What follows belongs to an exercise in optimizing a design on an open flow for small area; a production flow would make more cautious choices. Function was checked by simulation only, so behaviour that the tests miss may differ from the original. Some runs may be left out. An edit can pass the tests and still lose a function that they never use. The flow treats the clock pin as an ideal source, which a real chip does not have.

Fig. 1: run 1, routed metal per tile
Scale: 1.5 px per µm. The die is cut into 26 by 26 equal tiles; dark purple is low, yellow is high, scaled to the fullest tile. Values are wire area over tile area, all layers added.
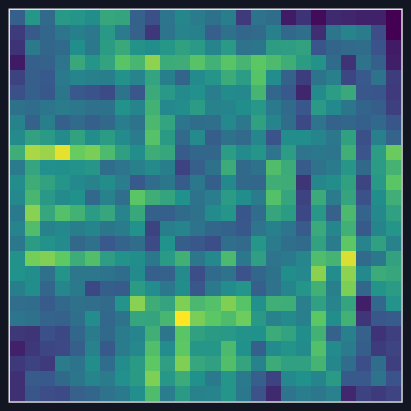
Fig. 2: run 1, close-up of the layout
Window x 176 to 216, y 176 to 216 µm. Cells in gray, sequential cells in the stronger gray; small squares are vias.
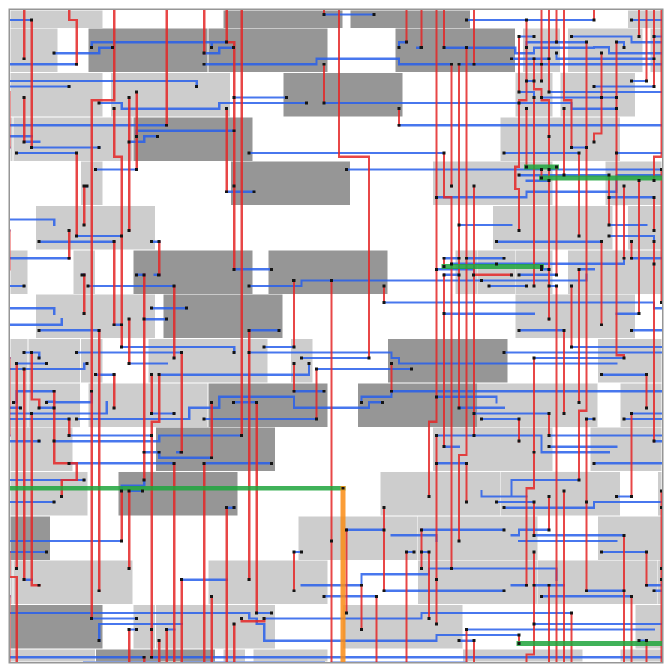
Fig. 3: run 1, I/O nets highlighted
Scale: 2 px per µm.
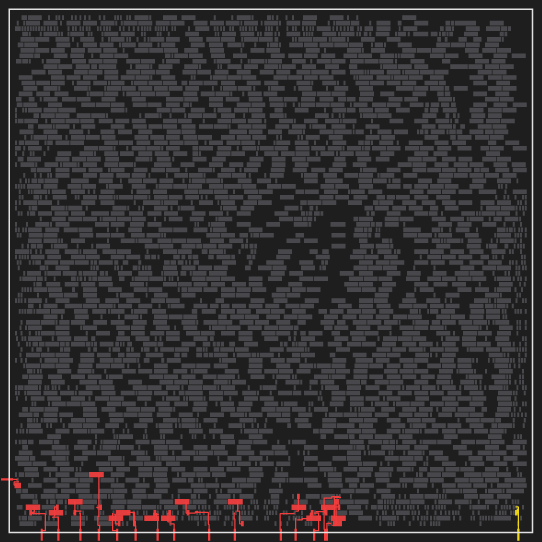
Fig. 4: run 1, gate-type map
Scale: 2 px per µm.
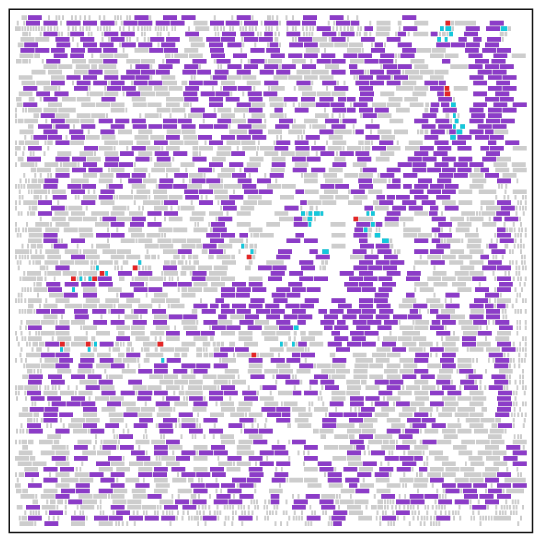
<file path="flow/design.v">
module fft_8point(
    input clk,
    input rst,
    input  signed [15:0] x_real_0, input signed [15:0] x_imag_0,
    input  signed [15:0] x_real_1, input signed [15:0] x_imag_1,
    input  signed [15:0] x_real_2, input signed [15:0] x_imag_2,
    input  signed [15:0] x_real_3, input signed [15:0] x_imag_3,
    input  signed [15:0] x_real_4, input signed [15:0] x_imag_4,
    input  signed [15:0] x_real_5, input signed [15:0] x_imag_5,
    input  signed [15:0] x_real_6, input signed [15:0] x_imag_6,
    input  signed [15:0] x_real_7, input signed [15:0] x_imag_7,
    output signed [15:0] X_real_0, output signed [15:0] X_imag_0,
    output signed [15:0] X_real_1, output signed [15:0] X_imag_1,
    output signed [15:0] X_real_2, output signed [15:0] X_imag_2,
    output signed [15:0] X_real_3, output signed [15:0] X_imag_3,
    output signed [15:0] X_real_4, output signed [15:0] X_imag_4,
    output signed [15:0] X_real_5, output signed [15:0] X_imag_5,
    output signed [15:0] X_real_6, output signed [15:0] X_imag_6,
    output signed [15:0] X_real_7, output signed [15:0] X_imag_7
);
  wire n1 = ~x_real_0[0];
  wire n2 = ~x_real_4[0];
  wire n3 = ~(n1 ^ n2);
  wire n4 = n1 | n2;
  wire n5 = ~x_real_0[1];
  wire n6 = ~x_real_4[1];
  wire n7, n8;
  fa u_n7(.a(n5), .b(n6), .c(n4), .s(n7), .co(n8));
  wire n9 = ~x_real_0[2];
  wire n10 = ~x_real_4[2];
  wire n11, n12;
  fa u_n11(.a(n9), .b(n10), .c(n8), .s(n11), .co(n12));
  wire n13 = ~x_real_0[3];
  wire n14 = ~x_real_4[3];
  wire n15, n16;
  fa u_n15(.a(n13), .b(n14), .c(n12), .s(n15), .co(n16));
  wire n17 = ~x_real_0[4];
  wire n18 = ~x_real_4[4];
  wire n19, n20;
  fa u_n19(.a(n17), .b(n18), .c(n16), .s(n19), .co(n20));
  wire n21 = ~x_real_0[5];
  wire n22 = ~x_real_4[5];
  wire n23, n24;
  fa u_n23(.a(n21), .b(n22), .c(n20), .s(n23), .co(n24));
  wire n25 = ~x_real_0[6];
  wire n26 = ~x_real_4[6];
  wire n27, n28;
  fa u_n27(.a(n25), .b(n26), .c(n24), .s(n27), .co(n28));
  wire n29 = ~x_real_0[7];
  wire n30 = ~x_real_4[7];
  wire n31, n32;
  fa u_n31(.a(n29), .b(n30), .c(n28), .s(n31), .co(n32));
  wire n33 = ~x_real_0[8];
  wire n34 = ~x_real_4[8];
  wire n35, n36;
  fa u_n35(.a(n33), .b(n34), .c(n32), .s(n35), .co(n36));
  wire n37 = ~x_real_0[9];
  wire n38 = ~x_real_4[9];
  wire n39, n40;
  fa u_n39(.a(n37), .b(n38), .c(n36), .s(n39), .co(n40));
  wire n41 = ~x_real_0[10];
  wire n42 = ~x_real_4[10];
  wire n43, n44;
  fa u_n43(.a(n41), .b(n42), .c(n40), .s(n43), .co(n44));
  wire n45 = ~x_real_0[11];
  wire n46 = ~x_real_4[11];
  wire n47, n48;
  fa u_n47(.a(n45), .b(n46), .c(n44), .s(n47), .co(n48));
  wire n49 = ~x_real_0[12];
  wire n50 = ~x_real_4[12];
  wire n51, n52;
  fa u_n51(.a(n49), .b(n50), .c(n48), .s(n51), .co(n52));
  wire n53 = ~x_real_0[13];
  wire n54 = ~x_real_4[13];
  wire n55, n56;
  fa u_n55(.a(n53), .b(n54), .c(n52), .s(n55), .co(n56));
  wire n57 = ~x_real_0[14];
  wire n58 = ~x_real_4[14];
  wire n59, n60;
  fa u_n59(.a(n57), .b(n58), .c(n56), .s(n59), .co(n60));
  wire n61 = x_real_0[15] ^ x_real_4[15];
  wire n62 = n61 ^ n60;
  wire n63 = n1 ^ x_real_4[0];
  wire n64 = n1 & x_real_4[0];
  wire n65, n66;
  fa u_n65(.a(n5), .b(x_real_4[1]), .c(n64), .s(n65), .co(n66));
  wire n67, n68;
  fa u_n67(.a(n9), .b(x_real_4[2]), .c(n66), .s(n67), .co(n68));
  wire n69, n70;
  fa u_n69(.a(n13), .b(x_real_4[3]), .c(n68), .s(n69), .co(n70));
  wire n71, n72;
  fa u_n71(.a(n17), .b(x_real_4[4]), .c(n70), .s(n71), .co(n72));
  wire n73, n74;
  fa u_n73(.a(n21), .b(x_real_4[5]), .c(n72), .s(n73), .co(n74));
  wire n75, n76;
  fa u_n75(.a(n25), .b(x_real_4[6]), .c(n74), .s(n75), .co(n76));
  wire n77, n78;
  fa u_n77(.a(n29), .b(x_real_4[7]), .c(n76), .s(n77), .co(n78));
  wire n79, n80;
  fa u_n79(.a(n33), .b(x_real_4[8]), .c(n78), .s(n79), .co(n80));
  wire n81, n82;
  fa u_n81(.a(n37), .b(x_real_4[9]), .c(n80), .s(n81), .co(n82));
  wire n83, n84;
  fa u_n83(.a(n41), .b(x_real_4[10]), .c(n82), .s(n83), .co(n84));
  wire n85, n86;
  fa u_n85(.a(n45), .b(x_real_4[11]), .c(n84), .s(n85), .co(n86));
  wire n87, n88;
  fa u_n87(.a(n49), .b(x_real_4[12]), .c(n86), .s(n87), .co(n88));
  wire n89, n90;
  fa u_n89(.a(n53), .b(x_real_4[13]), .c(n88), .s(n89), .co(n90));
  wire n91, n92;
  fa u_n91(.a(n57), .b(x_real_4[14]), .c(n90), .s(n91), .co(n92));
  wire n93 = ~(n61 ^ n92);
  reg [30:0] r1r0;
  wire n94 = ~x_imag_0[0];
  wire n95 = ~x_imag_4[0];
  wire n96 = ~(n94 ^ n95);
  wire n97 = n94 | n95;
  wire n98 = ~x_imag_0[1];
  wire n99 = ~x_imag_4[1];
  wire n100, n101;
  fa u_n100(.a(n98), .b(n99), .c(n97), .s(n100), .co(n101));
  wire n102 = ~x_imag_0[2];
  wire n103 = ~x_imag_4[2];
  wire n104, n105;
  fa u_n104(.a(n102), .b(n103), .c(n101), .s(n104), .co(n105));
  wire n106 = ~x_imag_0[3];
  wire n107 = ~x_imag_4[3];
  wire n108, n109;
  fa u_n108(.a(n106), .b(n107), .c(n105), .s(n108), .co(n109));
  wire n110 = ~x_imag_0[4];
  wire n111 = ~x_imag_4[4];
  wire n112, n113;
  fa u_n112(.a(n110), .b(n111), .c(n109), .s(n112), .co(n113));
  wire n114 = ~x_imag_0[5];
  wire n115 = ~x_imag_4[5];
  wire n116, n117;
  fa u_n116(.a(n114), .b(n115), .c(n113), .s(n116), .co(n117));
  wire n118 = ~x_imag_0[6];
  wire n119 = ~x_imag_4[6];
  wire n120, n121;
  fa u_n120(.a(n118), .b(n119), .c(n117), .s(n120), .co(n121));
  wire n122 = ~x_imag_0[7];
  wire n123 = ~x_imag_4[7];
  wire n124, n125;
  fa u_n124(.a(n122), .b(n123), .c(n121), .s(n124), .co(n125));
  wire n126 = ~x_imag_0[8];
  wire n127 = ~x_imag_4[8];
  wire n128, n129;
  fa u_n128(.a(n126), .b(n127), .c(n125), .s(n128), .co(n129));
  wire n130 = ~x_imag_0[9];
  wire n131 = ~x_imag_4[9];
  wire n132, n133;
  fa u_n132(.a(n130), .b(n131), .c(n129), .s(n132), .co(n133));
  wire n134 = ~x_imag_0[10];
  wire n135 = ~x_imag_4[10];
  wire n136, n137;
  fa u_n136(.a(n134), .b(n135), .c(n133), .s(n136), .co(n137));
  wire n138 = ~x_imag_0[11];
  wire n139 = ~x_imag_4[11];
  wire n140, n141;
  fa u_n140(.a(n138), .b(n139), .c(n137), .s(n140), .co(n141));
  wire n142 = ~x_imag_0[12];
  wire n143 = ~x_imag_4[12];
  wire n144, n145;
  fa u_n144(.a(n142), .b(n143), .c(n141), .s(n144), .co(n145));
  wire n146 = ~x_imag_0[13];
  wire n147 = ~x_imag_4[13];
  wire n148, n149;
  fa u_n148(.a(n146), .b(n147), .c(n145), .s(n148), .co(n149));
  wire n150 = ~x_imag_0[14];
  wire n151 = ~x_imag_4[14];
  wire n152, n153;
  fa u_n152(.a(n150), .b(n151), .c(n149), .s(n152), .co(n153));
  wire n154 = x_imag_0[15] ^ x_imag_4[15];
  wire n155 = n154 ^ n153;
  wire n156 = n94 ^ x_imag_4[0];
  wire n157 = n94 & x_imag_4[0];
  wire n158, n159;
  fa u_n158(.a(n98), .b(x_imag_4[1]), .c(n157), .s(n158), .co(n159));
  wire n160, n161;
  fa u_n160(.a(n102), .b(x_imag_4[2]), .c(n159), .s(n160), .co(n161));
  wire n162, n163;
  fa u_n162(.a(n106), .b(x_imag_4[3]), .c(n161), .s(n162), .co(n163));
  wire n164, n165;
  fa u_n164(.a(n110), .b(x_imag_4[4]), .c(n163), .s(n164), .co(n165));
  wire n166, n167;
  fa u_n166(.a(n114), .b(x_imag_4[5]), .c(n165), .s(n166), .co(n167));
  wire n168, n169;
  fa u_n168(.a(n118), .b(x_imag_4[6]), .c(n167), .s(n168), .co(n169));
  wire n170, n171;
  fa u_n170(.a(n122), .b(x_imag_4[7]), .c(n169), .s(n170), .co(n171));
  wire n172, n173;
  fa u_n172(.a(n126), .b(x_imag_4[8]), .c(n171), .s(n172), .co(n173));
  wire n174, n175;
  fa u_n174(.a(n130), .b(x_imag_4[9]), .c(n173), .s(n174), .co(n175));
  wire n176, n177;
  fa u_n176(.a(n134), .b(x_imag_4[10]), .c(n175), .s(n176), .co(n177));
  wire n178, n179;
  fa u_n178(.a(n138), .b(x_imag_4[11]), .c(n177), .s(n178), .co(n179));
  wire n180, n181;
  fa u_n180(.a(n142), .b(x_imag_4[12]), .c(n179), .s(n180), .co(n181));
  wire n182, n183;
  fa u_n182(.a(n146), .b(x_imag_4[13]), .c(n181), .s(n182), .co(n183));
  wire n184, n185;
  fa u_n184(.a(n150), .b(x_imag_4[14]), .c(n183), .s(n184), .co(n185));
  wire n186 = ~(n154 ^ n185);
  reg [30:0] r1i0;
  wire n187, n188;
  ha u_n187(.a(x_real_1[0]), .b(x_real_5[0]), .s(n187), .co(n188));
  wire n189, n190;
  fa u_n189(.a(x_real_1[1]), .b(x_real_5[1]), .c(n188), .s(n189), .co(n190));
  wire n191, n192;
  fa u_n191(.a(x_real_1[2]), .b(x_real_5[2]), .c(n190), .s(n191), .co(n192));
  wire n193, n194;
  fa u_n193(.a(x_real_1[3]), .b(x_real_5[3]), .c(n192), .s(n193), .co(n194));
  wire n195, n196;
  fa u_n195(.a(x_real_1[4]), .b(x_real_5[4]), .c(n194), .s(n195), .co(n196));
  wire n197, n198;
  fa u_n197(.a(x_real_1[5]), .b(x_real_5[5]), .c(n196), .s(n197), .co(n198));
  wire n199, n200;
  fa u_n199(.a(x_real_1[6]), .b(x_real_5[6]), .c(n198), .s(n199), .co(n200));
  wire n201, n202;
  fa u_n201(.a(x_real_1[7]), .b(x_real_5[7]), .c(n200), .s(n201), .co(n202));
  wire n203, n204;
  fa u_n203(.a(x_real_1[8]), .b(x_real_5[8]), .c(n202), .s(n203), .co(n204));
  wire n205, n206;
  fa u_n205(.a(x_real_1[9]), .b(x_real_5[9]), .c(n204), .s(n205), .co(n206));
  wire n207, n208;
  fa u_n207(.a(x_real_1[10]), .b(x_real_5[10]), .c(n206), .s(n207), .co(n208));
  wire n209, n210;
  fa u_n209(.a(x_real_1[11]), .b(x_real_5[11]), .c(n208), .s(n209), .co(n210));
  wire n211, n212;
  fa u_n211(.a(x_real_1[12]), .b(x_real_5[12]), .c(n210), .s(n211), .co(n212));
  wire n213, n214;
  fa u_n213(.a(x_real_1[13]), .b(x_real_5[13]), .c(n212), .s(n213), .co(n214));
  wire n215, n216;
  fa u_n215(.a(x_real_1[14]), .b(x_real_5[14]), .c(n214), .s(n215), .co(n216));
  wire n217 = x_real_1[15] ^ x_real_5[15];
  wire n218 = n217 ^ n216;
  wire n219 = ~x_real_5[0];
  wire n220 = ~(x_real_1[0] ^ n219);
  wire n221 = x_real_1[0] | n219;
  wire n222 = ~x_real_5[1];
  wire n223, n224;
  fa u_n223(.a(x_real_1[1]), .b(n222), .c(n221), .s(n223), .co(n224));
  wire n225 = ~x_real_5[2];
  wire n226, n227;
  fa u_n226(.a(x_real_1[2]), .b(n225), .c(n224), .s(n226), .co(n227));
  wire n228 = ~x_real_5[3];
  wire n229, n230;
  fa u_n229(.a(x_real_1[3]), .b(n228), .c(n227), .s(n229), .co(n230));
  wire n231 = ~x_real_5[4];
  wire n232, n233;
  fa u_n232(.a(x_real_1[4]), .b(n231), .c(n230), .s(n232), .co(n233));
  wire n234 = ~x_real_5[5];
  wire n235, n236;
  fa u_n235(.a(x_real_1[5]), .b(n234), .c(n233), .s(n235), .co(n236));
  wire n237 = ~x_real_5[6];
  wire n238, n239;
  fa u_n238(.a(x_real_1[6]), .b(n237), .c(n236), .s(n238), .co(n239));
  wire n240 = ~x_real_5[7];
  wire n241, n242;
  fa u_n241(.a(x_real_1[7]), .b(n240), .c(n239), .s(n241), .co(n242));
  wire n243 = ~x_real_5[8];
  wire n244, n245;
  fa u_n244(.a(x_real_1[8]), .b(n243), .c(n242), .s(n244), .co(n245));
  wire n246 = ~x_real_5[9];
  wire n247, n248;
  fa u_n247(.a(x_real_1[9]), .b(n246), .c(n245), .s(n247), .co(n248));
  wire n249 = ~x_real_5[10];
  wire n250, n251;
  fa u_n250(.a(x_real_1[10]), .b(n249), .c(n248), .s(n250), .co(n251));
  wire n252 = ~x_real_5[11];
  wire n253, n254;
  fa u_n253(.a(x_real_1[11]), .b(n252), .c(n251), .s(n253), .co(n254));
  wire n255 = ~x_real_5[12];
  wire n256, n257;
  fa u_n256(.a(x_real_1[12]), .b(n255), .c(n254), .s(n256), .co(n257));
  wire n258 = ~x_real_5[13];
  wire n259, n260;
  fa u_n259(.a(x_real_1[13]), .b(n258), .c(n257), .s(n259), .co(n260));
  wire n261 = ~x_real_5[14];
  wire n262, n263;
  fa u_n262(.a(x_real_1[14]), .b(n261), .c(n260), .s(n262), .co(n263));
  wire n264 = ~(n217 ^ n263);
  reg [30:0] r1r1;
  wire n265, n266;
  ha u_n265(.a(x_imag_1[0]), .b(x_imag_5[0]), .s(n265), .co(n266));
  wire n267, n268;
  fa u_n267(.a(x_imag_1[1]), .b(x_imag_5[1]), .c(n266), .s(n267), .co(n268));
  wire n269, n270;
  fa u_n269(.a(x_imag_1[2]), .b(x_imag_5[2]), .c(n268), .s(n269), .co(n270));
  wire n271, n272;
  fa u_n271(.a(x_imag_1[3]), .b(x_imag_5[3]), .c(n270), .s(n271), .co(n272));
  wire n273, n274;
  fa u_n273(.a(x_imag_1[4]), .b(x_imag_5[4]), .c(n272), .s(n273), .co(n274));
  wire n275, n276;
  fa u_n275(.a(x_imag_1[5]), .b(x_imag_5[5]), .c(n274), .s(n275), .co(n276));
  wire n277, n278;
  fa u_n277(.a(x_imag_1[6]), .b(x_imag_5[6]), .c(n276), .s(n277), .co(n278));
  wire n279, n280;
  fa u_n279(.a(x_imag_1[7]), .b(x_imag_5[7]), .c(n278), .s(n279), .co(n280));
  wire n281, n282;
  fa u_n281(.a(x_imag_1[8]), .b(x_imag_5[8]), .c(n280), .s(n281), .co(n282));
  wire n283, n284;
  fa u_n283(.a(x_imag_1[9]), .b(x_imag_5[9]), .c(n282), .s(n283), .co(n284));
  wire n285, n286;
  fa u_n285(.a(x_imag_1[10]), .b(x_imag_5[10]), .c(n284), .s(n285), .co(n286));
  wire n287, n288;
  fa u_n287(.a(x_imag_1[11]), .b(x_imag_5[11]), .c(n286), .s(n287), .co(n288));
  wire n289, n290;
  fa u_n289(.a(x_imag_1[12]), .b(x_imag_5[12]), .c(n288), .s(n289), .co(n290));
  wire n291, n292;
  fa u_n291(.a(x_imag_1[13]), .b(x_imag_5[13]), .c(n290), .s(n291), .co(n292));
  wire n293, n294;
  fa u_n293(.a(x_imag_1[14]), .b(x_imag_5[14]), .c(n292), .s(n293), .co(n294));
  wire n295 = x_imag_1[15] ^ x_imag_5[15];
  wire n296 = n295 ^ n294;
  wire n297 = ~x_imag_5[0];
  wire n298 = ~(x_imag_1[0] ^ n297);
  wire n299 = x_imag_1[0] | n297;
  wire n300 = ~x_imag_5[1];
  wire n301, n302;
  fa u_n301(.a(x_imag_1[1]), .b(n300), .c(n299), .s(n301), .co(n302));
  wire n303 = ~x_imag_5[2];
  wire n304, n305;
  fa u_n304(.a(x_imag_1[2]), .b(n303), .c(n302), .s(n304), .co(n305));
  wire n306 = ~x_imag_5[3];
  wire n307, n308;
  fa u_n307(.a(x_imag_1[3]), .b(n306), .c(n305), .s(n307), .co(n308));
  wire n309 = ~x_imag_5[4];
  wire n310, n311;
  fa u_n310(.a(x_imag_1[4]), .b(n309), .c(n308), .s(n310), .co(n311));
  wire n312 = ~x_imag_5[5];
  wire n313, n314;
  fa u_n313(.a(x_imag_1[5]), .b(n312), .c(n311), .s(n313), .co(n314));
  wire n315 = ~x_imag_5[6];
  wire n316, n317;
  fa u_n316(.a(x_imag_1[6]), .b(n315), .c(n314), .s(n316), .co(n317));
  wire n318 = ~x_imag_5[7];
  wire n319, n320;
  fa u_n319(.a(x_imag_1[7]), .b(n318), .c(n317), .s(n319), .co(n320));
  wire n321 = ~x_imag_5[8];
  wire n322, n323;
  fa u_n322(.a(x_imag_1[8]), .b(n321), .c(n320), .s(n322), .co(n323));
  wire n324 = ~x_imag_5[9];
  wire n325, n326;
  fa u_n325(.a(x_imag_1[9]), .b(n324), .c(n323), .s(n325), .co(n326));
  wire n327 = ~x_imag_5[10];
  wire n328, n329;
  fa u_n328(.a(x_imag_1[10]), .b(n327), .c(n326), .s(n328), .co(n329));
  wire n330 = ~x_imag_5[11];
  wire n331, n332;
  fa u_n331(.a(x_imag_1[11]), .b(n330), .c(n329), .s(n331), .co(n332));
  wire n333 = ~x_imag_5[12];
  wire n334, n335;
  fa u_n334(.a(x_imag_1[12]), .b(n333), .c(n332), .s(n334), .co(n335));
  wire n336 = ~x_imag_5[13];
  wire n337, n338;
  fa u_n337(.a(x_imag_1[13]), .b(n336), .c(n335), .s(n337), .co(n338));
  wire n339 = ~x_imag_5[14];
  wire n340, n341;
  fa u_n340(.a(x_imag_1[14]), .b(n339), .c(n338), .s(n340), .co(n341));
  wire n342 = ~(n295 ^ n341);
  reg [30:0] r1i1;
  wire n343, n344;
  ha u_n343(.a(x_real_2[0]), .b(x_real_6[0]), .s(n343), .co(n344));
  wire n345, n346;
  fa u_n345(.a(x_real_2[1]), .b(x_real_6[1]), .c(n344), .s(n345), .co(n346));
  wire n347, n348;
  fa u_n347(.a(x_real_2[2]), .b(x_real_6[2]), .c(n346), .s(n347), .co(n348));
  wire n349, n350;
  fa u_n349(.a(x_real_2[3]), .b(x_real_6[3]), .c(n348), .s(n349), .co(n350));
  wire n351, n352;
  fa u_n351(.a(x_real_2[4]), .b(x_real_6[4]), .c(n350), .s(n351), .co(n352));
  wire n353, n354;
  fa u_n353(.a(x_real_2[5]), .b(x_real_6[5]), .c(n352), .s(n353), .co(n354));
  wire n355, n356;
  fa u_n355(.a(x_real_2[6]), .b(x_real_6[6]), .c(n354), .s(n355), .co(n356));
  wire n357, n358;
  fa u_n357(.a(x_real_2[7]), .b(x_real_6[7]), .c(n356), .s(n357), .co(n358));
  wire n359, n360;
  fa u_n359(.a(x_real_2[8]), .b(x_real_6[8]), .c(n358), .s(n359), .co(n360));
  wire n361, n362;
  fa u_n361(.a(x_real_2[9]), .b(x_real_6[9]), .c(n360), .s(n361), .co(n362));
  wire n363, n364;
  fa u_n363(.a(x_real_2[10]), .b(x_real_6[10]), .c(n362), .s(n363), .co(n364));
  wire n365, n366;
  fa u_n365(.a(x_real_2[11]), .b(x_real_6[11]), .c(n364), .s(n365), .co(n366));
  wire n367, n368;
  fa u_n367(.a(x_real_2[12]), .b(x_real_6[12]), .c(n366), .s(n367), .co(n368));
  wire n369, n370;
  fa u_n369(.a(x_real_2[13]), .b(x_real_6[13]), .c(n368), .s(n369), .co(n370));
  wire n371, n372;
  fa u_n371(.a(x_real_2[14]), .b(x_real_6[14]), .c(n370), .s(n371), .co(n372));
  wire n373 = x_real_2[15] ^ x_real_6[15];
  wire n374 = n373 ^ n372;
  wire n375 = ~x_real_6[0];
  wire n376 = ~(x_real_2[0] ^ n375);
  wire n377 = x_real_2[0] | n375;
  wire n378 = ~x_real_6[1];
  wire n379, n380;
  fa u_n379(.a(x_real_2[1]), .b(n378), .c(n377), .s(n379), .co(n380));
  wire n381 = ~x_real_6[2];
  wire n382, n383;
  fa u_n382(.a(x_real_2[2]), .b(n381), .c(n380), .s(n382), .co(n383));
  wire n384 = ~x_real_6[3];
  wire n385, n386;
  fa u_n385(.a(x_real_2[3]), .b(n384), .c(n383), .s(n385), .co(n386));
  wire n387 = ~x_real_6[4];
  wire n388, n389;
  fa u_n388(.a(x_real_2[4]), .b(n387), .c(n386), .s(n388), .co(n389));
  wire n390 = ~x_real_6[5];
  wire n391, n392;
  fa u_n391(.a(x_real_2[5]), .b(n390), .c(n389), .s(n391), .co(n392));
  wire n393 = ~x_real_6[6];
  wire n394, n395;
  fa u_n394(.a(x_real_2[6]), .b(n393), .c(n392), .s(n394), .co(n395));
  wire n396 = ~x_real_6[7];
  wire n397, n398;
  fa u_n397(.a(x_real_2[7]), .b(n396), .c(n395), .s(n397), .co(n398));
  wire n399 = ~x_real_6[8];
  wire n400, n401;
  fa u_n400(.a(x_real_2[8]), .b(n399), .c(n398), .s(n400), .co(n401));
  wire n402 = ~x_real_6[9];
  wire n403, n404;
  fa u_n403(.a(x_real_2[9]), .b(n402), .c(n401), .s(n403), .co(n404));
  wire n405 = ~x_real_6[10];
  wire n406, n407;
  fa u_n406(.a(x_real_2[10]), .b(n405), .c(n404), .s(n406), .co(n407));
  wire n408 = ~x_real_6[11];
  wire n409, n410;
  fa u_n409(.a(x_real_2[11]), .b(n408), .c(n407), .s(n409), .co(n410));
  wire n411 = ~x_real_6[12];
  wire n412, n413;
  fa u_n412(.a(x_real_2[12]), .b(n411), .c(n410), .s(n412), .co(n413));
  wire n414 = ~x_real_6[13];
  wire n415, n416;
  fa u_n415(.a(x_real_2[13]), .b(n414), .c(n413), .s(n415), .co(n416));
  wire n417 = ~x_real_6[14];
  wire n418, n419;
  fa u_n418(.a(x_real_2[14]), .b(n417), .c(n416), .s(n418), .co(n419));
  wire n420 = ~(n373 ^ n419);
  reg [30:0] r1r2;
  wire n421, n422;
  ha u_n421(.a(x_imag_2[0]), .b(x_imag_6[0]), .s(n421), .co(n422));
  wire n423, n424;
  fa u_n423(.a(x_imag_2[1]), .b(x_imag_6[1]), .c(n422), .s(n423), .co(n424));
  wire n425, n426;
  fa u_n425(.a(x_imag_2[2]), .b(x_imag_6[2]), .c(n424), .s(n425), .co(n426));
  wire n427, n428;
  fa u_n427(.a(x_imag_2[3]), .b(x_imag_6[3]), .c(n426), .s(n427), .co(n428));
  wire n429, n430;
  fa u_n429(.a(x_imag_2[4]), .b(x_imag_6[4]), .c(n428), .s(n429), .co(n430));
  wire n431, n432;
  fa u_n431(.a(x_imag_2[5]), .b(x_imag_6[5]), .c(n430), .s(n431), .co(n432));
  wire n433, n434;
  fa u_n433(.a(x_imag_2[6]), .b(x_imag_6[6]), .c(n432), .s(n433), .co(n434));
  wire n435, n436;
  fa u_n435(.a(x_imag_2[7]), .b(x_imag_6[7]), .c(n434), .s(n435), .co(n436));
  wire n437, n438;
  fa u_n437(.a(x_imag_2[8]), .b(x_imag_6[8]), .c(n436), .s(n437), .co(n438));
  wire n439, n440;
  fa u_n439(.a(x_imag_2[9]), .b(x_imag_6[9]), .c(n438), .s(n439), .co(n440));
  wire n441, n442;
  fa u_n441(.a(x_imag_2[10]), .b(x_imag_6[10]), .c(n440), .s(n441), .co(n442));
  wire n443, n444;
  fa u_n443(.a(x_imag_2[11]), .b(x_imag_6[11]), .c(n442), .s(n443), .co(n444));
  wire n445, n446;
  fa u_n445(.a(x_imag_2[12]), .b(x_imag_6[12]), .c(n444), .s(n445), .co(n446));
  wire n447, n448;
  fa u_n447(.a(x_imag_2[13]), .b(x_imag_6[13]), .c(n446), .s(n447), .co(n448));
  wire n449, n450;
  fa u_n449(.a(x_imag_2[14]), .b(x_imag_6[14]), .c(n448), .s(n449), .co(n450));
  wire n451 = x_imag_2[15] ^ x_imag_6[15];
  wire n452 = n451 ^ n450;
  wire n453 = ~x_imag_6[0];
  wire n454 = ~(x_imag_2[0] ^ n453);
  wire n455 = x_imag_2[0] | n453;
  wire n456 = ~x_imag_6[1];
  wire n457, n458;
  fa u_n457(.a(x_imag_2[1]), .b(n456), .c(n455), .s(n457), .co(n458));
  wire n459 = ~x_imag_6[2];
  wire n460, n461;
  fa u_n460(.a(x_imag_2[2]), .b(n459), .c(n458), .s(n460), .co(n461));
  wire n462 = ~x_imag_6[3];
  wire n463, n464;
  fa u_n463(.a(x_imag_2[3]), .b(n462), .c(n461), .s(n463), .co(n464));
  wire n465 = ~x_imag_6[4];
  wire n466, n467;
  fa u_n466(.a(x_imag_2[4]), .b(n465), .c(n464), .s(n466), .co(n467));
  wire n468 = ~x_imag_6[5];
  wire n469, n470;
  fa u_n469(.a(x_imag_2[5]), .b(n468), .c(n467), .s(n469), .co(n470));
  wire n471 = ~x_imag_6[6];
  wire n472, n473;
  fa u_n472(.a(x_imag_2[6]), .b(n471), .c(n470), .s(n472), .co(n473));
  wire n474 = ~x_imag_6[7];
  wire n475, n476;
  fa u_n475(.a(x_imag_2[7]), .b(n474), .c(n473), .s(n475), .co(n476));
  wire n477 = ~x_imag_6[8];
  wire n478, n479;
  fa u_n478(.a(x_imag_2[8]), .b(n477), .c(n476), .s(n478), .co(n479));
  wire n480 = ~x_imag_6[9];
  wire n481, n482;
  fa u_n481(.a(x_imag_2[9]), .b(n480), .c(n479), .s(n481), .co(n482));
  wire n483 = ~x_imag_6[10];
  wire n484, n485;
  fa u_n484(.a(x_imag_2[10]), .b(n483), .c(n482), .s(n484), .co(n485));
  wire n486 = ~x_imag_6[11];
  wire n487, n488;
  fa u_n487(.a(x_imag_2[11]), .b(n486), .c(n485), .s(n487), .co(n488));
  wire n489 = ~x_imag_6[12];
  wire n490, n491;
  fa u_n490(.a(x_imag_2[12]), .b(n489), .c(n488), .s(n490), .co(n491));
  wire n492 = ~x_imag_6[13];
  wire n493, n494;
  fa u_n493(.a(x_imag_2[13]), .b(n492), .c(n491), .s(n493), .co(n494));
  wire n495 = ~x_imag_6[14];
  wire n496, n497;
  fa u_n496(.a(x_imag_2[14]), .b(n495), .c(n494), .s(n496), .co(n497));
  wire n498 = ~(n451 ^ n497);
  reg [30:0] r1i2;
  wire n499, n500;
  ha u_n499(.a(x_real_3[0]), .b(x_real_7[0]), .s(n499), .co(n500));
  wire n501, n502;
  fa u_n501(.a(x_real_3[1]), .b(x_real_7[1]), .c(n500), .s(n501), .co(n502));
  wire n503, n504;
  fa u_n503(.a(x_real_3[2]), .b(x_real_7[2]), .c(n502), .s(n503), .co(n504));
  wire n505, n506;
  fa u_n505(.a(x_real_3[3]), .b(x_real_7[3]), .c(n504), .s(n505), .co(n506));
  wire n507, n508;
  fa u_n507(.a(x_real_3[4]), .b(x_real_7[4]), .c(n506), .s(n507), .co(n508));
  wire n509, n510;
  fa u_n509(.a(x_real_3[5]), .b(x_real_7[5]), .c(n508), .s(n509), .co(n510));
  wire n511, n512;
  fa u_n511(.a(x_real_3[6]), .b(x_real_7[6]), .c(n510), .s(n511), .co(n512));
  wire n513, n514;
  fa u_n513(.a(x_real_3[7]), .b(x_real_7[7]), .c(n512), .s(n513), .co(n514));
  wire n515, n516;
  fa u_n515(.a(x_real_3[8]), .b(x_real_7[8]), .c(n514), .s(n515), .co(n516));
  wire n517, n518;
  fa u_n517(.a(x_real_3[9]), .b(x_real_7[9]), .c(n516), .s(n517), .co(n518));
  wire n519, n520;
  fa u_n519(.a(x_real_3[10]), .b(x_real_7[10]), .c(n518), .s(n519), .co(n520));
  wire n521, n522;
  fa u_n521(.a(x_real_3[11]), .b(x_real_7[11]), .c(n520), .s(n521), .co(n522));
  wire n523, n524;
  fa u_n523(.a(x_real_3[12]), .b(x_real_7[12]), .c(n522), .s(n523), .co(n524));
  wire n525, n526;
  fa u_n525(.a(x_real_3[13]), .b(x_real_7[13]), .c(n524), .s(n525), .co(n526));
  wire n527, n528;
  fa u_n527(.a(x_real_3[14]), .b(x_real_7[14]), .c(n526), .s(n527), .co(n528));
  wire n529 = x_real_3[15] ^ x_real_7[15];
  wire n530 = n529 ^ n528;
  wire n531 = ~x_real_7[0];
  wire n532 = ~(x_real_3[0] ^ n531);
  wire n533 = x_real_3[0] | n531;
  wire n534 = ~x_real_7[1];
  wire n535, n536;
  fa u_n535(.a(x_real_3[1]), .b(n534), .c(n533), .s(n535), .co(n536));
  wire n537 = ~x_real_7[2];
  wire n538, n539;
  fa u_n538(.a(x_real_3[2]), .b(n537), .c(n536), .s(n538), .co(n539));
  wire n540 = ~x_real_7[3];
  wire n541, n542;
  fa u_n541(.a(x_real_3[3]), .b(n540), .c(n539), .s(n541), .co(n542));
  wire n543 = ~x_real_7[4];
  wire n544, n545;
  fa u_n544(.a(x_real_3[4]), .b(n543), .c(n542), .s(n544), .co(n545));
  wire n546 = ~x_real_7[5];
  wire n547, n548;
  fa u_n547(.a(x_real_3[5]), .b(n546), .c(n545), .s(n547), .co(n548));
  wire n549 = ~x_real_7[6];
  wire n550, n551;
  fa u_n550(.a(x_real_3[6]), .b(n549), .c(n548), .s(n550), .co(n551));
  wire n552 = ~x_real_7[7];
  wire n553, n554;
  fa u_n553(.a(x_real_3[7]), .b(n552), .c(n551), .s(n553), .co(n554));
  wire n555 = ~x_real_7[8];
  wire n556, n557;
  fa u_n556(.a(x_real_3[8]), .b(n555), .c(n554), .s(n556), .co(n557));
  wire n558 = ~x_real_7[9];
  wire n559, n560;
  fa u_n559(.a(x_real_3[9]), .b(n558), .c(n557), .s(n559), .co(n560));
  wire n561 = ~x_real_7[10];
  wire n562, n563;
  fa u_n562(.a(x_real_3[10]), .b(n561), .c(n560), .s(n562), .co(n563));
  wire n564 = ~x_real_7[11];
  wire n565, n566;
  fa u_n565(.a(x_real_3[11]), .b(n564), .c(n563), .s(n565), .co(n566));
  wire n567 = ~x_real_7[12];
  wire n568, n569;
  fa u_n568(.a(x_real_3[12]), .b(n567), .c(n566), .s(n568), .co(n569));
  wire n570 = ~x_real_7[13];
  wire n571, n572;
  fa u_n571(.a(x_real_3[13]), .b(n570), .c(n569), .s(n571), .co(n572));
  wire n573 = ~x_real_7[14];
  wire n574, n575;
  fa u_n574(.a(x_real_3[14]), .b(n573), .c(n572), .s(n574), .co(n575));
  wire n576 = ~(n529 ^ n575);
  reg [30:0] r1r3;
  wire n577, n578;
  ha u_n577(.a(x_imag_3[0]), .b(x_imag_7[0]), .s(n577), .co(n578));
  wire n579, n580;
  fa u_n579(.a(x_imag_3[1]), .b(x_imag_7[1]), .c(n578), .s(n579), .co(n580));
  wire n581, n582;
  fa u_n581(.a(x_imag_3[2]), .b(x_imag_7[2]), .c(n580), .s(n581), .co(n582));
  wire n583, n584;
  fa u_n583(.a(x_imag_3[3]), .b(x_imag_7[3]), .c(n582), .s(n583), .co(n584));
  wire n585, n586;
  fa u_n585(.a(x_imag_3[4]), .b(x_imag_7[4]), .c(n584), .s(n585), .co(n586));
  wire n587, n588;
  fa u_n587(.a(x_imag_3[5]), .b(x_imag_7[5]), .c(n586), .s(n587), .co(n588));
  wire n589, n590;
  fa u_n589(.a(x_imag_3[6]), .b(x_imag_7[6]), .c(n588), .s(n589), .co(n590));
  wire n591, n592;
  fa u_n591(.a(x_imag_3[7]), .b(x_imag_7[7]), .c(n590), .s(n591), .co(n592));
  wire n593, n594;
  fa u_n593(.a(x_imag_3[8]), .b(x_imag_7[8]), .c(n592), .s(n593), .co(n594));
  wire n595, n596;
  fa u_n595(.a(x_imag_3[9]), .b(x_imag_7[9]), .c(n594), .s(n595), .co(n596));
  wire n597, n598;
  fa u_n597(.a(x_imag_3[10]), .b(x_imag_7[10]), .c(n596), .s(n597), .co(n598));
  wire n599, n600;
  fa u_n599(.a(x_imag_3[11]), .b(x_imag_7[11]), .c(n598), .s(n599), .co(n600));
  wire n601, n602;
  fa u_n601(.a(x_imag_3[12]), .b(x_imag_7[12]), .c(n600), .s(n601), .co(n602));
  wire n603, n604;
  fa u_n603(.a(x_imag_3[13]), .b(x_imag_7[13]), .c(n602), .s(n603), .co(n604));
  wire n605, n606;
  fa u_n605(.a(x_imag_3[14]), .b(x_imag_7[14]), .c(n604), .s(n605), .co(n606));
  wire n607 = x_imag_3[15] ^ x_imag_7[15];
  wire n608 = n607 ^ n606;
  wire n609 = ~x_imag_7[0];
  wire n610 = ~(x_imag_3[0] ^ n609);
  wire n611 = x_imag_3[0] | n609;
  wire n612 = ~x_imag_7[1];
  wire n613, n614;
  fa u_n613(.a(x_imag_3[1]), .b(n612), .c(n611), .s(n613), .co(n614));
  wire n615 = ~x_imag_7[2];
  wire n616, n617;
  fa u_n616(.a(x_imag_3[2]), .b(n615), .c(n614), .s(n616), .co(n617));
  wire n618 = ~x_imag_7[3];
  wire n619, n620;
  fa u_n619(.a(x_imag_3[3]), .b(n618), .c(n617), .s(n619), .co(n620));
  wire n621 = ~x_imag_7[4];
  wire n622, n623;
  fa u_n622(.a(x_imag_3[4]), .b(n621), .c(n620), .s(n622), .co(n623));
  wire n624 = ~x_imag_7[5];
  wire n625, n626;
  fa u_n625(.a(x_imag_3[5]), .b(n624), .c(n623), .s(n625), .co(n626));
  wire n627 = ~x_imag_7[6];
  wire n628, n629;
  fa u_n628(.a(x_imag_3[6]), .b(n627), .c(n626), .s(n628), .co(n629));
  wire n630 = ~x_imag_7[7];
  wire n631, n632;
  fa u_n631(.a(x_imag_3[7]), .b(n630), .c(n629), .s(n631), .co(n632));
  wire n633 = ~x_imag_7[8];
  wire n634, n635;
  fa u_n634(.a(x_imag_3[8]), .b(n633), .c(n632), .s(n634), .co(n635));
  wire n636 = ~x_imag_7[9];
  wire n637, n638;
  fa u_n637(.a(x_imag_3[9]), .b(n636), .c(n635), .s(n637), .co(n638));
  wire n639 = ~x_imag_7[10];
  wire n640, n641;
  fa u_n640(.a(x_imag_3[10]), .b(n639), .c(n638), .s(n640), .co(n641));
  wire n642 = ~x_imag_7[11];
  wire n643, n644;
  fa u_n643(.a(x_imag_3[11]), .b(n642), .c(n641), .s(n643), .co(n644));
  wire n645 = ~x_imag_7[12];
  wire n646, n647;
  fa u_n646(.a(x_imag_3[12]), .b(n645), .c(n644), .s(n646), .co(n647));
  wire n648 = ~x_imag_7[13];
  wire n649, n650;
  fa u_n649(.a(x_imag_3[13]), .b(n648), .c(n647), .s(n649), .co(n650));
  wire n651 = ~x_imag_7[14];
  wire n652, n653;
  fa u_n652(.a(x_imag_3[14]), .b(n651), .c(n650), .s(n652), .co(n653));
  wire n654 = ~(n607 ^ n653);
  reg [30:0] r1i3;
  wire n655 = ~r1r2[0];
  wire n656 = ~(r1r0[0] ^ n655);
  wire n657 = r1r0[0] | n655;
  wire n658 = ~r1r2[1];
  wire n659, n660;
  fa u_n659(.a(r1r0[1]), .b(n658), .c(n657), .s(n659), .co(n660));
  wire n661 = ~r1r2[2];
  wire n662, n663;
  fa u_n662(.a(r1r0[2]), .b(n661), .c(n660), .s(n662), .co(n663));
  wire n664 = ~r1r2[3];
  wire n665, n666;
  fa u_n665(.a(r1r0[3]), .b(n664), .c(n663), .s(n665), .co(n666));
  wire n667 = ~r1r2[4];
  wire n668, n669;
  fa u_n668(.a(r1r0[4]), .b(n667), .c(n666), .s(n668), .co(n669));
  wire n670 = ~r1r2[5];
  wire n671, n672;
  fa u_n671(.a(r1r0[5]), .b(n670), .c(n669), .s(n671), .co(n672));
  wire n673 = ~r1r2[6];
  wire n674, n675;
  fa u_n674(.a(r1r0[6]), .b(n673), .c(n672), .s(n674), .co(n675));
  wire n676 = ~r1r2[7];
  wire n677, n678;
  fa u_n677(.a(r1r0[7]), .b(n676), .c(n675), .s(n677), .co(n678));
  wire n679 = ~r1r2[8];
  wire n680, n681;
  fa u_n680(.a(r1r0[8]), .b(n679), .c(n678), .s(n680), .co(n681));
  wire n682 = ~r1r2[9];
  wire n683, n684;
  fa u_n683(.a(r1r0[9]), .b(n682), .c(n681), .s(n683), .co(n684));
  wire n685 = ~r1r2[10];
  wire n686, n687;
  fa u_n686(.a(r1r0[10]), .b(n685), .c(n684), .s(n686), .co(n687));
  wire n688 = ~r1r2[11];
  wire n689, n690;
  fa u_n689(.a(r1r0[11]), .b(n688), .c(n687), .s(n689), .co(n690));
  wire n691 = ~r1r2[12];
  wire n692, n693;
  fa u_n692(.a(r1r0[12]), .b(n691), .c(n690), .s(n692), .co(n693));
  wire n694 = ~r1r2[13];
  wire n695, n696;
  fa u_n695(.a(r1r0[13]), .b(n694), .c(n693), .s(n695), .co(n696));
  wire n697 = ~r1r2[14];
  wire n698, n699;
  fa u_n698(.a(r1r0[14]), .b(n697), .c(n696), .s(n698), .co(n699));
  wire n700 = r1r0[15] ^ r1r2[15];
  wire n701 = ~(n700 ^ n699);
  wire n702, n703;
  ha u_n702(.a(r1r0[0]), .b(r1r2[0]), .s(n702), .co(n703));
  wire n704, n705;
  fa u_n704(.a(r1r0[1]), .b(r1r2[1]), .c(n703), .s(n704), .co(n705));
  wire n706, n707;
  fa u_n706(.a(r1r0[2]), .b(r1r2[2]), .c(n705), .s(n706), .co(n707));
  wire n708, n709;
  fa u_n708(.a(r1r0[3]), .b(r1r2[3]), .c(n707), .s(n708), .co(n709));
  wire n710, n711;
  fa u_n710(.a(r1r0[4]), .b(r1r2[4]), .c(n709), .s(n710), .co(n711));
  wire n712, n713;
  fa u_n712(.a(r1r0[5]), .b(r1r2[5]), .c(n711), .s(n712), .co(n713));
  wire n714, n715;
  fa u_n714(.a(r1r0[6]), .b(r1r2[6]), .c(n713), .s(n714), .co(n715));
  wire n716, n717;
  fa u_n716(.a(r1r0[7]), .b(r1r2[7]), .c(n715), .s(n716), .co(n717));
  wire n718, n719;
  fa u_n718(.a(r1r0[8]), .b(r1r2[8]), .c(n717), .s(n718), .co(n719));
  wire n720, n721;
  fa u_n720(.a(r1r0[9]), .b(r1r2[9]), .c(n719), .s(n720), .co(n721));
  wire n722, n723;
  fa u_n722(.a(r1r0[10]), .b(r1r2[10]), .c(n721), .s(n722), .co(n723));
  wire n724, n725;
  fa u_n724(.a(r1r0[11]), .b(r1r2[11]), .c(n723), .s(n724), .co(n725));
  wire n726, n727;
  fa u_n726(.a(r1r0[12]), .b(r1r2[12]), .c(n725), .s(n726), .co(n727));
  wire n728, n729;
  fa u_n728(.a(r1r0[13]), .b(r1r2[13]), .c(n727), .s(n728), .co(n729));
  wire n730, n731;
  fa u_n730(.a(r1r0[14]), .b(r1r2[14]), .c(n729), .s(n730), .co(n731));
  wire n732 = n700 ^ n731;
  wire n733 = ~r1i2[0];
  wire n734 = ~(r1i0[0] ^ n733);
  wire n735 = r1i0[0] | n733;
  wire n736 = ~r1i2[1];
  wire n737, n738;
  fa u_n737(.a(r1i0[1]), .b(n736), .c(n735), .s(n737), .co(n738));
  wire n739 = ~r1i2[2];
  wire n740, n741;
  fa u_n740(.a(r1i0[2]), .b(n739), .c(n738), .s(n740), .co(n741));
  wire n742 = ~r1i2[3];
  wire n743, n744;
  fa u_n743(.a(r1i0[3]), .b(n742), .c(n741), .s(n743), .co(n744));
  wire n745 = ~r1i2[4];
  wire n746, n747;
  fa u_n746(.a(r1i0[4]), .b(n745), .c(n744), .s(n746), .co(n747));
  wire n748 = ~r1i2[5];
  wire n749, n750;
  fa u_n749(.a(r1i0[5]), .b(n748), .c(n747), .s(n749), .co(n750));
  wire n751 = ~r1i2[6];
  wire n752, n753;
  fa u_n752(.a(r1i0[6]), .b(n751), .c(n750), .s(n752), .co(n753));
  wire n754 = ~r1i2[7];
  wire n755, n756;
  fa u_n755(.a(r1i0[7]), .b(n754), .c(n753), .s(n755), .co(n756));
  wire n757 = ~r1i2[8];
  wire n758, n759;
  fa u_n758(.a(r1i0[8]), .b(n757), .c(n756), .s(n758), .co(n759));
  wire n760 = ~r1i2[9];
  wire n761, n762;
  fa u_n761(.a(r1i0[9]), .b(n760), .c(n759), .s(n761), .co(n762));
  wire n763 = ~r1i2[10];
  wire n764, n765;
  fa u_n764(.a(r1i0[10]), .b(n763), .c(n762), .s(n764), .co(n765));
  wire n766 = ~r1i2[11];
  wire n767, n768;
  fa u_n767(.a(r1i0[11]), .b(n766), .c(n765), .s(n767), .co(n768));
  wire n769 = ~r1i2[12];
  wire n770, n771;
  fa u_n770(.a(r1i0[12]), .b(n769), .c(n768), .s(n770), .co(n771));
  wire n772 = ~r1i2[13];
  wire n773, n774;
  fa u_n773(.a(r1i0[13]), .b(n772), .c(n771), .s(n773), .co(n774));
  wire n775 = ~r1i2[14];
  wire n776, n777;
  fa u_n776(.a(r1i0[14]), .b(n775), .c(n774), .s(n776), .co(n777));
  wire n778 = r1i0[15] ^ r1i2[15];
  wire n779 = ~(n778 ^ n777);
  wire n780, n781;
  ha u_n780(.a(r1i0[0]), .b(r1i2[0]), .s(n780), .co(n781));
  wire n782, n783;
  fa u_n782(.a(r1i0[1]), .b(r1i2[1]), .c(n781), .s(n782), .co(n783));
  wire n784, n785;
  fa u_n784(.a(r1i0[2]), .b(r1i2[2]), .c(n783), .s(n784), .co(n785));
  wire n786, n787;
  fa u_n786(.a(r1i0[3]), .b(r1i2[3]), .c(n785), .s(n786), .co(n787));
  wire n788, n789;
  fa u_n788(.a(r1i0[4]), .b(r1i2[4]), .c(n787), .s(n788), .co(n789));
  wire n790, n791;
  fa u_n790(.a(r1i0[5]), .b(r1i2[5]), .c(n789), .s(n790), .co(n791));
  wire n792, n793;
  fa u_n792(.a(r1i0[6]), .b(r1i2[6]), .c(n791), .s(n792), .co(n793));
  wire n794, n795;
  fa u_n794(.a(r1i0[7]), .b(r1i2[7]), .c(n793), .s(n794), .co(n795));
  wire n796, n797;
  fa u_n796(.a(r1i0[8]), .b(r1i2[8]), .c(n795), .s(n796), .co(n797));
  wire n798, n799;
  fa u_n798(.a(r1i0[9]), .b(r1i2[9]), .c(n797), .s(n798), .co(n799));
  wire n800, n801;
  fa u_n800(.a(r1i0[10]), .b(r1i2[10]), .c(n799), .s(n800), .co(n801));
  wire n802, n803;
  fa u_n802(.a(r1i0[11]), .b(r1i2[11]), .c(n801), .s(n802), .co(n803));
  wire n804, n805;
  fa u_n804(.a(r1i0[12]), .b(r1i2[12]), .c(n803), .s(n804), .co(n805));
  wire n806, n807;
  fa u_n806(.a(r1i0[13]), .b(r1i2[13]), .c(n805), .s(n806), .co(n807));
  wire n808, n809;
  fa u_n808(.a(r1i0[14]), .b(r1i2[14]), .c(n807), .s(n808), .co(n809));
  wire n810 = n778 ^ n809;
  wire n811, n812;
  ha u_n811(.a(r1r1[0]), .b(r1r3[0]), .s(n811), .co(n812));
  wire n813, n814;
  fa u_n813(.a(r1r1[1]), .b(r1r3[1]), .c(n812), .s(n813), .co(n814));
  wire n815, n816;
  fa u_n815(.a(r1r1[2]), .b(r1r3[2]), .c(n814), .s(n815), .co(n816));
  wire n817, n818;
  fa u_n817(.a(r1r1[3]), .b(r1r3[3]), .c(n816), .s(n817), .co(n818));
  wire n819, n820;
  fa u_n819(.a(r1r1[4]), .b(r1r3[4]), .c(n818), .s(n819), .co(n820));
  wire n821, n822;
  fa u_n821(.a(r1r1[5]), .b(r1r3[5]), .c(n820), .s(n821), .co(n822));
  wire n823, n824;
  fa u_n823(.a(r1r1[6]), .b(r1r3[6]), .c(n822), .s(n823), .co(n824));
  wire n825, n826;
  fa u_n825(.a(r1r1[7]), .b(r1r3[7]), .c(n824), .s(n825), .co(n826));
  wire n827, n828;
  fa u_n827(.a(r1r1[8]), .b(r1r3[8]), .c(n826), .s(n827), .co(n828));
  wire n829, n830;
  fa u_n829(.a(r1r1[9]), .b(r1r3[9]), .c(n828), .s(n829), .co(n830));
  wire n831, n832;
  fa u_n831(.a(r1r1[10]), .b(r1r3[10]), .c(n830), .s(n831), .co(n832));
  wire n833, n834;
  fa u_n833(.a(r1r1[11]), .b(r1r3[11]), .c(n832), .s(n833), .co(n834));
  wire n835, n836;
  fa u_n835(.a(r1r1[12]), .b(r1r3[12]), .c(n834), .s(n835), .co(n836));
  wire n837, n838;
  fa u_n837(.a(r1r1[13]), .b(r1r3[13]), .c(n836), .s(n837), .co(n838));
  wire n839, n840;
  fa u_n839(.a(r1r1[14]), .b(r1r3[14]), .c(n838), .s(n839), .co(n840));
  wire n841 = r1r1[15] ^ r1r3[15];
  wire n842 = n841 ^ n840;
  wire n843 = ~r1r3[0];
  wire n844 = ~(r1r1[0] ^ n843);
  wire n845 = r1r1[0] | n843;
  wire n846 = ~r1r3[1];
  wire n847, n848;
  fa u_n847(.a(r1r1[1]), .b(n846), .c(n845), .s(n847), .co(n848));
  wire n849 = ~r1r3[2];
  wire n850, n851;
  fa u_n850(.a(r1r1[2]), .b(n849), .c(n848), .s(n850), .co(n851));
  wire n852 = ~r1r3[3];
  wire n853, n854;
  fa u_n853(.a(r1r1[3]), .b(n852), .c(n851), .s(n853), .co(n854));
  wire n855 = ~r1r3[4];
  wire n856, n857;
  fa u_n856(.a(r1r1[4]), .b(n855), .c(n854), .s(n856), .co(n857));
  wire n858 = ~r1r3[5];
  wire n859, n860;
  fa u_n859(.a(r1r1[5]), .b(n858), .c(n857), .s(n859), .co(n860));
  wire n861 = ~r1r3[6];
  wire n862, n863;
  fa u_n862(.a(r1r1[6]), .b(n861), .c(n860), .s(n862), .co(n863));
  wire n864 = ~r1r3[7];
  wire n865, n866;
  fa u_n865(.a(r1r1[7]), .b(n864), .c(n863), .s(n865), .co(n866));
  wire n867 = ~r1r3[8];
  wire n868, n869;
  fa u_n868(.a(r1r1[8]), .b(n867), .c(n866), .s(n868), .co(n869));
  wire n870 = ~r1r3[9];
  wire n871, n872;
  fa u_n871(.a(r1r1[9]), .b(n870), .c(n869), .s(n871), .co(n872));
  wire n873 = ~r1r3[10];
  wire n874, n875;
  fa u_n874(.a(r1r1[10]), .b(n873), .c(n872), .s(n874), .co(n875));
  wire n876 = ~r1r3[11];
  wire n877, n878;
  fa u_n877(.a(r1r1[11]), .b(n876), .c(n875), .s(n877), .co(n878));
  wire n879 = ~r1r3[12];
  wire n880, n881;
  fa u_n880(.a(r1r1[12]), .b(n879), .c(n878), .s(n880), .co(n881));
  wire n882 = ~r1r3[13];
  wire n883, n884;
  fa u_n883(.a(r1r1[13]), .b(n882), .c(n881), .s(n883), .co(n884));
  wire n885 = ~r1r3[14];
  wire n886, n887;
  fa u_n886(.a(r1r1[14]), .b(n885), .c(n884), .s(n886), .co(n887));
  wire n888 = ~(n841 ^ n887);
  wire n889, n890;
  ha u_n889(.a(r1i1[0]), .b(r1i3[0]), .s(n889), .co(n890));
  wire n891, n892;
  fa u_n891(.a(r1i1[1]), .b(r1i3[1]), .c(n890), .s(n891), .co(n892));
  wire n893, n894;
  fa u_n893(.a(r1i1[2]), .b(r1i3[2]), .c(n892), .s(n893), .co(n894));
  wire n895, n896;
  fa u_n895(.a(r1i1[3]), .b(r1i3[3]), .c(n894), .s(n895), .co(n896));
  wire n897, n898;
  fa u_n897(.a(r1i1[4]), .b(r1i3[4]), .c(n896), .s(n897), .co(n898));
  wire n899, n900;
  fa u_n899(.a(r1i1[5]), .b(r1i3[5]), .c(n898), .s(n899), .co(n900));
  wire n901, n902;
  fa u_n901(.a(r1i1[6]), .b(r1i3[6]), .c(n900), .s(n901), .co(n902));
  wire n903, n904;
  fa u_n903(.a(r1i1[7]), .b(r1i3[7]), .c(n902), .s(n903), .co(n904));
  wire n905, n906;
  fa u_n905(.a(r1i1[8]), .b(r1i3[8]), .c(n904), .s(n905), .co(n906));
  wire n907, n908;
  fa u_n907(.a(r1i1[9]), .b(r1i3[9]), .c(n906), .s(n907), .co(n908));
  wire n909, n910;
  fa u_n909(.a(r1i1[10]), .b(r1i3[10]), .c(n908), .s(n909), .co(n910));
  wire n911, n912;
  fa u_n911(.a(r1i1[11]), .b(r1i3[11]), .c(n910), .s(n911), .co(n912));
  wire n913, n914;
  fa u_n913(.a(r1i1[12]), .b(r1i3[12]), .c(n912), .s(n913), .co(n914));
  wire n915, n916;
  fa u_n915(.a(r1i1[13]), .b(r1i3[13]), .c(n914), .s(n915), .co(n916));
  wire n917, n918;
  fa u_n917(.a(r1i1[14]), .b(r1i3[14]), .c(n916), .s(n917), .co(n918));
  wire n919 = r1i1[15] ^ r1i3[15];
  wire n920 = n919 ^ n918;
  wire n921 = ~r1i3[0];
  wire n922 = ~(r1i1[0] ^ n921);
  wire n923 = r1i1[0] | n921;
  wire n924 = ~r1i3[1];
  wire n925, n926;
  fa u_n925(.a(r1i1[1]), .b(n924), .c(n923), .s(n925), .co(n926));
  wire n927 = ~r1i3[2];
  wire n928, n929;
  fa u_n928(.a(r1i1[2]), .b(n927), .c(n926), .s(n928), .co(n929));
  wire n930 = ~r1i3[3];
  wire n931, n932;
  fa u_n931(.a(r1i1[3]), .b(n930), .c(n929), .s(n931), .co(n932));
  wire n933 = ~r1i3[4];
  wire n934, n935;
  fa u_n934(.a(r1i1[4]), .b(n933), .c(n932), .s(n934), .co(n935));
  wire n936 = ~r1i3[5];
  wire n937, n938;
  fa u_n937(.a(r1i1[5]), .b(n936), .c(n935), .s(n937), .co(n938));
  wire n939 = ~r1i3[6];
  wire n940, n941;
  fa u_n940(.a(r1i1[6]), .b(n939), .c(n938), .s(n940), .co(n941));
  wire n942 = ~r1i3[7];
  wire n943, n944;
  fa u_n943(.a(r1i1[7]), .b(n942), .c(n941), .s(n943), .co(n944));
  wire n945 = ~r1i3[8];
  wire n946, n947;
  fa u_n946(.a(r1i1[8]), .b(n945), .c(n944), .s(n946), .co(n947));
  wire n948 = ~r1i3[9];
  wire n949, n950;
  fa u_n949(.a(r1i1[9]), .b(n948), .c(n947), .s(n949), .co(n950));
  wire n951 = ~r1i3[10];
  wire n952, n953;
  fa u_n952(.a(r1i1[10]), .b(n951), .c(n950), .s(n952), .co(n953));
  wire n954 = ~r1i3[11];
  wire n955, n956;
  fa u_n955(.a(r1i1[11]), .b(n954), .c(n953), .s(n955), .co(n956));
  wire n957 = ~r1i3[12];
  wire n958, n959;
  fa u_n958(.a(r1i1[12]), .b(n957), .c(n956), .s(n958), .co(n959));
  wire n960 = ~r1i3[13];
  wire n961, n962;
  fa u_n961(.a(r1i1[13]), .b(n960), .c(n959), .s(n961), .co(n962));
  wire n963 = ~r1i3[14];
  wire n964, n965;
  fa u_n964(.a(r1i1[14]), .b(n963), .c(n962), .s(n964), .co(n965));
  wire n966 = ~(n919 ^ n965);
  wire n967 = ~(r1r0[0] ^ n733);
  wire n968 = r1r0[0] | n733;
  wire n969 = ~r1i2[16];
  wire n970, n971;
  fa u_n970(.a(r1r0[16]), .b(n969), .c(n968), .s(n970), .co(n971));
  wire n972 = ~r1i2[17];
  wire n973, n974;
  fa u_n973(.a(r1r0[17]), .b(n972), .c(n971), .s(n973), .co(n974));
  wire n975 = ~r1i2[18];
  wire n976, n977;
  fa u_n976(.a(r1r0[18]), .b(n975), .c(n974), .s(n976), .co(n977));
  wire n978 = ~r1i2[19];
  wire n979, n980;
  fa u_n979(.a(r1r0[19]), .b(n978), .c(n977), .s(n979), .co(n980));
  wire n981 = ~r1i2[20];
  wire n982, n983;
  fa u_n982(.a(r1r0[20]), .b(n981), .c(n980), .s(n982), .co(n983));
  wire n984 = ~r1i2[21];
  wire n985, n986;
  fa u_n985(.a(r1r0[21]), .b(n984), .c(n983), .s(n985), .co(n986));
  wire n987 = ~r1i2[22];
  wire n988, n989;
  fa u_n988(.a(r1r0[22]), .b(n987), .c(n986), .s(n988), .co(n989));
  wire n990 = ~r1i2[23];
  wire n991, n992;
  fa u_n991(.a(r1r0[23]), .b(n990), .c(n989), .s(n991), .co(n992));
  wire n993 = ~r1i2[24];
  wire n994, n995;
  fa u_n994(.a(r1r0[24]), .b(n993), .c(n992), .s(n994), .co(n995));
  wire n996 = ~r1i2[25];
  wire n997, n998;
  fa u_n997(.a(r1r0[25]), .b(n996), .c(n995), .s(n997), .co(n998));
  wire n999 = ~r1i2[26];
  wire n1000, n1001;
  fa u_n1000(.a(r1r0[26]), .b(n999), .c(n998), .s(n1000), .co(n1001));
  wire n1002 = ~r1i2[27];
  wire n1003, n1004;
  fa u_n1003(.a(r1r0[27]), .b(n1002), .c(n1001), .s(n1003), .co(n1004));
  wire n1005 = ~r1i2[28];
  wire n1006, n1007;
  fa u_n1006(.a(r1r0[28]), .b(n1005), .c(n1004), .s(n1006), .co(n1007));
  wire n1008 = ~r1i2[29];
  wire n1009, n1010;
  fa u_n1009(.a(r1r0[29]), .b(n1008), .c(n1007), .s(n1009), .co(n1010));
  wire n1011 = r1r0[30] ^ r1i2[30];
  wire n1012 = ~(n1011 ^ n1010);
  wire n1013, n1014;
  ha u_n1013(.a(r1r0[0]), .b(r1i2[0]), .s(n1013), .co(n1014));
  wire n1015, n1016;
  fa u_n1015(.a(r1r0[16]), .b(r1i2[16]), .c(n1014), .s(n1015), .co(n1016));
  wire n1017, n1018;
  fa u_n1017(.a(r1r0[17]), .b(r1i2[17]), .c(n1016), .s(n1017), .co(n1018));
  wire n1019, n1020;
  fa u_n1019(.a(r1r0[18]), .b(r1i2[18]), .c(n1018), .s(n1019), .co(n1020));
  wire n1021, n1022;
  fa u_n1021(.a(r1r0[19]), .b(r1i2[19]), .c(n1020), .s(n1021), .co(n1022));
  wire n1023, n1024;
  fa u_n1023(.a(r1r0[20]), .b(r1i2[20]), .c(n1022), .s(n1023), .co(n1024));
  wire n1025, n1026;
  fa u_n1025(.a(r1r0[21]), .b(r1i2[21]), .c(n1024), .s(n1025), .co(n1026));
  wire n1027, n1028;
  fa u_n1027(.a(r1r0[22]), .b(r1i2[22]), .c(n1026), .s(n1027), .co(n1028));
  wire n1029, n1030;
  fa u_n1029(.a(r1r0[23]), .b(r1i2[23]), .c(n1028), .s(n1029), .co(n1030));
  wire n1031, n1032;
  fa u_n1031(.a(r1r0[24]), .b(r1i2[24]), .c(n1030), .s(n1031), .co(n1032));
  wire n1033, n1034;
  fa u_n1033(.a(r1r0[25]), .b(r1i2[25]), .c(n1032), .s(n1033), .co(n1034));
  wire n1035, n1036;
  fa u_n1035(.a(r1r0[26]), .b(r1i2[26]), .c(n1034), .s(n1035), .co(n1036));
  wire n1037, n1038;
  fa u_n1037(.a(r1r0[27]), .b(r1i2[27]), .c(n1036), .s(n1037), .co(n1038));
  wire n1039, n1040;
  fa u_n1039(.a(r1r0[28]), .b(r1i2[28]), .c(n1038), .s(n1039), .co(n1040));
  wire n1041, n1042;
  fa u_n1041(.a(r1r0[29]), .b(r1i2[29]), .c(n1040), .s(n1041), .co(n1042));
  wire n1043 = n1011 ^ n1042;
  wire n1044 = ~(r1i0[0] ^ n655);
  wire n1045 = r1i0[0] | n655;
  wire n1046 = ~r1r2[16];
  wire n1047, n1048;
  fa u_n1047(.a(r1i0[16]), .b(n1046), .c(n1045), .s(n1047), .co(n1048));
  wire n1049 = ~r1r2[17];
  wire n1050, n1051;
  fa u_n1050(.a(r1i0[17]), .b(n1049), .c(n1048), .s(n1050), .co(n1051));
  wire n1052 = ~r1r2[18];
  wire n1053, n1054;
  fa u_n1053(.a(r1i0[18]), .b(n1052), .c(n1051), .s(n1053), .co(n1054));
  wire n1055 = ~r1r2[19];
  wire n1056, n1057;
  fa u_n1056(.a(r1i0[19]), .b(n1055), .c(n1054), .s(n1056), .co(n1057));
  wire n1058 = ~r1r2[20];
  wire n1059, n1060;
  fa u_n1059(.a(r1i0[20]), .b(n1058), .c(n1057), .s(n1059), .co(n1060));
  wire n1061 = ~r1r2[21];
  wire n1062, n1063;
  fa u_n1062(.a(r1i0[21]), .b(n1061), .c(n1060), .s(n1062), .co(n1063));
  wire n1064 = ~r1r2[22];
  wire n1065, n1066;
  fa u_n1065(.a(r1i0[22]), .b(n1064), .c(n1063), .s(n1065), .co(n1066));
  wire n1067 = ~r1r2[23];
  wire n1068, n1069;
  fa u_n1068(.a(r1i0[23]), .b(n1067), .c(n1066), .s(n1068), .co(n1069));
  wire n1070 = ~r1r2[24];
  wire n1071, n1072;
  fa u_n1071(.a(r1i0[24]), .b(n1070), .c(n1069), .s(n1071), .co(n1072));
  wire n1073 = ~r1r2[25];
  wire n1074, n1075;
  fa u_n1074(.a(r1i0[25]), .b(n1073), .c(n1072), .s(n1074), .co(n1075));
  wire n1076 = ~r1r2[26];
  wire n1077, n1078;
  fa u_n1077(.a(r1i0[26]), .b(n1076), .c(n1075), .s(n1077), .co(n1078));
  wire n1079 = ~r1r2[27];
  wire n1080, n1081;
  fa u_n1080(.a(r1i0[27]), .b(n1079), .c(n1078), .s(n1080), .co(n1081));
  wire n1082 = ~r1r2[28];
  wire n1083, n1084;
  fa u_n1083(.a(r1i0[28]), .b(n1082), .c(n1081), .s(n1083), .co(n1084));
  wire n1085 = ~r1r2[29];
  wire n1086, n1087;
  fa u_n1086(.a(r1i0[29]), .b(n1085), .c(n1084), .s(n1086), .co(n1087));
  wire n1088 = r1i0[30] ^ r1r2[30];
  wire n1089 = ~(n1088 ^ n1087);
  wire n1090, n1091;
  ha u_n1090(.a(r1i0[0]), .b(r1r2[0]), .s(n1090), .co(n1091));
  wire n1092, n1093;
  fa u_n1092(.a(r1i0[16]), .b(r1r2[16]), .c(n1091), .s(n1092), .co(n1093));
  wire n1094, n1095;
  fa u_n1094(.a(r1i0[17]), .b(r1r2[17]), .c(n1093), .s(n1094), .co(n1095));
  wire n1096, n1097;
  fa u_n1096(.a(r1i0[18]), .b(r1r2[18]), .c(n1095), .s(n1096), .co(n1097));
  wire n1098, n1099;
  fa u_n1098(.a(r1i0[19]), .b(r1r2[19]), .c(n1097), .s(n1098), .co(n1099));
  wire n1100, n1101;
  fa u_n1100(.a(r1i0[20]), .b(r1r2[20]), .c(n1099), .s(n1100), .co(n1101));
  wire n1102, n1103;
  fa u_n1102(.a(r1i0[21]), .b(r1r2[21]), .c(n1101), .s(n1102), .co(n1103));
  wire n1104, n1105;
  fa u_n1104(.a(r1i0[22]), .b(r1r2[22]), .c(n1103), .s(n1104), .co(n1105));
  wire n1106, n1107;
  fa u_n1106(.a(r1i0[23]), .b(r1r2[23]), .c(n1105), .s(n1106), .co(n1107));
  wire n1108, n1109;
  fa u_n1108(.a(r1i0[24]), .b(r1r2[24]), .c(n1107), .s(n1108), .co(n1109));
  wire n1110, n1111;
  fa u_n1110(.a(r1i0[25]), .b(r1r2[25]), .c(n1109), .s(n1110), .co(n1111));
  wire n1112, n1113;
  fa u_n1112(.a(r1i0[26]), .b(r1r2[26]), .c(n1111), .s(n1112), .co(n1113));
  wire n1114, n1115;
  fa u_n1114(.a(r1i0[27]), .b(r1r2[27]), .c(n1113), .s(n1114), .co(n1115));
  wire n1116, n1117;
  fa u_n1116(.a(r1i0[28]), .b(r1r2[28]), .c(n1115), .s(n1116), .co(n1117));
  wire n1118, n1119;
  fa u_n1118(.a(r1i0[29]), .b(r1r2[29]), .c(n1117), .s(n1118), .co(n1119));
  wire n1120 = n1088 ^ n1119;
  wire n1121, n1122;
  ha u_n1121(.a(r1r1[0]), .b(r1i3[0]), .s(n1121), .co(n1122));
  wire n1123, n1124;
  fa u_n1123(.a(r1r1[16]), .b(r1i3[16]), .c(n1122), .s(n1123), .co(n1124));
  wire n1125, n1126;
  fa u_n1125(.a(r1r1[17]), .b(r1i3[17]), .c(n1124), .s(n1125), .co(n1126));
  wire n1127, n1128;
  fa u_n1127(.a(r1r1[18]), .b(r1i3[18]), .c(n1126), .s(n1127), .co(n1128));
  wire n1129, n1130;
  fa u_n1129(.a(r1r1[19]), .b(r1i3[19]), .c(n1128), .s(n1129), .co(n1130));
  wire n1131, n1132;
  fa u_n1131(.a(r1r1[20]), .b(r1i3[20]), .c(n1130), .s(n1131), .co(n1132));
  wire n1133, n1134;
  fa u_n1133(.a(r1r1[21]), .b(r1i3[21]), .c(n1132), .s(n1133), .co(n1134));
  wire n1135, n1136;
  fa u_n1135(.a(r1r1[22]), .b(r1i3[22]), .c(n1134), .s(n1135), .co(n1136));
  wire n1137, n1138;
  fa u_n1137(.a(r1r1[23]), .b(r1i3[23]), .c(n1136), .s(n1137), .co(n1138));
  wire n1139, n1140;
  fa u_n1139(.a(r1r1[24]), .b(r1i3[24]), .c(n1138), .s(n1139), .co(n1140));
  wire n1141, n1142;
  fa u_n1141(.a(r1r1[25]), .b(r1i3[25]), .c(n1140), .s(n1141), .co(n1142));
  wire n1143, n1144;
  fa u_n1143(.a(r1r1[26]), .b(r1i3[26]), .c(n1142), .s(n1143), .co(n1144));
  wire n1145, n1146;
  fa u_n1145(.a(r1r1[27]), .b(r1i3[27]), .c(n1144), .s(n1145), .co(n1146));
  wire n1147, n1148;
  fa u_n1147(.a(r1r1[28]), .b(r1i3[28]), .c(n1146), .s(n1147), .co(n1148));
  wire n1149, n1150;
  fa u_n1149(.a(r1r1[29]), .b(r1i3[29]), .c(n1148), .s(n1149), .co(n1150));
  wire n1151 = r1r1[30] ^ r1i3[30];
  wire n1152 = n1151 ^ n1150;
  wire n1153 = ~(r1r1[0] ^ n921);
  wire n1154 = r1r1[0] | n921;
  wire n1155 = ~r1i3[16];
  wire n1156, n1157;
  fa u_n1156(.a(r1r1[16]), .b(n1155), .c(n1154), .s(n1156), .co(n1157));
  wire n1158 = ~r1i3[17];
  wire n1159, n1160;
  fa u_n1159(.a(r1r1[17]), .b(n1158), .c(n1157), .s(n1159), .co(n1160));
  wire n1161 = ~r1i3[18];
  wire n1162, n1163;
  fa u_n1162(.a(r1r1[18]), .b(n1161), .c(n1160), .s(n1162), .co(n1163));
  wire n1164 = ~r1i3[19];
  wire n1165, n1166;
  fa u_n1165(.a(r1r1[19]), .b(n1164), .c(n1163), .s(n1165), .co(n1166));
  wire n1167 = ~r1i3[20];
  wire n1168, n1169;
  fa u_n1168(.a(r1r1[20]), .b(n1167), .c(n1166), .s(n1168), .co(n1169));
  wire n1170 = ~r1i3[21];
  wire n1171, n1172;
  fa u_n1171(.a(r1r1[21]), .b(n1170), .c(n1169), .s(n1171), .co(n1172));
  wire n1173 = ~r1i3[22];
  wire n1174, n1175;
  fa u_n1174(.a(r1r1[22]), .b(n1173), .c(n1172), .s(n1174), .co(n1175));
  wire n1176 = ~r1i3[23];
  wire n1177, n1178;
  fa u_n1177(.a(r1r1[23]), .b(n1176), .c(n1175), .s(n1177), .co(n1178));
  wire n1179 = ~r1i3[24];
  wire n1180, n1181;
  fa u_n1180(.a(r1r1[24]), .b(n1179), .c(n1178), .s(n1180), .co(n1181));
  wire n1182 = ~r1i3[25];
  wire n1183, n1184;
  fa u_n1183(.a(r1r1[25]), .b(n1182), .c(n1181), .s(n1183), .co(n1184));
  wire n1185 = ~r1i3[26];
  wire n1186, n1187;
  fa u_n1186(.a(r1r1[26]), .b(n1185), .c(n1184), .s(n1186), .co(n1187));
  wire n1188 = ~r1i3[27];
  wire n1189, n1190;
  fa u_n1189(.a(r1r1[27]), .b(n1188), .c(n1187), .s(n1189), .co(n1190));
  wire n1191 = ~r1i3[28];
  wire n1192, n1193;
  fa u_n1192(.a(r1r1[28]), .b(n1191), .c(n1190), .s(n1192), .co(n1193));
  wire n1194 = ~r1i3[29];
  wire n1195, n1196;
  fa u_n1195(.a(r1r1[29]), .b(n1194), .c(n1193), .s(n1195), .co(n1196));
  wire n1197 = ~(n1151 ^ n1196);
  wire n1198, n1199;
  ha u_n1198(.a(r1i1[0]), .b(r1r3[0]), .s(n1198), .co(n1199));
  wire n1200, n1201;
  fa u_n1200(.a(r1i1[16]), .b(r1r3[16]), .c(n1199), .s(n1200), .co(n1201));
  wire n1202, n1203;
  fa u_n1202(.a(r1i1[17]), .b(r1r3[17]), .c(n1201), .s(n1202), .co(n1203));
  wire n1204, n1205;
  fa u_n1204(.a(r1i1[18]), .b(r1r3[18]), .c(n1203), .s(n1204), .co(n1205));
  wire n1206, n1207;
  fa u_n1206(.a(r1i1[19]), .b(r1r3[19]), .c(n1205), .s(n1206), .co(n1207));
  wire n1208, n1209;
  fa u_n1208(.a(r1i1[20]), .b(r1r3[20]), .c(n1207), .s(n1208), .co(n1209));
  wire n1210, n1211;
  fa u_n1210(.a(r1i1[21]), .b(r1r3[21]), .c(n1209), .s(n1210), .co(n1211));
  wire n1212, n1213;
  fa u_n1212(.a(r1i1[22]), .b(r1r3[22]), .c(n1211), .s(n1212), .co(n1213));
  wire n1214, n1215;
  fa u_n1214(.a(r1i1[23]), .b(r1r3[23]), .c(n1213), .s(n1214), .co(n1215));
  wire n1216, n1217;
  fa u_n1216(.a(r1i1[24]), .b(r1r3[24]), .c(n1215), .s(n1216), .co(n1217));
  wire n1218, n1219;
  fa u_n1218(.a(r1i1[25]), .b(r1r3[25]), .c(n1217), .s(n1218), .co(n1219));
  wire n1220, n1221;
  fa u_n1220(.a(r1i1[26]), .b(r1r3[26]), .c(n1219), .s(n1220), .co(n1221));
  wire n1222, n1223;
  fa u_n1222(.a(r1i1[27]), .b(r1r3[27]), .c(n1221), .s(n1222), .co(n1223));
  wire n1224, n1225;
  fa u_n1224(.a(r1i1[28]), .b(r1r3[28]), .c(n1223), .s(n1224), .co(n1225));
  wire n1226, n1227;
  fa u_n1226(.a(r1i1[29]), .b(r1r3[29]), .c(n1225), .s(n1226), .co(n1227));
  wire n1228 = r1i1[30] ^ r1r3[30];
  wire n1229 = n1228 ^ n1227;
  wire n1230 = ~(r1i1[0] ^ n843);
  wire n1231 = r1i1[0] | n843;
  wire n1232 = ~r1r3[16];
  wire n1233, n1234;
  fa u_n1233(.a(r1i1[16]), .b(n1232), .c(n1231), .s(n1233), .co(n1234));
  wire n1235 = ~r1r3[17];
  wire n1236, n1237;
  fa u_n1236(.a(r1i1[17]), .b(n1235), .c(n1234), .s(n1236), .co(n1237));
  wire n1238 = ~r1r3[18];
  wire n1239, n1240;
  fa u_n1239(.a(r1i1[18]), .b(n1238), .c(n1237), .s(n1239), .co(n1240));
  wire n1241 = ~r1r3[19];
  wire n1242, n1243;
  fa u_n1242(.a(r1i1[19]), .b(n1241), .c(n1240), .s(n1242), .co(n1243));
  wire n1244 = ~r1r3[20];
  wire n1245, n1246;
  fa u_n1245(.a(r1i1[20]), .b(n1244), .c(n1243), .s(n1245), .co(n1246));
  wire n1247 = ~r1r3[21];
  wire n1248, n1249;
  fa u_n1248(.a(r1i1[21]), .b(n1247), .c(n1246), .s(n1248), .co(n1249));
  wire n1250 = ~r1r3[22];
  wire n1251, n1252;
  fa u_n1251(.a(r1i1[22]), .b(n1250), .c(n1249), .s(n1251), .co(n1252));
  wire n1253 = ~r1r3[23];
  wire n1254, n1255;
  fa u_n1254(.a(r1i1[23]), .b(n1253), .c(n1252), .s(n1254), .co(n1255));
  wire n1256 = ~r1r3[24];
  wire n1257, n1258;
  fa u_n1257(.a(r1i1[24]), .b(n1256), .c(n1255), .s(n1257), .co(n1258));
  wire n1259 = ~r1r3[25];
  wire n1260, n1261;
  fa u_n1260(.a(r1i1[25]), .b(n1259), .c(n1258), .s(n1260), .co(n1261));
  wire n1262 = ~r1r3[26];
  wire n1263, n1264;
  fa u_n1263(.a(r1i1[26]), .b(n1262), .c(n1261), .s(n1263), .co(n1264));
  wire n1265 = ~r1r3[27];
  wire n1266, n1267;
  fa u_n1266(.a(r1i1[27]), .b(n1265), .c(n1264), .s(n1266), .co(n1267));
  wire n1268 = ~r1r3[28];
  wire n1269, n1270;
  fa u_n1269(.a(r1i1[28]), .b(n1268), .c(n1267), .s(n1269), .co(n1270));
  wire n1271 = ~r1r3[29];
  wire n1272, n1273;
  fa u_n1272(.a(r1i1[29]), .b(n1271), .c(n1270), .s(n1272), .co(n1273));
  wire n1274 = ~(n1228 ^ n1273);
  reg [30:0] r2_02r;
  reg [30:0] r2_02i;
  reg [30:0] r2_13r;
  reg [30:0] r2_13i;
  reg [30:0] r2_46r;
  reg [30:0] r2_46i;
  wire n1275, n1276;
  ha u_n1275(.a(n1121), .b(n1230), .s(n1275), .co(n1276));
  wire n1277, n1278;
  fa u_n1277(.a(n1123), .b(n1233), .c(n1276), .s(n1277), .co(n1278));
  wire n1279, n1280;
  fa u_n1279(.a(n1125), .b(n1236), .c(n1278), .s(n1279), .co(n1280));
  wire n1281, n1282;
  fa u_n1281(.a(n1127), .b(n1239), .c(n1280), .s(n1281), .co(n1282));
  wire n1283, n1284;
  fa u_n1283(.a(n1129), .b(n1242), .c(n1282), .s(n1283), .co(n1284));
  wire n1285, n1286;
  fa u_n1285(.a(n1131), .b(n1245), .c(n1284), .s(n1285), .co(n1286));
  wire n1287, n1288;
  fa u_n1287(.a(n1133), .b(n1248), .c(n1286), .s(n1287), .co(n1288));
  wire n1289, n1290;
  fa u_n1289(.a(n1135), .b(n1251), .c(n1288), .s(n1289), .co(n1290));
  wire n1291, n1292;
  fa u_n1291(.a(n1137), .b(n1254), .c(n1290), .s(n1291), .co(n1292));
  wire n1293, n1294;
  fa u_n1293(.a(n1139), .b(n1257), .c(n1292), .s(n1293), .co(n1294));
  wire n1295, n1296;
  fa u_n1295(.a(n1141), .b(n1260), .c(n1294), .s(n1295), .co(n1296));
  wire n1297, n1298;
  fa u_n1297(.a(n1143), .b(n1263), .c(n1296), .s(n1297), .co(n1298));
  wire n1299, n1300;
  fa u_n1299(.a(n1145), .b(n1266), .c(n1298), .s(n1299), .co(n1300));
  wire n1301, n1302;
  fa u_n1301(.a(n1147), .b(n1269), .c(n1300), .s(n1301), .co(n1302));
  wire n1303, n1304;
  fa u_n1303(.a(n1149), .b(n1272), .c(n1302), .s(n1303), .co(n1304));
  wire n1305, n1306;
  fa u_n1305(.a(n1152), .b(n1274), .c(n1304), .s(n1305), .co(n1306));
  wire n1307 = n1152 ^ n1274;
  wire n1308 = n1307 ^ n1306;
  wire n1309 = ~n1121;
  wire n1310 = ~(n1230 ^ n1309);
  wire n1311 = n1230 | n1309;
  wire n1312 = ~n1123;
  wire n1313, n1314;
  fa u_n1313(.a(n1233), .b(n1312), .c(n1311), .s(n1313), .co(n1314));
  wire n1315 = ~n1125;
  wire n1316, n1317;
  fa u_n1316(.a(n1236), .b(n1315), .c(n1314), .s(n1316), .co(n1317));
  wire n1318 = ~n1127;
  wire n1319, n1320;
  fa u_n1319(.a(n1239), .b(n1318), .c(n1317), .s(n1319), .co(n1320));
  wire n1321 = ~n1129;
  wire n1322, n1323;
  fa u_n1322(.a(n1242), .b(n1321), .c(n1320), .s(n1322), .co(n1323));
  wire n1324 = ~n1131;
  wire n1325, n1326;
  fa u_n1325(.a(n1245), .b(n1324), .c(n1323), .s(n1325), .co(n1326));
  wire n1327 = ~n1133;
  wire n1328, n1329;
  fa u_n1328(.a(n1248), .b(n1327), .c(n1326), .s(n1328), .co(n1329));
  wire n1330 = ~n1135;
  wire n1331, n1332;
  fa u_n1331(.a(n1251), .b(n1330), .c(n1329), .s(n1331), .co(n1332));
  wire n1333 = ~n1137;
  wire n1334, n1335;
  fa u_n1334(.a(n1254), .b(n1333), .c(n1332), .s(n1334), .co(n1335));
  wire n1336 = ~n1139;
  wire n1337, n1338;
  fa u_n1337(.a(n1257), .b(n1336), .c(n1335), .s(n1337), .co(n1338));
  wire n1339 = ~n1141;
  wire n1340, n1341;
  fa u_n1340(.a(n1260), .b(n1339), .c(n1338), .s(n1340), .co(n1341));
  wire n1342 = ~n1143;
  wire n1343, n1344;
  fa u_n1343(.a(n1263), .b(n1342), .c(n1341), .s(n1343), .co(n1344));
  wire n1345 = ~n1145;
  wire n1346, n1347;
  fa u_n1346(.a(n1266), .b(n1345), .c(n1344), .s(n1346), .co(n1347));
  wire n1348 = ~n1147;
  wire n1349, n1350;
  fa u_n1349(.a(n1269), .b(n1348), .c(n1347), .s(n1349), .co(n1350));
  wire n1351 = ~n1149;
  wire n1352, n1353;
  fa u_n1352(.a(n1272), .b(n1351), .c(n1350), .s(n1352), .co(n1353));
  wire n1354 = ~n1152;
  wire n1355, n1356;
  fa u_n1355(.a(n1274), .b(n1354), .c(n1353), .s(n1355), .co(n1356));
  wire n1357 = n1274 ^ n1152;
  wire n1358 = ~(n1357 ^ n1356);
  wire n1359, n1360;
  ha u_n1359(.a(n1153), .b(n1198), .s(n1359), .co(n1360));
  wire n1361, n1362;
  fa u_n1361(.a(n1156), .b(n1200), .c(n1360), .s(n1361), .co(n1362));
  wire n1363, n1364;
  fa u_n1363(.a(n1159), .b(n1202), .c(n1362), .s(n1363), .co(n1364));
  wire n1365, n1366;
  fa u_n1365(.a(n1162), .b(n1204), .c(n1364), .s(n1365), .co(n1366));
  wire n1367, n1368;
  fa u_n1367(.a(n1165), .b(n1206), .c(n1366), .s(n1367), .co(n1368));
  wire n1369, n1370;
  fa u_n1369(.a(n1168), .b(n1208), .c(n1368), .s(n1369), .co(n1370));
  wire n1371, n1372;
  fa u_n1371(.a(n1171), .b(n1210), .c(n1370), .s(n1371), .co(n1372));
  wire n1373, n1374;
  fa u_n1373(.a(n1174), .b(n1212), .c(n1372), .s(n1373), .co(n1374));
  wire n1375, n1376;
  fa u_n1375(.a(n1177), .b(n1214), .c(n1374), .s(n1375), .co(n1376));
  wire n1377, n1378;
  fa u_n1377(.a(n1180), .b(n1216), .c(n1376), .s(n1377), .co(n1378));
  wire n1379, n1380;
  fa u_n1379(.a(n1183), .b(n1218), .c(n1378), .s(n1379), .co(n1380));
  wire n1381, n1382;
  fa u_n1381(.a(n1186), .b(n1220), .c(n1380), .s(n1381), .co(n1382));
  wire n1383, n1384;
  fa u_n1383(.a(n1189), .b(n1222), .c(n1382), .s(n1383), .co(n1384));
  wire n1385, n1386;
  fa u_n1385(.a(n1192), .b(n1224), .c(n1384), .s(n1385), .co(n1386));
  wire n1387, n1388;
  fa u_n1387(.a(n1195), .b(n1226), .c(n1386), .s(n1387), .co(n1388));
  wire n1389, n1390;
  fa u_n1389(.a(n1197), .b(n1229), .c(n1388), .s(n1389), .co(n1390));
  wire n1391 = n1197 ^ n1229;
  wire n1392 = n1391 ^ n1390;
  wire n1393 = ~n1153;
  wire n1394 = ~(n1198 ^ n1393);
  wire n1395 = n1198 | n1393;
  wire n1396 = ~n1156;
  wire n1397, n1398;
  fa u_n1397(.a(n1200), .b(n1396), .c(n1395), .s(n1397), .co(n1398));
  wire n1399 = ~n1159;
  wire n1400, n1401;
  fa u_n1400(.a(n1202), .b(n1399), .c(n1398), .s(n1400), .co(n1401));
  wire n1402 = ~n1162;
  wire n1403, n1404;
  fa u_n1403(.a(n1204), .b(n1402), .c(n1401), .s(n1403), .co(n1404));
  wire n1405 = ~n1165;
  wire n1406, n1407;
  fa u_n1406(.a(n1206), .b(n1405), .c(n1404), .s(n1406), .co(n1407));
  wire n1408 = ~n1168;
  wire n1409, n1410;
  fa u_n1409(.a(n1208), .b(n1408), .c(n1407), .s(n1409), .co(n1410));
  wire n1411 = ~n1171;
  wire n1412, n1413;
  fa u_n1412(.a(n1210), .b(n1411), .c(n1410), .s(n1412), .co(n1413));
  wire n1414 = ~n1174;
  wire n1415, n1416;
  fa u_n1415(.a(n1212), .b(n1414), .c(n1413), .s(n1415), .co(n1416));
  wire n1417 = ~n1177;
  wire n1418, n1419;
  fa u_n1418(.a(n1214), .b(n1417), .c(n1416), .s(n1418), .co(n1419));
  wire n1420 = ~n1180;
  wire n1421, n1422;
  fa u_n1421(.a(n1216), .b(n1420), .c(n1419), .s(n1421), .co(n1422));
  wire n1423 = ~n1183;
  wire n1424, n1425;
  fa u_n1424(.a(n1218), .b(n1423), .c(n1422), .s(n1424), .co(n1425));
  wire n1426 = ~n1186;
  wire n1427, n1428;
  fa u_n1427(.a(n1220), .b(n1426), .c(n1425), .s(n1427), .co(n1428));
  wire n1429 = ~n1189;
  wire n1430, n1431;
  fa u_n1430(.a(n1222), .b(n1429), .c(n1428), .s(n1430), .co(n1431));
  wire n1432 = ~n1192;
  wire n1433, n1434;
  fa u_n1433(.a(n1224), .b(n1432), .c(n1431), .s(n1433), .co(n1434));
  wire n1435 = ~n1195;
  wire n1436, n1437;
  fa u_n1436(.a(n1226), .b(n1435), .c(n1434), .s(n1436), .co(n1437));
  wire n1438 = ~n1197;
  wire n1439, n1440;
  fa u_n1439(.a(n1229), .b(n1438), .c(n1437), .s(n1439), .co(n1440));
  wire n1441 = n1229 ^ n1197;
  wire n1442 = ~(n1441 ^ n1440);
  reg [32:0] r2_sd1;
  reg [32:0] r2_sd3;
  wire n1443 = ~r2_13r[0];
  wire n1444 = ~r2_13r[1];
  wire n1445 = n1443 & n1444;
  wire n1446 = ~r2_13r[2];
  wire n1447 = n1445 & n1446;
  wire n1448 = ~r2_13r[3];
  wire n1449 = n1447 & n1448;
  wire n1450 = ~r2_13r[4];
  wire n1451 = n1449 & n1450;
  wire n1452 = ~r2_13r[5];
  wire n1453 = n1451 & n1452;
  wire n1454 = ~r2_13r[6];
  wire n1455 = n1453 & n1454;
  wire n1456 = ~r2_13r[7];
  wire n1457 = n1455 & n1456;
  wire n1458 = ~r2_13r[8];
  wire n1459 = n1457 & n1458;
  wire n1460 = ~r2_13r[9];
  wire n1461 = n1459 & n1460;
  wire n1462 = ~r2_13r[10];
  wire n1463 = n1461 & n1462;
  wire n1464 = ~r2_13r[11];
  wire n1465 = n1463 & n1464;
  wire n1466 = ~r2_13r[12];
  wire n1467 = n1465 & n1466;
  wire n1468 = ~r2_13r[13];
  wire n1469 = n1467 & n1468;
  wire n1470 = ~r2_13r[14];
  wire n1471 = n1469 & n1470;
  wire n1472 = ~r2_13r[15];
  wire n1473 = ~n1471;
  wire n1474 = n1472 & n1473;
  wire n1475 = r2_13r[0] ^ n1474;
  wire n1476 = n1474 & n1443;
  wire n1477 = r2_13r[1] ^ n1476;
  wire n1478 = n1474 & n1445;
  wire n1479 = r2_13r[2] ^ n1478;
  wire n1480 = n1474 & n1447;
  wire n1481 = r2_13r[3] ^ n1480;
  wire n1482 = n1474 & n1449;
  wire n1483 = r2_13r[4] ^ n1482;
  wire n1484 = n1474 & n1451;
  wire n1485 = r2_13r[5] ^ n1484;
  wire n1486 = n1474 & n1453;
  wire n1487 = r2_13r[6] ^ n1486;
  wire n1488 = n1474 & n1455;
  wire n1489 = r2_13r[7] ^ n1488;
  wire n1490 = n1474 & n1457;
  wire n1491 = r2_13r[8] ^ n1490;
  wire n1492 = n1474 & n1459;
  wire n1493 = r2_13r[9] ^ n1492;
  wire n1494 = n1474 & n1461;
  wire n1495 = r2_13r[10] ^ n1494;
  wire n1496 = n1474 & n1463;
  wire n1497 = r2_13r[11] ^ n1496;
  wire n1498 = n1474 & n1465;
  wire n1499 = r2_13r[12] ^ n1498;
  wire n1500 = n1474 & n1467;
  wire n1501 = r2_13r[13] ^ n1500;
  wire n1502 = n1474 & n1469;
  wire n1503 = r2_13r[14] ^ n1502;
  wire n1504 = r2_13r[15] & n1471;
  wire n1505 = n1475 | n1504;
  wire n1506 = ~r2_13i[0];
  wire n1507 = ~r2_13i[1];
  wire n1508 = n1506 & n1507;
  wire n1509 = ~r2_13i[2];
  wire n1510 = n1508 & n1509;
  wire n1511 = ~r2_13i[3];
  wire n1512 = n1510 & n1511;
  wire n1513 = ~r2_13i[4];
  wire n1514 = n1512 & n1513;
  wire n1515 = ~r2_13i[5];
  wire n1516 = n1514 & n1515;
  wire n1517 = ~r2_13i[6];
  wire n1518 = n1516 & n1517;
  wire n1519 = ~r2_13i[7];
  wire n1520 = n1518 & n1519;
  wire n1521 = ~r2_13i[8];
  wire n1522 = n1520 & n1521;
  wire n1523 = ~r2_13i[9];
  wire n1524 = n1522 & n1523;
  wire n1525 = ~r2_13i[10];
  wire n1526 = n1524 & n1525;
  wire n1527 = ~r2_13i[11];
  wire n1528 = n1526 & n1527;
  wire n1529 = ~r2_13i[12];
  wire n1530 = n1528 & n1529;
  wire n1531 = ~r2_13i[13];
  wire n1532 = n1530 & n1531;
  wire n1533 = ~r2_13i[14];
  wire n1534 = n1532 & n1533;
  wire n1535 = ~r2_13i[15];
  wire n1536 = ~n1534;
  wire n1537 = n1535 & n1536;
  wire n1538 = r2_13i[0] ^ n1537;
  wire n1539 = n1537 & n1506;
  wire n1540 = r2_13i[1] ^ n1539;
  wire n1541 = n1537 & n1508;
  wire n1542 = r2_13i[2] ^ n1541;
  wire n1543 = n1537 & n1510;
  wire n1544 = r2_13i[3] ^ n1543;
  wire n1545 = n1537 & n1512;
  wire n1546 = r2_13i[4] ^ n1545;
  wire n1547 = n1537 & n1514;
  wire n1548 = r2_13i[5] ^ n1547;
  wire n1549 = n1537 & n1516;
  wire n1550 = r2_13i[6] ^ n1549;
  wire n1551 = n1537 & n1518;
  wire n1552 = r2_13i[7] ^ n1551;
  wire n1553 = n1537 & n1520;
  wire n1554 = r2_13i[8] ^ n1553;
  wire n1555 = n1537 & n1522;
  wire n1556 = r2_13i[9] ^ n1555;
  wire n1557 = n1537 & n1524;
  wire n1558 = r2_13i[10] ^ n1557;
  wire n1559 = n1537 & n1526;
  wire n1560 = r2_13i[11] ^ n1559;
  wire n1561 = n1537 & n1528;
  wire n1562 = r2_13i[12] ^ n1561;
  wire n1563 = n1537 & n1530;
  wire n1564 = r2_13i[13] ^ n1563;
  wire n1565 = n1537 & n1532;
  wire n1566 = r2_13i[14] ^ n1565;
  wire n1567 = r2_13i[15] & n1534;
  wire n1568 = n1538 | n1567;
  wire n1569, n1570;
  ha u_n1569(.a(r2_sd1[2]), .b(r2_sd1[0]), .s(n1569), .co(n1570));
  wire n1571, n1572;
  fa u_n1571(.a(r2_sd1[3]), .b(r2_sd1[1]), .c(n1570), .s(n1571), .co(n1572));
  wire n1573, n1574;
  fa u_n1573(.a(r2_sd1[4]), .b(r2_sd1[2]), .c(n1572), .s(n1573), .co(n1574));
  wire n1575, n1576;
  fa u_n1575(.a(r2_sd1[5]), .b(r2_sd1[3]), .c(n1574), .s(n1575), .co(n1576));
  wire n1577, n1578;
  fa u_n1577(.a(r2_sd1[6]), .b(r2_sd1[4]), .c(n1576), .s(n1577), .co(n1578));
  wire n1579, n1580;
  fa u_n1579(.a(r2_sd1[7]), .b(r2_sd1[5]), .c(n1578), .s(n1579), .co(n1580));
  wire n1581, n1582;
  fa u_n1581(.a(r2_sd1[8]), .b(r2_sd1[6]), .c(n1580), .s(n1581), .co(n1582));
  wire n1583, n1584;
  fa u_n1583(.a(r2_sd1[9]), .b(r2_sd1[7]), .c(n1582), .s(n1583), .co(n1584));
  wire n1585, n1586;
  fa u_n1585(.a(r2_sd1[10]), .b(r2_sd1[8]), .c(n1584), .s(n1585), .co(n1586));
  wire n1587, n1588;
  fa u_n1587(.a(r2_sd1[11]), .b(r2_sd1[9]), .c(n1586), .s(n1587), .co(n1588));
  wire n1589, n1590;
  fa u_n1589(.a(r2_sd1[12]), .b(r2_sd1[10]), .c(n1588), .s(n1589), .co(n1590));
  wire n1591, n1592;
  fa u_n1591(.a(r2_sd1[13]), .b(r2_sd1[11]), .c(n1590), .s(n1591), .co(n1592));
  wire n1593, n1594;
  fa u_n1593(.a(r2_sd1[14]), .b(r2_sd1[12]), .c(n1592), .s(n1593), .co(n1594));
  wire n1595, n1596;
  fa u_n1595(.a(r2_sd1[15]), .b(r2_sd1[13]), .c(n1594), .s(n1595), .co(n1596));
  wire n1597, n1598;
  ha u_n1597(.a(r2_sd1[14]), .b(n1596), .s(n1597), .co(n1598));
  wire n1599, n1600;
  ha u_n1599(.a(r2_sd1[15]), .b(n1598), .s(n1599), .co(n1600));
  wire n1601, n1602;
  ha u_n1601(.a(r2_sd1[11]), .b(r2_sd1[5]), .s(n1601), .co(n1602));
  wire n1603, n1604;
  fa u_n1603(.a(r2_sd1[12]), .b(r2_sd1[6]), .c(n1573), .s(n1603), .co(n1604));
  wire n1605, n1606;
  fa u_n1605(.a(r2_sd1[13]), .b(r2_sd1[7]), .c(n1575), .s(n1605), .co(n1606));
  wire n1607, n1608;
  fa u_n1607(.a(r2_sd1[14]), .b(r2_sd1[8]), .c(n1577), .s(n1607), .co(n1608));
  wire n1609, n1610;
  fa u_n1609(.a(r2_sd1[15]), .b(r2_sd1[9]), .c(n1579), .s(n1609), .co(n1610));
  wire n1611, n1612;
  fa u_n1611(.a(r2_sd1[10]), .b(n1581), .c(n1575), .s(n1611), .co(n1612));
  wire n1613, n1614;
  fa u_n1613(.a(r2_sd1[11]), .b(n1583), .c(n1577), .s(n1613), .co(n1614));
  wire n1615, n1616;
  fa u_n1615(.a(r2_sd1[12]), .b(n1585), .c(n1579), .s(n1615), .co(n1616));
  wire n1617, n1618;
  fa u_n1617(.a(r2_sd1[13]), .b(n1587), .c(n1581), .s(n1617), .co(n1618));
  wire n1619, n1620;
  fa u_n1619(.a(r2_sd1[14]), .b(n1589), .c(n1583), .s(n1619), .co(n1620));
  wire n1621, n1622;
  fa u_n1621(.a(r2_sd1[15]), .b(n1591), .c(n1585), .s(n1621), .co(n1622));
  wire n1623, n1624;
  ha u_n1623(.a(r2_sd1[8]), .b(r2_sd1[2]), .s(n1623), .co(n1624));
  wire n1625, n1626;
  fa u_n1625(.a(r2_sd1[9]), .b(r2_sd1[3]), .c(r2_sd1[1]), .s(n1625), .co(n1626));
  wire n1627, n1628;
  fa u_n1627(.a(r2_sd1[10]), .b(r2_sd1[4]), .c(n1569), .s(n1627), .co(n1628));
  wire n1629, n1630;
  fa u_n1629(.a(n1571), .b(r2_sd1[0]), .c(n1601), .s(n1629), .co(n1630));
  wire n1631, n1632;
  fa u_n1631(.a(r2_sd1[1]), .b(n1602), .c(n1603), .s(n1631), .co(n1632));
  wire n1633, n1634;
  fa u_n1633(.a(n1569), .b(n1604), .c(n1605), .s(n1633), .co(n1634));
  wire n1635, n1636;
  fa u_n1635(.a(n1571), .b(n1606), .c(n1607), .s(n1635), .co(n1636));
  wire n1637, n1638;
  fa u_n1637(.a(n1573), .b(n1608), .c(n1609), .s(n1637), .co(n1638));
  wire n1639, n1640;
  fa u_n1639(.a(r2_sd1[16]), .b(n1610), .c(n1611), .s(n1639), .co(n1640));
  wire n1641, n1642;
  fa u_n1641(.a(r2_sd1[16]), .b(n1612), .c(n1613), .s(n1641), .co(n1642));
  wire n1643, n1644;
  fa u_n1643(.a(r2_sd1[16]), .b(n1614), .c(n1615), .s(n1643), .co(n1644));
  wire n1645, n1646;
  fa u_n1645(.a(r2_sd1[16]), .b(n1616), .c(n1617), .s(n1645), .co(n1646));
  wire n1647, n1648;
  fa u_n1647(.a(r2_sd1[16]), .b(n1618), .c(n1619), .s(n1647), .co(n1648));
  wire n1649, n1650;
  fa u_n1649(.a(r2_sd1[16]), .b(n1620), .c(n1621), .s(n1649), .co(n1650));
  wire n1651, n1652;
  fa u_n1651(.a(n1593), .b(n1587), .c(n1622), .s(n1651), .co(n1652));
  wire n1653, n1654;
  fa u_n1653(.a(n1595), .b(n1589), .c(r2_sd1[16]), .s(n1653), .co(n1654));
  wire n1655, n1656;
  ha u_n1655(.a(n1597), .b(n1591), .s(n1655), .co(n1656));
  wire n1657, n1658;
  fa u_n1657(.a(n1599), .b(n1593), .c(r2_sd1[16]), .s(n1657), .co(n1658));
  wire n1659, n1660;
  ha u_n1659(.a(n1600), .b(n1595), .s(n1659), .co(n1660));
  wire n1661 = r2_sd1[6] & r2_sd1[0];
  wire n1662 = (r2_sd1[7] & r2_sd1[1]) | (r2_sd1[7] & n1661) | (r2_sd1[1] & n1661);
  wire n1663 = (r2_sd1[0] & n1623) | (r2_sd1[0] & n1662) | (n1623 & n1662);
  wire n1664 = (n1624 & n1625) | (n1624 & n1663) | (n1625 & n1663);
  wire n1665 = (n1626 & n1627) | (n1626 & n1664) | (n1627 & n1664);
  wire n1666 = (n1628 & n1629) | (n1628 & n1665) | (n1629 & n1665);
  wire n1667 = (n1630 & n1631) | (n1630 & n1666) | (n1631 & n1666);
  wire n1668 = (n1632 & n1633) | (n1632 & n1667) | (n1633 & n1667);
  wire n1669, n1670;
  fa u_n1669(.a(n1634), .b(n1635), .c(n1668), .s(n1669), .co(n1670));
  wire n1671, n1672;
  fa u_n1671(.a(n1636), .b(n1637), .c(n1670), .s(n1671), .co(n1672));
  wire n1673, n1674;
  fa u_n1673(.a(n1638), .b(n1639), .c(n1672), .s(n1673), .co(n1674));
  wire n1675, n1676;
  fa u_n1675(.a(n1640), .b(n1641), .c(n1674), .s(n1675), .co(n1676));
  wire n1677, n1678;
  fa u_n1677(.a(n1642), .b(n1643), .c(n1676), .s(n1677), .co(n1678));
  wire n1679, n1680;
  fa u_n1679(.a(n1644), .b(n1645), .c(n1678), .s(n1679), .co(n1680));
  wire n1681, n1682;
  fa u_n1681(.a(n1646), .b(n1647), .c(n1680), .s(n1681), .co(n1682));
  wire n1683, n1684;
  fa u_n1683(.a(n1648), .b(n1649), .c(n1682), .s(n1683), .co(n1684));
  wire n1685, n1686;
  fa u_n1685(.a(n1650), .b(n1651), .c(n1684), .s(n1685), .co(n1686));
  wire n1687, n1688;
  fa u_n1687(.a(n1652), .b(n1653), .c(n1686), .s(n1687), .co(n1688));
  wire n1689, n1690;
  fa u_n1689(.a(n1654), .b(n1655), .c(n1688), .s(n1689), .co(n1690));
  wire n1691, n1692;
  fa u_n1691(.a(n1656), .b(n1657), .c(n1690), .s(n1691), .co(n1692));
  wire n1693, n1694;
  fa u_n1693(.a(n1658), .b(n1659), .c(n1692), .s(n1693), .co(n1694));
  wire n1695, n1696;
  fa u_n1695(.a(n1597), .b(n1660), .c(n1694), .s(n1695), .co(n1696));
  wire n1697, n1698;
  fa u_n1697(.a(n1599), .b(r2_sd1[16]), .c(n1696), .s(n1697), .co(n1698));
  wire n1699 = n1600 ^ n1698;
  wire n1700, n1701;
  ha u_n1700(.a(r2_sd1[18]), .b(r2_sd1[0]), .s(n1700), .co(n1701));
  wire n1702, n1703;
  fa u_n1702(.a(r2_sd1[19]), .b(r2_sd1[17]), .c(n1701), .s(n1702), .co(n1703));
  wire n1704, n1705;
  fa u_n1704(.a(r2_sd1[20]), .b(r2_sd1[18]), .c(n1703), .s(n1704), .co(n1705));
  wire n1706, n1707;
  fa u_n1706(.a(r2_sd1[21]), .b(r2_sd1[19]), .c(n1705), .s(n1706), .co(n1707));
  wire n1708, n1709;
  fa u_n1708(.a(r2_sd1[22]), .b(r2_sd1[20]), .c(n1707), .s(n1708), .co(n1709));
  wire n1710, n1711;
  fa u_n1710(.a(r2_sd1[23]), .b(r2_sd1[21]), .c(n1709), .s(n1710), .co(n1711));
  wire n1712, n1713;
  fa u_n1712(.a(r2_sd1[24]), .b(r2_sd1[22]), .c(n1711), .s(n1712), .co(n1713));
  wire n1714, n1715;
  fa u_n1714(.a(r2_sd1[25]), .b(r2_sd1[23]), .c(n1713), .s(n1714), .co(n1715));
  wire n1716, n1717;
  fa u_n1716(.a(r2_sd1[26]), .b(r2_sd1[24]), .c(n1715), .s(n1716), .co(n1717));
  wire n1718, n1719;
  fa u_n1718(.a(r2_sd1[27]), .b(r2_sd1[25]), .c(n1717), .s(n1718), .co(n1719));
  wire n1720, n1721;
  fa u_n1720(.a(r2_sd1[28]), .b(r2_sd1[26]), .c(n1719), .s(n1720), .co(n1721));
  wire n1722, n1723;
  fa u_n1722(.a(r2_sd1[29]), .b(r2_sd1[27]), .c(n1721), .s(n1722), .co(n1723));
  wire n1724, n1725;
  fa u_n1724(.a(r2_sd1[30]), .b(r2_sd1[28]), .c(n1723), .s(n1724), .co(n1725));
  wire n1726, n1727;
  fa u_n1726(.a(r2_sd1[31]), .b(r2_sd1[29]), .c(n1725), .s(n1726), .co(n1727));
  wire n1728, n1729;
  ha u_n1728(.a(r2_sd1[30]), .b(n1727), .s(n1728), .co(n1729));
  wire n1730, n1731;
  ha u_n1730(.a(r2_sd1[31]), .b(n1729), .s(n1730), .co(n1731));
  wire n1732, n1733;
  ha u_n1732(.a(r2_sd1[27]), .b(r2_sd1[21]), .s(n1732), .co(n1733));
  wire n1734, n1735;
  fa u_n1734(.a(r2_sd1[28]), .b(r2_sd1[22]), .c(n1704), .s(n1734), .co(n1735));
  wire n1736, n1737;
  fa u_n1736(.a(r2_sd1[29]), .b(r2_sd1[23]), .c(n1706), .s(n1736), .co(n1737));
  wire n1738, n1739;
  fa u_n1738(.a(r2_sd1[30]), .b(r2_sd1[24]), .c(n1708), .s(n1738), .co(n1739));
  wire n1740, n1741;
  fa u_n1740(.a(r2_sd1[31]), .b(r2_sd1[25]), .c(n1710), .s(n1740), .co(n1741));
  wire n1742, n1743;
  fa u_n1742(.a(r2_sd1[26]), .b(n1712), .c(n1706), .s(n1742), .co(n1743));
  wire n1744, n1745;
  fa u_n1744(.a(r2_sd1[27]), .b(n1714), .c(n1708), .s(n1744), .co(n1745));
  wire n1746, n1747;
  fa u_n1746(.a(r2_sd1[28]), .b(n1716), .c(n1710), .s(n1746), .co(n1747));
  wire n1748, n1749;
  fa u_n1748(.a(r2_sd1[29]), .b(n1718), .c(n1712), .s(n1748), .co(n1749));
  wire n1750, n1751;
  fa u_n1750(.a(r2_sd1[30]), .b(n1720), .c(n1714), .s(n1750), .co(n1751));
  wire n1752, n1753;
  fa u_n1752(.a(r2_sd1[31]), .b(n1722), .c(n1716), .s(n1752), .co(n1753));
  wire n1754, n1755;
  ha u_n1754(.a(r2_sd1[24]), .b(r2_sd1[18]), .s(n1754), .co(n1755));
  wire n1756, n1757;
  fa u_n1756(.a(r2_sd1[25]), .b(r2_sd1[19]), .c(r2_sd1[17]), .s(n1756), .co(n1757));
  wire n1758, n1759;
  fa u_n1758(.a(r2_sd1[26]), .b(r2_sd1[20]), .c(n1700), .s(n1758), .co(n1759));
  wire n1760, n1761;
  fa u_n1760(.a(n1702), .b(r2_sd1[0]), .c(n1732), .s(n1760), .co(n1761));
  wire n1762, n1763;
  fa u_n1762(.a(r2_sd1[17]), .b(n1733), .c(n1734), .s(n1762), .co(n1763));
  wire n1764, n1765;
  fa u_n1764(.a(n1700), .b(n1735), .c(n1736), .s(n1764), .co(n1765));
  wire n1766, n1767;
  fa u_n1766(.a(n1702), .b(n1737), .c(n1738), .s(n1766), .co(n1767));
  wire n1768, n1769;
  fa u_n1768(.a(n1704), .b(n1739), .c(n1740), .s(n1768), .co(n1769));
  wire n1770, n1771;
  fa u_n1770(.a(r2_sd1[32]), .b(n1741), .c(n1742), .s(n1770), .co(n1771));
  wire n1772, n1773;
  fa u_n1772(.a(r2_sd1[32]), .b(n1743), .c(n1744), .s(n1772), .co(n1773));
  wire n1774, n1775;
  fa u_n1774(.a(r2_sd1[32]), .b(n1745), .c(n1746), .s(n1774), .co(n1775));
  wire n1776, n1777;
  fa u_n1776(.a(r2_sd1[32]), .b(n1747), .c(n1748), .s(n1776), .co(n1777));
  wire n1778, n1779;
  fa u_n1778(.a(r2_sd1[32]), .b(n1749), .c(n1750), .s(n1778), .co(n1779));
  wire n1780, n1781;
  fa u_n1780(.a(r2_sd1[32]), .b(n1751), .c(n1752), .s(n1780), .co(n1781));
  wire n1782, n1783;
  fa u_n1782(.a(n1724), .b(n1718), .c(n1753), .s(n1782), .co(n1783));
  wire n1784, n1785;
  fa u_n1784(.a(n1726), .b(n1720), .c(r2_sd1[32]), .s(n1784), .co(n1785));
  wire n1786, n1787;
  ha u_n1786(.a(n1728), .b(n1722), .s(n1786), .co(n1787));
  wire n1788, n1789;
  fa u_n1788(.a(n1730), .b(n1724), .c(r2_sd1[32]), .s(n1788), .co(n1789));
  wire n1790, n1791;
  ha u_n1790(.a(n1731), .b(n1726), .s(n1790), .co(n1791));
  wire n1792 = r2_sd1[22] & r2_sd1[0];
  wire n1793 = (r2_sd1[23] & r2_sd1[17]) | (r2_sd1[23] & n1792) | (r2_sd1[17] & n1792);
  wire n1794 = (r2_sd1[0] & n1754) | (r2_sd1[0] & n1793) | (n1754 & n1793);
  wire n1795 = (n1755 & n1756) | (n1755 & n1794) | (n1756 & n1794);
  wire n1796 = (n1757 & n1758) | (n1757 & n1795) | (n1758 & n1795);
  wire n1797 = (n1759 & n1760) | (n1759 & n1796) | (n1760 & n1796);
  wire n1798 = (n1761 & n1762) | (n1761 & n1797) | (n1762 & n1797);
  wire n1799 = (n1763 & n1764) | (n1763 & n1798) | (n1764 & n1798);
  wire n1800, n1801;
  fa u_n1800(.a(n1765), .b(n1766), .c(n1799), .s(n1800), .co(n1801));
  wire n1802, n1803;
  fa u_n1802(.a(n1767), .b(n1768), .c(n1801), .s(n1802), .co(n1803));
  wire n1804, n1805;
  fa u_n1804(.a(n1769), .b(n1770), .c(n1803), .s(n1804), .co(n1805));
  wire n1806, n1807;
  fa u_n1806(.a(n1771), .b(n1772), .c(n1805), .s(n1806), .co(n1807));
  wire n1808, n1809;
  fa u_n1808(.a(n1773), .b(n1774), .c(n1807), .s(n1808), .co(n1809));
  wire n1810, n1811;
  fa u_n1810(.a(n1775), .b(n1776), .c(n1809), .s(n1810), .co(n1811));
  wire n1812, n1813;
  fa u_n1812(.a(n1777), .b(n1778), .c(n1811), .s(n1812), .co(n1813));
  wire n1814, n1815;
  fa u_n1814(.a(n1779), .b(n1780), .c(n1813), .s(n1814), .co(n1815));
  wire n1816, n1817;
  fa u_n1816(.a(n1781), .b(n1782), .c(n1815), .s(n1816), .co(n1817));
  wire n1818, n1819;
  fa u_n1818(.a(n1783), .b(n1784), .c(n1817), .s(n1818), .co(n1819));
  wire n1820, n1821;
  fa u_n1820(.a(n1785), .b(n1786), .c(n1819), .s(n1820), .co(n1821));
  wire n1822, n1823;
  fa u_n1822(.a(n1787), .b(n1788), .c(n1821), .s(n1822), .co(n1823));
  wire n1824, n1825;
  fa u_n1824(.a(n1789), .b(n1790), .c(n1823), .s(n1824), .co(n1825));
  wire n1826, n1827;
  fa u_n1826(.a(n1728), .b(n1791), .c(n1825), .s(n1826), .co(n1827));
  wire n1828, n1829;
  fa u_n1828(.a(n1730), .b(r2_sd1[32]), .c(n1827), .s(n1828), .co(n1829));
  wire n1830 = n1731 ^ n1829;
  wire n1831, n1832;
  ha u_n1831(.a(r2_sd3[18]), .b(r2_sd3[0]), .s(n1831), .co(n1832));
  wire n1833, n1834;
  fa u_n1833(.a(r2_sd3[19]), .b(r2_sd3[17]), .c(n1832), .s(n1833), .co(n1834));
  wire n1835, n1836;
  fa u_n1835(.a(r2_sd3[20]), .b(r2_sd3[18]), .c(n1834), .s(n1835), .co(n1836));
  wire n1837, n1838;
  fa u_n1837(.a(r2_sd3[21]), .b(r2_sd3[19]), .c(n1836), .s(n1837), .co(n1838));
  wire n1839, n1840;
  fa u_n1839(.a(r2_sd3[22]), .b(r2_sd3[20]), .c(n1838), .s(n1839), .co(n1840));
  wire n1841, n1842;
  fa u_n1841(.a(r2_sd3[23]), .b(r2_sd3[21]), .c(n1840), .s(n1841), .co(n1842));
  wire n1843, n1844;
  fa u_n1843(.a(r2_sd3[24]), .b(r2_sd3[22]), .c(n1842), .s(n1843), .co(n1844));
  wire n1845, n1846;
  fa u_n1845(.a(r2_sd3[25]), .b(r2_sd3[23]), .c(n1844), .s(n1845), .co(n1846));
  wire n1847, n1848;
  fa u_n1847(.a(r2_sd3[26]), .b(r2_sd3[24]), .c(n1846), .s(n1847), .co(n1848));
  wire n1849, n1850;
  fa u_n1849(.a(r2_sd3[27]), .b(r2_sd3[25]), .c(n1848), .s(n1849), .co(n1850));
  wire n1851, n1852;
  fa u_n1851(.a(r2_sd3[28]), .b(r2_sd3[26]), .c(n1850), .s(n1851), .co(n1852));
  wire n1853, n1854;
  fa u_n1853(.a(r2_sd3[29]), .b(r2_sd3[27]), .c(n1852), .s(n1853), .co(n1854));
  wire n1855, n1856;
  fa u_n1855(.a(r2_sd3[30]), .b(r2_sd3[28]), .c(n1854), .s(n1855), .co(n1856));
  wire n1857, n1858;
  fa u_n1857(.a(r2_sd3[31]), .b(r2_sd3[29]), .c(n1856), .s(n1857), .co(n1858));
  wire n1859, n1860;
  ha u_n1859(.a(r2_sd3[30]), .b(n1858), .s(n1859), .co(n1860));
  wire n1861, n1862;
  ha u_n1861(.a(r2_sd3[31]), .b(n1860), .s(n1861), .co(n1862));
  wire n1863, n1864;
  ha u_n1863(.a(r2_sd3[27]), .b(r2_sd3[21]), .s(n1863), .co(n1864));
  wire n1865, n1866;
  fa u_n1865(.a(r2_sd3[28]), .b(r2_sd3[22]), .c(n1835), .s(n1865), .co(n1866));
  wire n1867, n1868;
  fa u_n1867(.a(r2_sd3[29]), .b(r2_sd3[23]), .c(n1837), .s(n1867), .co(n1868));
  wire n1869, n1870;
  fa u_n1869(.a(r2_sd3[30]), .b(r2_sd3[24]), .c(n1839), .s(n1869), .co(n1870));
  wire n1871, n1872;
  fa u_n1871(.a(r2_sd3[31]), .b(r2_sd3[25]), .c(n1841), .s(n1871), .co(n1872));
  wire n1873, n1874;
  fa u_n1873(.a(r2_sd3[26]), .b(n1843), .c(n1837), .s(n1873), .co(n1874));
  wire n1875, n1876;
  fa u_n1875(.a(r2_sd3[27]), .b(n1845), .c(n1839), .s(n1875), .co(n1876));
  wire n1877, n1878;
  fa u_n1877(.a(r2_sd3[28]), .b(n1847), .c(n1841), .s(n1877), .co(n1878));
  wire n1879, n1880;
  fa u_n1879(.a(r2_sd3[29]), .b(n1849), .c(n1843), .s(n1879), .co(n1880));
  wire n1881, n1882;
  fa u_n1881(.a(r2_sd3[30]), .b(n1851), .c(n1845), .s(n1881), .co(n1882));
  wire n1883, n1884;
  fa u_n1883(.a(r2_sd3[31]), .b(n1853), .c(n1847), .s(n1883), .co(n1884));
  wire n1885, n1886;
  ha u_n1885(.a(r2_sd3[24]), .b(r2_sd3[18]), .s(n1885), .co(n1886));
  wire n1887, n1888;
  fa u_n1887(.a(r2_sd3[25]), .b(r2_sd3[19]), .c(r2_sd3[17]), .s(n1887), .co(n1888));
  wire n1889, n1890;
  fa u_n1889(.a(r2_sd3[26]), .b(r2_sd3[20]), .c(n1831), .s(n1889), .co(n1890));
  wire n1891, n1892;
  fa u_n1891(.a(n1833), .b(r2_sd3[0]), .c(n1863), .s(n1891), .co(n1892));
  wire n1893, n1894;
  fa u_n1893(.a(r2_sd3[17]), .b(n1864), .c(n1865), .s(n1893), .co(n1894));
  wire n1895, n1896;
  fa u_n1895(.a(n1831), .b(n1866), .c(n1867), .s(n1895), .co(n1896));
  wire n1897, n1898;
  fa u_n1897(.a(n1833), .b(n1868), .c(n1869), .s(n1897), .co(n1898));
  wire n1899, n1900;
  fa u_n1899(.a(n1835), .b(n1870), .c(n1871), .s(n1899), .co(n1900));
  wire n1901, n1902;
  fa u_n1901(.a(r2_sd3[32]), .b(n1872), .c(n1873), .s(n1901), .co(n1902));
  wire n1903, n1904;
  fa u_n1903(.a(r2_sd3[32]), .b(n1874), .c(n1875), .s(n1903), .co(n1904));
  wire n1905, n1906;
  fa u_n1905(.a(r2_sd3[32]), .b(n1876), .c(n1877), .s(n1905), .co(n1906));
  wire n1907, n1908;
  fa u_n1907(.a(r2_sd3[32]), .b(n1878), .c(n1879), .s(n1907), .co(n1908));
  wire n1909, n1910;
  fa u_n1909(.a(r2_sd3[32]), .b(n1880), .c(n1881), .s(n1909), .co(n1910));
  wire n1911, n1912;
  fa u_n1911(.a(r2_sd3[32]), .b(n1882), .c(n1883), .s(n1911), .co(n1912));
  wire n1913, n1914;
  fa u_n1913(.a(n1855), .b(n1849), .c(n1884), .s(n1913), .co(n1914));
  wire n1915, n1916;
  fa u_n1915(.a(n1857), .b(n1851), .c(r2_sd3[32]), .s(n1915), .co(n1916));
  wire n1917, n1918;
  ha u_n1917(.a(n1859), .b(n1853), .s(n1917), .co(n1918));
  wire n1919, n1920;
  fa u_n1919(.a(n1861), .b(n1855), .c(r2_sd3[32]), .s(n1919), .co(n1920));
  wire n1921, n1922;
  ha u_n1921(.a(n1862), .b(n1857), .s(n1921), .co(n1922));
  wire n1923 = r2_sd3[22] & r2_sd3[0];
  wire n1924 = (r2_sd3[23] & r2_sd3[17]) | (r2_sd3[23] & n1923) | (r2_sd3[17] & n1923);
  wire n1925 = (r2_sd3[0] & n1885) | (r2_sd3[0] & n1924) | (n1885 & n1924);
  wire n1926 = (n1886 & n1887) | (n1886 & n1925) | (n1887 & n1925);
  wire n1927 = (n1888 & n1889) | (n1888 & n1926) | (n1889 & n1926);
  wire n1928 = (n1890 & n1891) | (n1890 & n1927) | (n1891 & n1927);
  wire n1929 = (n1892 & n1893) | (n1892 & n1928) | (n1893 & n1928);
  wire n1930 = (n1894 & n1895) | (n1894 & n1929) | (n1895 & n1929);
  wire n1931, n1932;
  fa u_n1931(.a(n1896), .b(n1897), .c(n1930), .s(n1931), .co(n1932));
  wire n1933, n1934;
  fa u_n1933(.a(n1898), .b(n1899), .c(n1932), .s(n1933), .co(n1934));
  wire n1935, n1936;
  fa u_n1935(.a(n1900), .b(n1901), .c(n1934), .s(n1935), .co(n1936));
  wire n1937, n1938;
  fa u_n1937(.a(n1902), .b(n1903), .c(n1936), .s(n1937), .co(n1938));
  wire n1939, n1940;
  fa u_n1939(.a(n1904), .b(n1905), .c(n1938), .s(n1939), .co(n1940));
  wire n1941, n1942;
  fa u_n1941(.a(n1906), .b(n1907), .c(n1940), .s(n1941), .co(n1942));
  wire n1943, n1944;
  fa u_n1943(.a(n1908), .b(n1909), .c(n1942), .s(n1943), .co(n1944));
  wire n1945, n1946;
  fa u_n1945(.a(n1910), .b(n1911), .c(n1944), .s(n1945), .co(n1946));
  wire n1947, n1948;
  fa u_n1947(.a(n1912), .b(n1913), .c(n1946), .s(n1947), .co(n1948));
  wire n1949, n1950;
  fa u_n1949(.a(n1914), .b(n1915), .c(n1948), .s(n1949), .co(n1950));
  wire n1951, n1952;
  fa u_n1951(.a(n1916), .b(n1917), .c(n1950), .s(n1951), .co(n1952));
  wire n1953, n1954;
  fa u_n1953(.a(n1918), .b(n1919), .c(n1952), .s(n1953), .co(n1954));
  wire n1955, n1956;
  fa u_n1955(.a(n1920), .b(n1921), .c(n1954), .s(n1955), .co(n1956));
  wire n1957, n1958;
  fa u_n1957(.a(n1859), .b(n1922), .c(n1956), .s(n1957), .co(n1958));
  wire n1959, n1960;
  fa u_n1959(.a(n1861), .b(r2_sd3[32]), .c(n1958), .s(n1959), .co(n1960));
  wire n1961 = n1862 ^ n1960;
  wire n1962, n1963;
  ha u_n1962(.a(r2_sd3[2]), .b(r2_sd3[0]), .s(n1962), .co(n1963));
  wire n1964, n1965;
  fa u_n1964(.a(r2_sd3[3]), .b(r2_sd3[1]), .c(n1963), .s(n1964), .co(n1965));
  wire n1966, n1967;
  fa u_n1966(.a(r2_sd3[4]), .b(r2_sd3[2]), .c(n1965), .s(n1966), .co(n1967));
  wire n1968, n1969;
  fa u_n1968(.a(r2_sd3[5]), .b(r2_sd3[3]), .c(n1967), .s(n1968), .co(n1969));
  wire n1970, n1971;
  fa u_n1970(.a(r2_sd3[6]), .b(r2_sd3[4]), .c(n1969), .s(n1970), .co(n1971));
  wire n1972, n1973;
  fa u_n1972(.a(r2_sd3[7]), .b(r2_sd3[5]), .c(n1971), .s(n1972), .co(n1973));
  wire n1974, n1975;
  fa u_n1974(.a(r2_sd3[8]), .b(r2_sd3[6]), .c(n1973), .s(n1974), .co(n1975));
  wire n1976, n1977;
  fa u_n1976(.a(r2_sd3[9]), .b(r2_sd3[7]), .c(n1975), .s(n1976), .co(n1977));
  wire n1978, n1979;
  fa u_n1978(.a(r2_sd3[10]), .b(r2_sd3[8]), .c(n1977), .s(n1978), .co(n1979));
  wire n1980, n1981;
  fa u_n1980(.a(r2_sd3[11]), .b(r2_sd3[9]), .c(n1979), .s(n1980), .co(n1981));
  wire n1982, n1983;
  fa u_n1982(.a(r2_sd3[12]), .b(r2_sd3[10]), .c(n1981), .s(n1982), .co(n1983));
  wire n1984, n1985;
  fa u_n1984(.a(r2_sd3[13]), .b(r2_sd3[11]), .c(n1983), .s(n1984), .co(n1985));
  wire n1986, n1987;
  fa u_n1986(.a(r2_sd3[14]), .b(r2_sd3[12]), .c(n1985), .s(n1986), .co(n1987));
  wire n1988, n1989;
  fa u_n1988(.a(r2_sd3[15]), .b(r2_sd3[13]), .c(n1987), .s(n1988), .co(n1989));
  wire n1990, n1991;
  ha u_n1990(.a(r2_sd3[14]), .b(n1989), .s(n1990), .co(n1991));
  wire n1992, n1993;
  ha u_n1992(.a(r2_sd3[15]), .b(n1991), .s(n1992), .co(n1993));
  wire n1994, n1995;
  ha u_n1994(.a(r2_sd3[11]), .b(r2_sd3[5]), .s(n1994), .co(n1995));
  wire n1996, n1997;
  fa u_n1996(.a(r2_sd3[12]), .b(r2_sd3[6]), .c(n1966), .s(n1996), .co(n1997));
  wire n1998, n1999;
  fa u_n1998(.a(r2_sd3[13]), .b(r2_sd3[7]), .c(n1968), .s(n1998), .co(n1999));
  wire n2000, n2001;
  fa u_n2000(.a(r2_sd3[14]), .b(r2_sd3[8]), .c(n1970), .s(n2000), .co(n2001));
  wire n2002, n2003;
  fa u_n2002(.a(r2_sd3[15]), .b(r2_sd3[9]), .c(n1972), .s(n2002), .co(n2003));
  wire n2004, n2005;
  fa u_n2004(.a(r2_sd3[10]), .b(n1974), .c(n1968), .s(n2004), .co(n2005));
  wire n2006, n2007;
  fa u_n2006(.a(r2_sd3[11]), .b(n1976), .c(n1970), .s(n2006), .co(n2007));
  wire n2008, n2009;
  fa u_n2008(.a(r2_sd3[12]), .b(n1978), .c(n1972), .s(n2008), .co(n2009));
  wire n2010, n2011;
  fa u_n2010(.a(r2_sd3[13]), .b(n1980), .c(n1974), .s(n2010), .co(n2011));
  wire n2012, n2013;
  fa u_n2012(.a(r2_sd3[14]), .b(n1982), .c(n1976), .s(n2012), .co(n2013));
  wire n2014, n2015;
  fa u_n2014(.a(r2_sd3[15]), .b(n1984), .c(n1978), .s(n2014), .co(n2015));
  wire n2016, n2017;
  ha u_n2016(.a(r2_sd3[8]), .b(r2_sd3[2]), .s(n2016), .co(n2017));
  wire n2018, n2019;
  fa u_n2018(.a(r2_sd3[9]), .b(r2_sd3[3]), .c(r2_sd3[1]), .s(n2018), .co(n2019));
  wire n2020, n2021;
  fa u_n2020(.a(r2_sd3[10]), .b(r2_sd3[4]), .c(n1962), .s(n2020), .co(n2021));
  wire n2022, n2023;
  fa u_n2022(.a(n1964), .b(r2_sd3[0]), .c(n1994), .s(n2022), .co(n2023));
  wire n2024, n2025;
  fa u_n2024(.a(r2_sd3[1]), .b(n1995), .c(n1996), .s(n2024), .co(n2025));
  wire n2026, n2027;
  fa u_n2026(.a(n1962), .b(n1997), .c(n1998), .s(n2026), .co(n2027));
  wire n2028, n2029;
  fa u_n2028(.a(n1964), .b(n1999), .c(n2000), .s(n2028), .co(n2029));
  wire n2030, n2031;
  fa u_n2030(.a(n1966), .b(n2001), .c(n2002), .s(n2030), .co(n2031));
  wire n2032, n2033;
  fa u_n2032(.a(r2_sd3[16]), .b(n2003), .c(n2004), .s(n2032), .co(n2033));
  wire n2034, n2035;
  fa u_n2034(.a(r2_sd3[16]), .b(n2005), .c(n2006), .s(n2034), .co(n2035));
  wire n2036, n2037;
  fa u_n2036(.a(r2_sd3[16]), .b(n2007), .c(n2008), .s(n2036), .co(n2037));
  wire n2038, n2039;
  fa u_n2038(.a(r2_sd3[16]), .b(n2009), .c(n2010), .s(n2038), .co(n2039));
  wire n2040, n2041;
  fa u_n2040(.a(r2_sd3[16]), .b(n2011), .c(n2012), .s(n2040), .co(n2041));
  wire n2042, n2043;
  fa u_n2042(.a(r2_sd3[16]), .b(n2013), .c(n2014), .s(n2042), .co(n2043));
  wire n2044, n2045;
  fa u_n2044(.a(n1986), .b(n1980), .c(n2015), .s(n2044), .co(n2045));
  wire n2046, n2047;
  fa u_n2046(.a(n1988), .b(n1982), .c(r2_sd3[16]), .s(n2046), .co(n2047));
  wire n2048, n2049;
  ha u_n2048(.a(n1990), .b(n1984), .s(n2048), .co(n2049));
  wire n2050, n2051;
  fa u_n2050(.a(n1992), .b(n1986), .c(r2_sd3[16]), .s(n2050), .co(n2051));
  wire n2052, n2053;
  ha u_n2052(.a(n1993), .b(n1988), .s(n2052), .co(n2053));
  wire n2054 = r2_sd3[6] & r2_sd3[0];
  wire n2055 = (r2_sd3[7] & r2_sd3[1]) | (r2_sd3[7] & n2054) | (r2_sd3[1] & n2054);
  wire n2056 = (r2_sd3[0] & n2016) | (r2_sd3[0] & n2055) | (n2016 & n2055);
  wire n2057 = (n2017 & n2018) | (n2017 & n2056) | (n2018 & n2056);
  wire n2058 = (n2019 & n2020) | (n2019 & n2057) | (n2020 & n2057);
  wire n2059 = (n2021 & n2022) | (n2021 & n2058) | (n2022 & n2058);
  wire n2060 = (n2023 & n2024) | (n2023 & n2059) | (n2024 & n2059);
  wire n2061 = (n2025 & n2026) | (n2025 & n2060) | (n2026 & n2060);
  wire n2062, n2063;
  fa u_n2062(.a(n2027), .b(n2028), .c(n2061), .s(n2062), .co(n2063));
  wire n2064, n2065;
  fa u_n2064(.a(n2029), .b(n2030), .c(n2063), .s(n2064), .co(n2065));
  wire n2066, n2067;
  fa u_n2066(.a(n2031), .b(n2032), .c(n2065), .s(n2066), .co(n2067));
  wire n2068, n2069;
  fa u_n2068(.a(n2033), .b(n2034), .c(n2067), .s(n2068), .co(n2069));
  wire n2070, n2071;
  fa u_n2070(.a(n2035), .b(n2036), .c(n2069), .s(n2070), .co(n2071));
  wire n2072, n2073;
  fa u_n2072(.a(n2037), .b(n2038), .c(n2071), .s(n2072), .co(n2073));
  wire n2074, n2075;
  fa u_n2074(.a(n2039), .b(n2040), .c(n2073), .s(n2074), .co(n2075));
  wire n2076, n2077;
  fa u_n2076(.a(n2041), .b(n2042), .c(n2075), .s(n2076), .co(n2077));
  wire n2078, n2079;
  fa u_n2078(.a(n2043), .b(n2044), .c(n2077), .s(n2078), .co(n2079));
  wire n2080, n2081;
  fa u_n2080(.a(n2045), .b(n2046), .c(n2079), .s(n2080), .co(n2081));
  wire n2082, n2083;
  fa u_n2082(.a(n2047), .b(n2048), .c(n2081), .s(n2082), .co(n2083));
  wire n2084, n2085;
  fa u_n2084(.a(n2049), .b(n2050), .c(n2083), .s(n2084), .co(n2085));
  wire n2086, n2087;
  fa u_n2086(.a(n2051), .b(n2052), .c(n2085), .s(n2086), .co(n2087));
  wire n2088, n2089;
  fa u_n2088(.a(n1990), .b(n2053), .c(n2087), .s(n2088), .co(n2089));
  wire n2090, n2091;
  fa u_n2090(.a(n1992), .b(r2_sd3[16]), .c(n2089), .s(n2090), .co(n2091));
  wire n2092 = n1993 ^ n2091;
  wire n2093 = r2_sd3[0] | r2_sd3[1];
  wire n2094 = n2093 | r2_sd3[2];
  wire n2095 = n2094 | r2_sd3[3];
  wire n2096 = n2095 | r2_sd3[4];
  wire n2097 = n2096 | r2_sd3[5];
  wire n2098 = n2097 | r2_sd3[6];
  wire n2099 = n2098 | r2_sd3[7];
  wire n2100 = n2099 | r2_sd3[8];
  wire n2101 = n2100 | r2_sd3[9];
  wire n2102 = n2101 | r2_sd3[10];
  wire n2103 = n2102 | r2_sd3[11];
  wire n2104 = n2103 | r2_sd3[12];
  wire n2105 = n2104 | r2_sd3[13];
  wire n2106 = ~n1505;
  wire n2107 = ~(r2_02r[0] ^ n2106);
  wire n2108 = r2_02r[0] | n2106;
  wire n2109 = ~n1477;
  wire n2110, n2111;
  fa u_n2110(.a(r2_02r[1]), .b(n2109), .c(n2108), .s(n2110), .co(n2111));
  wire n2112 = ~n1479;
  wire n2113, n2114;
  fa u_n2113(.a(r2_02r[2]), .b(n2112), .c(n2111), .s(n2113), .co(n2114));
  wire n2115 = ~n1481;
  wire n2116, n2117;
  fa u_n2116(.a(r2_02r[3]), .b(n2115), .c(n2114), .s(n2116), .co(n2117));
  wire n2118 = ~n1483;
  wire n2119, n2120;
  fa u_n2119(.a(r2_02r[4]), .b(n2118), .c(n2117), .s(n2119), .co(n2120));
  wire n2121 = ~n1485;
  wire n2122, n2123;
  fa u_n2122(.a(r2_02r[5]), .b(n2121), .c(n2120), .s(n2122), .co(n2123));
  wire n2124 = ~n1487;
  wire n2125, n2126;
  fa u_n2125(.a(r2_02r[6]), .b(n2124), .c(n2123), .s(n2125), .co(n2126));
  wire n2127 = ~n1489;
  wire n2128, n2129;
  fa u_n2128(.a(r2_02r[7]), .b(n2127), .c(n2126), .s(n2128), .co(n2129));
  wire n2130 = ~n1491;
  wire n2131, n2132;
  fa u_n2131(.a(r2_02r[8]), .b(n2130), .c(n2129), .s(n2131), .co(n2132));
  wire n2133 = ~n1493;
  wire n2134, n2135;
  fa u_n2134(.a(r2_02r[9]), .b(n2133), .c(n2132), .s(n2134), .co(n2135));
  wire n2136 = ~n1495;
  wire n2137, n2138;
  fa u_n2137(.a(r2_02r[10]), .b(n2136), .c(n2135), .s(n2137), .co(n2138));
  wire n2139 = ~n1497;
  wire n2140, n2141;
  fa u_n2140(.a(r2_02r[11]), .b(n2139), .c(n2138), .s(n2140), .co(n2141));
  wire n2142 = ~n1499;
  wire n2143, n2144;
  fa u_n2143(.a(r2_02r[12]), .b(n2142), .c(n2141), .s(n2143), .co(n2144));
  wire n2145 = ~n1501;
  wire n2146, n2147;
  fa u_n2146(.a(r2_02r[13]), .b(n2145), .c(n2144), .s(n2146), .co(n2147));
  wire n2148 = ~n1503;
  wire n2149, n2150;
  fa u_n2149(.a(r2_02r[14]), .b(n2148), .c(n2147), .s(n2149), .co(n2150));
  wire n2151 = r2_02r[15] ^ r2_13r[15];
  wire n2152 = ~(n2151 ^ n2150);
  wire n2153, n2154;
  ha u_n2153(.a(r2_02r[0]), .b(n1505), .s(n2153), .co(n2154));
  wire n2155, n2156;
  fa u_n2155(.a(r2_02r[1]), .b(n1477), .c(n2154), .s(n2155), .co(n2156));
  wire n2157, n2158;
  fa u_n2157(.a(r2_02r[2]), .b(n1479), .c(n2156), .s(n2157), .co(n2158));
  wire n2159, n2160;
  fa u_n2159(.a(r2_02r[3]), .b(n1481), .c(n2158), .s(n2159), .co(n2160));
  wire n2161, n2162;
  fa u_n2161(.a(r2_02r[4]), .b(n1483), .c(n2160), .s(n2161), .co(n2162));
  wire n2163, n2164;
  fa u_n2163(.a(r2_02r[5]), .b(n1485), .c(n2162), .s(n2163), .co(n2164));
  wire n2165, n2166;
  fa u_n2165(.a(r2_02r[6]), .b(n1487), .c(n2164), .s(n2165), .co(n2166));
  wire n2167, n2168;
  fa u_n2167(.a(r2_02r[7]), .b(n1489), .c(n2166), .s(n2167), .co(n2168));
  wire n2169, n2170;
  fa u_n2169(.a(r2_02r[8]), .b(n1491), .c(n2168), .s(n2169), .co(n2170));
  wire n2171, n2172;
  fa u_n2171(.a(r2_02r[9]), .b(n1493), .c(n2170), .s(n2171), .co(n2172));
  wire n2173, n2174;
  fa u_n2173(.a(r2_02r[10]), .b(n1495), .c(n2172), .s(n2173), .co(n2174));
  wire n2175, n2176;
  fa u_n2175(.a(r2_02r[11]), .b(n1497), .c(n2174), .s(n2175), .co(n2176));
  wire n2177, n2178;
  fa u_n2177(.a(r2_02r[12]), .b(n1499), .c(n2176), .s(n2177), .co(n2178));
  wire n2179, n2180;
  fa u_n2179(.a(r2_02r[13]), .b(n1501), .c(n2178), .s(n2179), .co(n2180));
  wire n2181, n2182;
  fa u_n2181(.a(r2_02r[14]), .b(n1503), .c(n2180), .s(n2181), .co(n2182));
  wire n2183 = n2151 ^ n2182;
  reg [30:0] r3_x04r;
  wire n2184 = ~n1568;
  wire n2185 = ~(r2_02i[0] ^ n2184);
  wire n2186 = r2_02i[0] | n2184;
  wire n2187 = ~n1540;
  wire n2188, n2189;
  fa u_n2188(.a(r2_02i[1]), .b(n2187), .c(n2186), .s(n2188), .co(n2189));
  wire n2190 = ~n1542;
  wire n2191, n2192;
  fa u_n2191(.a(r2_02i[2]), .b(n2190), .c(n2189), .s(n2191), .co(n2192));
  wire n2193 = ~n1544;
  wire n2194, n2195;
  fa u_n2194(.a(r2_02i[3]), .b(n2193), .c(n2192), .s(n2194), .co(n2195));
  wire n2196 = ~n1546;
  wire n2197, n2198;
  fa u_n2197(.a(r2_02i[4]), .b(n2196), .c(n2195), .s(n2197), .co(n2198));
  wire n2199 = ~n1548;
  wire n2200, n2201;
  fa u_n2200(.a(r2_02i[5]), .b(n2199), .c(n2198), .s(n2200), .co(n2201));
  wire n2202 = ~n1550;
  wire n2203, n2204;
  fa u_n2203(.a(r2_02i[6]), .b(n2202), .c(n2201), .s(n2203), .co(n2204));
  wire n2205 = ~n1552;
  wire n2206, n2207;
  fa u_n2206(.a(r2_02i[7]), .b(n2205), .c(n2204), .s(n2206), .co(n2207));
  wire n2208 = ~n1554;
  wire n2209, n2210;
  fa u_n2209(.a(r2_02i[8]), .b(n2208), .c(n2207), .s(n2209), .co(n2210));
  wire n2211 = ~n1556;
  wire n2212, n2213;
  fa u_n2212(.a(r2_02i[9]), .b(n2211), .c(n2210), .s(n2212), .co(n2213));
  wire n2214 = ~n1558;
  wire n2215, n2216;
  fa u_n2215(.a(r2_02i[10]), .b(n2214), .c(n2213), .s(n2215), .co(n2216));
  wire n2217 = ~n1560;
  wire n2218, n2219;
  fa u_n2218(.a(r2_02i[11]), .b(n2217), .c(n2216), .s(n2218), .co(n2219));
  wire n2220 = ~n1562;
  wire n2221, n2222;
  fa u_n2221(.a(r2_02i[12]), .b(n2220), .c(n2219), .s(n2221), .co(n2222));
  wire n2223 = ~n1564;
  wire n2224, n2225;
  fa u_n2224(.a(r2_02i[13]), .b(n2223), .c(n2222), .s(n2224), .co(n2225));
  wire n2226 = ~n1566;
  wire n2227, n2228;
  fa u_n2227(.a(r2_02i[14]), .b(n2226), .c(n2225), .s(n2227), .co(n2228));
  wire n2229 = r2_02i[15] ^ r2_13i[15];
  wire n2230 = ~(n2229 ^ n2228);
  wire n2231, n2232;
  ha u_n2231(.a(r2_02i[0]), .b(n1568), .s(n2231), .co(n2232));
  wire n2233, n2234;
  fa u_n2233(.a(r2_02i[1]), .b(n1540), .c(n2232), .s(n2233), .co(n2234));
  wire n2235, n2236;
  fa u_n2235(.a(r2_02i[2]), .b(n1542), .c(n2234), .s(n2235), .co(n2236));
  wire n2237, n2238;
  fa u_n2237(.a(r2_02i[3]), .b(n1544), .c(n2236), .s(n2237), .co(n2238));
  wire n2239, n2240;
  fa u_n2239(.a(r2_02i[4]), .b(n1546), .c(n2238), .s(n2239), .co(n2240));
  wire n2241, n2242;
  fa u_n2241(.a(r2_02i[5]), .b(n1548), .c(n2240), .s(n2241), .co(n2242));
  wire n2243, n2244;
  fa u_n2243(.a(r2_02i[6]), .b(n1550), .c(n2242), .s(n2243), .co(n2244));
  wire n2245, n2246;
  fa u_n2245(.a(r2_02i[7]), .b(n1552), .c(n2244), .s(n2245), .co(n2246));
  wire n2247, n2248;
  fa u_n2247(.a(r2_02i[8]), .b(n1554), .c(n2246), .s(n2247), .co(n2248));
  wire n2249, n2250;
  fa u_n2249(.a(r2_02i[9]), .b(n1556), .c(n2248), .s(n2249), .co(n2250));
  wire n2251, n2252;
  fa u_n2251(.a(r2_02i[10]), .b(n1558), .c(n2250), .s(n2251), .co(n2252));
  wire n2253, n2254;
  fa u_n2253(.a(r2_02i[11]), .b(n1560), .c(n2252), .s(n2253), .co(n2254));
  wire n2255, n2256;
  fa u_n2255(.a(r2_02i[12]), .b(n1562), .c(n2254), .s(n2255), .co(n2256));
  wire n2257, n2258;
  fa u_n2257(.a(r2_02i[13]), .b(n1564), .c(n2256), .s(n2257), .co(n2258));
  wire n2259, n2260;
  fa u_n2259(.a(r2_02i[14]), .b(n1566), .c(n2258), .s(n2259), .co(n2260));
  wire n2261 = n2229 ^ n2260;
  reg [30:0] r3_x04i;
  wire n2262 = ~(r2_02r[0] ^ n1506);
  wire n2263 = r2_02r[0] | n1506;
  wire n2264 = ~r2_13i[16];
  wire n2265, n2266;
  fa u_n2265(.a(r2_02r[16]), .b(n2264), .c(n2263), .s(n2265), .co(n2266));
  wire n2267 = ~r2_13i[17];
  wire n2268, n2269;
  fa u_n2268(.a(r2_02r[17]), .b(n2267), .c(n2266), .s(n2268), .co(n2269));
  wire n2270 = ~r2_13i[18];
  wire n2271, n2272;
  fa u_n2271(.a(r2_02r[18]), .b(n2270), .c(n2269), .s(n2271), .co(n2272));
  wire n2273 = ~r2_13i[19];
  wire n2274, n2275;
  fa u_n2274(.a(r2_02r[19]), .b(n2273), .c(n2272), .s(n2274), .co(n2275));
  wire n2276 = ~r2_13i[20];
  wire n2277, n2278;
  fa u_n2277(.a(r2_02r[20]), .b(n2276), .c(n2275), .s(n2277), .co(n2278));
  wire n2279 = ~r2_13i[21];
  wire n2280, n2281;
  fa u_n2280(.a(r2_02r[21]), .b(n2279), .c(n2278), .s(n2280), .co(n2281));
  wire n2282 = ~r2_13i[22];
  wire n2283, n2284;
  fa u_n2283(.a(r2_02r[22]), .b(n2282), .c(n2281), .s(n2283), .co(n2284));
  wire n2285 = ~r2_13i[23];
  wire n2286, n2287;
  fa u_n2286(.a(r2_02r[23]), .b(n2285), .c(n2284), .s(n2286), .co(n2287));
  wire n2288 = ~r2_13i[24];
  wire n2289, n2290;
  fa u_n2289(.a(r2_02r[24]), .b(n2288), .c(n2287), .s(n2289), .co(n2290));
  wire n2291 = ~r2_13i[25];
  wire n2292, n2293;
  fa u_n2292(.a(r2_02r[25]), .b(n2291), .c(n2290), .s(n2292), .co(n2293));
  wire n2294 = ~r2_13i[26];
  wire n2295, n2296;
  fa u_n2295(.a(r2_02r[26]), .b(n2294), .c(n2293), .s(n2295), .co(n2296));
  wire n2297 = ~r2_13i[27];
  wire n2298, n2299;
  fa u_n2298(.a(r2_02r[27]), .b(n2297), .c(n2296), .s(n2298), .co(n2299));
  wire n2300 = ~r2_13i[28];
  wire n2301, n2302;
  fa u_n2301(.a(r2_02r[28]), .b(n2300), .c(n2299), .s(n2301), .co(n2302));
  wire n2303 = ~r2_13i[29];
  wire n2304, n2305;
  fa u_n2304(.a(r2_02r[29]), .b(n2303), .c(n2302), .s(n2304), .co(n2305));
  wire n2306 = r2_02r[30] ^ r2_13i[30];
  wire n2307 = ~(n2306 ^ n2305);
  wire n2308, n2309;
  ha u_n2308(.a(r2_02r[0]), .b(r2_13i[0]), .s(n2308), .co(n2309));
  wire n2310, n2311;
  fa u_n2310(.a(r2_02r[16]), .b(r2_13i[16]), .c(n2309), .s(n2310), .co(n2311));
  wire n2312, n2313;
  fa u_n2312(.a(r2_02r[17]), .b(r2_13i[17]), .c(n2311), .s(n2312), .co(n2313));
  wire n2314, n2315;
  fa u_n2314(.a(r2_02r[18]), .b(r2_13i[18]), .c(n2313), .s(n2314), .co(n2315));
  wire n2316, n2317;
  fa u_n2316(.a(r2_02r[19]), .b(r2_13i[19]), .c(n2315), .s(n2316), .co(n2317));
  wire n2318, n2319;
  fa u_n2318(.a(r2_02r[20]), .b(r2_13i[20]), .c(n2317), .s(n2318), .co(n2319));
  wire n2320, n2321;
  fa u_n2320(.a(r2_02r[21]), .b(r2_13i[21]), .c(n2319), .s(n2320), .co(n2321));
  wire n2322, n2323;
  fa u_n2322(.a(r2_02r[22]), .b(r2_13i[22]), .c(n2321), .s(n2322), .co(n2323));
  wire n2324, n2325;
  fa u_n2324(.a(r2_02r[23]), .b(r2_13i[23]), .c(n2323), .s(n2324), .co(n2325));
  wire n2326, n2327;
  fa u_n2326(.a(r2_02r[24]), .b(r2_13i[24]), .c(n2325), .s(n2326), .co(n2327));
  wire n2328, n2329;
  fa u_n2328(.a(r2_02r[25]), .b(r2_13i[25]), .c(n2327), .s(n2328), .co(n2329));
  wire n2330, n2331;
  fa u_n2330(.a(r2_02r[26]), .b(r2_13i[26]), .c(n2329), .s(n2330), .co(n2331));
  wire n2332, n2333;
  fa u_n2332(.a(r2_02r[27]), .b(r2_13i[27]), .c(n2331), .s(n2332), .co(n2333));
  wire n2334, n2335;
  fa u_n2334(.a(r2_02r[28]), .b(r2_13i[28]), .c(n2333), .s(n2334), .co(n2335));
  wire n2336, n2337;
  fa u_n2336(.a(r2_02r[29]), .b(r2_13i[29]), .c(n2335), .s(n2336), .co(n2337));
  wire n2338 = n2306 ^ n2337;
  reg [30:0] r3_x26r;
  wire n2339 = ~(r2_02i[0] ^ n1443);
  wire n2340 = r2_02i[0] | n1443;
  wire n2341 = ~r2_13r[16];
  wire n2342, n2343;
  fa u_n2342(.a(r2_02i[16]), .b(n2341), .c(n2340), .s(n2342), .co(n2343));
  wire n2344 = ~r2_13r[17];
  wire n2345, n2346;
  fa u_n2345(.a(r2_02i[17]), .b(n2344), .c(n2343), .s(n2345), .co(n2346));
  wire n2347 = ~r2_13r[18];
  wire n2348, n2349;
  fa u_n2348(.a(r2_02i[18]), .b(n2347), .c(n2346), .s(n2348), .co(n2349));
  wire n2350 = ~r2_13r[19];
  wire n2351, n2352;
  fa u_n2351(.a(r2_02i[19]), .b(n2350), .c(n2349), .s(n2351), .co(n2352));
  wire n2353 = ~r2_13r[20];
  wire n2354, n2355;
  fa u_n2354(.a(r2_02i[20]), .b(n2353), .c(n2352), .s(n2354), .co(n2355));
  wire n2356 = ~r2_13r[21];
  wire n2357, n2358;
  fa u_n2357(.a(r2_02i[21]), .b(n2356), .c(n2355), .s(n2357), .co(n2358));
  wire n2359 = ~r2_13r[22];
  wire n2360, n2361;
  fa u_n2360(.a(r2_02i[22]), .b(n2359), .c(n2358), .s(n2360), .co(n2361));
  wire n2362 = ~r2_13r[23];
  wire n2363, n2364;
  fa u_n2363(.a(r2_02i[23]), .b(n2362), .c(n2361), .s(n2363), .co(n2364));
  wire n2365 = ~r2_13r[24];
  wire n2366, n2367;
  fa u_n2366(.a(r2_02i[24]), .b(n2365), .c(n2364), .s(n2366), .co(n2367));
  wire n2368 = ~r2_13r[25];
  wire n2369, n2370;
  fa u_n2369(.a(r2_02i[25]), .b(n2368), .c(n2367), .s(n2369), .co(n2370));
  wire n2371 = ~r2_13r[26];
  wire n2372, n2373;
  fa u_n2372(.a(r2_02i[26]), .b(n2371), .c(n2370), .s(n2372), .co(n2373));
  wire n2374 = ~r2_13r[27];
  wire n2375, n2376;
  fa u_n2375(.a(r2_02i[27]), .b(n2374), .c(n2373), .s(n2375), .co(n2376));
  wire n2377 = ~r2_13r[28];
  wire n2378, n2379;
  fa u_n2378(.a(r2_02i[28]), .b(n2377), .c(n2376), .s(n2378), .co(n2379));
  wire n2380 = ~r2_13r[29];
  wire n2381, n2382;
  fa u_n2381(.a(r2_02i[29]), .b(n2380), .c(n2379), .s(n2381), .co(n2382));
  wire n2383 = r2_02i[30] ^ r2_13r[30];
  wire n2384 = ~(n2383 ^ n2382);
  wire n2385, n2386;
  ha u_n2385(.a(r2_02i[0]), .b(r2_13r[0]), .s(n2385), .co(n2386));
  wire n2387, n2388;
  fa u_n2387(.a(r2_02i[16]), .b(r2_13r[16]), .c(n2386), .s(n2387), .co(n2388));
  wire n2389, n2390;
  fa u_n2389(.a(r2_02i[17]), .b(r2_13r[17]), .c(n2388), .s(n2389), .co(n2390));
  wire n2391, n2392;
  fa u_n2391(.a(r2_02i[18]), .b(r2_13r[18]), .c(n2390), .s(n2391), .co(n2392));
  wire n2393, n2394;
  fa u_n2393(.a(r2_02i[19]), .b(r2_13r[19]), .c(n2392), .s(n2393), .co(n2394));
  wire n2395, n2396;
  fa u_n2395(.a(r2_02i[20]), .b(r2_13r[20]), .c(n2394), .s(n2395), .co(n2396));
  wire n2397, n2398;
  fa u_n2397(.a(r2_02i[21]), .b(r2_13r[21]), .c(n2396), .s(n2397), .co(n2398));
  wire n2399, n2400;
  fa u_n2399(.a(r2_02i[22]), .b(r2_13r[22]), .c(n2398), .s(n2399), .co(n2400));
  wire n2401, n2402;
  fa u_n2401(.a(r2_02i[23]), .b(r2_13r[23]), .c(n2400), .s(n2401), .co(n2402));
  wire n2403, n2404;
  fa u_n2403(.a(r2_02i[24]), .b(r2_13r[24]), .c(n2402), .s(n2403), .co(n2404));
  wire n2405, n2406;
  fa u_n2405(.a(r2_02i[25]), .b(r2_13r[25]), .c(n2404), .s(n2405), .co(n2406));
  wire n2407, n2408;
  fa u_n2407(.a(r2_02i[26]), .b(r2_13r[26]), .c(n2406), .s(n2407), .co(n2408));
  wire n2409, n2410;
  fa u_n2409(.a(r2_02i[27]), .b(r2_13r[27]), .c(n2408), .s(n2409), .co(n2410));
  wire n2411, n2412;
  fa u_n2411(.a(r2_02i[28]), .b(r2_13r[28]), .c(n2410), .s(n2411), .co(n2412));
  wire n2413, n2414;
  fa u_n2413(.a(r2_02i[29]), .b(r2_13r[29]), .c(n2412), .s(n2413), .co(n2414));
  wire n2415 = n2383 ^ n2414;
  reg [30:0] r3_x26i;
  reg [30:0] r3_46r;
  reg [30:0] r3_46i;
  reg [15:0] r3_u1r;
  reg [15:0] r3_u1i;
  reg [15:0] r3_u3r;
  reg [16:0] r3_m3i;
  wire n2416 = ~r3_u1r[0];
  wire n2417 = ~(r3_46r[0] ^ n2416);
  wire n2418 = r3_46r[0] | n2416;
  wire n2419 = ~r3_u1r[1];
  wire n2420, n2421;
  fa u_n2420(.a(r3_46r[1]), .b(n2419), .c(n2418), .s(n2420), .co(n2421));
  wire n2422 = ~r3_u1r[2];
  wire n2423, n2424;
  fa u_n2423(.a(r3_46r[2]), .b(n2422), .c(n2421), .s(n2423), .co(n2424));
  wire n2425 = ~r3_u1r[3];
  wire n2426, n2427;
  fa u_n2426(.a(r3_46r[3]), .b(n2425), .c(n2424), .s(n2426), .co(n2427));
  wire n2428 = ~r3_u1r[4];
  wire n2429, n2430;
  fa u_n2429(.a(r3_46r[4]), .b(n2428), .c(n2427), .s(n2429), .co(n2430));
  wire n2431 = ~r3_u1r[5];
  wire n2432, n2433;
  fa u_n2432(.a(r3_46r[5]), .b(n2431), .c(n2430), .s(n2432), .co(n2433));
  wire n2434 = ~r3_u1r[6];
  wire n2435, n2436;
  fa u_n2435(.a(r3_46r[6]), .b(n2434), .c(n2433), .s(n2435), .co(n2436));
  wire n2437 = ~r3_u1r[7];
  wire n2438, n2439;
  fa u_n2438(.a(r3_46r[7]), .b(n2437), .c(n2436), .s(n2438), .co(n2439));
  wire n2440 = ~r3_u1r[8];
  wire n2441, n2442;
  fa u_n2441(.a(r3_46r[8]), .b(n2440), .c(n2439), .s(n2441), .co(n2442));
  wire n2443 = ~r3_u1r[9];
  wire n2444, n2445;
  fa u_n2444(.a(r3_46r[9]), .b(n2443), .c(n2442), .s(n2444), .co(n2445));
  wire n2446 = ~r3_u1r[10];
  wire n2447, n2448;
  fa u_n2447(.a(r3_46r[10]), .b(n2446), .c(n2445), .s(n2447), .co(n2448));
  wire n2449 = ~r3_u1r[11];
  wire n2450, n2451;
  fa u_n2450(.a(r3_46r[11]), .b(n2449), .c(n2448), .s(n2450), .co(n2451));
  wire n2452 = ~r3_u1r[12];
  wire n2453, n2454;
  fa u_n2453(.a(r3_46r[12]), .b(n2452), .c(n2451), .s(n2453), .co(n2454));
  wire n2455 = ~r3_u1r[13];
  wire n2456, n2457;
  fa u_n2456(.a(r3_46r[13]), .b(n2455), .c(n2454), .s(n2456), .co(n2457));
  wire n2458 = ~r3_u1r[14];
  wire n2459, n2460;
  fa u_n2459(.a(r3_46r[14]), .b(n2458), .c(n2457), .s(n2459), .co(n2460));
  wire n2461 = r3_46r[15] ^ r3_u1r[15];
  wire n2462 = ~(n2461 ^ n2460);
  wire n2463, n2464;
  ha u_n2463(.a(r3_46r[0]), .b(r3_u1r[0]), .s(n2463), .co(n2464));
  wire n2465, n2466;
  fa u_n2465(.a(r3_46r[1]), .b(r3_u1r[1]), .c(n2464), .s(n2465), .co(n2466));
  wire n2467, n2468;
  fa u_n2467(.a(r3_46r[2]), .b(r3_u1r[2]), .c(n2466), .s(n2467), .co(n2468));
  wire n2469, n2470;
  fa u_n2469(.a(r3_46r[3]), .b(r3_u1r[3]), .c(n2468), .s(n2469), .co(n2470));
  wire n2471, n2472;
  fa u_n2471(.a(r3_46r[4]), .b(r3_u1r[4]), .c(n2470), .s(n2471), .co(n2472));
  wire n2473, n2474;
  fa u_n2473(.a(r3_46r[5]), .b(r3_u1r[5]), .c(n2472), .s(n2473), .co(n2474));
  wire n2475, n2476;
  fa u_n2475(.a(r3_46r[6]), .b(r3_u1r[6]), .c(n2474), .s(n2475), .co(n2476));
  wire n2477, n2478;
  fa u_n2477(.a(r3_46r[7]), .b(r3_u1r[7]), .c(n2476), .s(n2477), .co(n2478));
  wire n2479, n2480;
  fa u_n2479(.a(r3_46r[8]), .b(r3_u1r[8]), .c(n2478), .s(n2479), .co(n2480));
  wire n2481, n2482;
  fa u_n2481(.a(r3_46r[9]), .b(r3_u1r[9]), .c(n2480), .s(n2481), .co(n2482));
  wire n2483, n2484;
  fa u_n2483(.a(r3_46r[10]), .b(r3_u1r[10]), .c(n2482), .s(n2483), .co(n2484));
  wire n2485, n2486;
  fa u_n2485(.a(r3_46r[11]), .b(r3_u1r[11]), .c(n2484), .s(n2485), .co(n2486));
  wire n2487, n2488;
  fa u_n2487(.a(r3_46r[12]), .b(r3_u1r[12]), .c(n2486), .s(n2487), .co(n2488));
  wire n2489, n2490;
  fa u_n2489(.a(r3_46r[13]), .b(r3_u1r[13]), .c(n2488), .s(n2489), .co(n2490));
  wire n2491, n2492;
  fa u_n2491(.a(r3_46r[14]), .b(r3_u1r[14]), .c(n2490), .s(n2491), .co(n2492));
  wire n2493 = n2461 ^ n2492;
  wire n2494 = ~r3_u1i[0];
  wire n2495 = ~(r3_46i[0] ^ n2494);
  wire n2496 = r3_46i[0] | n2494;
  wire n2497 = ~r3_u1i[1];
  wire n2498, n2499;
  fa u_n2498(.a(r3_46i[16]), .b(n2497), .c(n2496), .s(n2498), .co(n2499));
  wire n2500 = ~r3_u1i[2];
  wire n2501, n2502;
  fa u_n2501(.a(r3_46i[17]), .b(n2500), .c(n2499), .s(n2501), .co(n2502));
  wire n2503 = ~r3_u1i[3];
  wire n2504, n2505;
  fa u_n2504(.a(r3_46i[18]), .b(n2503), .c(n2502), .s(n2504), .co(n2505));
  wire n2506 = ~r3_u1i[4];
  wire n2507, n2508;
  fa u_n2507(.a(r3_46i[19]), .b(n2506), .c(n2505), .s(n2507), .co(n2508));
  wire n2509 = ~r3_u1i[5];
  wire n2510, n2511;
  fa u_n2510(.a(r3_46i[20]), .b(n2509), .c(n2508), .s(n2510), .co(n2511));
  wire n2512 = ~r3_u1i[6];
  wire n2513, n2514;
  fa u_n2513(.a(r3_46i[21]), .b(n2512), .c(n2511), .s(n2513), .co(n2514));
  wire n2515 = ~r3_u1i[7];
  wire n2516, n2517;
  fa u_n2516(.a(r3_46i[22]), .b(n2515), .c(n2514), .s(n2516), .co(n2517));
  wire n2518 = ~r3_u1i[8];
  wire n2519, n2520;
  fa u_n2519(.a(r3_46i[23]), .b(n2518), .c(n2517), .s(n2519), .co(n2520));
  wire n2521 = ~r3_u1i[9];
  wire n2522, n2523;
  fa u_n2522(.a(r3_46i[24]), .b(n2521), .c(n2520), .s(n2522), .co(n2523));
  wire n2524 = ~r3_u1i[10];
  wire n2525, n2526;
  fa u_n2525(.a(r3_46i[25]), .b(n2524), .c(n2523), .s(n2525), .co(n2526));
  wire n2527 = ~r3_u1i[11];
  wire n2528, n2529;
  fa u_n2528(.a(r3_46i[26]), .b(n2527), .c(n2526), .s(n2528), .co(n2529));
  wire n2530 = ~r3_u1i[12];
  wire n2531, n2532;
  fa u_n2531(.a(r3_46i[27]), .b(n2530), .c(n2529), .s(n2531), .co(n2532));
  wire n2533 = ~r3_u1i[13];
  wire n2534, n2535;
  fa u_n2534(.a(r3_46i[28]), .b(n2533), .c(n2532), .s(n2534), .co(n2535));
  wire n2536 = ~r3_u1i[14];
  wire n2537, n2538;
  fa u_n2537(.a(r3_46i[29]), .b(n2536), .c(n2535), .s(n2537), .co(n2538));
  wire n2539 = r3_46i[30] ^ r3_u1i[15];
  wire n2540 = ~(n2539 ^ n2538);
  wire n2541, n2542;
  ha u_n2541(.a(r3_46i[0]), .b(r3_u1i[0]), .s(n2541), .co(n2542));
  wire n2543, n2544;
  fa u_n2543(.a(r3_46i[16]), .b(r3_u1i[1]), .c(n2542), .s(n2543), .co(n2544));
  wire n2545, n2546;
  fa u_n2545(.a(r3_46i[17]), .b(r3_u1i[2]), .c(n2544), .s(n2545), .co(n2546));
  wire n2547, n2548;
  fa u_n2547(.a(r3_46i[18]), .b(r3_u1i[3]), .c(n2546), .s(n2547), .co(n2548));
  wire n2549, n2550;
  fa u_n2549(.a(r3_46i[19]), .b(r3_u1i[4]), .c(n2548), .s(n2549), .co(n2550));
  wire n2551, n2552;
  fa u_n2551(.a(r3_46i[20]), .b(r3_u1i[5]), .c(n2550), .s(n2551), .co(n2552));
  wire n2553, n2554;
  fa u_n2553(.a(r3_46i[21]), .b(r3_u1i[6]), .c(n2552), .s(n2553), .co(n2554));
  wire n2555, n2556;
  fa u_n2555(.a(r3_46i[22]), .b(r3_u1i[7]), .c(n2554), .s(n2555), .co(n2556));
  wire n2557, n2558;
  fa u_n2557(.a(r3_46i[23]), .b(r3_u1i[8]), .c(n2556), .s(n2557), .co(n2558));
  wire n2559, n2560;
  fa u_n2559(.a(r3_46i[24]), .b(r3_u1i[9]), .c(n2558), .s(n2559), .co(n2560));
  wire n2561, n2562;
  fa u_n2561(.a(r3_46i[25]), .b(r3_u1i[10]), .c(n2560), .s(n2561), .co(n2562));
  wire n2563, n2564;
  fa u_n2563(.a(r3_46i[26]), .b(r3_u1i[11]), .c(n2562), .s(n2563), .co(n2564));
  wire n2565, n2566;
  fa u_n2565(.a(r3_46i[27]), .b(r3_u1i[12]), .c(n2564), .s(n2565), .co(n2566));
  wire n2567, n2568;
  fa u_n2567(.a(r3_46i[28]), .b(r3_u1i[13]), .c(n2566), .s(n2567), .co(n2568));
  wire n2569, n2570;
  fa u_n2569(.a(r3_46i[29]), .b(r3_u1i[14]), .c(n2568), .s(n2569), .co(n2570));
  wire n2571 = n2539 ^ n2570;
  wire n2572 = ~r3_u3r[0];
  wire n2573 = ~(r3_46r[0] ^ n2572);
  wire n2574 = r3_46r[0] | n2572;
  wire n2575 = ~r3_u3r[1];
  wire n2576, n2577;
  fa u_n2576(.a(r3_46r[16]), .b(n2575), .c(n2574), .s(n2576), .co(n2577));
  wire n2578 = ~r3_u3r[2];
  wire n2579, n2580;
  fa u_n2579(.a(r3_46r[17]), .b(n2578), .c(n2577), .s(n2579), .co(n2580));
  wire n2581 = ~r3_u3r[3];
  wire n2582, n2583;
  fa u_n2582(.a(r3_46r[18]), .b(n2581), .c(n2580), .s(n2582), .co(n2583));
  wire n2584 = ~r3_u3r[4];
  wire n2585, n2586;
  fa u_n2585(.a(r3_46r[19]), .b(n2584), .c(n2583), .s(n2585), .co(n2586));
  wire n2587 = ~r3_u3r[5];
  wire n2588, n2589;
  fa u_n2588(.a(r3_46r[20]), .b(n2587), .c(n2586), .s(n2588), .co(n2589));
  wire n2590 = ~r3_u3r[6];
  wire n2591, n2592;
  fa u_n2591(.a(r3_46r[21]), .b(n2590), .c(n2589), .s(n2591), .co(n2592));
  wire n2593 = ~r3_u3r[7];
  wire n2594, n2595;
  fa u_n2594(.a(r3_46r[22]), .b(n2593), .c(n2592), .s(n2594), .co(n2595));
  wire n2596 = ~r3_u3r[8];
  wire n2597, n2598;
  fa u_n2597(.a(r3_46r[23]), .b(n2596), .c(n2595), .s(n2597), .co(n2598));
  wire n2599 = ~r3_u3r[9];
  wire n2600, n2601;
  fa u_n2600(.a(r3_46r[24]), .b(n2599), .c(n2598), .s(n2600), .co(n2601));
  wire n2602 = ~r3_u3r[10];
  wire n2603, n2604;
  fa u_n2603(.a(r3_46r[25]), .b(n2602), .c(n2601), .s(n2603), .co(n2604));
  wire n2605 = ~r3_u3r[11];
  wire n2606, n2607;
  fa u_n2606(.a(r3_46r[26]), .b(n2605), .c(n2604), .s(n2606), .co(n2607));
  wire n2608 = ~r3_u3r[12];
  wire n2609, n2610;
  fa u_n2609(.a(r3_46r[27]), .b(n2608), .c(n2607), .s(n2609), .co(n2610));
  wire n2611 = ~r3_u3r[13];
  wire n2612, n2613;
  fa u_n2612(.a(r3_46r[28]), .b(n2611), .c(n2610), .s(n2612), .co(n2613));
  wire n2614 = ~r3_u3r[14];
  wire n2615, n2616;
  fa u_n2615(.a(r3_46r[29]), .b(n2614), .c(n2613), .s(n2615), .co(n2616));
  wire n2617 = r3_46r[30] ^ r3_u3r[15];
  wire n2618 = ~(n2617 ^ n2616);
  wire n2619, n2620;
  ha u_n2619(.a(r3_46r[0]), .b(r3_u3r[0]), .s(n2619), .co(n2620));
  wire n2621, n2622;
  fa u_n2621(.a(r3_46r[16]), .b(r3_u3r[1]), .c(n2620), .s(n2621), .co(n2622));
  wire n2623, n2624;
  fa u_n2623(.a(r3_46r[17]), .b(r3_u3r[2]), .c(n2622), .s(n2623), .co(n2624));
  wire n2625, n2626;
  fa u_n2625(.a(r3_46r[18]), .b(r3_u3r[3]), .c(n2624), .s(n2625), .co(n2626));
  wire n2627, n2628;
  fa u_n2627(.a(r3_46r[19]), .b(r3_u3r[4]), .c(n2626), .s(n2627), .co(n2628));
  wire n2629, n2630;
  fa u_n2629(.a(r3_46r[20]), .b(r3_u3r[5]), .c(n2628), .s(n2629), .co(n2630));
  wire n2631, n2632;
  fa u_n2631(.a(r3_46r[21]), .b(r3_u3r[6]), .c(n2630), .s(n2631), .co(n2632));
  wire n2633, n2634;
  fa u_n2633(.a(r3_46r[22]), .b(r3_u3r[7]), .c(n2632), .s(n2633), .co(n2634));
  wire n2635, n2636;
  fa u_n2635(.a(r3_46r[23]), .b(r3_u3r[8]), .c(n2634), .s(n2635), .co(n2636));
  wire n2637, n2638;
  fa u_n2637(.a(r3_46r[24]), .b(r3_u3r[9]), .c(n2636), .s(n2637), .co(n2638));
  wire n2639, n2640;
  fa u_n2639(.a(r3_46r[25]), .b(r3_u3r[10]), .c(n2638), .s(n2639), .co(n2640));
  wire n2641, n2642;
  fa u_n2641(.a(r3_46r[26]), .b(r3_u3r[11]), .c(n2640), .s(n2641), .co(n2642));
  wire n2643, n2644;
  fa u_n2643(.a(r3_46r[27]), .b(r3_u3r[12]), .c(n2642), .s(n2643), .co(n2644));
  wire n2645, n2646;
  fa u_n2645(.a(r3_46r[28]), .b(r3_u3r[13]), .c(n2644), .s(n2645), .co(n2646));
  wire n2647, n2648;
  fa u_n2647(.a(r3_46r[29]), .b(r3_u3r[14]), .c(n2646), .s(n2647), .co(n2648));
  wire n2649 = n2617 ^ n2648;
  wire n2650 = ~r3_m3i[16];
  wire n2651 = ~r3_m3i[0];
  wire n2652, n2653;
  fa u_n2652(.a(r3_46i[0]), .b(n2651), .c(n2650), .s(n2652), .co(n2653));
  wire n2654 = ~r3_m3i[1];
  wire n2655, n2656;
  fa u_n2655(.a(r3_46i[1]), .b(n2654), .c(n2653), .s(n2655), .co(n2656));
  wire n2657 = ~r3_m3i[2];
  wire n2658, n2659;
  fa u_n2658(.a(r3_46i[2]), .b(n2657), .c(n2656), .s(n2658), .co(n2659));
  wire n2660 = ~r3_m3i[3];
  wire n2661, n2662;
  fa u_n2661(.a(r3_46i[3]), .b(n2660), .c(n2659), .s(n2661), .co(n2662));
  wire n2663 = ~r3_m3i[4];
  wire n2664, n2665;
  fa u_n2664(.a(r3_46i[4]), .b(n2663), .c(n2662), .s(n2664), .co(n2665));
  wire n2666 = ~r3_m3i[5];
  wire n2667, n2668;
  fa u_n2667(.a(r3_46i[5]), .b(n2666), .c(n2665), .s(n2667), .co(n2668));
  wire n2669 = ~r3_m3i[6];
  wire n2670, n2671;
  fa u_n2670(.a(r3_46i[6]), .b(n2669), .c(n2668), .s(n2670), .co(n2671));
  wire n2672 = ~r3_m3i[7];
  wire n2673, n2674;
  fa u_n2673(.a(r3_46i[7]), .b(n2672), .c(n2671), .s(n2673), .co(n2674));
  wire n2675 = ~r3_m3i[8];
  wire n2676, n2677;
  fa u_n2676(.a(r3_46i[8]), .b(n2675), .c(n2674), .s(n2676), .co(n2677));
  wire n2678 = ~r3_m3i[9];
  wire n2679, n2680;
  fa u_n2679(.a(r3_46i[9]), .b(n2678), .c(n2677), .s(n2679), .co(n2680));
  wire n2681 = ~r3_m3i[10];
  wire n2682, n2683;
  fa u_n2682(.a(r3_46i[10]), .b(n2681), .c(n2680), .s(n2682), .co(n2683));
  wire n2684 = ~r3_m3i[11];
  wire n2685, n2686;
  fa u_n2685(.a(r3_46i[11]), .b(n2684), .c(n2683), .s(n2685), .co(n2686));
  wire n2687 = ~r3_m3i[12];
  wire n2688, n2689;
  fa u_n2688(.a(r3_46i[12]), .b(n2687), .c(n2686), .s(n2688), .co(n2689));
  wire n2690 = ~r3_m3i[13];
  wire n2691, n2692;
  fa u_n2691(.a(r3_46i[13]), .b(n2690), .c(n2689), .s(n2691), .co(n2692));
  wire n2693 = ~r3_m3i[14];
  wire n2694, n2695;
  fa u_n2694(.a(r3_46i[14]), .b(n2693), .c(n2692), .s(n2694), .co(n2695));
  wire n2696 = r3_46i[15] ^ r3_m3i[15];
  wire n2697 = ~(n2696 ^ n2695);
  wire n2698, n2699;
  fa u_n2698(.a(r3_46i[0]), .b(r3_m3i[0]), .c(r3_m3i[16]), .s(n2698), .co(n2699));
  wire n2700, n2701;
  fa u_n2700(.a(r3_46i[1]), .b(r3_m3i[1]), .c(n2699), .s(n2700), .co(n2701));
  wire n2702, n2703;
  fa u_n2702(.a(r3_46i[2]), .b(r3_m3i[2]), .c(n2701), .s(n2702), .co(n2703));
  wire n2704, n2705;
  fa u_n2704(.a(r3_46i[3]), .b(r3_m3i[3]), .c(n2703), .s(n2704), .co(n2705));
  wire n2706, n2707;
  fa u_n2706(.a(r3_46i[4]), .b(r3_m3i[4]), .c(n2705), .s(n2706), .co(n2707));
  wire n2708, n2709;
  fa u_n2708(.a(r3_46i[5]), .b(r3_m3i[5]), .c(n2707), .s(n2708), .co(n2709));
  wire n2710, n2711;
  fa u_n2710(.a(r3_46i[6]), .b(r3_m3i[6]), .c(n2709), .s(n2710), .co(n2711));
  wire n2712, n2713;
  fa u_n2712(.a(r3_46i[7]), .b(r3_m3i[7]), .c(n2711), .s(n2712), .co(n2713));
  wire n2714, n2715;
  fa u_n2714(.a(r3_46i[8]), .b(r3_m3i[8]), .c(n2713), .s(n2714), .co(n2715));
  wire n2716, n2717;
  fa u_n2716(.a(r3_46i[9]), .b(r3_m3i[9]), .c(n2715), .s(n2716), .co(n2717));
  wire n2718, n2719;
  fa u_n2718(.a(r3_46i[10]), .b(r3_m3i[10]), .c(n2717), .s(n2718), .co(n2719));
  wire n2720, n2721;
  fa u_n2720(.a(r3_46i[11]), .b(r3_m3i[11]), .c(n2719), .s(n2720), .co(n2721));
  wire n2722, n2723;
  fa u_n2722(.a(r3_46i[12]), .b(r3_m3i[12]), .c(n2721), .s(n2722), .co(n2723));
  wire n2724, n2725;
  fa u_n2724(.a(r3_46i[13]), .b(r3_m3i[13]), .c(n2723), .s(n2724), .co(n2725));
  wire n2726, n2727;
  fa u_n2726(.a(r3_46i[14]), .b(r3_m3i[14]), .c(n2725), .s(n2726), .co(n2727));
  wire n2728 = n2696 ^ n2727;
  always @(posedge clk)
    r1r0 <= {n93, n91, n89, n87, n85, n83, n81, n79, n77, n75, n73, n71, n69, n67, n65, n62, n59, n55, n51, n47, n43, n39, n35, n31, n27, n23, n19, n15, n11, n7, n3};
  always @(posedge clk)
    r1i0 <= {n186, n184, n182, n180, n178, n176, n174, n172, n170, n168, n166, n164, n162, n160, n158, n155, n152, n148, n144, n140, n136, n132, n128, n124, n120, n116, n112, n108, n104, n100, n96};
  always @(posedge clk)
    r1r1 <= {n264, n262, n259, n256, n253, n250, n247, n244, n241, n238, n235, n232, n229, n226, n223, n218, n215, n213, n211, n209, n207, n205, n203, n201, n199, n197, n195, n193, n191, n189, n187};
  always @(posedge clk)
    r1i1 <= {n342, n340, n337, n334, n331, n328, n325, n322, n319, n316, n313, n310, n307, n304, n301, n296, n293, n291, n289, n287, n285, n283, n281, n279, n277, n275, n273, n271, n269, n267, n265};
  always @(posedge clk)
    r1r2 <= {n420, n418, n415, n412, n409, n406, n403, n400, n397, n394, n391, n388, n385, n382, n379, n374, n371, n369, n367, n365, n363, n361, n359, n357, n355, n353, n351, n349, n347, n345, n343};
  always @(posedge clk)
    r1i2 <= {n498, n496, n493, n490, n487, n484, n481, n478, n475, n472, n469, n466, n463, n460, n457, n452, n449, n447, n445, n443, n441, n439, n437, n435, n433, n431, n429, n427, n425, n423, n421};
  always @(posedge clk)
    r1r3 <= {n576, n574, n571, n568, n565, n562, n559, n556, n553, n550, n547, n544, n541, n538, n535, n530, n527, n525, n523, n521, n519, n517, n515, n513, n511, n509, n507, n505, n503, n501, n499};
  always @(posedge clk)
    r1i3 <= {n654, n652, n649, n646, n643, n640, n637, n634, n631, n628, n625, n622, n619, n616, n613, n608, n605, n603, n601, n599, n597, n595, n593, n591, n589, n587, n585, n583, n581, n579, n577};
  always @(posedge clk)
    r2_02r <= {n732, n730, n728, n726, n724, n722, n720, n718, n716, n714, n712, n710, n708, n706, n704, n701, n698, n695, n692, n689, n686, n683, n680, n677, n674, n671, n668, n665, n662, n659, n656};
  always @(posedge clk)
    r2_02i <= {n810, n808, n806, n804, n802, n800, n798, n796, n794, n792, n790, n788, n786, n784, n782, n779, n776, n773, n770, n767, n764, n761, n758, n755, n752, n749, n746, n743, n740, n737, n734};
  always @(posedge clk)
    r2_13r <= {n888, n886, n883, n880, n877, n874, n871, n868, n865, n862, n859, n856, n853, n850, n847, n842, n839, n837, n835, n833, n831, n829, n827, n825, n823, n821, n819, n817, n815, n813, n811};
  always @(posedge clk)
    r2_13i <= {n966, n964, n961, n958, n955, n952, n949, n946, n943, n940, n937, n934, n931, n928, n925, n920, n917, n915, n913, n911, n909, n907, n905, n903, n901, n899, n897, n895, n893, n891, n889};
  always @(posedge clk)
    r2_46r <= {n1043, n1041, n1039, n1037, n1035, n1033, n1031, n1029, n1027, n1025, n1023, n1021, n1019, n1017, n1015, n1012, n1009, n1006, n1003, n1000, n997, n994, n991, n988, n985, n982, n979, n976, n973, n970, n967};
  always @(posedge clk)
    r2_46i <= {n1120, n1118, n1116, n1114, n1112, n1110, n1108, n1106, n1104, n1102, n1100, n1098, n1096, n1094, n1092, n1089, n1086, n1083, n1080, n1077, n1074, n1071, n1068, n1065, n1062, n1059, n1056, n1053, n1050, n1047, n1044};
  always @(posedge clk)
    r2_sd1 <= {n1358, n1355, n1352, n1349, n1346, n1343, n1340, n1337, n1334, n1331, n1328, n1325, n1322, n1319, n1316, n1313, n1308, n1305, n1303, n1301, n1299, n1297, n1295, n1293, n1291, n1289, n1287, n1285, n1283, n1281, n1279, n1277, n1275};
  always @(posedge clk)
    r2_sd3 <= {n1442, n1439, n1436, n1433, n1430, n1427, n1424, n1421, n1418, n1415, n1412, n1409, n1406, n1403, n1400, n1397, n1392, n1389, n1387, n1385, n1383, n1381, n1379, n1377, n1375, n1373, n1371, n1369, n1367, n1365, n1363, n1361, n1359};
  always @(posedge clk)
    r3_x04r <= {n2183, n2181, n2179, n2177, n2175, n2173, n2171, n2169, n2167, n2165, n2163, n2161, n2159, n2157, n2155, n2152, n2149, n2146, n2143, n2140, n2137, n2134, n2131, n2128, n2125, n2122, n2119, n2116, n2113, n2110, n2107};
  always @(posedge clk)
    r3_x04i <= {n2261, n2259, n2257, n2255, n2253, n2251, n2249, n2247, n2245, n2243, n2241, n2239, n2237, n2235, n2233, n2230, n2227, n2224, n2221, n2218, n2215, n2212, n2209, n2206, n2203, n2200, n2197, n2194, n2191, n2188, n2185};
  always @(posedge clk)
    r3_x26r <= {n2338, n2336, n2334, n2332, n2330, n2328, n2326, n2324, n2322, n2320, n2318, n2316, n2314, n2312, n2310, n2307, n2304, n2301, n2298, n2295, n2292, n2289, n2286, n2283, n2280, n2277, n2274, n2271, n2268, n2265, n2262};
  always @(posedge clk)
    r3_x26i <= {n2384, n2381, n2378, n2375, n2372, n2369, n2366, n2363, n2360, n2357, n2354, n2351, n2348, n2345, n2342, n2415, n2413, n2411, n2409, n2407, n2405, n2403, n2401, n2399, n2397, n2395, n2393, n2391, n2389, n2387, n2385};
  always @(posedge clk)
    r3_46r <= {r2_46r[30], r2_46r[29], r2_46r[28], r2_46r[27], r2_46r[26], r2_46r[25], r2_46r[24], r2_46r[23], r2_46r[22], r2_46r[21], r2_46r[20], r2_46r[19], r2_46r[18], r2_46r[17], r2_46r[16], r2_46r[15], r2_46r[14], r2_46r[13], r2_46r[12], r2_46r[11], r2_46r[10], r2_46r[9], r2_46r[8], r2_46r[7], r2_46r[6], r2_46r[5], r2_46r[4], r2_46r[3], r2_46r[2], r2_46r[1], r2_46r[0]};
  always @(posedge clk)
    r3_46i <= {r2_46i[30], r2_46i[29], r2_46i[28], r2_46i[27], r2_46i[26], r2_46i[25], r2_46i[24], r2_46i[23], r2_46i[22], r2_46i[21], r2_46i[20], r2_46i[19], r2_46i[18], r2_46i[17], r2_46i[16], r2_46i[15], r2_46i[14], r2_46i[13], r2_46i[12], r2_46i[11], r2_46i[10], r2_46i[9], r2_46i[8], r2_46i[7], r2_46i[6], r2_46i[5], r2_46i[4], r2_46i[3], r2_46i[2], r2_46i[1], r2_46i[0]};
  always @(posedge clk)
    r3_u1r <= {n1699, n1697, n1695, n1693, n1691, n1689, n1687, n1685, n1683, n1681, n1679, n1677, n1675, n1673, n1671, n1669};
  always @(posedge clk)
    r3_u1i <= {n1830, n1828, n1826, n1824, n1822, n1820, n1818, n1816, n1814, n1812, n1810, n1808, n1806, n1804, n1802, n1800};
  always @(posedge clk)
    r3_u3r <= {n1961, n1959, n1957, n1955, n1953, n1951, n1949, n1947, n1945, n1943, n1941, n1939, n1937, n1935, n1933, n1931};
  always @(posedge clk)
    r3_m3i <= {n2105, n2092, n2090, n2088, n2086, n2084, n2082, n2080, n2078, n2076, n2074, n2072, n2070, n2068, n2066, n2064, n2062};
  reg v1, v2, nv3;
  always @(posedge clk or posedge rst)
    if (rst) begin v1 <= 1'b0; v2 <= 1'b0; nv3 <= 1'b1; end
    else begin v1 <= 1'b1; v2 <= v1; nv3 <= ~v2; end
  assign X_real_0 = {~(nv3 | r3_x04r[15]), ~(nv3 | r3_x04r[14]), ~(nv3 | r3_x04r[13]), ~(nv3 | r3_x04r[12]), ~(nv3 | r3_x04r[11]), ~(nv3 | r3_x04r[10]), ~(nv3 | r3_x04r[9]), ~(nv3 | r3_x04r[8]), ~(nv3 | r3_x04r[7]), ~(nv3 | r3_x04r[6]), ~(nv3 | r3_x04r[5]), ~(nv3 | r3_x04r[4]), ~(nv3 | r3_x04r[3]), ~(nv3 | r3_x04r[2]), ~(nv3 | r3_x04r[1]), ~(nv3 | r3_x04r[0])};
  assign X_imag_0 = {~(nv3 | r3_x04i[15]), ~(nv3 | r3_x04i[14]), ~(nv3 | r3_x04i[13]), ~(nv3 | r3_x04i[12]), ~(nv3 | r3_x04i[11]), ~(nv3 | r3_x04i[10]), ~(nv3 | r3_x04i[9]), ~(nv3 | r3_x04i[8]), ~(nv3 | r3_x04i[7]), ~(nv3 | r3_x04i[6]), ~(nv3 | r3_x04i[5]), ~(nv3 | r3_x04i[4]), ~(nv3 | r3_x04i[3]), ~(nv3 | r3_x04i[2]), ~(nv3 | r3_x04i[1]), ~(nv3 | r3_x04i[0])};
  assign X_real_1 = {~(nv3 | n2462), ~(nv3 | n2459), ~(nv3 | n2456), ~(nv3 | n2453), ~(nv3 | n2450), ~(nv3 | n2447), ~(nv3 | n2444), ~(nv3 | n2441), ~(nv3 | n2438), ~(nv3 | n2435), ~(nv3 | n2432), ~(nv3 | n2429), ~(nv3 | n2426), ~(nv3 | n2423), ~(nv3 | n2420), ~(nv3 | n2417)};
  assign X_imag_1 = {~(nv3 | n2540), ~(nv3 | n2537), ~(nv3 | n2534), ~(nv3 | n2531), ~(nv3 | n2528), ~(nv3 | n2525), ~(nv3 | n2522), ~(nv3 | n2519), ~(nv3 | n2516), ~(nv3 | n2513), ~(nv3 | n2510), ~(nv3 | n2507), ~(nv3 | n2504), ~(nv3 | n2501), ~(nv3 | n2498), ~(nv3 | n2495)};
  assign X_real_2 = {~(nv3 | r3_x26r[15]), ~(nv3 | r3_x26r[14]), ~(nv3 | r3_x26r[13]), ~(nv3 | r3_x26r[12]), ~(nv3 | r3_x26r[11]), ~(nv3 | r3_x26r[10]), ~(nv3 | r3_x26r[9]), ~(nv3 | r3_x26r[8]), ~(nv3 | r3_x26r[7]), ~(nv3 | r3_x26r[6]), ~(nv3 | r3_x26r[5]), ~(nv3 | r3_x26r[4]), ~(nv3 | r3_x26r[3]), ~(nv3 | r3_x26r[2]), ~(nv3 | r3_x26r[1]), ~(nv3 | r3_x26r[0])};
  assign X_imag_2 = {~(nv3 | r3_x26i[15]), ~(nv3 | r3_x26i[14]), ~(nv3 | r3_x26i[13]), ~(nv3 | r3_x26i[12]), ~(nv3 | r3_x26i[11]), ~(nv3 | r3_x26i[10]), ~(nv3 | r3_x26i[9]), ~(nv3 | r3_x26i[8]), ~(nv3 | r3_x26i[7]), ~(nv3 | r3_x26i[6]), ~(nv3 | r3_x26i[5]), ~(nv3 | r3_x26i[4]), ~(nv3 | r3_x26i[3]), ~(nv3 | r3_x26i[2]), ~(nv3 | r3_x26i[1]), ~(nv3 | r3_x26i[0])};
  assign X_real_3 = {~(nv3 | n2618), ~(nv3 | n2615), ~(nv3 | n2612), ~(nv3 | n2609), ~(nv3 | n2606), ~(nv3 | n2603), ~(nv3 | n2600), ~(nv3 | n2597), ~(nv3 | n2594), ~(nv3 | n2591), ~(nv3 | n2588), ~(nv3 | n2585), ~(nv3 | n2582), ~(nv3 | n2579), ~(nv3 | n2576), ~(nv3 | n2573)};
  assign X_imag_3 = {~(nv3 | n2728), ~(nv3 | n2726), ~(nv3 | n2724), ~(nv3 | n2722), ~(nv3 | n2720), ~(nv3 | n2718), ~(nv3 | n2716), ~(nv3 | n2714), ~(nv3 | n2712), ~(nv3 | n2710), ~(nv3 | n2708), ~(nv3 | n2706), ~(nv3 | n2704), ~(nv3 | n2702), ~(nv3 | n2700), ~(nv3 | n2698)};
  assign X_real_4 = {~(nv3 | r3_x04r[30]), ~(nv3 | r3_x04r[29]), ~(nv3 | r3_x04r[28]), ~(nv3 | r3_x04r[27]), ~(nv3 | r3_x04r[26]), ~(nv3 | r3_x04r[25]), ~(nv3 | r3_x04r[24]), ~(nv3 | r3_x04r[23]), ~(nv3 | r3_x04r[22]), ~(nv3 | r3_x04r[21]), ~(nv3 | r3_x04r[20]), ~(nv3 | r3_x04r[19]), ~(nv3 | r3_x04r[18]), ~(nv3 | r3_x04r[17]), ~(nv3 | r3_x04r[16]), ~(nv3 | r3_x04r[0])};
  assign X_imag_4 = {~(nv3 | r3_x04i[30]), ~(nv3 | r3_x04i[29]), ~(nv3 | r3_x04i[28]), ~(nv3 | r3_x04i[27]), ~(nv3 | r3_x04i[26]), ~(nv3 | r3_x04i[25]), ~(nv3 | r3_x04i[24]), ~(nv3 | r3_x04i[23]), ~(nv3 | r3_x04i[22]), ~(nv3 | r3_x04i[21]), ~(nv3 | r3_x04i[20]), ~(nv3 | r3_x04i[19]), ~(nv3 | r3_x04i[18]), ~(nv3 | r3_x04i[17]), ~(nv3 | r3_x04i[16]), ~(nv3 | r3_x04i[0])};
  assign X_real_5 = {~(nv3 | n2493), ~(nv3 | n2491), ~(nv3 | n2489), ~(nv3 | n2487), ~(nv3 | n2485), ~(nv3 | n2483), ~(nv3 | n2481), ~(nv3 | n2479), ~(nv3 | n2477), ~(nv3 | n2475), ~(nv3 | n2473), ~(nv3 | n2471), ~(nv3 | n2469), ~(nv3 | n2467), ~(nv3 | n2465), ~(nv3 | n2417)};
  assign X_imag_5 = {~(nv3 | n2571), ~(nv3 | n2569), ~(nv3 | n2567), ~(nv3 | n2565), ~(nv3 | n2563), ~(nv3 | n2561), ~(nv3 | n2559), ~(nv3 | n2557), ~(nv3 | n2555), ~(nv3 | n2553), ~(nv3 | n2551), ~(nv3 | n2549), ~(nv3 | n2547), ~(nv3 | n2545), ~(nv3 | n2543), ~(nv3 | n2495)};
  assign X_real_6 = {~(nv3 | r3_x26r[30]), ~(nv3 | r3_x26r[29]), ~(nv3 | r3_x26r[28]), ~(nv3 | r3_x26r[27]), ~(nv3 | r3_x26r[26]), ~(nv3 | r3_x26r[25]), ~(nv3 | r3_x26r[24]), ~(nv3 | r3_x26r[23]), ~(nv3 | r3_x26r[22]), ~(nv3 | r3_x26r[21]), ~(nv3 | r3_x26r[20]), ~(nv3 | r3_x26r[19]), ~(nv3 | r3_x26r[18]), ~(nv3 | r3_x26r[17]), ~(nv3 | r3_x26r[16]), ~(nv3 | r3_x26r[0])};
  assign X_imag_6 = {~(nv3 | r3_x26i[30]), ~(nv3 | r3_x26i[29]), ~(nv3 | r3_x26i[28]), ~(nv3 | r3_x26i[27]), ~(nv3 | r3_x26i[26]), ~(nv3 | r3_x26i[25]), ~(nv3 | r3_x26i[24]), ~(nv3 | r3_x26i[23]), ~(nv3 | r3_x26i[22]), ~(nv3 | r3_x26i[21]), ~(nv3 | r3_x26i[20]), ~(nv3 | r3_x26i[19]), ~(nv3 | r3_x26i[18]), ~(nv3 | r3_x26i[17]), ~(nv3 | r3_x26i[16]), ~(nv3 | r3_x26i[0])};
  assign X_real_7 = {~(nv3 | n2649), ~(nv3 | n2647), ~(nv3 | n2645), ~(nv3 | n2643), ~(nv3 | n2641), ~(nv3 | n2639), ~(nv3 | n2637), ~(nv3 | n2635), ~(nv3 | n2633), ~(nv3 | n2631), ~(nv3 | n2629), ~(nv3 | n2627), ~(nv3 | n2625), ~(nv3 | n2623), ~(nv3 | n2621), ~(nv3 | n2573)};
  assign X_imag_7 = {~(nv3 | n2697), ~(nv3 | n2694), ~(nv3 | n2691), ~(nv3 | n2688), ~(nv3 | n2685), ~(nv3 | n2682), ~(nv3 | n2679), ~(nv3 | n2676), ~(nv3 | n2673), ~(nv3 | n2670), ~(nv3 | n2667), ~(nv3 | n2664), ~(nv3 | n2661), ~(nv3 | n2658), ~(nv3 | n2655), ~(nv3 | n2698)};
endmodule
module fa(input a, input b, input c, output s, output co);
  assign s = a ^ b ^ c;
  assign co = (a & b) | (a & c) | (b & c);
endmodule
module ha(input a, input b, output s, output co);
  assign s = a ^ b;
  assign co = a & b;
endmodule
</file>
<file path="flow/flow/run.sh">
#!/bin/bash
# The standard layout (standard.sh, unchanged synthesis and steps); the only
# difference is the cell used for the port buffers: buf_1 instead of the default.
export BUFFER_PORTS_ARGS="-buffer_cell sky130_fd_sc_hd__buf_1"
bash standard.sh > standard.log 2>&1
</file>
<file path="flow/standard.sh">
#!/bin/bash
# synth_recipe.tcl (not shown) runs the flow's synth.tcl, then flattens the netlist and writes it again
# the make line also repeats each setting of config.mk as NAME=value (left out here)
make -C /OpenROAD-flow-scripts/flow DESIGN_CONFIG=/design/flow/config.mk WORK_HOME=/design/flow/orfs CLKGATE_MAP_FILE= SYNTH_SCRIPT=/design/flow/synth_recipe.tcl "${@:-finish}"
</file>
<file path="flow/config.mk">
export PLATFORM = sky130hd
export DESIGN_NAME = fft_8point
export DESIGN_NICKNAME = fft_8point
export VERILOG_FILES = /design/flow/design.v
export SDC_FILE = /design/flow/constraint.sdc
export NUM_CORES = 4
export LEC_CHECK = 0
export CAP_MARGIN = 20
export CORE_MARGIN = 2
export CORE_UTILIZATION = 60
export CTS_BUF_LIST = sky130_fd_sc_hd__clkbuf_16
export CTS_CLUSTER_DIAMETER = 100
export CTS_CLUSTER_SIZE = 28
export SLEW_MARGIN = 20
export SYNTH_HIERARCHICAL = 1
export SYNTH_MINIMUM_KEEP_SIZE = 0
</file>
<file path="flow/constraint.sdc">
create_clock -name core_clock -period 10.0 [get_ports {clk}]
set_input_delay 2.0000 -clock core_clock [delete_from_list [all_inputs] [get_ports {clk}]]
set_output_delay 2.0000 -clock core_clock [all_outputs]
set_load 0.01 [all_outputs]
</file>
==> results list, run 1 <==
- Counting the buffers created by CTS gives 34.
- Maximum fanout along the worst path: 9
- The repair_antennas step left the layout with diodes totalling 0.
* Pin slew with the least headroom to its limit: 0.858 ns
* Clock transition time at the flip-flop clock pins of the worst setup and hold paths: 0.10 ns
- Number of buffers and inverters on the critical path: 0
* WP data arrival: 10.14 ns
* Warnings from Yosys: 7
- Global-route wire length before repair: 138000 µm
* Area Growth Syn to Fin: 9.64%
- Counting every net in the synthesized netlist gives 4026.
* Maximum Capacitance Violations: 0
- The tightest min-delay check is of the reg -> reg type.
- At the later pin of the worst-skew pair, clock insertion delay measures 0.60 ns.
- Count of nets after finishing: 4538
* CTS root buffer: clkbuf_16
- The setup path with the least slack is of type reg -> reg.
* Main flop type after synthesis: dfxtp_1
- Setup repair after global routing left no endpoint under its margin.
- Post-CTS Setup Bufs: 0
* Required time at the worst-slack endpoint: 10.49 ns
* Vias in the first global route: 23500
- # setup viols final: 0
- The worst setup path is captured at a register.
- Clock tree from TritonCTS: yes
- After synthesis the netlist holds a flip-flop and latch count of 754.
* Final hold viol count: 0
- Gate count of the mapped netlist: 2749
* Core Util, Final: 66.3%
- On the final layout, the worst hold slack is 0.332 ns.
- Core outline area: 65500 µm²
- Largest stage delay on the critical path: 0.56 ns
- STA classifies the critical path startpoint as a register.
* Total DRC errors in the routed layout: 0
* Rows: 94
- CP most frequent cell: fa_1
* Port buffer count: 513
- Max Fclk: 104 MHz
* Clock Skews: 0.0313 ns
- For this block, the initial DRC count from the detailed router was 1083.
* Headroom to the max-slew limit: 42.8%
- The library cells used most frequently in the layout, excluding fill and tap cells, are fa_1, dfxtp_1, buf_1, inv_1, nor2_1.
* Async SR Flop Fraction: 0.398%
- Post-layout min period: 9.65 ns
- The number of max-slew violations in the final report is 0.
* Maximum clock path buffer count: 3
* Routed wirelength normalized by instance count: 23.0 µm
* Clock sink count: 754
- Detailed-routing iteration count for the pre-antenna-repair pass: 4
- Entering global routing, the biggest net connects 170 pins.
- The wire-length estimate of the detail-placed layout is 85100 µm.
- Leftover overflow at the end of global routing: 0
* Starting utilization of the core area: 60.4%
* Average vias per placed instance: 5.01
- Grouping stages by cell kind, the critical path spends the most delay in adder cells.
- The largest individual stage delay along the critical path comes from the cell fa_1.
- Post-placement cell area: 42400 µm²
- Routability-driven placement finished with a final weighted congestion of 0.928.
- The number of antenna violations at the first check in global routing was 5.
- Cells on Worst Hold Path: 0
- Post-synthesis instance area: 39600 µm²
- Chip width: 261 µm
- Counting flops with a built-in enable in the synthesized netlist gives 0.
- Die area: 68100 µm²
* Inst Count DP: 4089
- Netlist cell types: 50
- Pin placement for this block handled 514 I/O pins.
* GRT Total Usage: 28.9%
- The worst register-to-register path has a depth of 25.
- Post-Syn Area per Cell: 14.4 µm²
- Share of post-route cells with drive strength above 1: 1.62%
- The H-tree was split into 2 levels.
- Fin Setup TNS: 0 ns
- The run finished with no timing, DRC or antenna violations.
* Tcrit/Tclk final: 96.5%
- Sequential area share after synthesis: 38.2%
- Routed Wire Length: 94900 µm
- Counting buffers and inverters, the worst setup path is 25 cells deep.
- Final non-filler cell area: 43400 µm²
* Via Count: 20700
* Vertical die dimension: 261 µm
- Largest registers in the final layout: r2_sd1: 33 flops, r2_sd3: 33 flops
* Antenna violation net count after detailed routing: 0
## Picture notes: Fig. 1
fullest tile: 0.50
tiles over half the peak: 33%
nearly empty tiles: 0.30%
mean over tiles: 0.22

## Picture notes: Fig. 2
| color | layer |
|---|---|
| blue | metal 1 |
| orange | metal 4 |
| red | metal 2 |
| green | metal 3 |
netlist names of flops here include: r2_sd3 (13)
most frequent: fa_1 (29), dfxtp_1 (15), inv_1 (4)
cells with their middle in the window: 59
sequential cells in the window: 15

## Picture notes: Fig. 3
| color | port | direction | end cells | wire |
|---|---|---|---|---|
| yellow | rst | input | 1 | 16.1 µm |
| red | x_real_6 | input | 31 | 341 µm |

## Picture notes: Fig. 4
| color | family | cells |
|---|---|---|
| purple | fa/ha/maj cells | 1025 |
| red | non-inverting ao/oa cells | 13 |
| cyan | aoi and oai cells | 41 |
multi-input gate share of total cell area: 52.4%
most common cell after layout, fill and taps aside: fa_1
final cell count without fillers: 4133

[run 1: metal layers]
layer  part of all wire (%)  global-route usage, %  vias up  wire (µm)
li1                       -                      -     9068          -
met1                     39                   36.9    11000      37000
met2                     52                   51.0      521      49800
met3                    4.9                   3.96      114       4640
met4                    3.6                   10.1        0       3430
met5                      0                      0        -          0
[run 1: final timing paths]
check	startpoint	endpoint	slack, ns
min	r2_46r[24]	r3_46r[24]	0.33
min reg2reg	r2_46r[24]	r3_46r[24]	0.33
max in group asynchronous	rst	nv3	8.55
max reg2reg	r2_sd3[0]	r3_u3r[15]	0.35
max	r2_sd3[0]	r3_u3r[15]	0.35
min in group asynchronous	rst	v1	1.24
[run 1: Yosys stat by module (local to each module, per instance)]
module / cells inside / area, µm² / flip-flops and latches / times used
fa: 1 / 20.0 / 0 / 950
fft_8point: 1748 / 19900 / 754 / 1
ha: 1 / 12.5 / 0 / 51
[run 1: layout make-up]
cell class / instances / area [µm²]
sequential: 754 / 15100
fill: 4937 / 22100
inverter: 418 / 1570
tap: 864 / 1080
multi-input combinational: 1539 / 22700
clock buffer: 34 / 851
timing repair buffer: 514 / 1950
clock inverter: 10 / 113
[run 1: synth_stat cells, types with 2 or more instances]
library cell  number  area, µm²
mux2i_1            3       30.0
o31ai_1            2       15.0
and2_1             6       37.5
or2_2              3       18.8
a2111oi_0          3       26.3
xor2_1            66        578
xnor2_1           35        307
clkbuf_1          26       97.6
nand2b_1           7       43.8
mux2_2             2       22.5
ha_1              69        863
nand3b_1           2       15.0
nor3_1            15       75.1
fa_1             950      19000
o22ai_1            3       18.8
nand3_1            4       20.0
dfxtp_1          751      15000
maj3_1             6       60.1
o311ai_0           3       26.3
buf_4              8       60.1
o21a_1             3       22.5
o21ai_0           11       55.1
o2bb2ai_1          2       17.5
or3_1              4       25.0
a21oi_1            9       45.0
nor2b_1            6       37.5
inv_1            418       1570
a31oi_1            6       37.5
nor4_1            10       62.6
dfrtp_1            2       50.1
a21o_1             8       60.1
nor2_1           264        991
buf_1              2       7.51
nand2_1           23       86.3
nand4_1            2       12.5
[run 1: cell families (layout without fill, tap and decap cells)]
group	count (synthesis)	in the layout	synth area share (%)
flip-flops	754	754	38.2
XOR/XNOR	101	101	2.23
other	1	1	0.00947
buffers and inverters	456	976	4.42
adder cells (fa/ha/maj)	1025	1025	50.4
multiplexers	6	6	0.171
AND/OR/NAND/NOR	352	352	3.73
AO/OA/AOI/OAI	54	54	0.901
[run 1: timing repair]
action / 4_1_cts / 5_1_grt
gates resized for setup: 0 / 5
endpoints found under the hold margin: 0 / 0
endpoints found under the setup margin: 0 / 4
hold buffers: 0 / 0
[run 1: metrics by stage]
step / setup WS (ns)
after floorplan: 0.670
after global placement: 0.349
after detailed placement: 0.223
after CTS: 0.225
after global routing: 0.0492
final: 0.349
--- run 2 (diff from run 1) ---
--- a/flow/config.mk
+++ b/flow/config.mk
@@ -10,5 +10,5 @@
 export CORE_UTILIZATION = 60
-export CTS_BUF_LIST = sky130_fd_sc_hd__clkbuf_16
-export CTS_CLUSTER_DIAMETER = 100
-export CTS_CLUSTER_SIZE = 28
+export CTS_BUF_LIST = sky130_fd_sc_hd__clkbuf_8
+export CTS_CLUSTER_DIAMETER = 60
+export CTS_CLUSTER_SIZE = 14
 export SLEW_MARGIN = 20
Fig. 5: run 2, close-up of the layout
Window x 176 to 216, y 176 to 216 µm. Cells in gray, sequential cells in the stronger gray; small squares are vias.
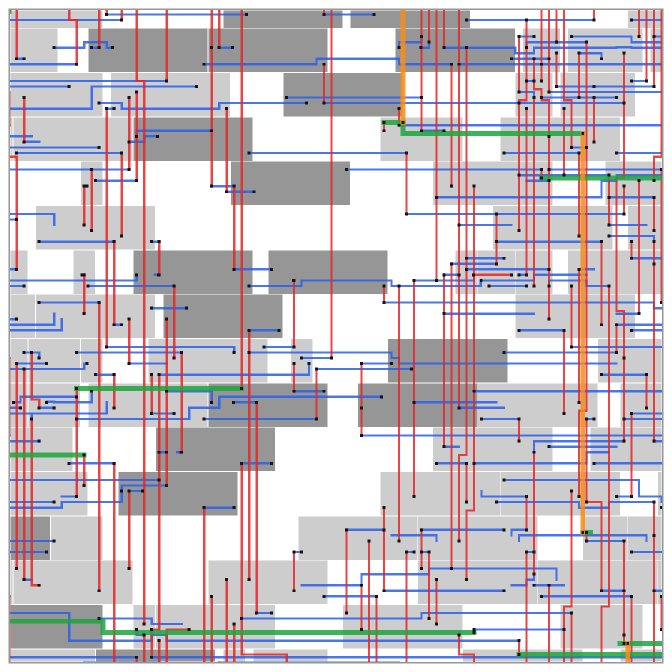

Fig. 6: run 2, gate-type map
Scale: 2 px per µm.
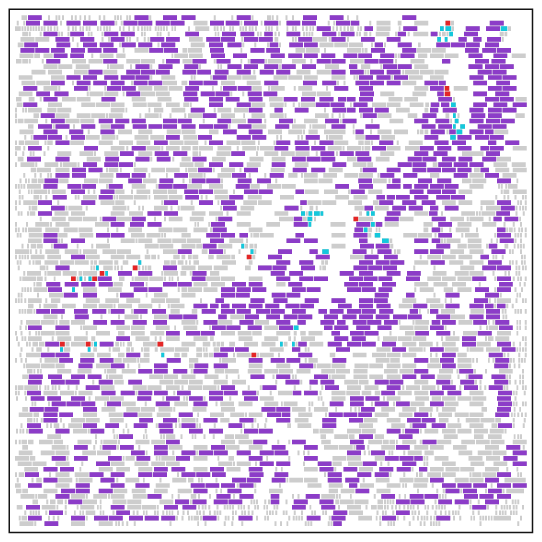
| color | family | cells |
|---|---|---|
| purple | fa/ha/maj cells | 1025 |
| red | non-inverting ao/oa cells | 13 |
| cyan | aoi and oai cells | 41 |

==> run 2 against run 1 <==
Critical endpoint unchanged. Clock skew increased by 0.016 ns. Largest cell class unchanged. Non-clock buffer count is the same. Synthesized cell count did not move. Still clean.
==> results list, run 2 <==
- Most common cell after layout, fill and taps aside: fa_1 (unchanged)
- Number of buffers and inverters on the critical path: 0 (unchanged)
* Worst min-delay path category: reg -> reg (unchanged)
- The number of instances in the placed design came to 4089 (unchanged).
* Yosys top cell by area: fa_1 (unchanged)
- The depth of the worst register-to-register path is 25 (unchanged).
- Clock sink count: 754 (unchanged)
* Main flop type after synthesis: dfxtp_1 (unchanged)
- Netlist cell types: 50 (unchanged)
- Core outline area: 65500 µm² (unchanged)
* Chip width: 261 µm (unchanged)
- Most common cell in the synthesized netlist: fa_1 (unchanged)
* Tcrit/Tclk final: 96.8% (was 96.5%)
- Commonest cells in the synthesized netlist: fa_1, dfxtp_1, inv_1 (unchanged)
* Async SR Flop Fraction: 0.398% (unchanged)
* Routed wirelength normalized by instance count: 22.9 µm (was 23.0 µm)
- Cells taking the most area after synthesis: fa_1, dfxtp_1, inv_1 (unchanged).
* Maximum clock path buffer count: 3 (unchanged)
- Count of final max-slew check failures: 0 (unchanged)
- The class of the most critical setup path was reg -> reg (unchanged).
- The post-route antenna net violation count is 0 (unchanged).
* Starting utilization of the core area: 60.4% (unchanged)
- The number of optimization iterations in the first detailed-route pass was 7 (was 4).
* Worst slack, placed: 0.223 ns (unchanged)
- Critical-path cell with the highest stage delay: fa_1 (unchanged)
- The number of hold-slack violations in the final timing report is 0 (unchanged).
- CTS H-tree depth: 3 (was 2)
* Register bit total from synthesis: 754 (unchanged)
* Core Util, Final: 66.7% (was 66.3%)
- Post-placement cell area: 42400 µm² (unchanged)
* CP most frequent cell: fa_1 (unchanged)
- Largest registers in the final layout: r2_sd1: 33 flops, r2_sd3: 33 flops (unchanged)
- Post-CTS Setup Bufs: 0 (unchanged)
- The cell count after synthesis was 2749 (unchanged).
- Initial antenna violation count: 7 (was 5)
- The final-stage net count came to 4572 (was 4538).
- The final weighted congestion in routability-driven placement is 0.928 (unchanged).
- The residual DRC count is 0 (unchanged).
- The iteration-0 DRC count of the detailed router came to 1034 (was 1083).
* Port buffer count: 513 (unchanged)
* Endpoint kind of the worst setup timing path: register (unchanged)
- Area Growth Syn to Fin: 10.3% (was 9.64%)
- The sequential fraction of the synthesis area came to 38.2% (unchanged).
- Run status: complete, no violations (unchanged).
* Average vias per placed instance: 5.01 (about the same)
- The largest driver fanout on the critical path is 9 (unchanged).
* Largest delay share family, worst path: adder cells (unchanged)
- Top library cells by usage in the layout, fill and taps aside: fa_1, dfxtp_1, buf_1, inv_1, nor2_1 (unchanged).
* Clock tree from TritonCTS: yes (unchanged)
- Clock Skews: 0.0476 ns (was 0.0313 ns)
- The total congestion overflow after global routing was 0 (unchanged).
- Clock transition time at the flip-flop clock pins of the worst setup and hold paths: 0.09 ns (was 0.10 ns)
* Fin Setup TNS: 0 ns (unchanged)
- The total half-perimeter wirelength after legalization and detailed placement was 85100 µm (unchanged).
* Cells on Worst Hold Path: 0 (unchanged)
* Rows: 94 (unchanged)
- Vertical die dimension: 261 µm (unchanged)
- The final routed wirelength across all metal layers came to 95900 µm (was 94900 µm).
- The mean cell area of the mapped netlist came to 14.4 µm² (unchanged).
## run 2: cell families (layout without fill, tap and decap cells)
group	count (synthesis)	in the layout	synth area share [%]
adders and majority gates	1025	1025	50.4
DFF	754	754	38.2
buffers and inverters	456	1027	4.42
and+or+nand+nor	352	352	3.73
xor gates and xnor gates	101	101	2.23
AOI/OAI and AO/OA	54	54	0.901
muxes	6	6	0.171
other	1	4	0.00947
## run 2: final timing paths
check	start	end	slack, ns
min reg2reg	r2_46r[11]	r3_46r[11]	0.31
min in group asynchronous	rst	v1	1.14
max reg2reg	r2_sd3[0]	r3_u3r[15]	0.32
max in group asynchronous	rst	nv3	8.65
max	r2_sd3[0]	r3_u3r[15]	0.32
min	r2_46r[11]	r3_46r[11]	0.31
## run 2: Yosys stat by module (local to each module, per instance)
module	cell area (µm²)	cells inside	flops+latches	copies in the design
fft_8point	19900	1748	754	1
ha	12.5	1	0	51
fa	20.0	1	0	950
## run 2: layer usage
layer,part of all wire (%),vias up,routed length [µm],global-route usage (%)
li1,-,9148,-,-
met1,39,11100,37300,36.9
met2,52,565,49900,51.1
met3,5.1,161,4880,4.90
met4,4.0,0,3810,11.3
met5,0,-,0,0
## run 2: repair_timing
item	4_1_cts	5_1_grt
endpoints found under the hold margin	0	0
setup endpoints to repair	0	4
hold buffers	0	0
gates resized for setup	0	5
## run 2: worst register-to-register path, cell delays in order (launching register included)
cell	delay, ns
dfxtp_2	0.39
ha_1	0.21
fa_1	0.38
fa_1	0.39
fa_1	0.56
fa_1	0.44
fa_1	0.45
and2_1	0.16
a2111oi_1	0.36
nor3_1	0.11
fa_1	0.39
fa_1	0.40
fa_1	0.40
fa_1	0.40
fa_1	0.39
fa_1	0.41
fa_1	0.41
fa_1	0.39
fa_1	0.39
fa_1	0.39
fa_1	0.41
fa_1	0.41
fa_1	0.40
fa_1	0.39
fa_1	0.38
xor2_1	0.17
## run 2: layout make-up
class / count / area, µm²
clock buffers: 74 / 1020
inverters: 418 / 1570
well taps: 864 / 1080
diodes: 3 / 7.51
repair buffers: 514 / 1950
clock inverters: 21 / 193
fillers: 4929 / 21800
flip-flops and latches: 754 / 15100
multi-input cells: 1539 / 22700
Fig. 7: run 2, I/O nets highlighted
Scale: 2 px per µm.
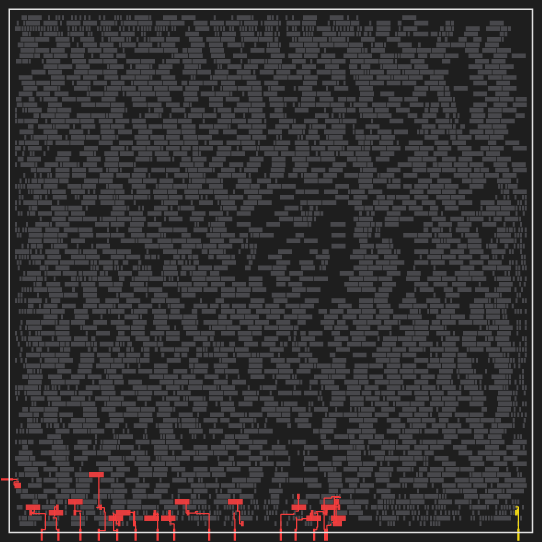

--- run 3 (diff from run 2) ---
==> flow/run.sh (new file) <==
#!/bin/bash
# synth_recipe.tcl (not shown) runs the flow's synth.tcl, then flattens the netlist and writes it again
# the make line also repeats each setting of config.mk as NAME=value (left out here)
make -C /OpenROAD-flow-scripts/flow DESIGN_CONFIG=/design/flow/config.mk WORK_HOME=/design/flow/orfs CLKGATE_MAP_FILE= SYNTH_SCRIPT=/design/flow/synth_recipe.tcl finish
--- a/flow/config.mk
+++ b/flow/config.mk
@@ -10,5 +10,5 @@
 export CORE_UTILIZATION = 60
-export CTS_BUF_LIST = sky130_fd_sc_hd__clkbuf_8
-export CTS_CLUSTER_DIAMETER = 60
-export CTS_CLUSTER_SIZE = 14
+export CTS_BUF_LIST = sky130_fd_sc_hd__clkbuf_16
+export CTS_CLUSTER_DIAMETER = 100
+export CTS_CLUSTER_SIZE = 28
 export SLEW_MARGIN = 20
removed: flow/flow/run.sh
removed: flow/standard.sh
Fig. 8: run 3, I/O nets highlighted
Scale: 2 px per µm.
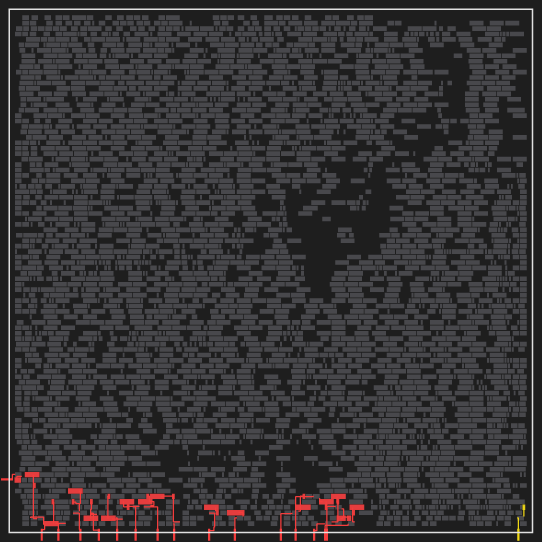
I/O pins: 514
port buffer count: 513

Fig. 9: run 3, gate-type map
Scale: 2 px per µm.
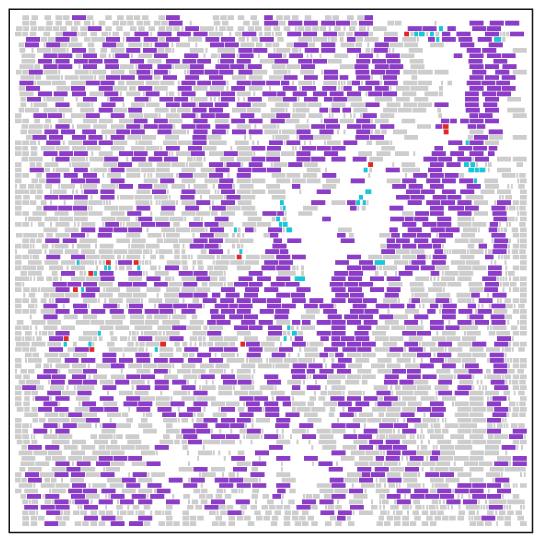
| color | family | cells |
|---|---|---|
| cyan | aoi and oai cells | 41 |
| purple | fa/ha/maj cells | 1025 |
| red | non-inverting ao/oa cells | 13 |
multi-input gate share of total cell area: 48.7%
final cell count without fillers: 4142

==> run 3 against run 2 <==
Critical path type unchanged. Still clean. Register-to-register slack lost 0.05 ns. First-iteration DRC count rose by 12%. Largest cell class unchanged. Clock-buffer cell count down 40. Hold slack better by 0.017 ns. Area after synthesis unchanged.
==> results list, run 3 <==
- Kind of start point of the critical path: register (unchanged)
- The area of the placeable core came to 65500 µm² (unchanged).
* Area Growth Syn to Fin: 18.0% (was 10.3%)
- The setup total negative slack is 0 ns (unchanged).
- The share of async-settable or async-resettable flops after synthesis is 0.398% (unchanged).
* Die area: 68100 µm² (unchanged)
- The area share of the leading cell type in the synthesized netlist is 48.0% (unchanged).
- CP startpoint: r2_sd3[0] (unchanged)
- Count of nets after finishing: 4543 (was 4572)
- Register bit total from synthesis: 754 (unchanged)
- The number of optimization iterations in the first detailed-route pass came to 5 (was 7).
* Vias in the first global route: 24400 (was 23800)
- Clock Skews: 0.0448 ns (was 0.0476 ns)
- Capture instance of the worst register-to-register path: r3_m3i[15] (was r3_u3r[15])
- Most common cell after layout, fill and taps aside: fa_1 (unchanged)
* Final weighted congestion of routability-driven global placement: 0.972 (was 0.928)
- Leftover overflow at the end of global routing: 0 (unchanged)
* CP most frequent cell: fa_1 (unchanged)
- The headroom to the max-slew limit came to 45.6% (was 41.5%).
* # setup viols final: 0 (unchanged)
* Global-route wire length before repair: 147000 µm (was 140000 µm)
- Filler Cells Inserted: 4306 (was 4929)
* Kind of critical path: reg -> reg (unchanged)
- The post-route antenna net violation count was 0 (unchanged).
- Final non-filler cell area: 46700 µm² (was 43700 µm²)
- Number of flops mapped to enable cells by yosys: 0 (unchanged)
- Clock sink count: 754 (unchanged)
- Largest registers in the final layout: r2_sd1: 33 flops, r2_sd3: 33 flops (unchanged).
- The initial core utilization is 60.4% (unchanged).
- The detail-routed net length per standard cell was 23.9 µm (was 22.9 µm).
- Rows: 94 (unchanged)
* Worst slack, placed: 0.264 ns (was 0.223 ns)
- The critical path depth was 26 (was 25).
- The ratio of routed vias to standard cells was 5.09 (was 5.01).
- WP data arrival: 10.19 ns (was 10.25 ns)
* Commonest cells in the synthesized netlist: fa_1, dfxtp_1, inv_1 (unchanged)
- The critical path buffer and inverter count is 1 (was 0).
- The hold-fix buffer count after cts came to 0 (unchanged).
* Largest stage delay on the critical path: 0.56 ns (about the same)
- Required time at the worst-slack endpoint: 10.47 ns (was 10.57 ns)
- Flop2flop setup slack: 0.27 ns (was 0.32 ns)
* Initial antenna violation count: 8 (was 7)
- Clock transition time at the flip-flop clock pins of the worst setup and hold paths: 0.11 ns (was 0.09 ns)
- Unrepaired setup endpoints after global routing: false (unchanged).
- The total vias in the final route is 21100 (was 21000).
- The minimum clock period is 9.73 ns (was 9.68 ns).
- Maximum fanout along the worst path: 5 (was 9)
- Run status: complete, no violations (unchanged).
- The count of max-cap constraint violations is 0 (unchanged).
- Inst Count DP: 4092 (was 4089)
- The worst hold path class was reg -> reg (unchanged).
- Share of post-route cells with drive strength above 1: 1.95% (was 3.07%)
* Sequential area share after synthesis: 38.2% (unchanged)
- The iteration-0 DRC count of the detailed router is 1158 (was 1034).
* Most common cell in the synthesized netlist: fa_1 (unchanged)
* Warnings from Yosys: 7 (unchanged)
- Endpoint kind of the worst setup timing path: register (unchanged)
* Gate count of the mapped netlist: 2749 (unchanged)
- Final hold viol count: 0 (unchanged)
* Final Worst Setup Slack: 0.273 ns (was 0.324 ns)
* Core Util, Final: 71.3% (was 66.7%)
- GRT Total Usage: 30.5% (was 29.3%)
- The synthesized area is 39600 µm² (unchanged).
- Largest delay share family, worst path: adder cells (unchanged)
- The die height was 261 µm (unchanged).
- The synthesized netlist net count is 4026 (unchanged).
- The cell area after placement is 45700 µm² (was 42400 µm²).
* Routed Wire Length: 98800 µm (was 95900 µm)
* Total DRC errors in the routed layout: 0 (unchanged)
* Yosys top cell by area: fa_1 (unchanged)
* Maximum clock path buffer count: 3 (unchanged)
- Main flop type after synthesis: dfxtp_1 (unchanged)
* Tcrit/Tclk final: 97.3% (was 96.8%)
- Maximum number of pins on one net before global-route repair: 101 (was 170)
- Logic depth of the worst register-to-register path: 26 (was 25)
- The destination of the critical timing path is r3_m3i[15] (was r3_u3r[15]).
* Worst R2R Start: r2_sd3[0] (unchanged)
- The clock tree root buffer cell is clkbuf_16 (was clkbuf_8).
* CTS H-tree depth: 2 (was 3)
- The slowest cell on the critical path was fa_1 (unchanged).
* Placed wire-length estimate after detailed placement: 88000 µm (was 85100 µm)
- Clock buffer count from CTS: 34 (was 68)
- Netlist cell types: 50 (unchanged)
* Post-Syn Area per Cell: 14.4 µm² (unchanged)
- Top library cells by usage in the layout, fill and taps aside: fa_1, dfxtp_1, clkdlybuf4s50_1, inv_1, nor2_1 (was fa_1, dfxtp_1, buf_1, inv_1, nor2_1)
- The number of max-slew violations in the final report was 0 (unchanged).
* Cells taking the most area after synthesis: fa_1, dfxtp_1, inv_1 (unchanged)
* Clock tree from TritonCTS: yes (unchanged)
- The measured slew at the worst slew-check pin is 0.810 ns (was 0.877 ns).
- Max Fclk: 103 MHz (about the same)
- Source-to-sink clock delay at the later pin of the worst-skew pair: 0.62 ns (was 0.70 ns)
- The floorplan die width is 261 µm (unchanged).
==> run 3: cell count changes in the layout (fill, tap and decap cells not counted), moves of 3 or more <==
| cell | delta |
|---|---|
| buf_1 | -513 |
| buf_4 | +5 |
| clkbuf_16 | +34 |
| clkbuf_8 | -74 |
| clkdlybuf4s50_1 | +512 |
| clkinv_4 | -3 |
| clkinvlp_4 | -3 |
| inv_1 | -3 |
==> run 3: Yosys stat by module, one instance, submodules excluded <==
module,flip-flops and latches,cells
fft_8point,754,1748
fa,0,1
ha,0,1
==> run 3: per-stage QoR <==
stage / hold WS [ns]
4_1_cts: 0.332
5_1_grt: 0.333
2_1_floorplan: 0.310
3_5_place_dp: 0.312
6_report: 0.330
3_3_place_gp: 0.312
==> run 3: logic make-up after synthesis <==
group	Yosys count	synth area share, %
buffers and inverters	456	4.42
adders and majority gates	1025	50.4
DFF	754	38.2
muxes	6	0.171
xor gates and xnor gates	101	2.23
other	1	0.00947
and+or+nand+nor	352	3.73
AOI/OAI and AO/OA	54	0.901
==> run 3: worst reg2reg max path, delay by kind of cell (launching register included) <==
family	cells	cell delay, ns
AO/OA/AOI/OAI	2	0.28
XOR/XNOR	1	0.17
adder cells (fa/ha/maj)	22	8.65
buffers and inverters	1	0.16
flip-flops	1	0.36
==> run 3: cell type report <==
cell class | instances | area, µm² | share of cell area, %
timing repair buffer | 519 | 5200 | 11.1
clock buffer | 34 | 851 | 1.82
clock inverter | 11 | 129 | 0.276
sequential | 754 | 15100 | 32.4
antenna | 3 | 7.51 | 0.0161
tap | 864 | 1080 | 2.31
inverter | 418 | 1570 | 3.36
multi-input combinational | 1539 | 22700 | 48.7
==> run 3: worst min path at each step <==
stage          cells after the start        from  slack [ns]          to
5_1_grt                            0   r2_46r[7]        0.33   r3_46r[7]
6_report                           0  r2_46i[26]        0.33  r3_46i[26]
3_5_place_dp                       0  r2_46i[17]        0.31  r3_46i[17]
2_1_floorplan                      0   r2_46i[0]        0.31   r3_46i[0]
3_3_place_gp                       0  r2_46i[20]        0.31  r3_46i[20]
4_1_cts                            0   r2_46r[7]        0.33   r3_46r[7]
==> run 3: what timing repair did <==
action,CTS,global route
buffers inserted,0,1
setup endpoints to repair,0,8
resized for setup,0,10
==> run 3: metal layers <==
metal,routed length [µm],up-vias,share of wire (%),track usage [%]
met1,37400,11300,38,38.3
met3,5450,92,5.5,4.68
met4,2540,0,2.6,7.89
li1,-,9095,-,-
met2,53500,541,54,55.4
met5,0,-,0,0
Fig. 10: run 3, routed metal per tile
Scale: 1.5 px per µm. The die is cut into 26 by 26 equal tiles; dark purple is low, yellow is high, scaled to the fullest tile. Values are wire area over tile area, all layers added.
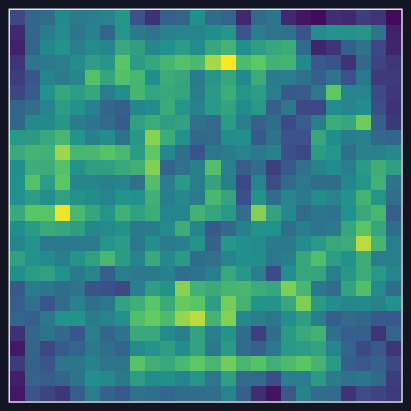

--- run 4 (diff from run 3) ---
==> flow/flow/run.sh (new file) <==
#!/bin/bash
# The standard layout (standard.sh: unchanged synthesis and steps) with two
# settings changed: buf_1 as the port buffer cell, and no dummy clock loads in CTS.
export BUFFER_PORTS_ARGS="-buffer_cell sky130_fd_sc_hd__buf_1"
export CTS_ARGS="-sink_clustering_enable -repair_clock_nets -buf_list sky130_fd_sc_hd__clkbuf_16 -sink_clustering_size 28 -sink_clustering_max_diameter 100 -dont_use_dummy_load"
bash standard.sh > standard.log 2>&1
==> flow/standard.sh (new file) <==
#!/bin/bash
# synth_recipe.tcl (not shown) runs the flow's synth.tcl, then flattens the netlist and writes it again
# the make line also repeats each setting of config.mk as NAME=value (left out here)
make -C /OpenROAD-flow-scripts/flow DESIGN_CONFIG=/design/flow/config.mk WORK_HOME=/design/flow/orfs CLKGATE_MAP_FILE= SYNTH_SCRIPT=/design/flow/synth_recipe.tcl "${@:-finish}"
removed: flow/run.sh
Fig. 11: run 4, routed metal per tile
Scale: 1.5 px per µm. The die is cut into 26 by 26 equal tiles; dark purple is low, yellow is high, scaled to the fullest tile. Values are wire area over tile area, all layers added.
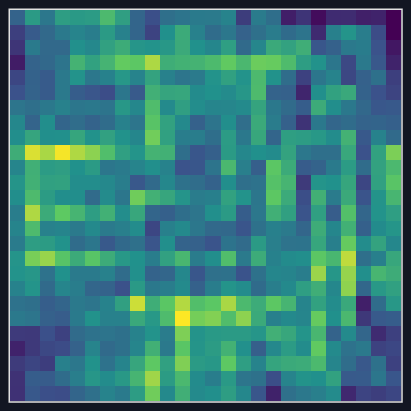
nearly empty tiles: 0.30%
fullest tile: 0.48
tiles over half the peak: 37%
mean over tiles: 0.22
Via Count: 20600
Routed Wire Length: 94900 µm
GRT Total Usage: 28.9%

==> run 4 against run 3 <==
Maximum frequency rose by 0.23%. Routed wire length fell by 4.0%. Register-to-register slack improved by 0.02 ns. Non-clock buffer count fell by 5. Final cell count fell by 0.43%. Final area fell by 7.3%. Die area did not move. Synthesized cell count did not move. Critical path depth fell by 1.
==> results list, run 4 <==
- Run status: complete, no violations (unchanged)
* Average vias per placed instance: 5.00 (was 5.09)
- The most instantiated flip-flop cell in the synthesis netlist is dfxtp_1 (unchanged).
- The count of boundary I/O pins was 514 (unchanged).
- The detail-routed net length per standard cell was 23.0 µm (was 23.9 µm).
- The number of optimization iterations in the first detailed-route pass is 5 (unchanged).
- The total half-perimeter wirelength after legalization and detailed placement is 85100 µm (was 88000 µm).
* Commonest cells in the synthesized netlist: fa_1, dfxtp_1, inv_1 (unchanged)
- The area share of the leading cell type in the synthesized netlist was 48.0% (unchanged).
* Synthesized-area fraction occupied by ao, oa, aoi and oai cells: 0.901% (unchanged)
- The number of max-slew violations in the final report was 0 (unchanged).
- The class of the most critical setup path is reg -> reg (unchanged).
- The area of the placeable core was 65500 µm² (unchanged).
* Number of buffers inserted by hold repair at cts: 0 (unchanged)
* Clock sink count: 754 (unchanged)
- Final weighted congestion of routability-driven global placement: 0.928 (was 0.972)
- The floorplan die width is 261 µm (unchanged).
- The post-route antenna net violation count came to 0 (unchanged).
- The clock latency at the later pin of the worst-skew pair was 0.60 ns (was 0.62 ns).
* Headroom to the max-slew limit: 40.2% (was 45.6%)
* Yosys top cell by area: fa_1 (unchanged)
- The area enclosed by the die boundary came to 68100 µm² (unchanged).
* Port buffer count: 513 (unchanged)
- Leftover overflow at the end of global routing: 0 (unchanged)
- Max Fclk: 103 MHz (about the same)
- The TritonCTS clock tree is yes (unchanged).
- Worst R2R Start: r2_sd3[0] (unchanged)
* Vertical die dimension: 261 µm (unchanged)
- Largest delay share family, worst path: adder cells (unchanged)
- Kind of start point of the critical path: register (unchanged)
- Maximum clock path buffer count: 3 (unchanged)
- Tcrit/Tclk final: 97.0% (was 97.3%)
- The signed area change from the synthesized netlist to the final layout came to 9.36% (was 18.0%).
* Most common cell in the synthesized netlist: fa_1 (unchanged)
- The minimum clock period came to 9.70 ns (was 9.73 ns).
* Final non-filler cell area: 43300 µm² (was 46700 µm²)
* Clock transition time at the flip-flop clock pins of the worst setup and hold paths: 0.10 ns (was 0.11 ns)
- The measured slew at the worst slew-check pin was 0.897 ns (was 0.810 ns).
* Post-Syn Area per Cell: 14.4 µm² (unchanged)
* Filler Cells Inserted: 4940 (was 4306)
- Count of nets after finishing: 4538 (was 4543)
* Clock buffer count from CTS: 34 (unchanged)
* Endpoint kind of the worst setup timing path: register (unchanged)
- The iteration-0 DRC count of the detailed router came to 1005 (was 1158).
* Post-CTS Setup Bufs: 0 (unchanged)
* Rows: 94 (unchanged)
- The distinct cell type count of the synthesized netlist came to 50 (unchanged).
- Xor and xnor area share after synthesis: 2.23% (unchanged)
- Cells taking the most area after synthesis: fa_1, dfxtp_1, inv_1 (unchanged)
- The synthesized netlist net count came to 4026 (unchanged).
- Post-cts repair resize count: 0 (unchanged)
- The cell occurring most often along the worst timing path is fa_1 (unchanged).
- The critical path data required time was 10.46 ns (was 10.47 ns).
- The cell area after placement was 42400 µm² (was 45700 µm²).
- The setup total negative slack was 0 ns (unchanged).
- The most common library cell in the layout ignoring fill and taps was fa_1 (unchanged).
- The synthesized area is 39600 µm² (unchanged).
* WP data arrival: 10.17 ns (was 10.19 ns)
* Multiplexer fraction of the synthesized cell area: 0.171% (unchanged)
- Total DRC errors in the routed layout: 0 (unchanged)
* CTS root buffer: clkbuf_16 (unchanged)
- The global-route wire length before repair was 138000 µm (was 147000 µm).
- Largest registers in the final layout: r2_sd1: 33 flops, r2_sd3: 33 flops (unchanged).
- Critical-path cell with the highest stage delay: fa_1 (unchanged)
* Starting utilization of the core area: 60.4% (unchanged)
- The count of flip-flops with a built-in enable after synthesis came to 0 (unchanged).
- Simple logic cell fraction of the synthesized area: 3.73% (unchanged)
- Unrepaired setup endpoints after global routing: false (unchanged)
* Clock Skews: 0.0845 ns (was 0.0448 ns)
- The pin count of the biggest net entering global routing came to 170 (was 101).
* Top library cells by usage in the layout, fill and taps aside: fa_1, dfxtp_1, buf_1, inv_1, nor2_1 (was fa_1, dfxtp_1, clkdlybuf4s50_1, inv_1, nor2_1)
Fig. 12: run 4, I/O nets highlighted
Scale: 2 px per µm.
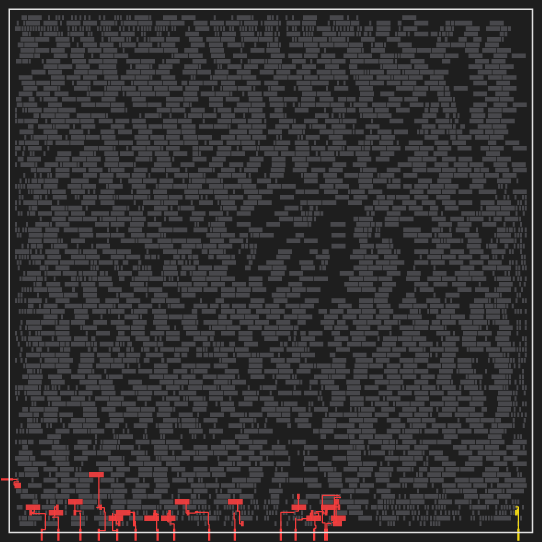
| color | port | direction | end cells | wire |
|---|---|---|---|---|
| red | x_real_6 | input | 31 | 348 µm |
| yellow | rst | input | 1 | 16.1 µm |

==> run 4: through the flow <==
stage | instances | hold WS, ns | utilization, %
2_1_floorplan | 2749 | 0.310 | -
3_3_place_gp | 4089 | 0.311 | 64.8
3_5_place_dp | 4089 | 0.312 | 64.8
4_1_cts | 4123 | 0.328 | 66.1
5_1_grt | 4123 | 0.338 | 66.1
6_report | 4124 | 0.330 | 66.1
==> run 4: worst reg2reg max path, delay by kind of cell (launching register included) <==
family / cells / cell delay [ns]
XOR/XNOR: 1 / 0.17
AO/OA/AOI/OAI: 1 / 0.36
flip-flops: 1 / 0.42
AND/OR/NAND/NOR: 2 / 0.27
adder cells (fa/ha/maj): 21 / 8.45
==> run 4: kinds of logic (layout without fill, tap and decap cells) <==
group / Yosys count / after routing
other cells: 1 / 2
mux: 6 / 6
flops: 754 / 754
compound gates: 54 / 54
xor+xnor: 101 / 101
buf+inv: 456 / 966
simple gates: 352 / 352
fa+ha+maj: 1025 / 1025
==> run 4: layer usage <==
metal  vias up  wire (µm)  global-route usage, %
li1       9052          -                      -
met1     10900      36900                   36.9
met2       526      49600                   51.0
met3       126       4690                   3.94
met4         0       3610                   10.3
met5         -          0                      0
==> run 4: cell type report <==
cell class / count / area [µm²] / area share, %
multi-input combinational: 1539 / 22700 / 52.5
sequential: 754 / 15100 / 34.9
timing repair buffer: 514 / 1950 / 4.49
inverter: 418 / 1570 / 3.62
tap: 864 / 1080 / 2.50
clock buffer: 34 / 851 / 1.96
antenna: 1 / 2.50 / 0.00578
==> run 4: Yosys stat by module, one instance, submodules excluded <==
module / cells inside / flops+latches / area [µm²] / times used
fa: 1 / 0 / 20.0 / 950
fft_8point: 1748 / 754 / 19900 / 1
ha: 1 / 0 / 12.5 / 51
==> run 4: path summary, 6_finish.rpt <==
path / endpoint / slack [ns] / depth (start not counted)
worst max-delay path: r3_u3r[15] / 0.30 / 25
worst min-delay path: r3_46i[22] / 0.33 / 0
worst max register to register: r3_u3r[15] / 0.30 / 25
worst min register to register: r3_46i[22] / 0.33 / 0
max in group asynchronous: nv3 / 8.53 / 2
min in group asynchronous: v1 / 1.26 / 2
Fig. 13: run 4, close-up of the layout
Window x 176 to 216, y 176 to 216 µm. Cells in gray, sequential cells in the stronger gray; small squares are vias.
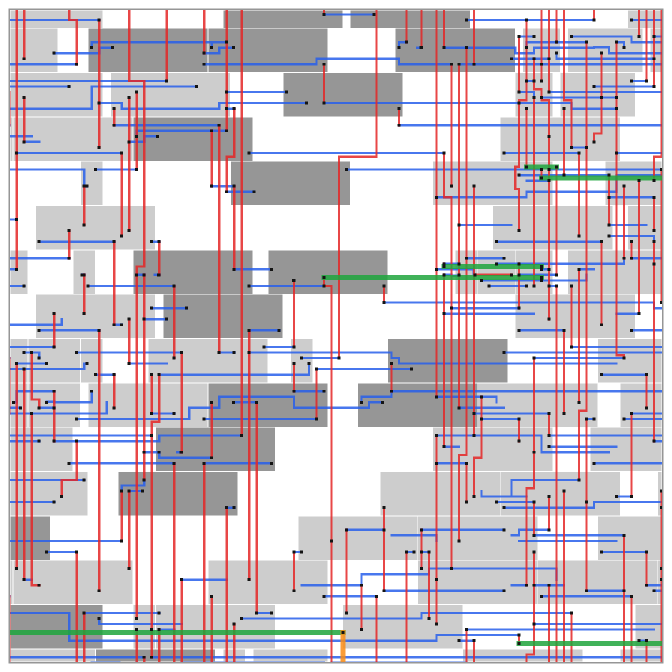

--- run 5 (diff from run 4) ---
==> flow/flow/run.sh (replaced) <==
#!/bin/bash
# The standard layout (standard.sh: unchanged synthesis and steps) with two
# settings changed: buf_1 as the port buffer cell, and no dummy clock loads in CTS.
export BUFFER_PORTS_ARGS="-buffer_cell sky130_fd_sc_hd__buf_1"
export CTS_ARGS="-sink_clustering_enable -repair_clock_nets -buf_list sky130_fd_sc_hd__clkbuf_16 -sink_clustering_size 26 -sink_clustering_max_diameter 140 -dont_use_dummy_load"
bash standard.sh > standard.log 2>&1
Fig. 14: run 5, close-up of the layout
Window x 176 to 216, y 176 to 216 µm. Cells in gray, sequential cells in the stronger gray; small squares are vias.
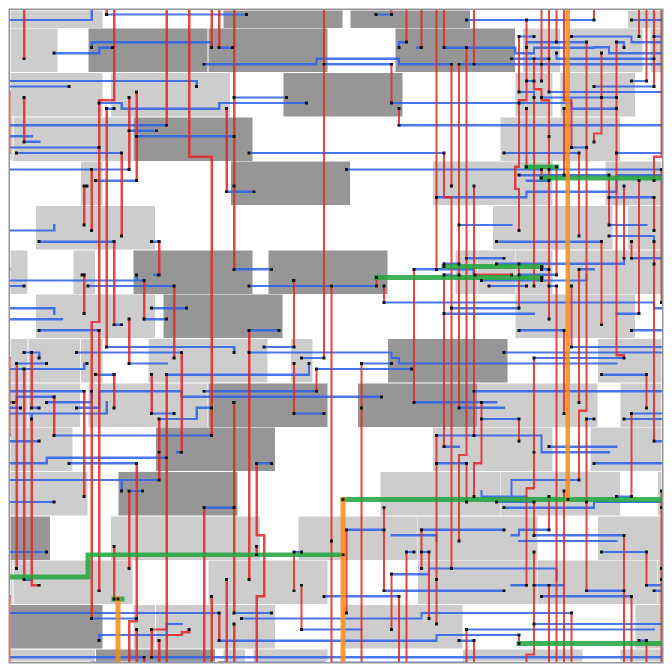
| color | layer |
|---|---|
| green | metal 3 |
| red | metal 2 |
| blue | metal 1 |
| orange | metal 4 |
sequential cells in the window: 15
most frequent: fa_1 (29), dfxtp_1 (15), inv_1 (4)
netlist names of flops here include: r2_sd3 (13)
cells with their middle in the window: 60

Fig. 15: run 5, gate-type map
Scale: 2 px per µm.
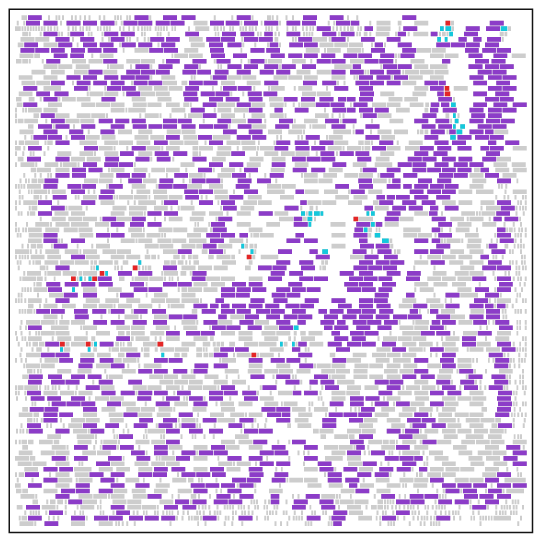
| color | family | cells |
|---|---|---|
| purple | fa/ha/maj cells | 1025 |
| cyan | aoi and oai cells | 41 |
| red | non-inverting ao/oa cells | 13 |
final cell count without fillers: 4124
multi-input gate share of total cell area: 52.5%

==> run 5 against run 4 <==
Final cell count is the same. Clock-buffer cell count is the same. Largest cell class unchanged. Highest routed layer unchanged.
==> results list, run 5 <==
* Headroom to the max-slew limit: 40.0% (was 40.2%)
- Run status: complete, no violations (unchanged).
- The total vias in the final route came to 20600 (about the same).
* Max Fclk: 103 MHz (about the same)
- The clock transition at the register clock pins on the worst setup and hold paths after CTS came to 0.10 ns (about the same).
- Kind of start point of the critical path: register (unchanged)
- Post-layout min period: 9.69 ns (was 9.70 ns)
* Multi-input gate area in the final layout: 22700 µm² (about the same)
- Capture instance of the worst register-to-register path: r3_u3r[15] (unchanged)
* Maximum Capacitance Violations: 0 (unchanged)
- The largest driver fanout on the critical path came to 9 (unchanged).
- Tcrit/Tclk final: 96.9% (was 97.0%)
* Detailed-routing iteration count for the pre-antenna-repair pass: 5 (unchanged)
- The total congestion overflow after global routing was 0 (unchanged).
* Post-CTS Setup Bufs: 0 (unchanged)
- Gate count of the mapped netlist: 2749 (unchanged)
- The endpoint kind of the worst setup timing path was a register (unchanged).
- The floorplan die width came to 261 µm (unchanged).
- The global-route wire length before repair came to 138000 µm (about the same).
* Vias in the first global route: 23400 (was 23500)
* Clock sink count: 754 (unchanged)
- Die area: 68100 µm² (unchanged)
- The ratio of cells with drive above 1 in the final layout came to 1.41% (was 1.38%).
- Flop2flop setup slack: 0.31 ns (was 0.30 ns)
- The H-tree level count came to 2 (unchanged).
- Core Util, Final: 66.1% (unchanged)
* Sequential area share after synthesis: 38.2% (unchanged)
* Post-Syn Nets: 4026 (unchanged)
- Vertical die dimension: 261 µm (unchanged)
- Routed wirelength normalized by instance count: 23.0 µm (about the same)
- Post-cts repair resize count: 0 (unchanged)
- The measured slew at the worst slew-check pin was 0.900 ns (was 0.897 ns).
- Required time at the worst-slack endpoint: 10.45 ns (was 10.46 ns)
- # setup viols final: 0 (unchanged)
- Main flop type after synthesis: dfxtp_1 (unchanged)
* Top library cells by usage in the layout, fill and taps aside: fa_1, dfxtp_1, buf_1, inv_1, nor2_1 (unchanged)
* Maximum number of pins on one net before global-route repair: 170 (unchanged)
- Unrepaired setup endpoints after global routing: false (unchanged)
* Clock Skews: 0.0274 ns (was 0.0845 ns)
- Total DRC errors in the routed layout: 0 (unchanged)
- Async SR Flop Fraction: 0.398% (unchanged)
- Cells taking the most area after synthesis: fa_1, dfxtp_1, inv_1 (unchanged)
- Number of flops mapped to enable cells by yosys: 0 (unchanged)
* Critical hold path startpoint: r2_46r[24] (was r2_46i[22])
- The distinct cell type count of the synthesized netlist came to 50 (unchanged).
- Core outline area: 65500 µm² (unchanged)
* Worst min-delay path category: reg -> reg (unchanged)
- Initial detailed-routing violation count: 1040 (was 1005)
* Rows: 94 (unchanged)
- Post-Syn Area per Cell: 14.4 µm² (unchanged)
- Register bit total from synthesis: 754 (unchanged)
- The initial core utilization came to 60.4% (unchanged).
* Kind of critical path: reg -> reg (unchanged)
* Count of final max-slew check failures: 0 (unchanged)
* Filler Cells Inserted: 4935 (was 4940)
* Commonest cells in the synthesized netlist: fa_1, dfxtp_1, inv_1 (unchanged)
- WP data arrival: 10.14 ns (was 10.17 ns)
- The maximum buffer depth of the clock tree came to 3 (unchanged).
- The worst min-delay path endpoint was r3_46r[24] (was r3_46i[22]).
* Worst R2R Start: r2_sd3[0] (unchanged)
- Fin Setup TNS: 0 ns (unchanged)
- The TritonCTS clock tree was yes (unchanged).
* Largest registers in the final layout: r2_sd1: 33 flops, r2_sd3: 33 flops (unchanged)
* Post-synthesis instance area: 39600 µm² (unchanged)
- Cells on Worst Hold Path: 0 (unchanged)
- Final hold viol count: 0 (unchanged)
run 5: cell types whose count changed in the layout (fill, tap and decap cells not counted):
cell and change:
a2111oi_0 +1, a2111oi_1 -1, dfxtp_1 -1, dfxtp_2 +1
run 5: final cells by class:
cell class	instances	share of cell area (%)
Multi-Input combinational cell	1539	52.5
Tap cell	864	2.50
Timing Repair Buffer	514	4.49
Inverter	418	3.62
Clock buffer	34	1.96
Sequential cell	754	34.9
Antenna cell	1	0.00578
run 5: how the worst max path moves through the flow:
stage              start         end  slack (ns)  depth (start not counted)
2_1_floorplan  r2_sd3[0]  r3_u3r[15]        0.67                         25
3_3_place_gp   r2_sd3[0]  r3_u3r[15]        0.35                         25
3_5_place_dp   r2_sd3[0]  r3_u3r[15]        0.22                         25
4_1_cts        r2_sd3[0]  r3_u3r[15]        0.19                         25
5_1_grt        r2_sd3[0]  r3_u3r[15]       0.003                         25
6_report       r2_sd3[0]  r3_u3r[15]        0.31                         25
run 5: kinds of logic (layout without fill, tap and decap cells):
| kind of cell | Yosys count | after routing | share of synthesized area, % |
|---|---|---|---|
| AO/OA/AOI/OAI | 54 | 54 | 0.901 |
| other | 1 | 2 | 0.00947 |
| multiplexers | 6 | 6 | 0.171 |
| buffers and inverters | 456 | 966 | 4.42 |
| flip-flops | 754 | 754 | 38.2 |
| AND/OR/NAND/NOR | 352 | 352 | 3.73 |
| XOR/XNOR | 101 | 101 | 2.23 |
| adder cells (fa/ha/maj) | 1025 | 1025 | 50.4 |
run 5: worst max-delay path, stage by stage, from the launching register on:
cell and delay, ns:
dfxtp_2 0.40, ha_1 0.21, fa_1 0.38, fa_1 0.39, fa_1 0.56, fa_1 0.44
fa_1 0.45, and2_1 0.16, a2111oi_1 0.36, nor3_1 0.11, fa_1 0.39, fa_1 0.40
fa_1 0.40, fa_1 0.40, fa_1 0.39, fa_1 0.41, fa_1 0.42, fa_1 0.39
fa_1 0.39, fa_1 0.39, fa_1 0.41, fa_1 0.41, fa_1 0.40, fa_1 0.39
fa_1 0.38, xor2_1 0.17
run 5: through the flow:
step,instance area [µm²],hold WS (ns),std cells,setup slack (ns)
3_5_place_dp,42400,0.312,4089,0.223
2_1_floorplan,39600,0.310,2749,0.670
3_3_place_gp,42400,0.311,4089,0.349
4_1_cts,43300,0.323,4123,0.187
5_1_grt,43300,0.333,4123,0.00344
6_report,43300,0.322,4124,0.312
run 5: modules after synthesis (local to each module, per instance):
module      cells inside  flops+latches
fft_8point          1748            754
fa                     1              0
ha                     1              0
run 5: per-layer routing:
layer / routed length [µm] / share of wire (%) / track usage (%)
met1: 37400 / 39 / 36.8
met2: 49800 / 52 / 51.2
met3: 4400 / 4.6 / 3.97
met4: 3380 / 3.6 / 9.68
met5: 0 / 0 / 0
Fig. 16: run 5, routed metal per tile
Scale: 1.5 px per µm. The die is cut into 26 by 26 equal tiles; dark purple is low, yellow is high, scaled to the fullest tile. Values are wire area over tile area, all layers added.
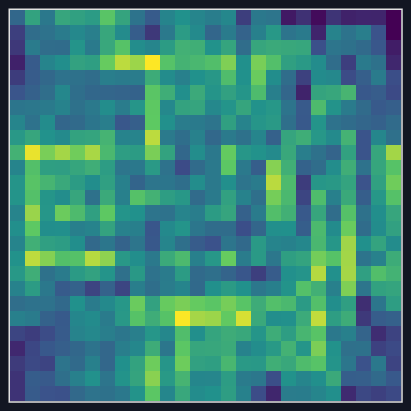

--- run 6 (diff from run 5) ---
==> flow/flow/run.sh (replaced) <==
#!/bin/bash
# The standard layout (standard.sh: unchanged synthesis and steps) with two
# settings changed: buf_1 as the port buffer cell, and no dummy clock loads in CTS.
export BUFFER_PORTS_ARGS="-buffer_cell sky130_fd_sc_hd__buf_1"
export CTS_ARGS="-sink_clustering_enable -repair_clock_nets -buf_list sky130_fd_sc_hd__clkbuf_16 -sink_clustering_size 30 -sink_clustering_max_diameter 130 -dont_use_dummy_load"
bash standard.sh > standard.log 2>&1
Fig. 17: run 6, routed metal per tile
Scale: 1.5 px per µm. The die is cut into 26 by 26 equal tiles; dark purple is low, yellow is high, scaled to the fullest tile. Values are wire area over tile area, all layers added.
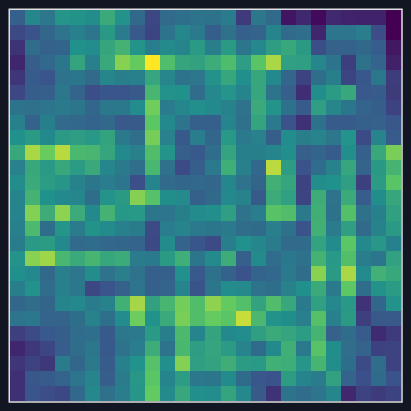
routed wirelength normalized by instance count: 23.0 µm
Routed Wire Length: 94800 µm
Via Count: 20600

==> run 6 against run 5 <==
Utilization down 0.18 points. Area after synthesis unchanged. Hold slack better by 0.0097 ns. Sequential cell count unchanged. First-iteration DRC count down 7.0%. Clock skew up 0.042 ns. Sequential share of layout area up 0.097 points. Critical path type unchanged.
==> results list, run 6 <==
* Post-Syn Area per Cell: 14.4 µm² (unchanged)
- The sequential fraction of the synthesis area is 38.2% (unchanged).
- The clock tree root buffer cell is clkbuf_16 (unchanged).
* Clock transition time at the flip-flop clock pins of the worst setup and hold paths: 0.12 ns (was 0.10 ns)
* Max Fclk: 103 MHz (about the same)
- Yosys top cell area share: 48.0% (unchanged)
- The initial core utilization came to 60.4% (unchanged).
* Required time at the worst-slack endpoint: 10.51 ns (was 10.45 ns)
- Total DRC errors in the routed layout: 0 (unchanged)
* Final weighted congestion of routability-driven global placement: 0.928 (unchanged)
* Chip width: 261 µm (unchanged)
* CTS H-tree depth: 1 (was 2)
- The pin count of the biggest net entering global routing came to 170 (unchanged).
* Vertical die dimension: 261 µm (unchanged)
- The worst setup slack before clock tree synthesis came to 0.223 ns (unchanged).
- Kind of start point of the critical path: register (unchanged)
- Rows: 94 (unchanged)
- The largest area contributor in the netlist is fa_1 (unchanged).
* Most common cell in the synthesized netlist: fa_1 (unchanged)
- Number of buffers inserted by hold repair at cts: 0 (unchanged)
- Post-synthesis instance area: 39600 µm² (unchanged)
- The depth of the worst register-to-register path came to 25 (unchanged).
- The number of warnings printed during yosys synthesis is 7 (unchanged).
* Final hold viol count: 0 (unchanged)
- Run status: complete, no violations (unchanged).
* Core outline area: 65500 µm² (unchanged)
- The number of buffers created by CTS was 29 (was 34).
- Most common cell after layout, fill and taps aside: fa_1 (unchanged)
- Critical hold path startpoint: r2_46i[26] (was r2_46r[24])
- The measured slew at the worst slew-check pin was 0.919 ns (was 0.900 ns).
* Number of flops mapped to enable cells by yosys: 0 (unchanged)
- Maximum fanout along the worst path: 9 (unchanged)
- The count of max-cap constraint violations came to 0 (unchanged).
- Vias in the first global route: 23300 (was 23400)
* Register bit total from synthesis: 754 (unchanged)
- Top library cells by usage in the layout, fill and taps aside: fa_1, dfxtp_1, buf_1, inv_1, nor2_1 (unchanged)
* Worst setup path end: r3_u3r[15] (unchanged)
* Initial antenna violation count: 5 (was 7)
- The setup total negative slack came to 0 ns (unchanged).
* Commonest cells in the synthesized netlist: fa_1, dfxtp_1, inv_1 (unchanged)
- Worst R2R Start: r2_sd3[0] (unchanged)
- Average vias per placed instance: 5.00 (about the same)
- The share of async-settable or async-resettable flops after synthesis is 0.398% (unchanged).
- The headroom to the max-slew limit is 38.7% (was 40.0%).
* Global-route wire length before repair: 138000 µm (about the same)
* Largest registers in the final layout: r2_sd1: 33 flops, r2_sd3: 33 flops (unchanged)
- Placed wire-length estimate after detailed placement: 85100 µm (unchanged)
- The class of the most critical setup path is reg -> reg (unchanged).
- Capture instance of the worst register-to-register path: r3_u3r[15] (unchanged)
- Leftover overflow at the end of global routing: 0 (unchanged)
- The ratio of cells with drive above 1 in the final layout came to 1.26% (was 1.41%).
- Endpoint kind of the worst setup timing path: register (unchanged)
- The post-route antenna net violation count came to 0 (unchanged).
- Unrepaired setup endpoints after global routing: false (unchanged).
- # setup viols final: 0 (unchanged)
- The synthesized netlist net count came to 4026 (unchanged).
- The iteration-0 DRC count of the detailed router came to 967 (was 1040).
- The maximum buffer depth of the clock tree came to 3 (unchanged).
- The number of optimization iterations in the first detailed-route pass was 7 (was 5).
- The distinct cell type count of the synthesized netlist came to 50 (unchanged).
* Worst min-delay path category: reg -> reg (unchanged)
- Clock sink count: 754 (unchanged)
- Flop2flop setup slack: 0.32 ns (was 0.31 ns)
* Area Growth Syn to Fin: 9.06% (was 9.36%)
* Source-to-sink clock delay at the later pin of the worst-skew pair: 0.63 ns (was 0.58 ns)
- Gate count of the mapped netlist: 2749 (unchanged)
- CP startpoint: r2_sd3[0] (unchanged)
- The worst-case setup margin in the final layout is 0.322 ns (was 0.312 ns).
Fig. 18: run 6, I/O nets highlighted
Scale: 2 px per µm.
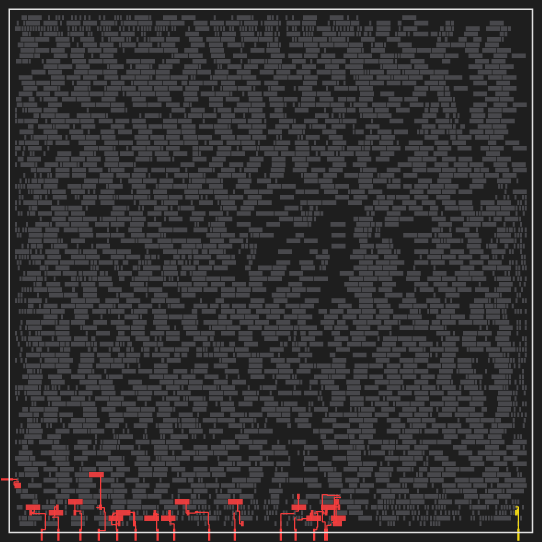
| color | port | direction | end cells | wire |
|---|---|---|---|---|
| yellow | rst | input | 1 | 16.1 µm |
| red | x_real_6 | input | 31 | 352 µm |

==> run 6: worst min-delay path by stage <==
stage,to,cells after the start
after floorplan,r3_46i[0],0
after global placement,r3_46i[20],0
after detailed placement,r3_46i[29],0
after CTS,r3_46i[26],0
after global routing,r3_46i[8],0
final,r3_46i[26],0
==> run 6: stage by stage <==
stage / cell area, µm² / hold WS (ns) / util, % / std cells
5_1_grt: 43200 / 0.335 / 65.9 / 4118
4_1_cts: 43200 / 0.334 / 65.9 / 4118
3_5_place_dp: 42400 / 0.312 / 64.8 / 4089
3_3_place_gp: 42400 / 0.311 / 64.8 / 4089
2_1_floorplan: 39600 / 0.310 / - / 2749
6_report: 43200 / 0.332 / 65.9 / 4121
==> run 6: cell families after synthesis <==
| group | share of synthesized area [%] |
|---|---|
| DFF | 38.2 |
| buffers and inverters | 4.42 |
| AOI/OAI and AO/OA | 0.901 |
| and+or+nand+nor | 3.73 |
| adders and majority gates | 50.4 |
| xor gates and xnor gates | 2.23 |
| muxes | 0.171 |
| other | 0.00947 |
==> run 6: per-layer routing <==
| metal | share of wire [%] | global-route usage [%] |
|---|---|---|
| met1 | 39 | 36.8 |
| met2 | 53 | 51.2 |
| met3 | 5.3 | 3.83 |
| met4 | 3.4 | 8.60 |
| met5 | 0 | 0 |
==> run 6: per-module statistics from Yosys, one instance, submodules excluded <==
| module | copies in the design | flip-flops and latches | area (µm²) | cells inside |
|---|---|---|---|---|
| fft_8point | 1 | 754 | 19900 | 1748 |
| fa | 950 | 0 | 20.0 | 1 |
| ha | 51 | 0 | 12.5 | 1 |
==> run 6: area by class of cell <==
| class | instances | area [µm²] | share of cell area (%) |
|---|---|---|---|
| diodes | 3 | 7.51 | 0.0174 |
| clock buffers | 29 | 726 | 1.68 |
| inverters | 418 | 1570 | 3.63 |
| multi-input cells | 1539 | 22700 | 52.6 |
| flip-flops and latches | 754 | 15100 | 35.0 |
| well taps | 864 | 1080 | 2.50 |
| repair buffers | 514 | 1950 | 4.51 |
==> run 6: worst max-delay path, stage by stage (launching register included) <==
cell	delay, ns
dfxtp_2	0.41
ha_1	0.21
fa_1	0.38
fa_1	0.39
fa_1	0.56
fa_1	0.44
fa_1	0.45
and2_1	0.16
a2111oi_1	0.36
nor3_1	0.11
fa_1	0.39
fa_1	0.40
fa_1	0.40
fa_1	0.40
fa_1	0.39
fa_1	0.41
fa_1	0.41
fa_1	0.39
fa_1	0.39
fa_1	0.39
fa_1	0.41
fa_1	0.40
fa_1	0.40
fa_1	0.39
fa_1	0.38
xor2_1	0.17
==> run 6: repair_timing <==
action / 4_1_cts / 5_1_grt
buffers inserted: 0 / 0
setup endpoints to repair: 0 / 5
resized for setup: 0 / 4
Fig. 19: run 6, close-up of the layout
Window x 176 to 216, y 176 to 216 µm. Cells in gray, sequential cells in the stronger gray; small squares are vias.
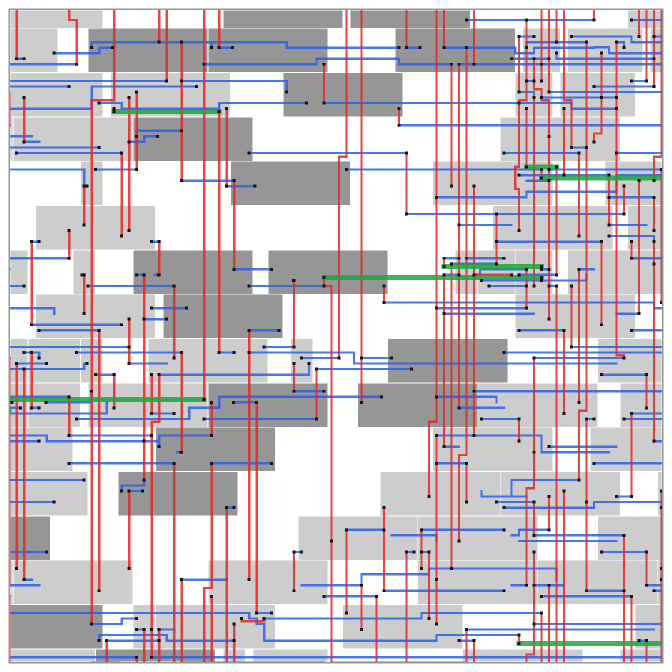

--- run 7 (diff from run 6) ---
==> flow/flow/run.sh (replaced) <==
#!/bin/bash
# The standard layout (standard.sh: unchanged synthesis and steps) with two
# settings changed: buf_1 as the port buffer cell, and no dummy clock loads in CTS.
export BUFFER_PORTS_ARGS="-buffer_cell sky130_fd_sc_hd__buf_1"
export CTS_ARGS="-sink_clustering_enable -repair_clock_nets -buf_list sky130_fd_sc_hd__clkbuf_16 -sink_clustering_size 28 -sink_clustering_max_diameter 120 -tree_buf sky130_fd_sc_hd__clkbuf_4 -root_buf sky130_fd_sc_hd__clkbuf_8 -dont_use_dummy_load"
bash standard.sh > standard.log 2>&1
Fig. 20: run 7, close-up of the layout
Window x 176 to 216, y 176 to 216 µm. Cells in gray, sequential cells in the stronger gray; small squares are vias.
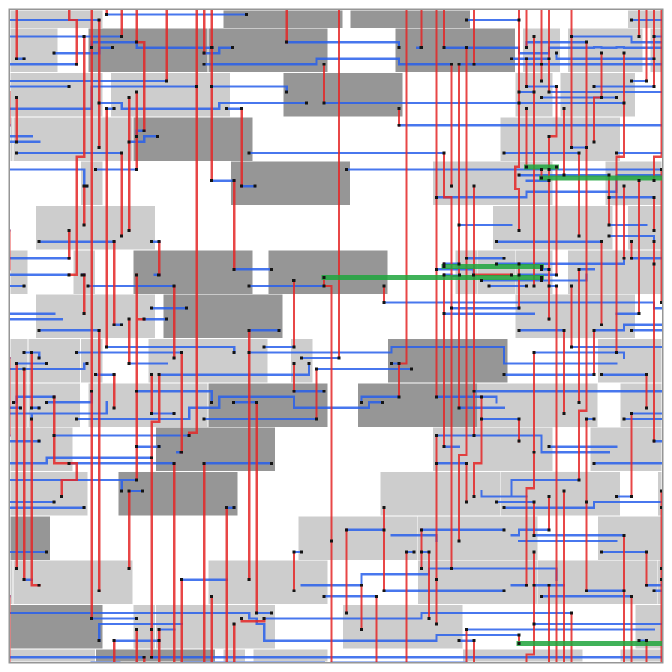
| color | layer |
|---|---|
| blue | metal 1 |
| red | metal 2 |
| green | metal 3 |
netlist names of flops here include: r2_sd3 (13)
cells with their middle in the window: 59
sequential cells in the window: 15
most frequent: fa_1 (29), dfxtp_1 (15), inv_1 (4)

==> run 7 against run 6 <==
Still clean. Routed wire length about the same. Register-to-register slack about the same. Setup slack got worse by 0.012 ns. Area after synthesis unchanged. Via count increased by 0.13%. Global-route usage increased by 0.072 points. Clock skew increased by 0.0054 ns. First-iteration DRC count increased by 9.9%. Non-clock buffer count unchanged. Critical endpoint unchanged.
==> results list, run 7 <==
* Chip width: 261 µm (unchanged)
- Global-route wire length before repair: 138000 µm (about the same)
* Leftover overflow at the end of global routing: 0 (unchanged)
* Most common cell in the synthesized netlist: fa_1 (unchanged)
- Largest stage delay on the critical path: 0.56 ns (about the same)
* Warnings from Yosys: 7 (unchanged)
- Most common cell after layout, fill and taps aside: fa_1 (unchanged)
- Clock Skews: 0.0747 ns (was 0.0693 ns)
* Number of buffers inserted by hold repair at cts: 0 (unchanged)
- Area Growth Syn to Fin: 9.04% (was 9.06%)
- Sequential area share after synthesis: 38.2% (unchanged)
- The slowest cell on the critical path is fa_1 (unchanged).
- Clock sink count: 754 (unchanged)
* Final weighted congestion of routability-driven global placement: 0.928 (unchanged)
- Final hold viol count: 0 (unchanged)
* Unrepaired setup endpoints after global routing: false (unchanged)
- Final Worst Setup Slack: 0.310 ns (was 0.322 ns)
* Maximum clock path buffer count: 3 (unchanged)
- Post-cts repair resize count: 0 (unchanged)
* Vertical die dimension: 261 µm (unchanged)
- The class of the most critical setup path is reg -> reg (unchanged).
- The final routed wirelength across all metal layers is 94800 µm (about the same).
- Yosys top cell area share: 48.0% (unchanged)
- Clock transition time at the flip-flop clock pins of the worst setup and hold paths: 0.11 ns (was 0.12 ns)
- The distinct cell type count of the synthesized netlist came to 50 (unchanged).
* Count of final max-slew check failures: 0 (unchanged)
- The iteration-0 DRC count of the detailed router is 1063 (was 967).
- GRT Total Usage: 28.8% (was 28.7%)
- Required time at the worst-slack endpoint: 10.62 ns (was 10.51 ns)
* Post-Syn Area per Cell: 14.4 µm² (unchanged)
* Headroom to the max-slew limit: 40.1% (was 38.7%)
- Maximum number of pins on one net before global-route repair: 170 (unchanged)
* CTS H-tree depth: 1 (unchanged)
- Rows: 94 (unchanged)
- The worst hold path class is reg -> reg (unchanged).
- The number of buffers inserted to repair setup after CTS is 0 (unchanged).
- Die area: 68100 µm² (unchanged)
- The clock tree root buffer cell is clkbuf_8 (was clkbuf_16).
* Core Util, Final: 65.9% (about the same)
- The count of max-cap constraint violations came to 0 (unchanged).
- Vias in the first global route: 23400 (was 23300)
- The TritonCTS clock tree is yes (unchanged).
- Filler Cells Inserted: 4963 (was 4969)
- The ratio of routed vias to standard cells came to 5.00 (about the same).
- Total DRC errors in the routed layout: 0 (unchanged)
- The cell count after synthesis came to 2749 (unchanged).
- The largest area contributor in the netlist was fa_1 (unchanged).
* Hold slack final: 0.330 ns (was 0.332 ns)
* Maximum fanout along the worst path: 9 (unchanged)
- The measured slew at the worst slew-check pin is 0.898 ns (was 0.919 ns).
- The total half-perimeter wirelength after legalization and detailed placement came to 85100 µm (unchanged).
- The area of the placeable core is 65500 µm² (unchanged).
* Commonest cells in the synthesized netlist: fa_1, dfxtp_1, inv_1 (unchanged)
- The total vias in the final route is 20600 (about the same).
* Source-to-sink clock delay at the later pin of the worst-skew pair: 0.78 ns (was 0.63 ns)
- Tcrit/Tclk final: 96.9% (was 96.8%)
- The number of endpoints failing setup at the final stage was 0 (unchanged).
- Clock buffer count from CTS: 30 (was 29)
- Run status: complete, no violations (unchanged)
- The count of boundary I/O pins is 514 (unchanged).
- Top library cells by usage in the layout, fill and taps aside: fa_1, dfxtp_1, buf_1, inv_1, nor2_1 (unchanged)
- The setup total negative slack came to 0 ns (unchanged).
* Count of nets after finishing: 4534 (was 4533)
- Detailed-routing iteration count for the pre-antenna-repair pass: 4 (was 7)
- Post-Syn Nets: 4026 (unchanged)
* Register bit total from synthesis: 754 (unchanged)
- The number of input and output port buffers inserted was 513 (unchanged).
- The kind of start point of the critical path was a register (unchanged).
* Largest registers in the final layout: r2_sd1: 33 flops, r2_sd3: 33 flops (unchanged)
- The worst setup slack before clock tree synthesis is 0.223 ns (unchanged).
* Post-layout min period: 9.69 ns (was 9.68 ns)
* Initial antenna violation count: 6 (was 5)
- Antenna violation net count after detailed routing: 0 (unchanged)
- CP most frequent cell: fa_1 (unchanged)
* WP data arrival: 10.31 ns (was 10.19 ns)
- Main flop type after synthesis: dfxtp_1 (unchanged)
- The count of flip-flops with a built-in enable after synthesis was 0 (unchanged).
* Routed wirelength normalized by instance count: 23.0 µm (about the same)
- Max Fclk: 103 MHz (about the same)
- The synthesized area was 39600 µm² (unchanged).
- The share of async-settable or async-resettable flops after synthesis was 0.398% (unchanged).
- Endpoint kind of the worst setup timing path: register (unchanged)
* Share of post-route cells with drive strength above 1: 1.29% (was 1.26%)
- Cells taking the most area after synthesis: fa_1, dfxtp_1, inv_1 (unchanged)
- The initial core utilization is 60.4% (unchanged).
Fig. 21: run 7, routed metal per tile
Scale: 1.5 px per µm. The die is cut into 26 by 26 equal tiles; dark purple is low, yellow is high, scaled to the fullest tile. Values are wire area over tile area, all layers added.
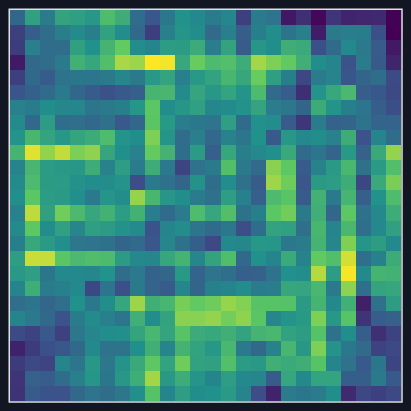
mean over tiles: 0.22
tiles over half the peak: 42%
fullest tile: 0.46
nearly empty tiles: 0.30%

run 7: cell counts after synthesis:
Identical to the previous run, type by type.
run 7: cell type report:
class	instances	area [µm²]	area share, %
antenna	4	10.0	0.0232
clock buffer	30	717	1.66
inverter	418	1570	3.63
multi-input combinational	1539	22700	52.7
sequential	754	15100	35.0
tap	864	1080	2.50
timing repair buffer	514	1950	4.51
run 7: per-module statistics from Yosys (local to each module, per instance):
module      flops+latches  cells inside  times used
fft_8point            754          1748           1
ha                      0             1          51
fa                      0             1         950
run 7: logic make-up (layout without fill, tap and decap cells):
| logic type | count (synthesis) | after routing | share of synthesized area [%] |
|---|---|---|---|
| other cells | 1 | 5 | 0.00947 |
| simple gates | 352 | 352 | 3.73 |
| xor+xnor | 101 | 101 | 2.23 |
| buf+inv | 456 | 962 | 4.42 |
| mux | 6 | 6 | 0.171 |
| fa+ha+maj | 1025 | 1025 | 50.4 |
| compound gates | 54 | 54 | 0.901 |
| flops | 754 | 754 | 38.2 |
run 7: metal layers:
layer  track usage [%]  share of wire, %  vias to the layer above
met5                 0                 0                        -
met4              9.37               3.7                        0
met3              4.26               5.0                      117
met2              50.9                52                      526
met1              36.7                39                    10900
li1                  -                 -                     9053
run 7: worst max-delay path: cells and delay by family (launching register included):
family / cells / cell delay, ns
flops: 1 / 0.40
xor+xnor: 1 / 0.17
compound gates: 1 / 0.36
simple gates: 2 / 0.27
fa+ha+maj: 21 / 8.38
run 7: final timing paths:
check	start	endpoint	cells past startpoint	slack (ns)
max reg2reg	r2_sd3[0]	r3_u3r[15]	25	0.31
min	r2_46r[12]	r3_46r[12]	0	0.33
min reg2reg	r2_46r[12]	r3_46r[12]	0	0.33
max	r2_sd3[0]	r3_u3r[15]	25	0.31
min in group asynchronous	rst	v1	2	1.10
max in group asynchronous	rst	nv3	2	8.69
run 7: through the flow:
stage / area [µm²] / instances
after floorplan: 39600 / 2749
after global routing: 43200 / 4120
after detailed placement: 42400 / 4089
after global placement: 42400 / 4089
final: 43200 / 4123
after CTS: 43200 / 4119
--- run 8 (diff from run 7) ---
==> flow/flow/run.sh (replaced) <==
#!/bin/bash
# The standard layout (standard.sh: unchanged synthesis and steps) with two
# settings changed: buf_1 as the port buffer cell, and no dummy clock loads in CTS.
export BUFFER_PORTS_ARGS="-buffer_cell sky130_fd_sc_hd__buf_1"
export CTS_ARGS="-sink_clustering_enable -repair_clock_nets -buf_list sky130_fd_sc_hd__clkbuf_16 -sink_clustering_size 28 -sink_clustering_max_diameter 120 -tree_buf sky130_fd_sc_hd__clkbuf_8 -root_buf sky130_fd_sc_hd__clkbuf_8 -dont_use_dummy_load"
bash standard.sh > standard.log 2>&1
Fig. 22: run 8, I/O nets highlighted
Scale: 2 px per µm.
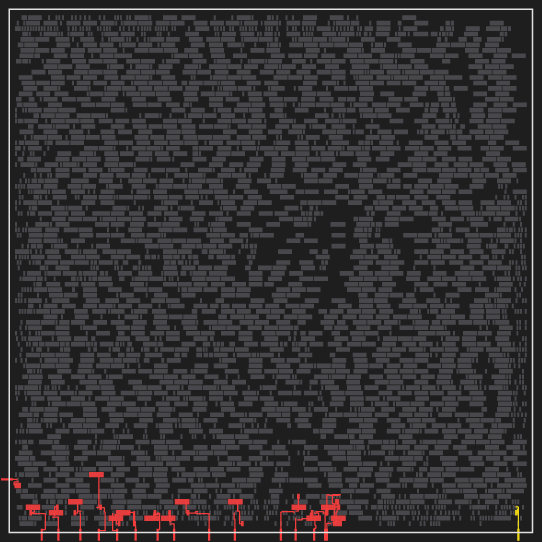
| color | port | direction | end cells | wire |
|---|---|---|---|---|
| yellow | rst | input | 1 | 16.1 µm |
| red | x_real_6 | input | 31 | 353 µm |

==> run 8 against run 7 <==
Non-clock buffer count did not move. Critical path type unchanged. Still clean on timing, DRC and antenna. Highest routed layer unchanged. Sequential share of layout area did not move. Largest cell class unchanged.
==> results list, run 8 <==
* Core Util, Final: 65.9% (unchanged)
- The startpoint of the worst-slack reg-to-reg timing path was r2_sd3[0] (unchanged).
* Maximum fanout along the worst path: 9 (unchanged)
* Netlist cell types: 50 (unchanged)
- Core outline area: 65500 µm² (unchanged)
- The total vias in the final route was 20600 (unchanged).
- Source-to-sink clock delay at the later pin of the worst-skew pair: 0.78 ns (about the same)
* # setup viols final: 0 (unchanged)
* Clock buffer count from CTS: 30 (unchanged)
* Post-Syn Area per Cell: 14.4 µm² (unchanged)
* Cells on Worst Hold Path: 0 (unchanged)
- Count of nets after finishing: 4534 (unchanged)
- Fin Setup TNS: 0 ns (unchanged)
- Run status: complete, no violations (unchanged)
* Required time at the worst-slack endpoint: 10.62 ns (about the same)
- Commonest cells in the synthesized netlist: fa_1, dfxtp_1, inv_1 (unchanged)
- The class of the most critical setup path was reg -> reg (unchanged).
- The headroom to the max-slew limit was 40.1% (unchanged).
- The endpoint kind of the worst setup timing path was a register (unchanged).
- The global-route wire length before repair is 138000 µm (unchanged).
- The portion of the clock cycle consumed by the worst path in the final layout is 96.9% (unchanged).
- Most common cell after layout, fill and taps aside: fa_1 (unchanged)
* Largest stage delay on the critical path: 0.56 ns (about the same)
- The arrival time of data at the critical path endpoint came to 10.31 ns (about the same).
* Port buffer count: 513 (unchanged)
- The final weighted congestion in routability-driven placement is 0.928 (unchanged).
- The most instantiated flip-flop cell in the synthesis netlist is dfxtp_1 (unchanged).
- Hold slack final: 0.330 ns (unchanged)
- The post-route antenna net violation count is 0 (unchanged).
- The sequential fraction of the synthesis area was 38.2% (unchanged).
* Detailed-routing iteration count for the pre-antenna-repair pass: 4 (unchanged)
- Vias in the first global route: 23400 (unchanged)
* Critical hold path startpoint: r2_46r[12] (unchanged)
- The clock tree root buffer cell is clkbuf_8 (unchanged).
- The measured slew at the worst slew-check pin was 0.898 ns (unchanged).
- Max Fclk: 103 MHz (unchanged)
- The count of flip-flops with a built-in enable after synthesis was 0 (unchanged).
* Logic depth of the worst register-to-register path: 25 (unchanged)
* Clock sink count: 754 (unchanged)
* Area Growth Syn to Fin: 9.04% (unchanged)
- Post-synthesis instance area: 39600 µm² (unchanged)
- Total DRC errors in the routed layout: 0 (unchanged)
* Gate count of the mapped netlist: 2749 (unchanged)
* Post-layout min period: 9.69 ns (unchanged)
- The overall track demand over capacity in global routing is 28.8% (unchanged).
- Top library cells by usage in the layout, fill and taps aside: fa_1, dfxtp_1, buf_1, inv_1, nor2_1 (unchanged)
- Unrepaired setup endpoints after global routing: false (unchanged).
- Yosys top cell area share: 48.0% (unchanged)
- Async SR Flop Fraction: 0.398% (unchanged)
- Critical-path cell with the highest stage delay: fa_1 (unchanged)
* Final hold viol count: 0 (unchanged)
- Kind of start point of the critical path: register (unchanged)
- The worst hold path class was reg -> reg (unchanged).
- Post-Syn Nets: 4026 (unchanged)
* CTS H-tree depth: 1 (unchanged)
- Cells taking the most area after synthesis: fa_1, dfxtp_1, inv_1 (unchanged).
- The floorplan die width is 261 µm (unchanged).
Fig. 23: run 8, gate-type map
Scale: 2 px per µm.
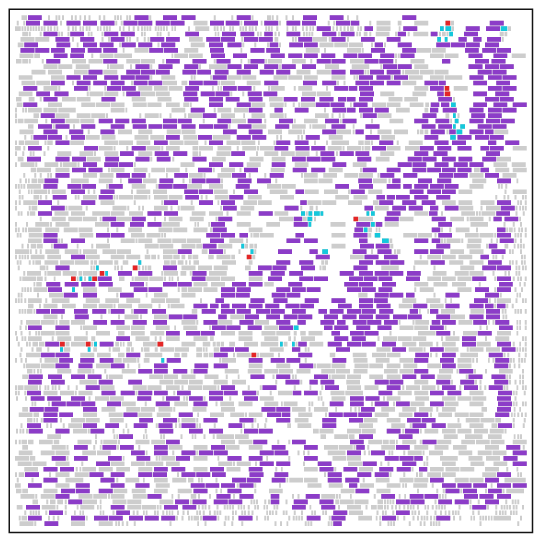
| color | family | cells |
|---|---|---|
| cyan | aoi and oai cells | 41 |
| red | non-inverting ao/oa cells | 13 |
| purple | fa/ha/maj cells | 1025 |
multi-input gate share of total cell area: 52.7%
final cell count without fillers: 4123

-- run 8: cell counts after synthesis --
No cell type changed its count.
-- run 8: repair_timing --
action,CTS,global route
hold buffers,0,0
endpoints found under the setup margin,0,4
resized for setup,0,4
-- run 8: cell type report --
type / count / area [µm²]
Tap cell: 864 / 1080
Antenna cell: 4 / 10.0
Multi-Input combinational cell: 1539 / 22700
Inverter: 418 / 1570
Clock buffer: 30 / 717
Sequential cell: 754 / 15100
Timing Repair Buffer: 514 / 1950
Fill cell: 4963 / 22300
-- run 8: cells by family (layout without fill, tap and decap cells) --
family                     after synthesis  count (layout)  synth area share, %
adders and majority gates             1025            1025                 50.4
DFF                                    754             754                 38.2
buffers and inverters                  456             962                 4.42
and+or+nand+nor                        352             352                 3.73
xor gates and xnor gates               101             101                 2.23
AOI/OAI and AO/OA                       54              54                0.901
muxes                                    6               6                0.171
other                                    1               5              0.00947
-- run 8: path summary, 6_finish.rpt --
| kind | to | slack, ns |
|---|---|---|
| max in group asynchronous | nv3 | 8.69 |
| min in group asynchronous | v1 | 1.10 |
| setup reg to reg | r3_u3r[15] | 0.31 |
| setup / recovery | r3_u3r[15] | 0.31 |
| hold / removal | r3_46r[12] | 0.33 |
| hold reg to reg | r3_46r[12] | 0.33 |
-- run 8: Yosys stat by module (local to each module, per instance) --
module,times used,area (µm²)
ha,51,12.5
fa,950,20.0
fft_8point,1,19900
-- run 8: layer usage --
layer | vias to the layer above | global-route usage [%] | part of all wire, % | wire [µm]
li1 | 9053 | - | - | -
met4 | 0 | 9.37 | 3.7 | 3540
met5 | - | 0 | 0 | 0
met3 | 117 | 4.26 | 5.0 | 4740
met2 | 526 | 50.9 | 52 | 49600
met1 | 10900 | 36.7 | 39 | 36900
-- run 8: metrics by stage --
step | cells | area, µm²
2_1_floorplan | 2749 | 39600
3_3_place_gp | 4089 | 42400
3_5_place_dp | 4089 | 42400
4_1_cts | 4119 | 43200
5_1_grt | 4120 | 43200
6_report | 4123 | 43200
-- run 8: critical path, delay by kind of cell, from the launching register on --
kind                     cells  cell delay, ns
flip-flops                   1            0.40
AND/OR/NAND/NOR              2            0.27
XOR/XNOR                     1            0.17
adder cells (fa/ha/maj)     21            8.38
AO/OA/AOI/OAI                1            0.36

## separate check: timing with driven ports
The flow's constraints put no driver on any port. The routed layouts listed below were extracted and timed again, unchanged, in two steps.
Step 1 (the two cells are an assumption about what drives the block):
set clk [get_ports {clk}]
set_driving_cell -lib_cell sky130_fd_sc_hd__clkbuf_16 $clk
set_driving_cell -lib_cell sky130_fd_sc_hd__buf_2 [delete_from_list [all_inputs] $clk]
Step 2 adds t to the input delays and takes it off the output delays; t is the mean of the earliest and latest rising clock arrival at the registers after step 1. Input paths then give back, and output paths get back, about the clock's delay inside the block.
a / b / c = ideal / step 1 / step 2; a / b = the first two.
run	t (ns)	slack for setup (ns)	worst setup path at the end	worst slew at a driven data input, ns	cell pins on the clock port's net
run 1	0.647	0.349 / 0.349 / 0.349	register to register	0.07	1
run 2	0.743	0.324 / 0.324 / 0.324	register to register	0.07	1
run 3	0.657	0.273 / 0.247 / 0.273	register to register	0.08	1
run 4	0.621	0.296 / 0.296 / 0.296	register to register	0.07	1
run 5	0.631	0.312 / 0.312 / 0.312	register to register	0.08	1
run 6	0.661	0.322 / 0.322 / 0.322	register to register	0.07	1
run 7	0.810	0.310 / 0.310 / 0.310	register to register	0.07	1
run 8	0.810	0.310 / 0.310 / 0.310	register to register	0.07	1
After both steps setup and hold are still met in every run listed.
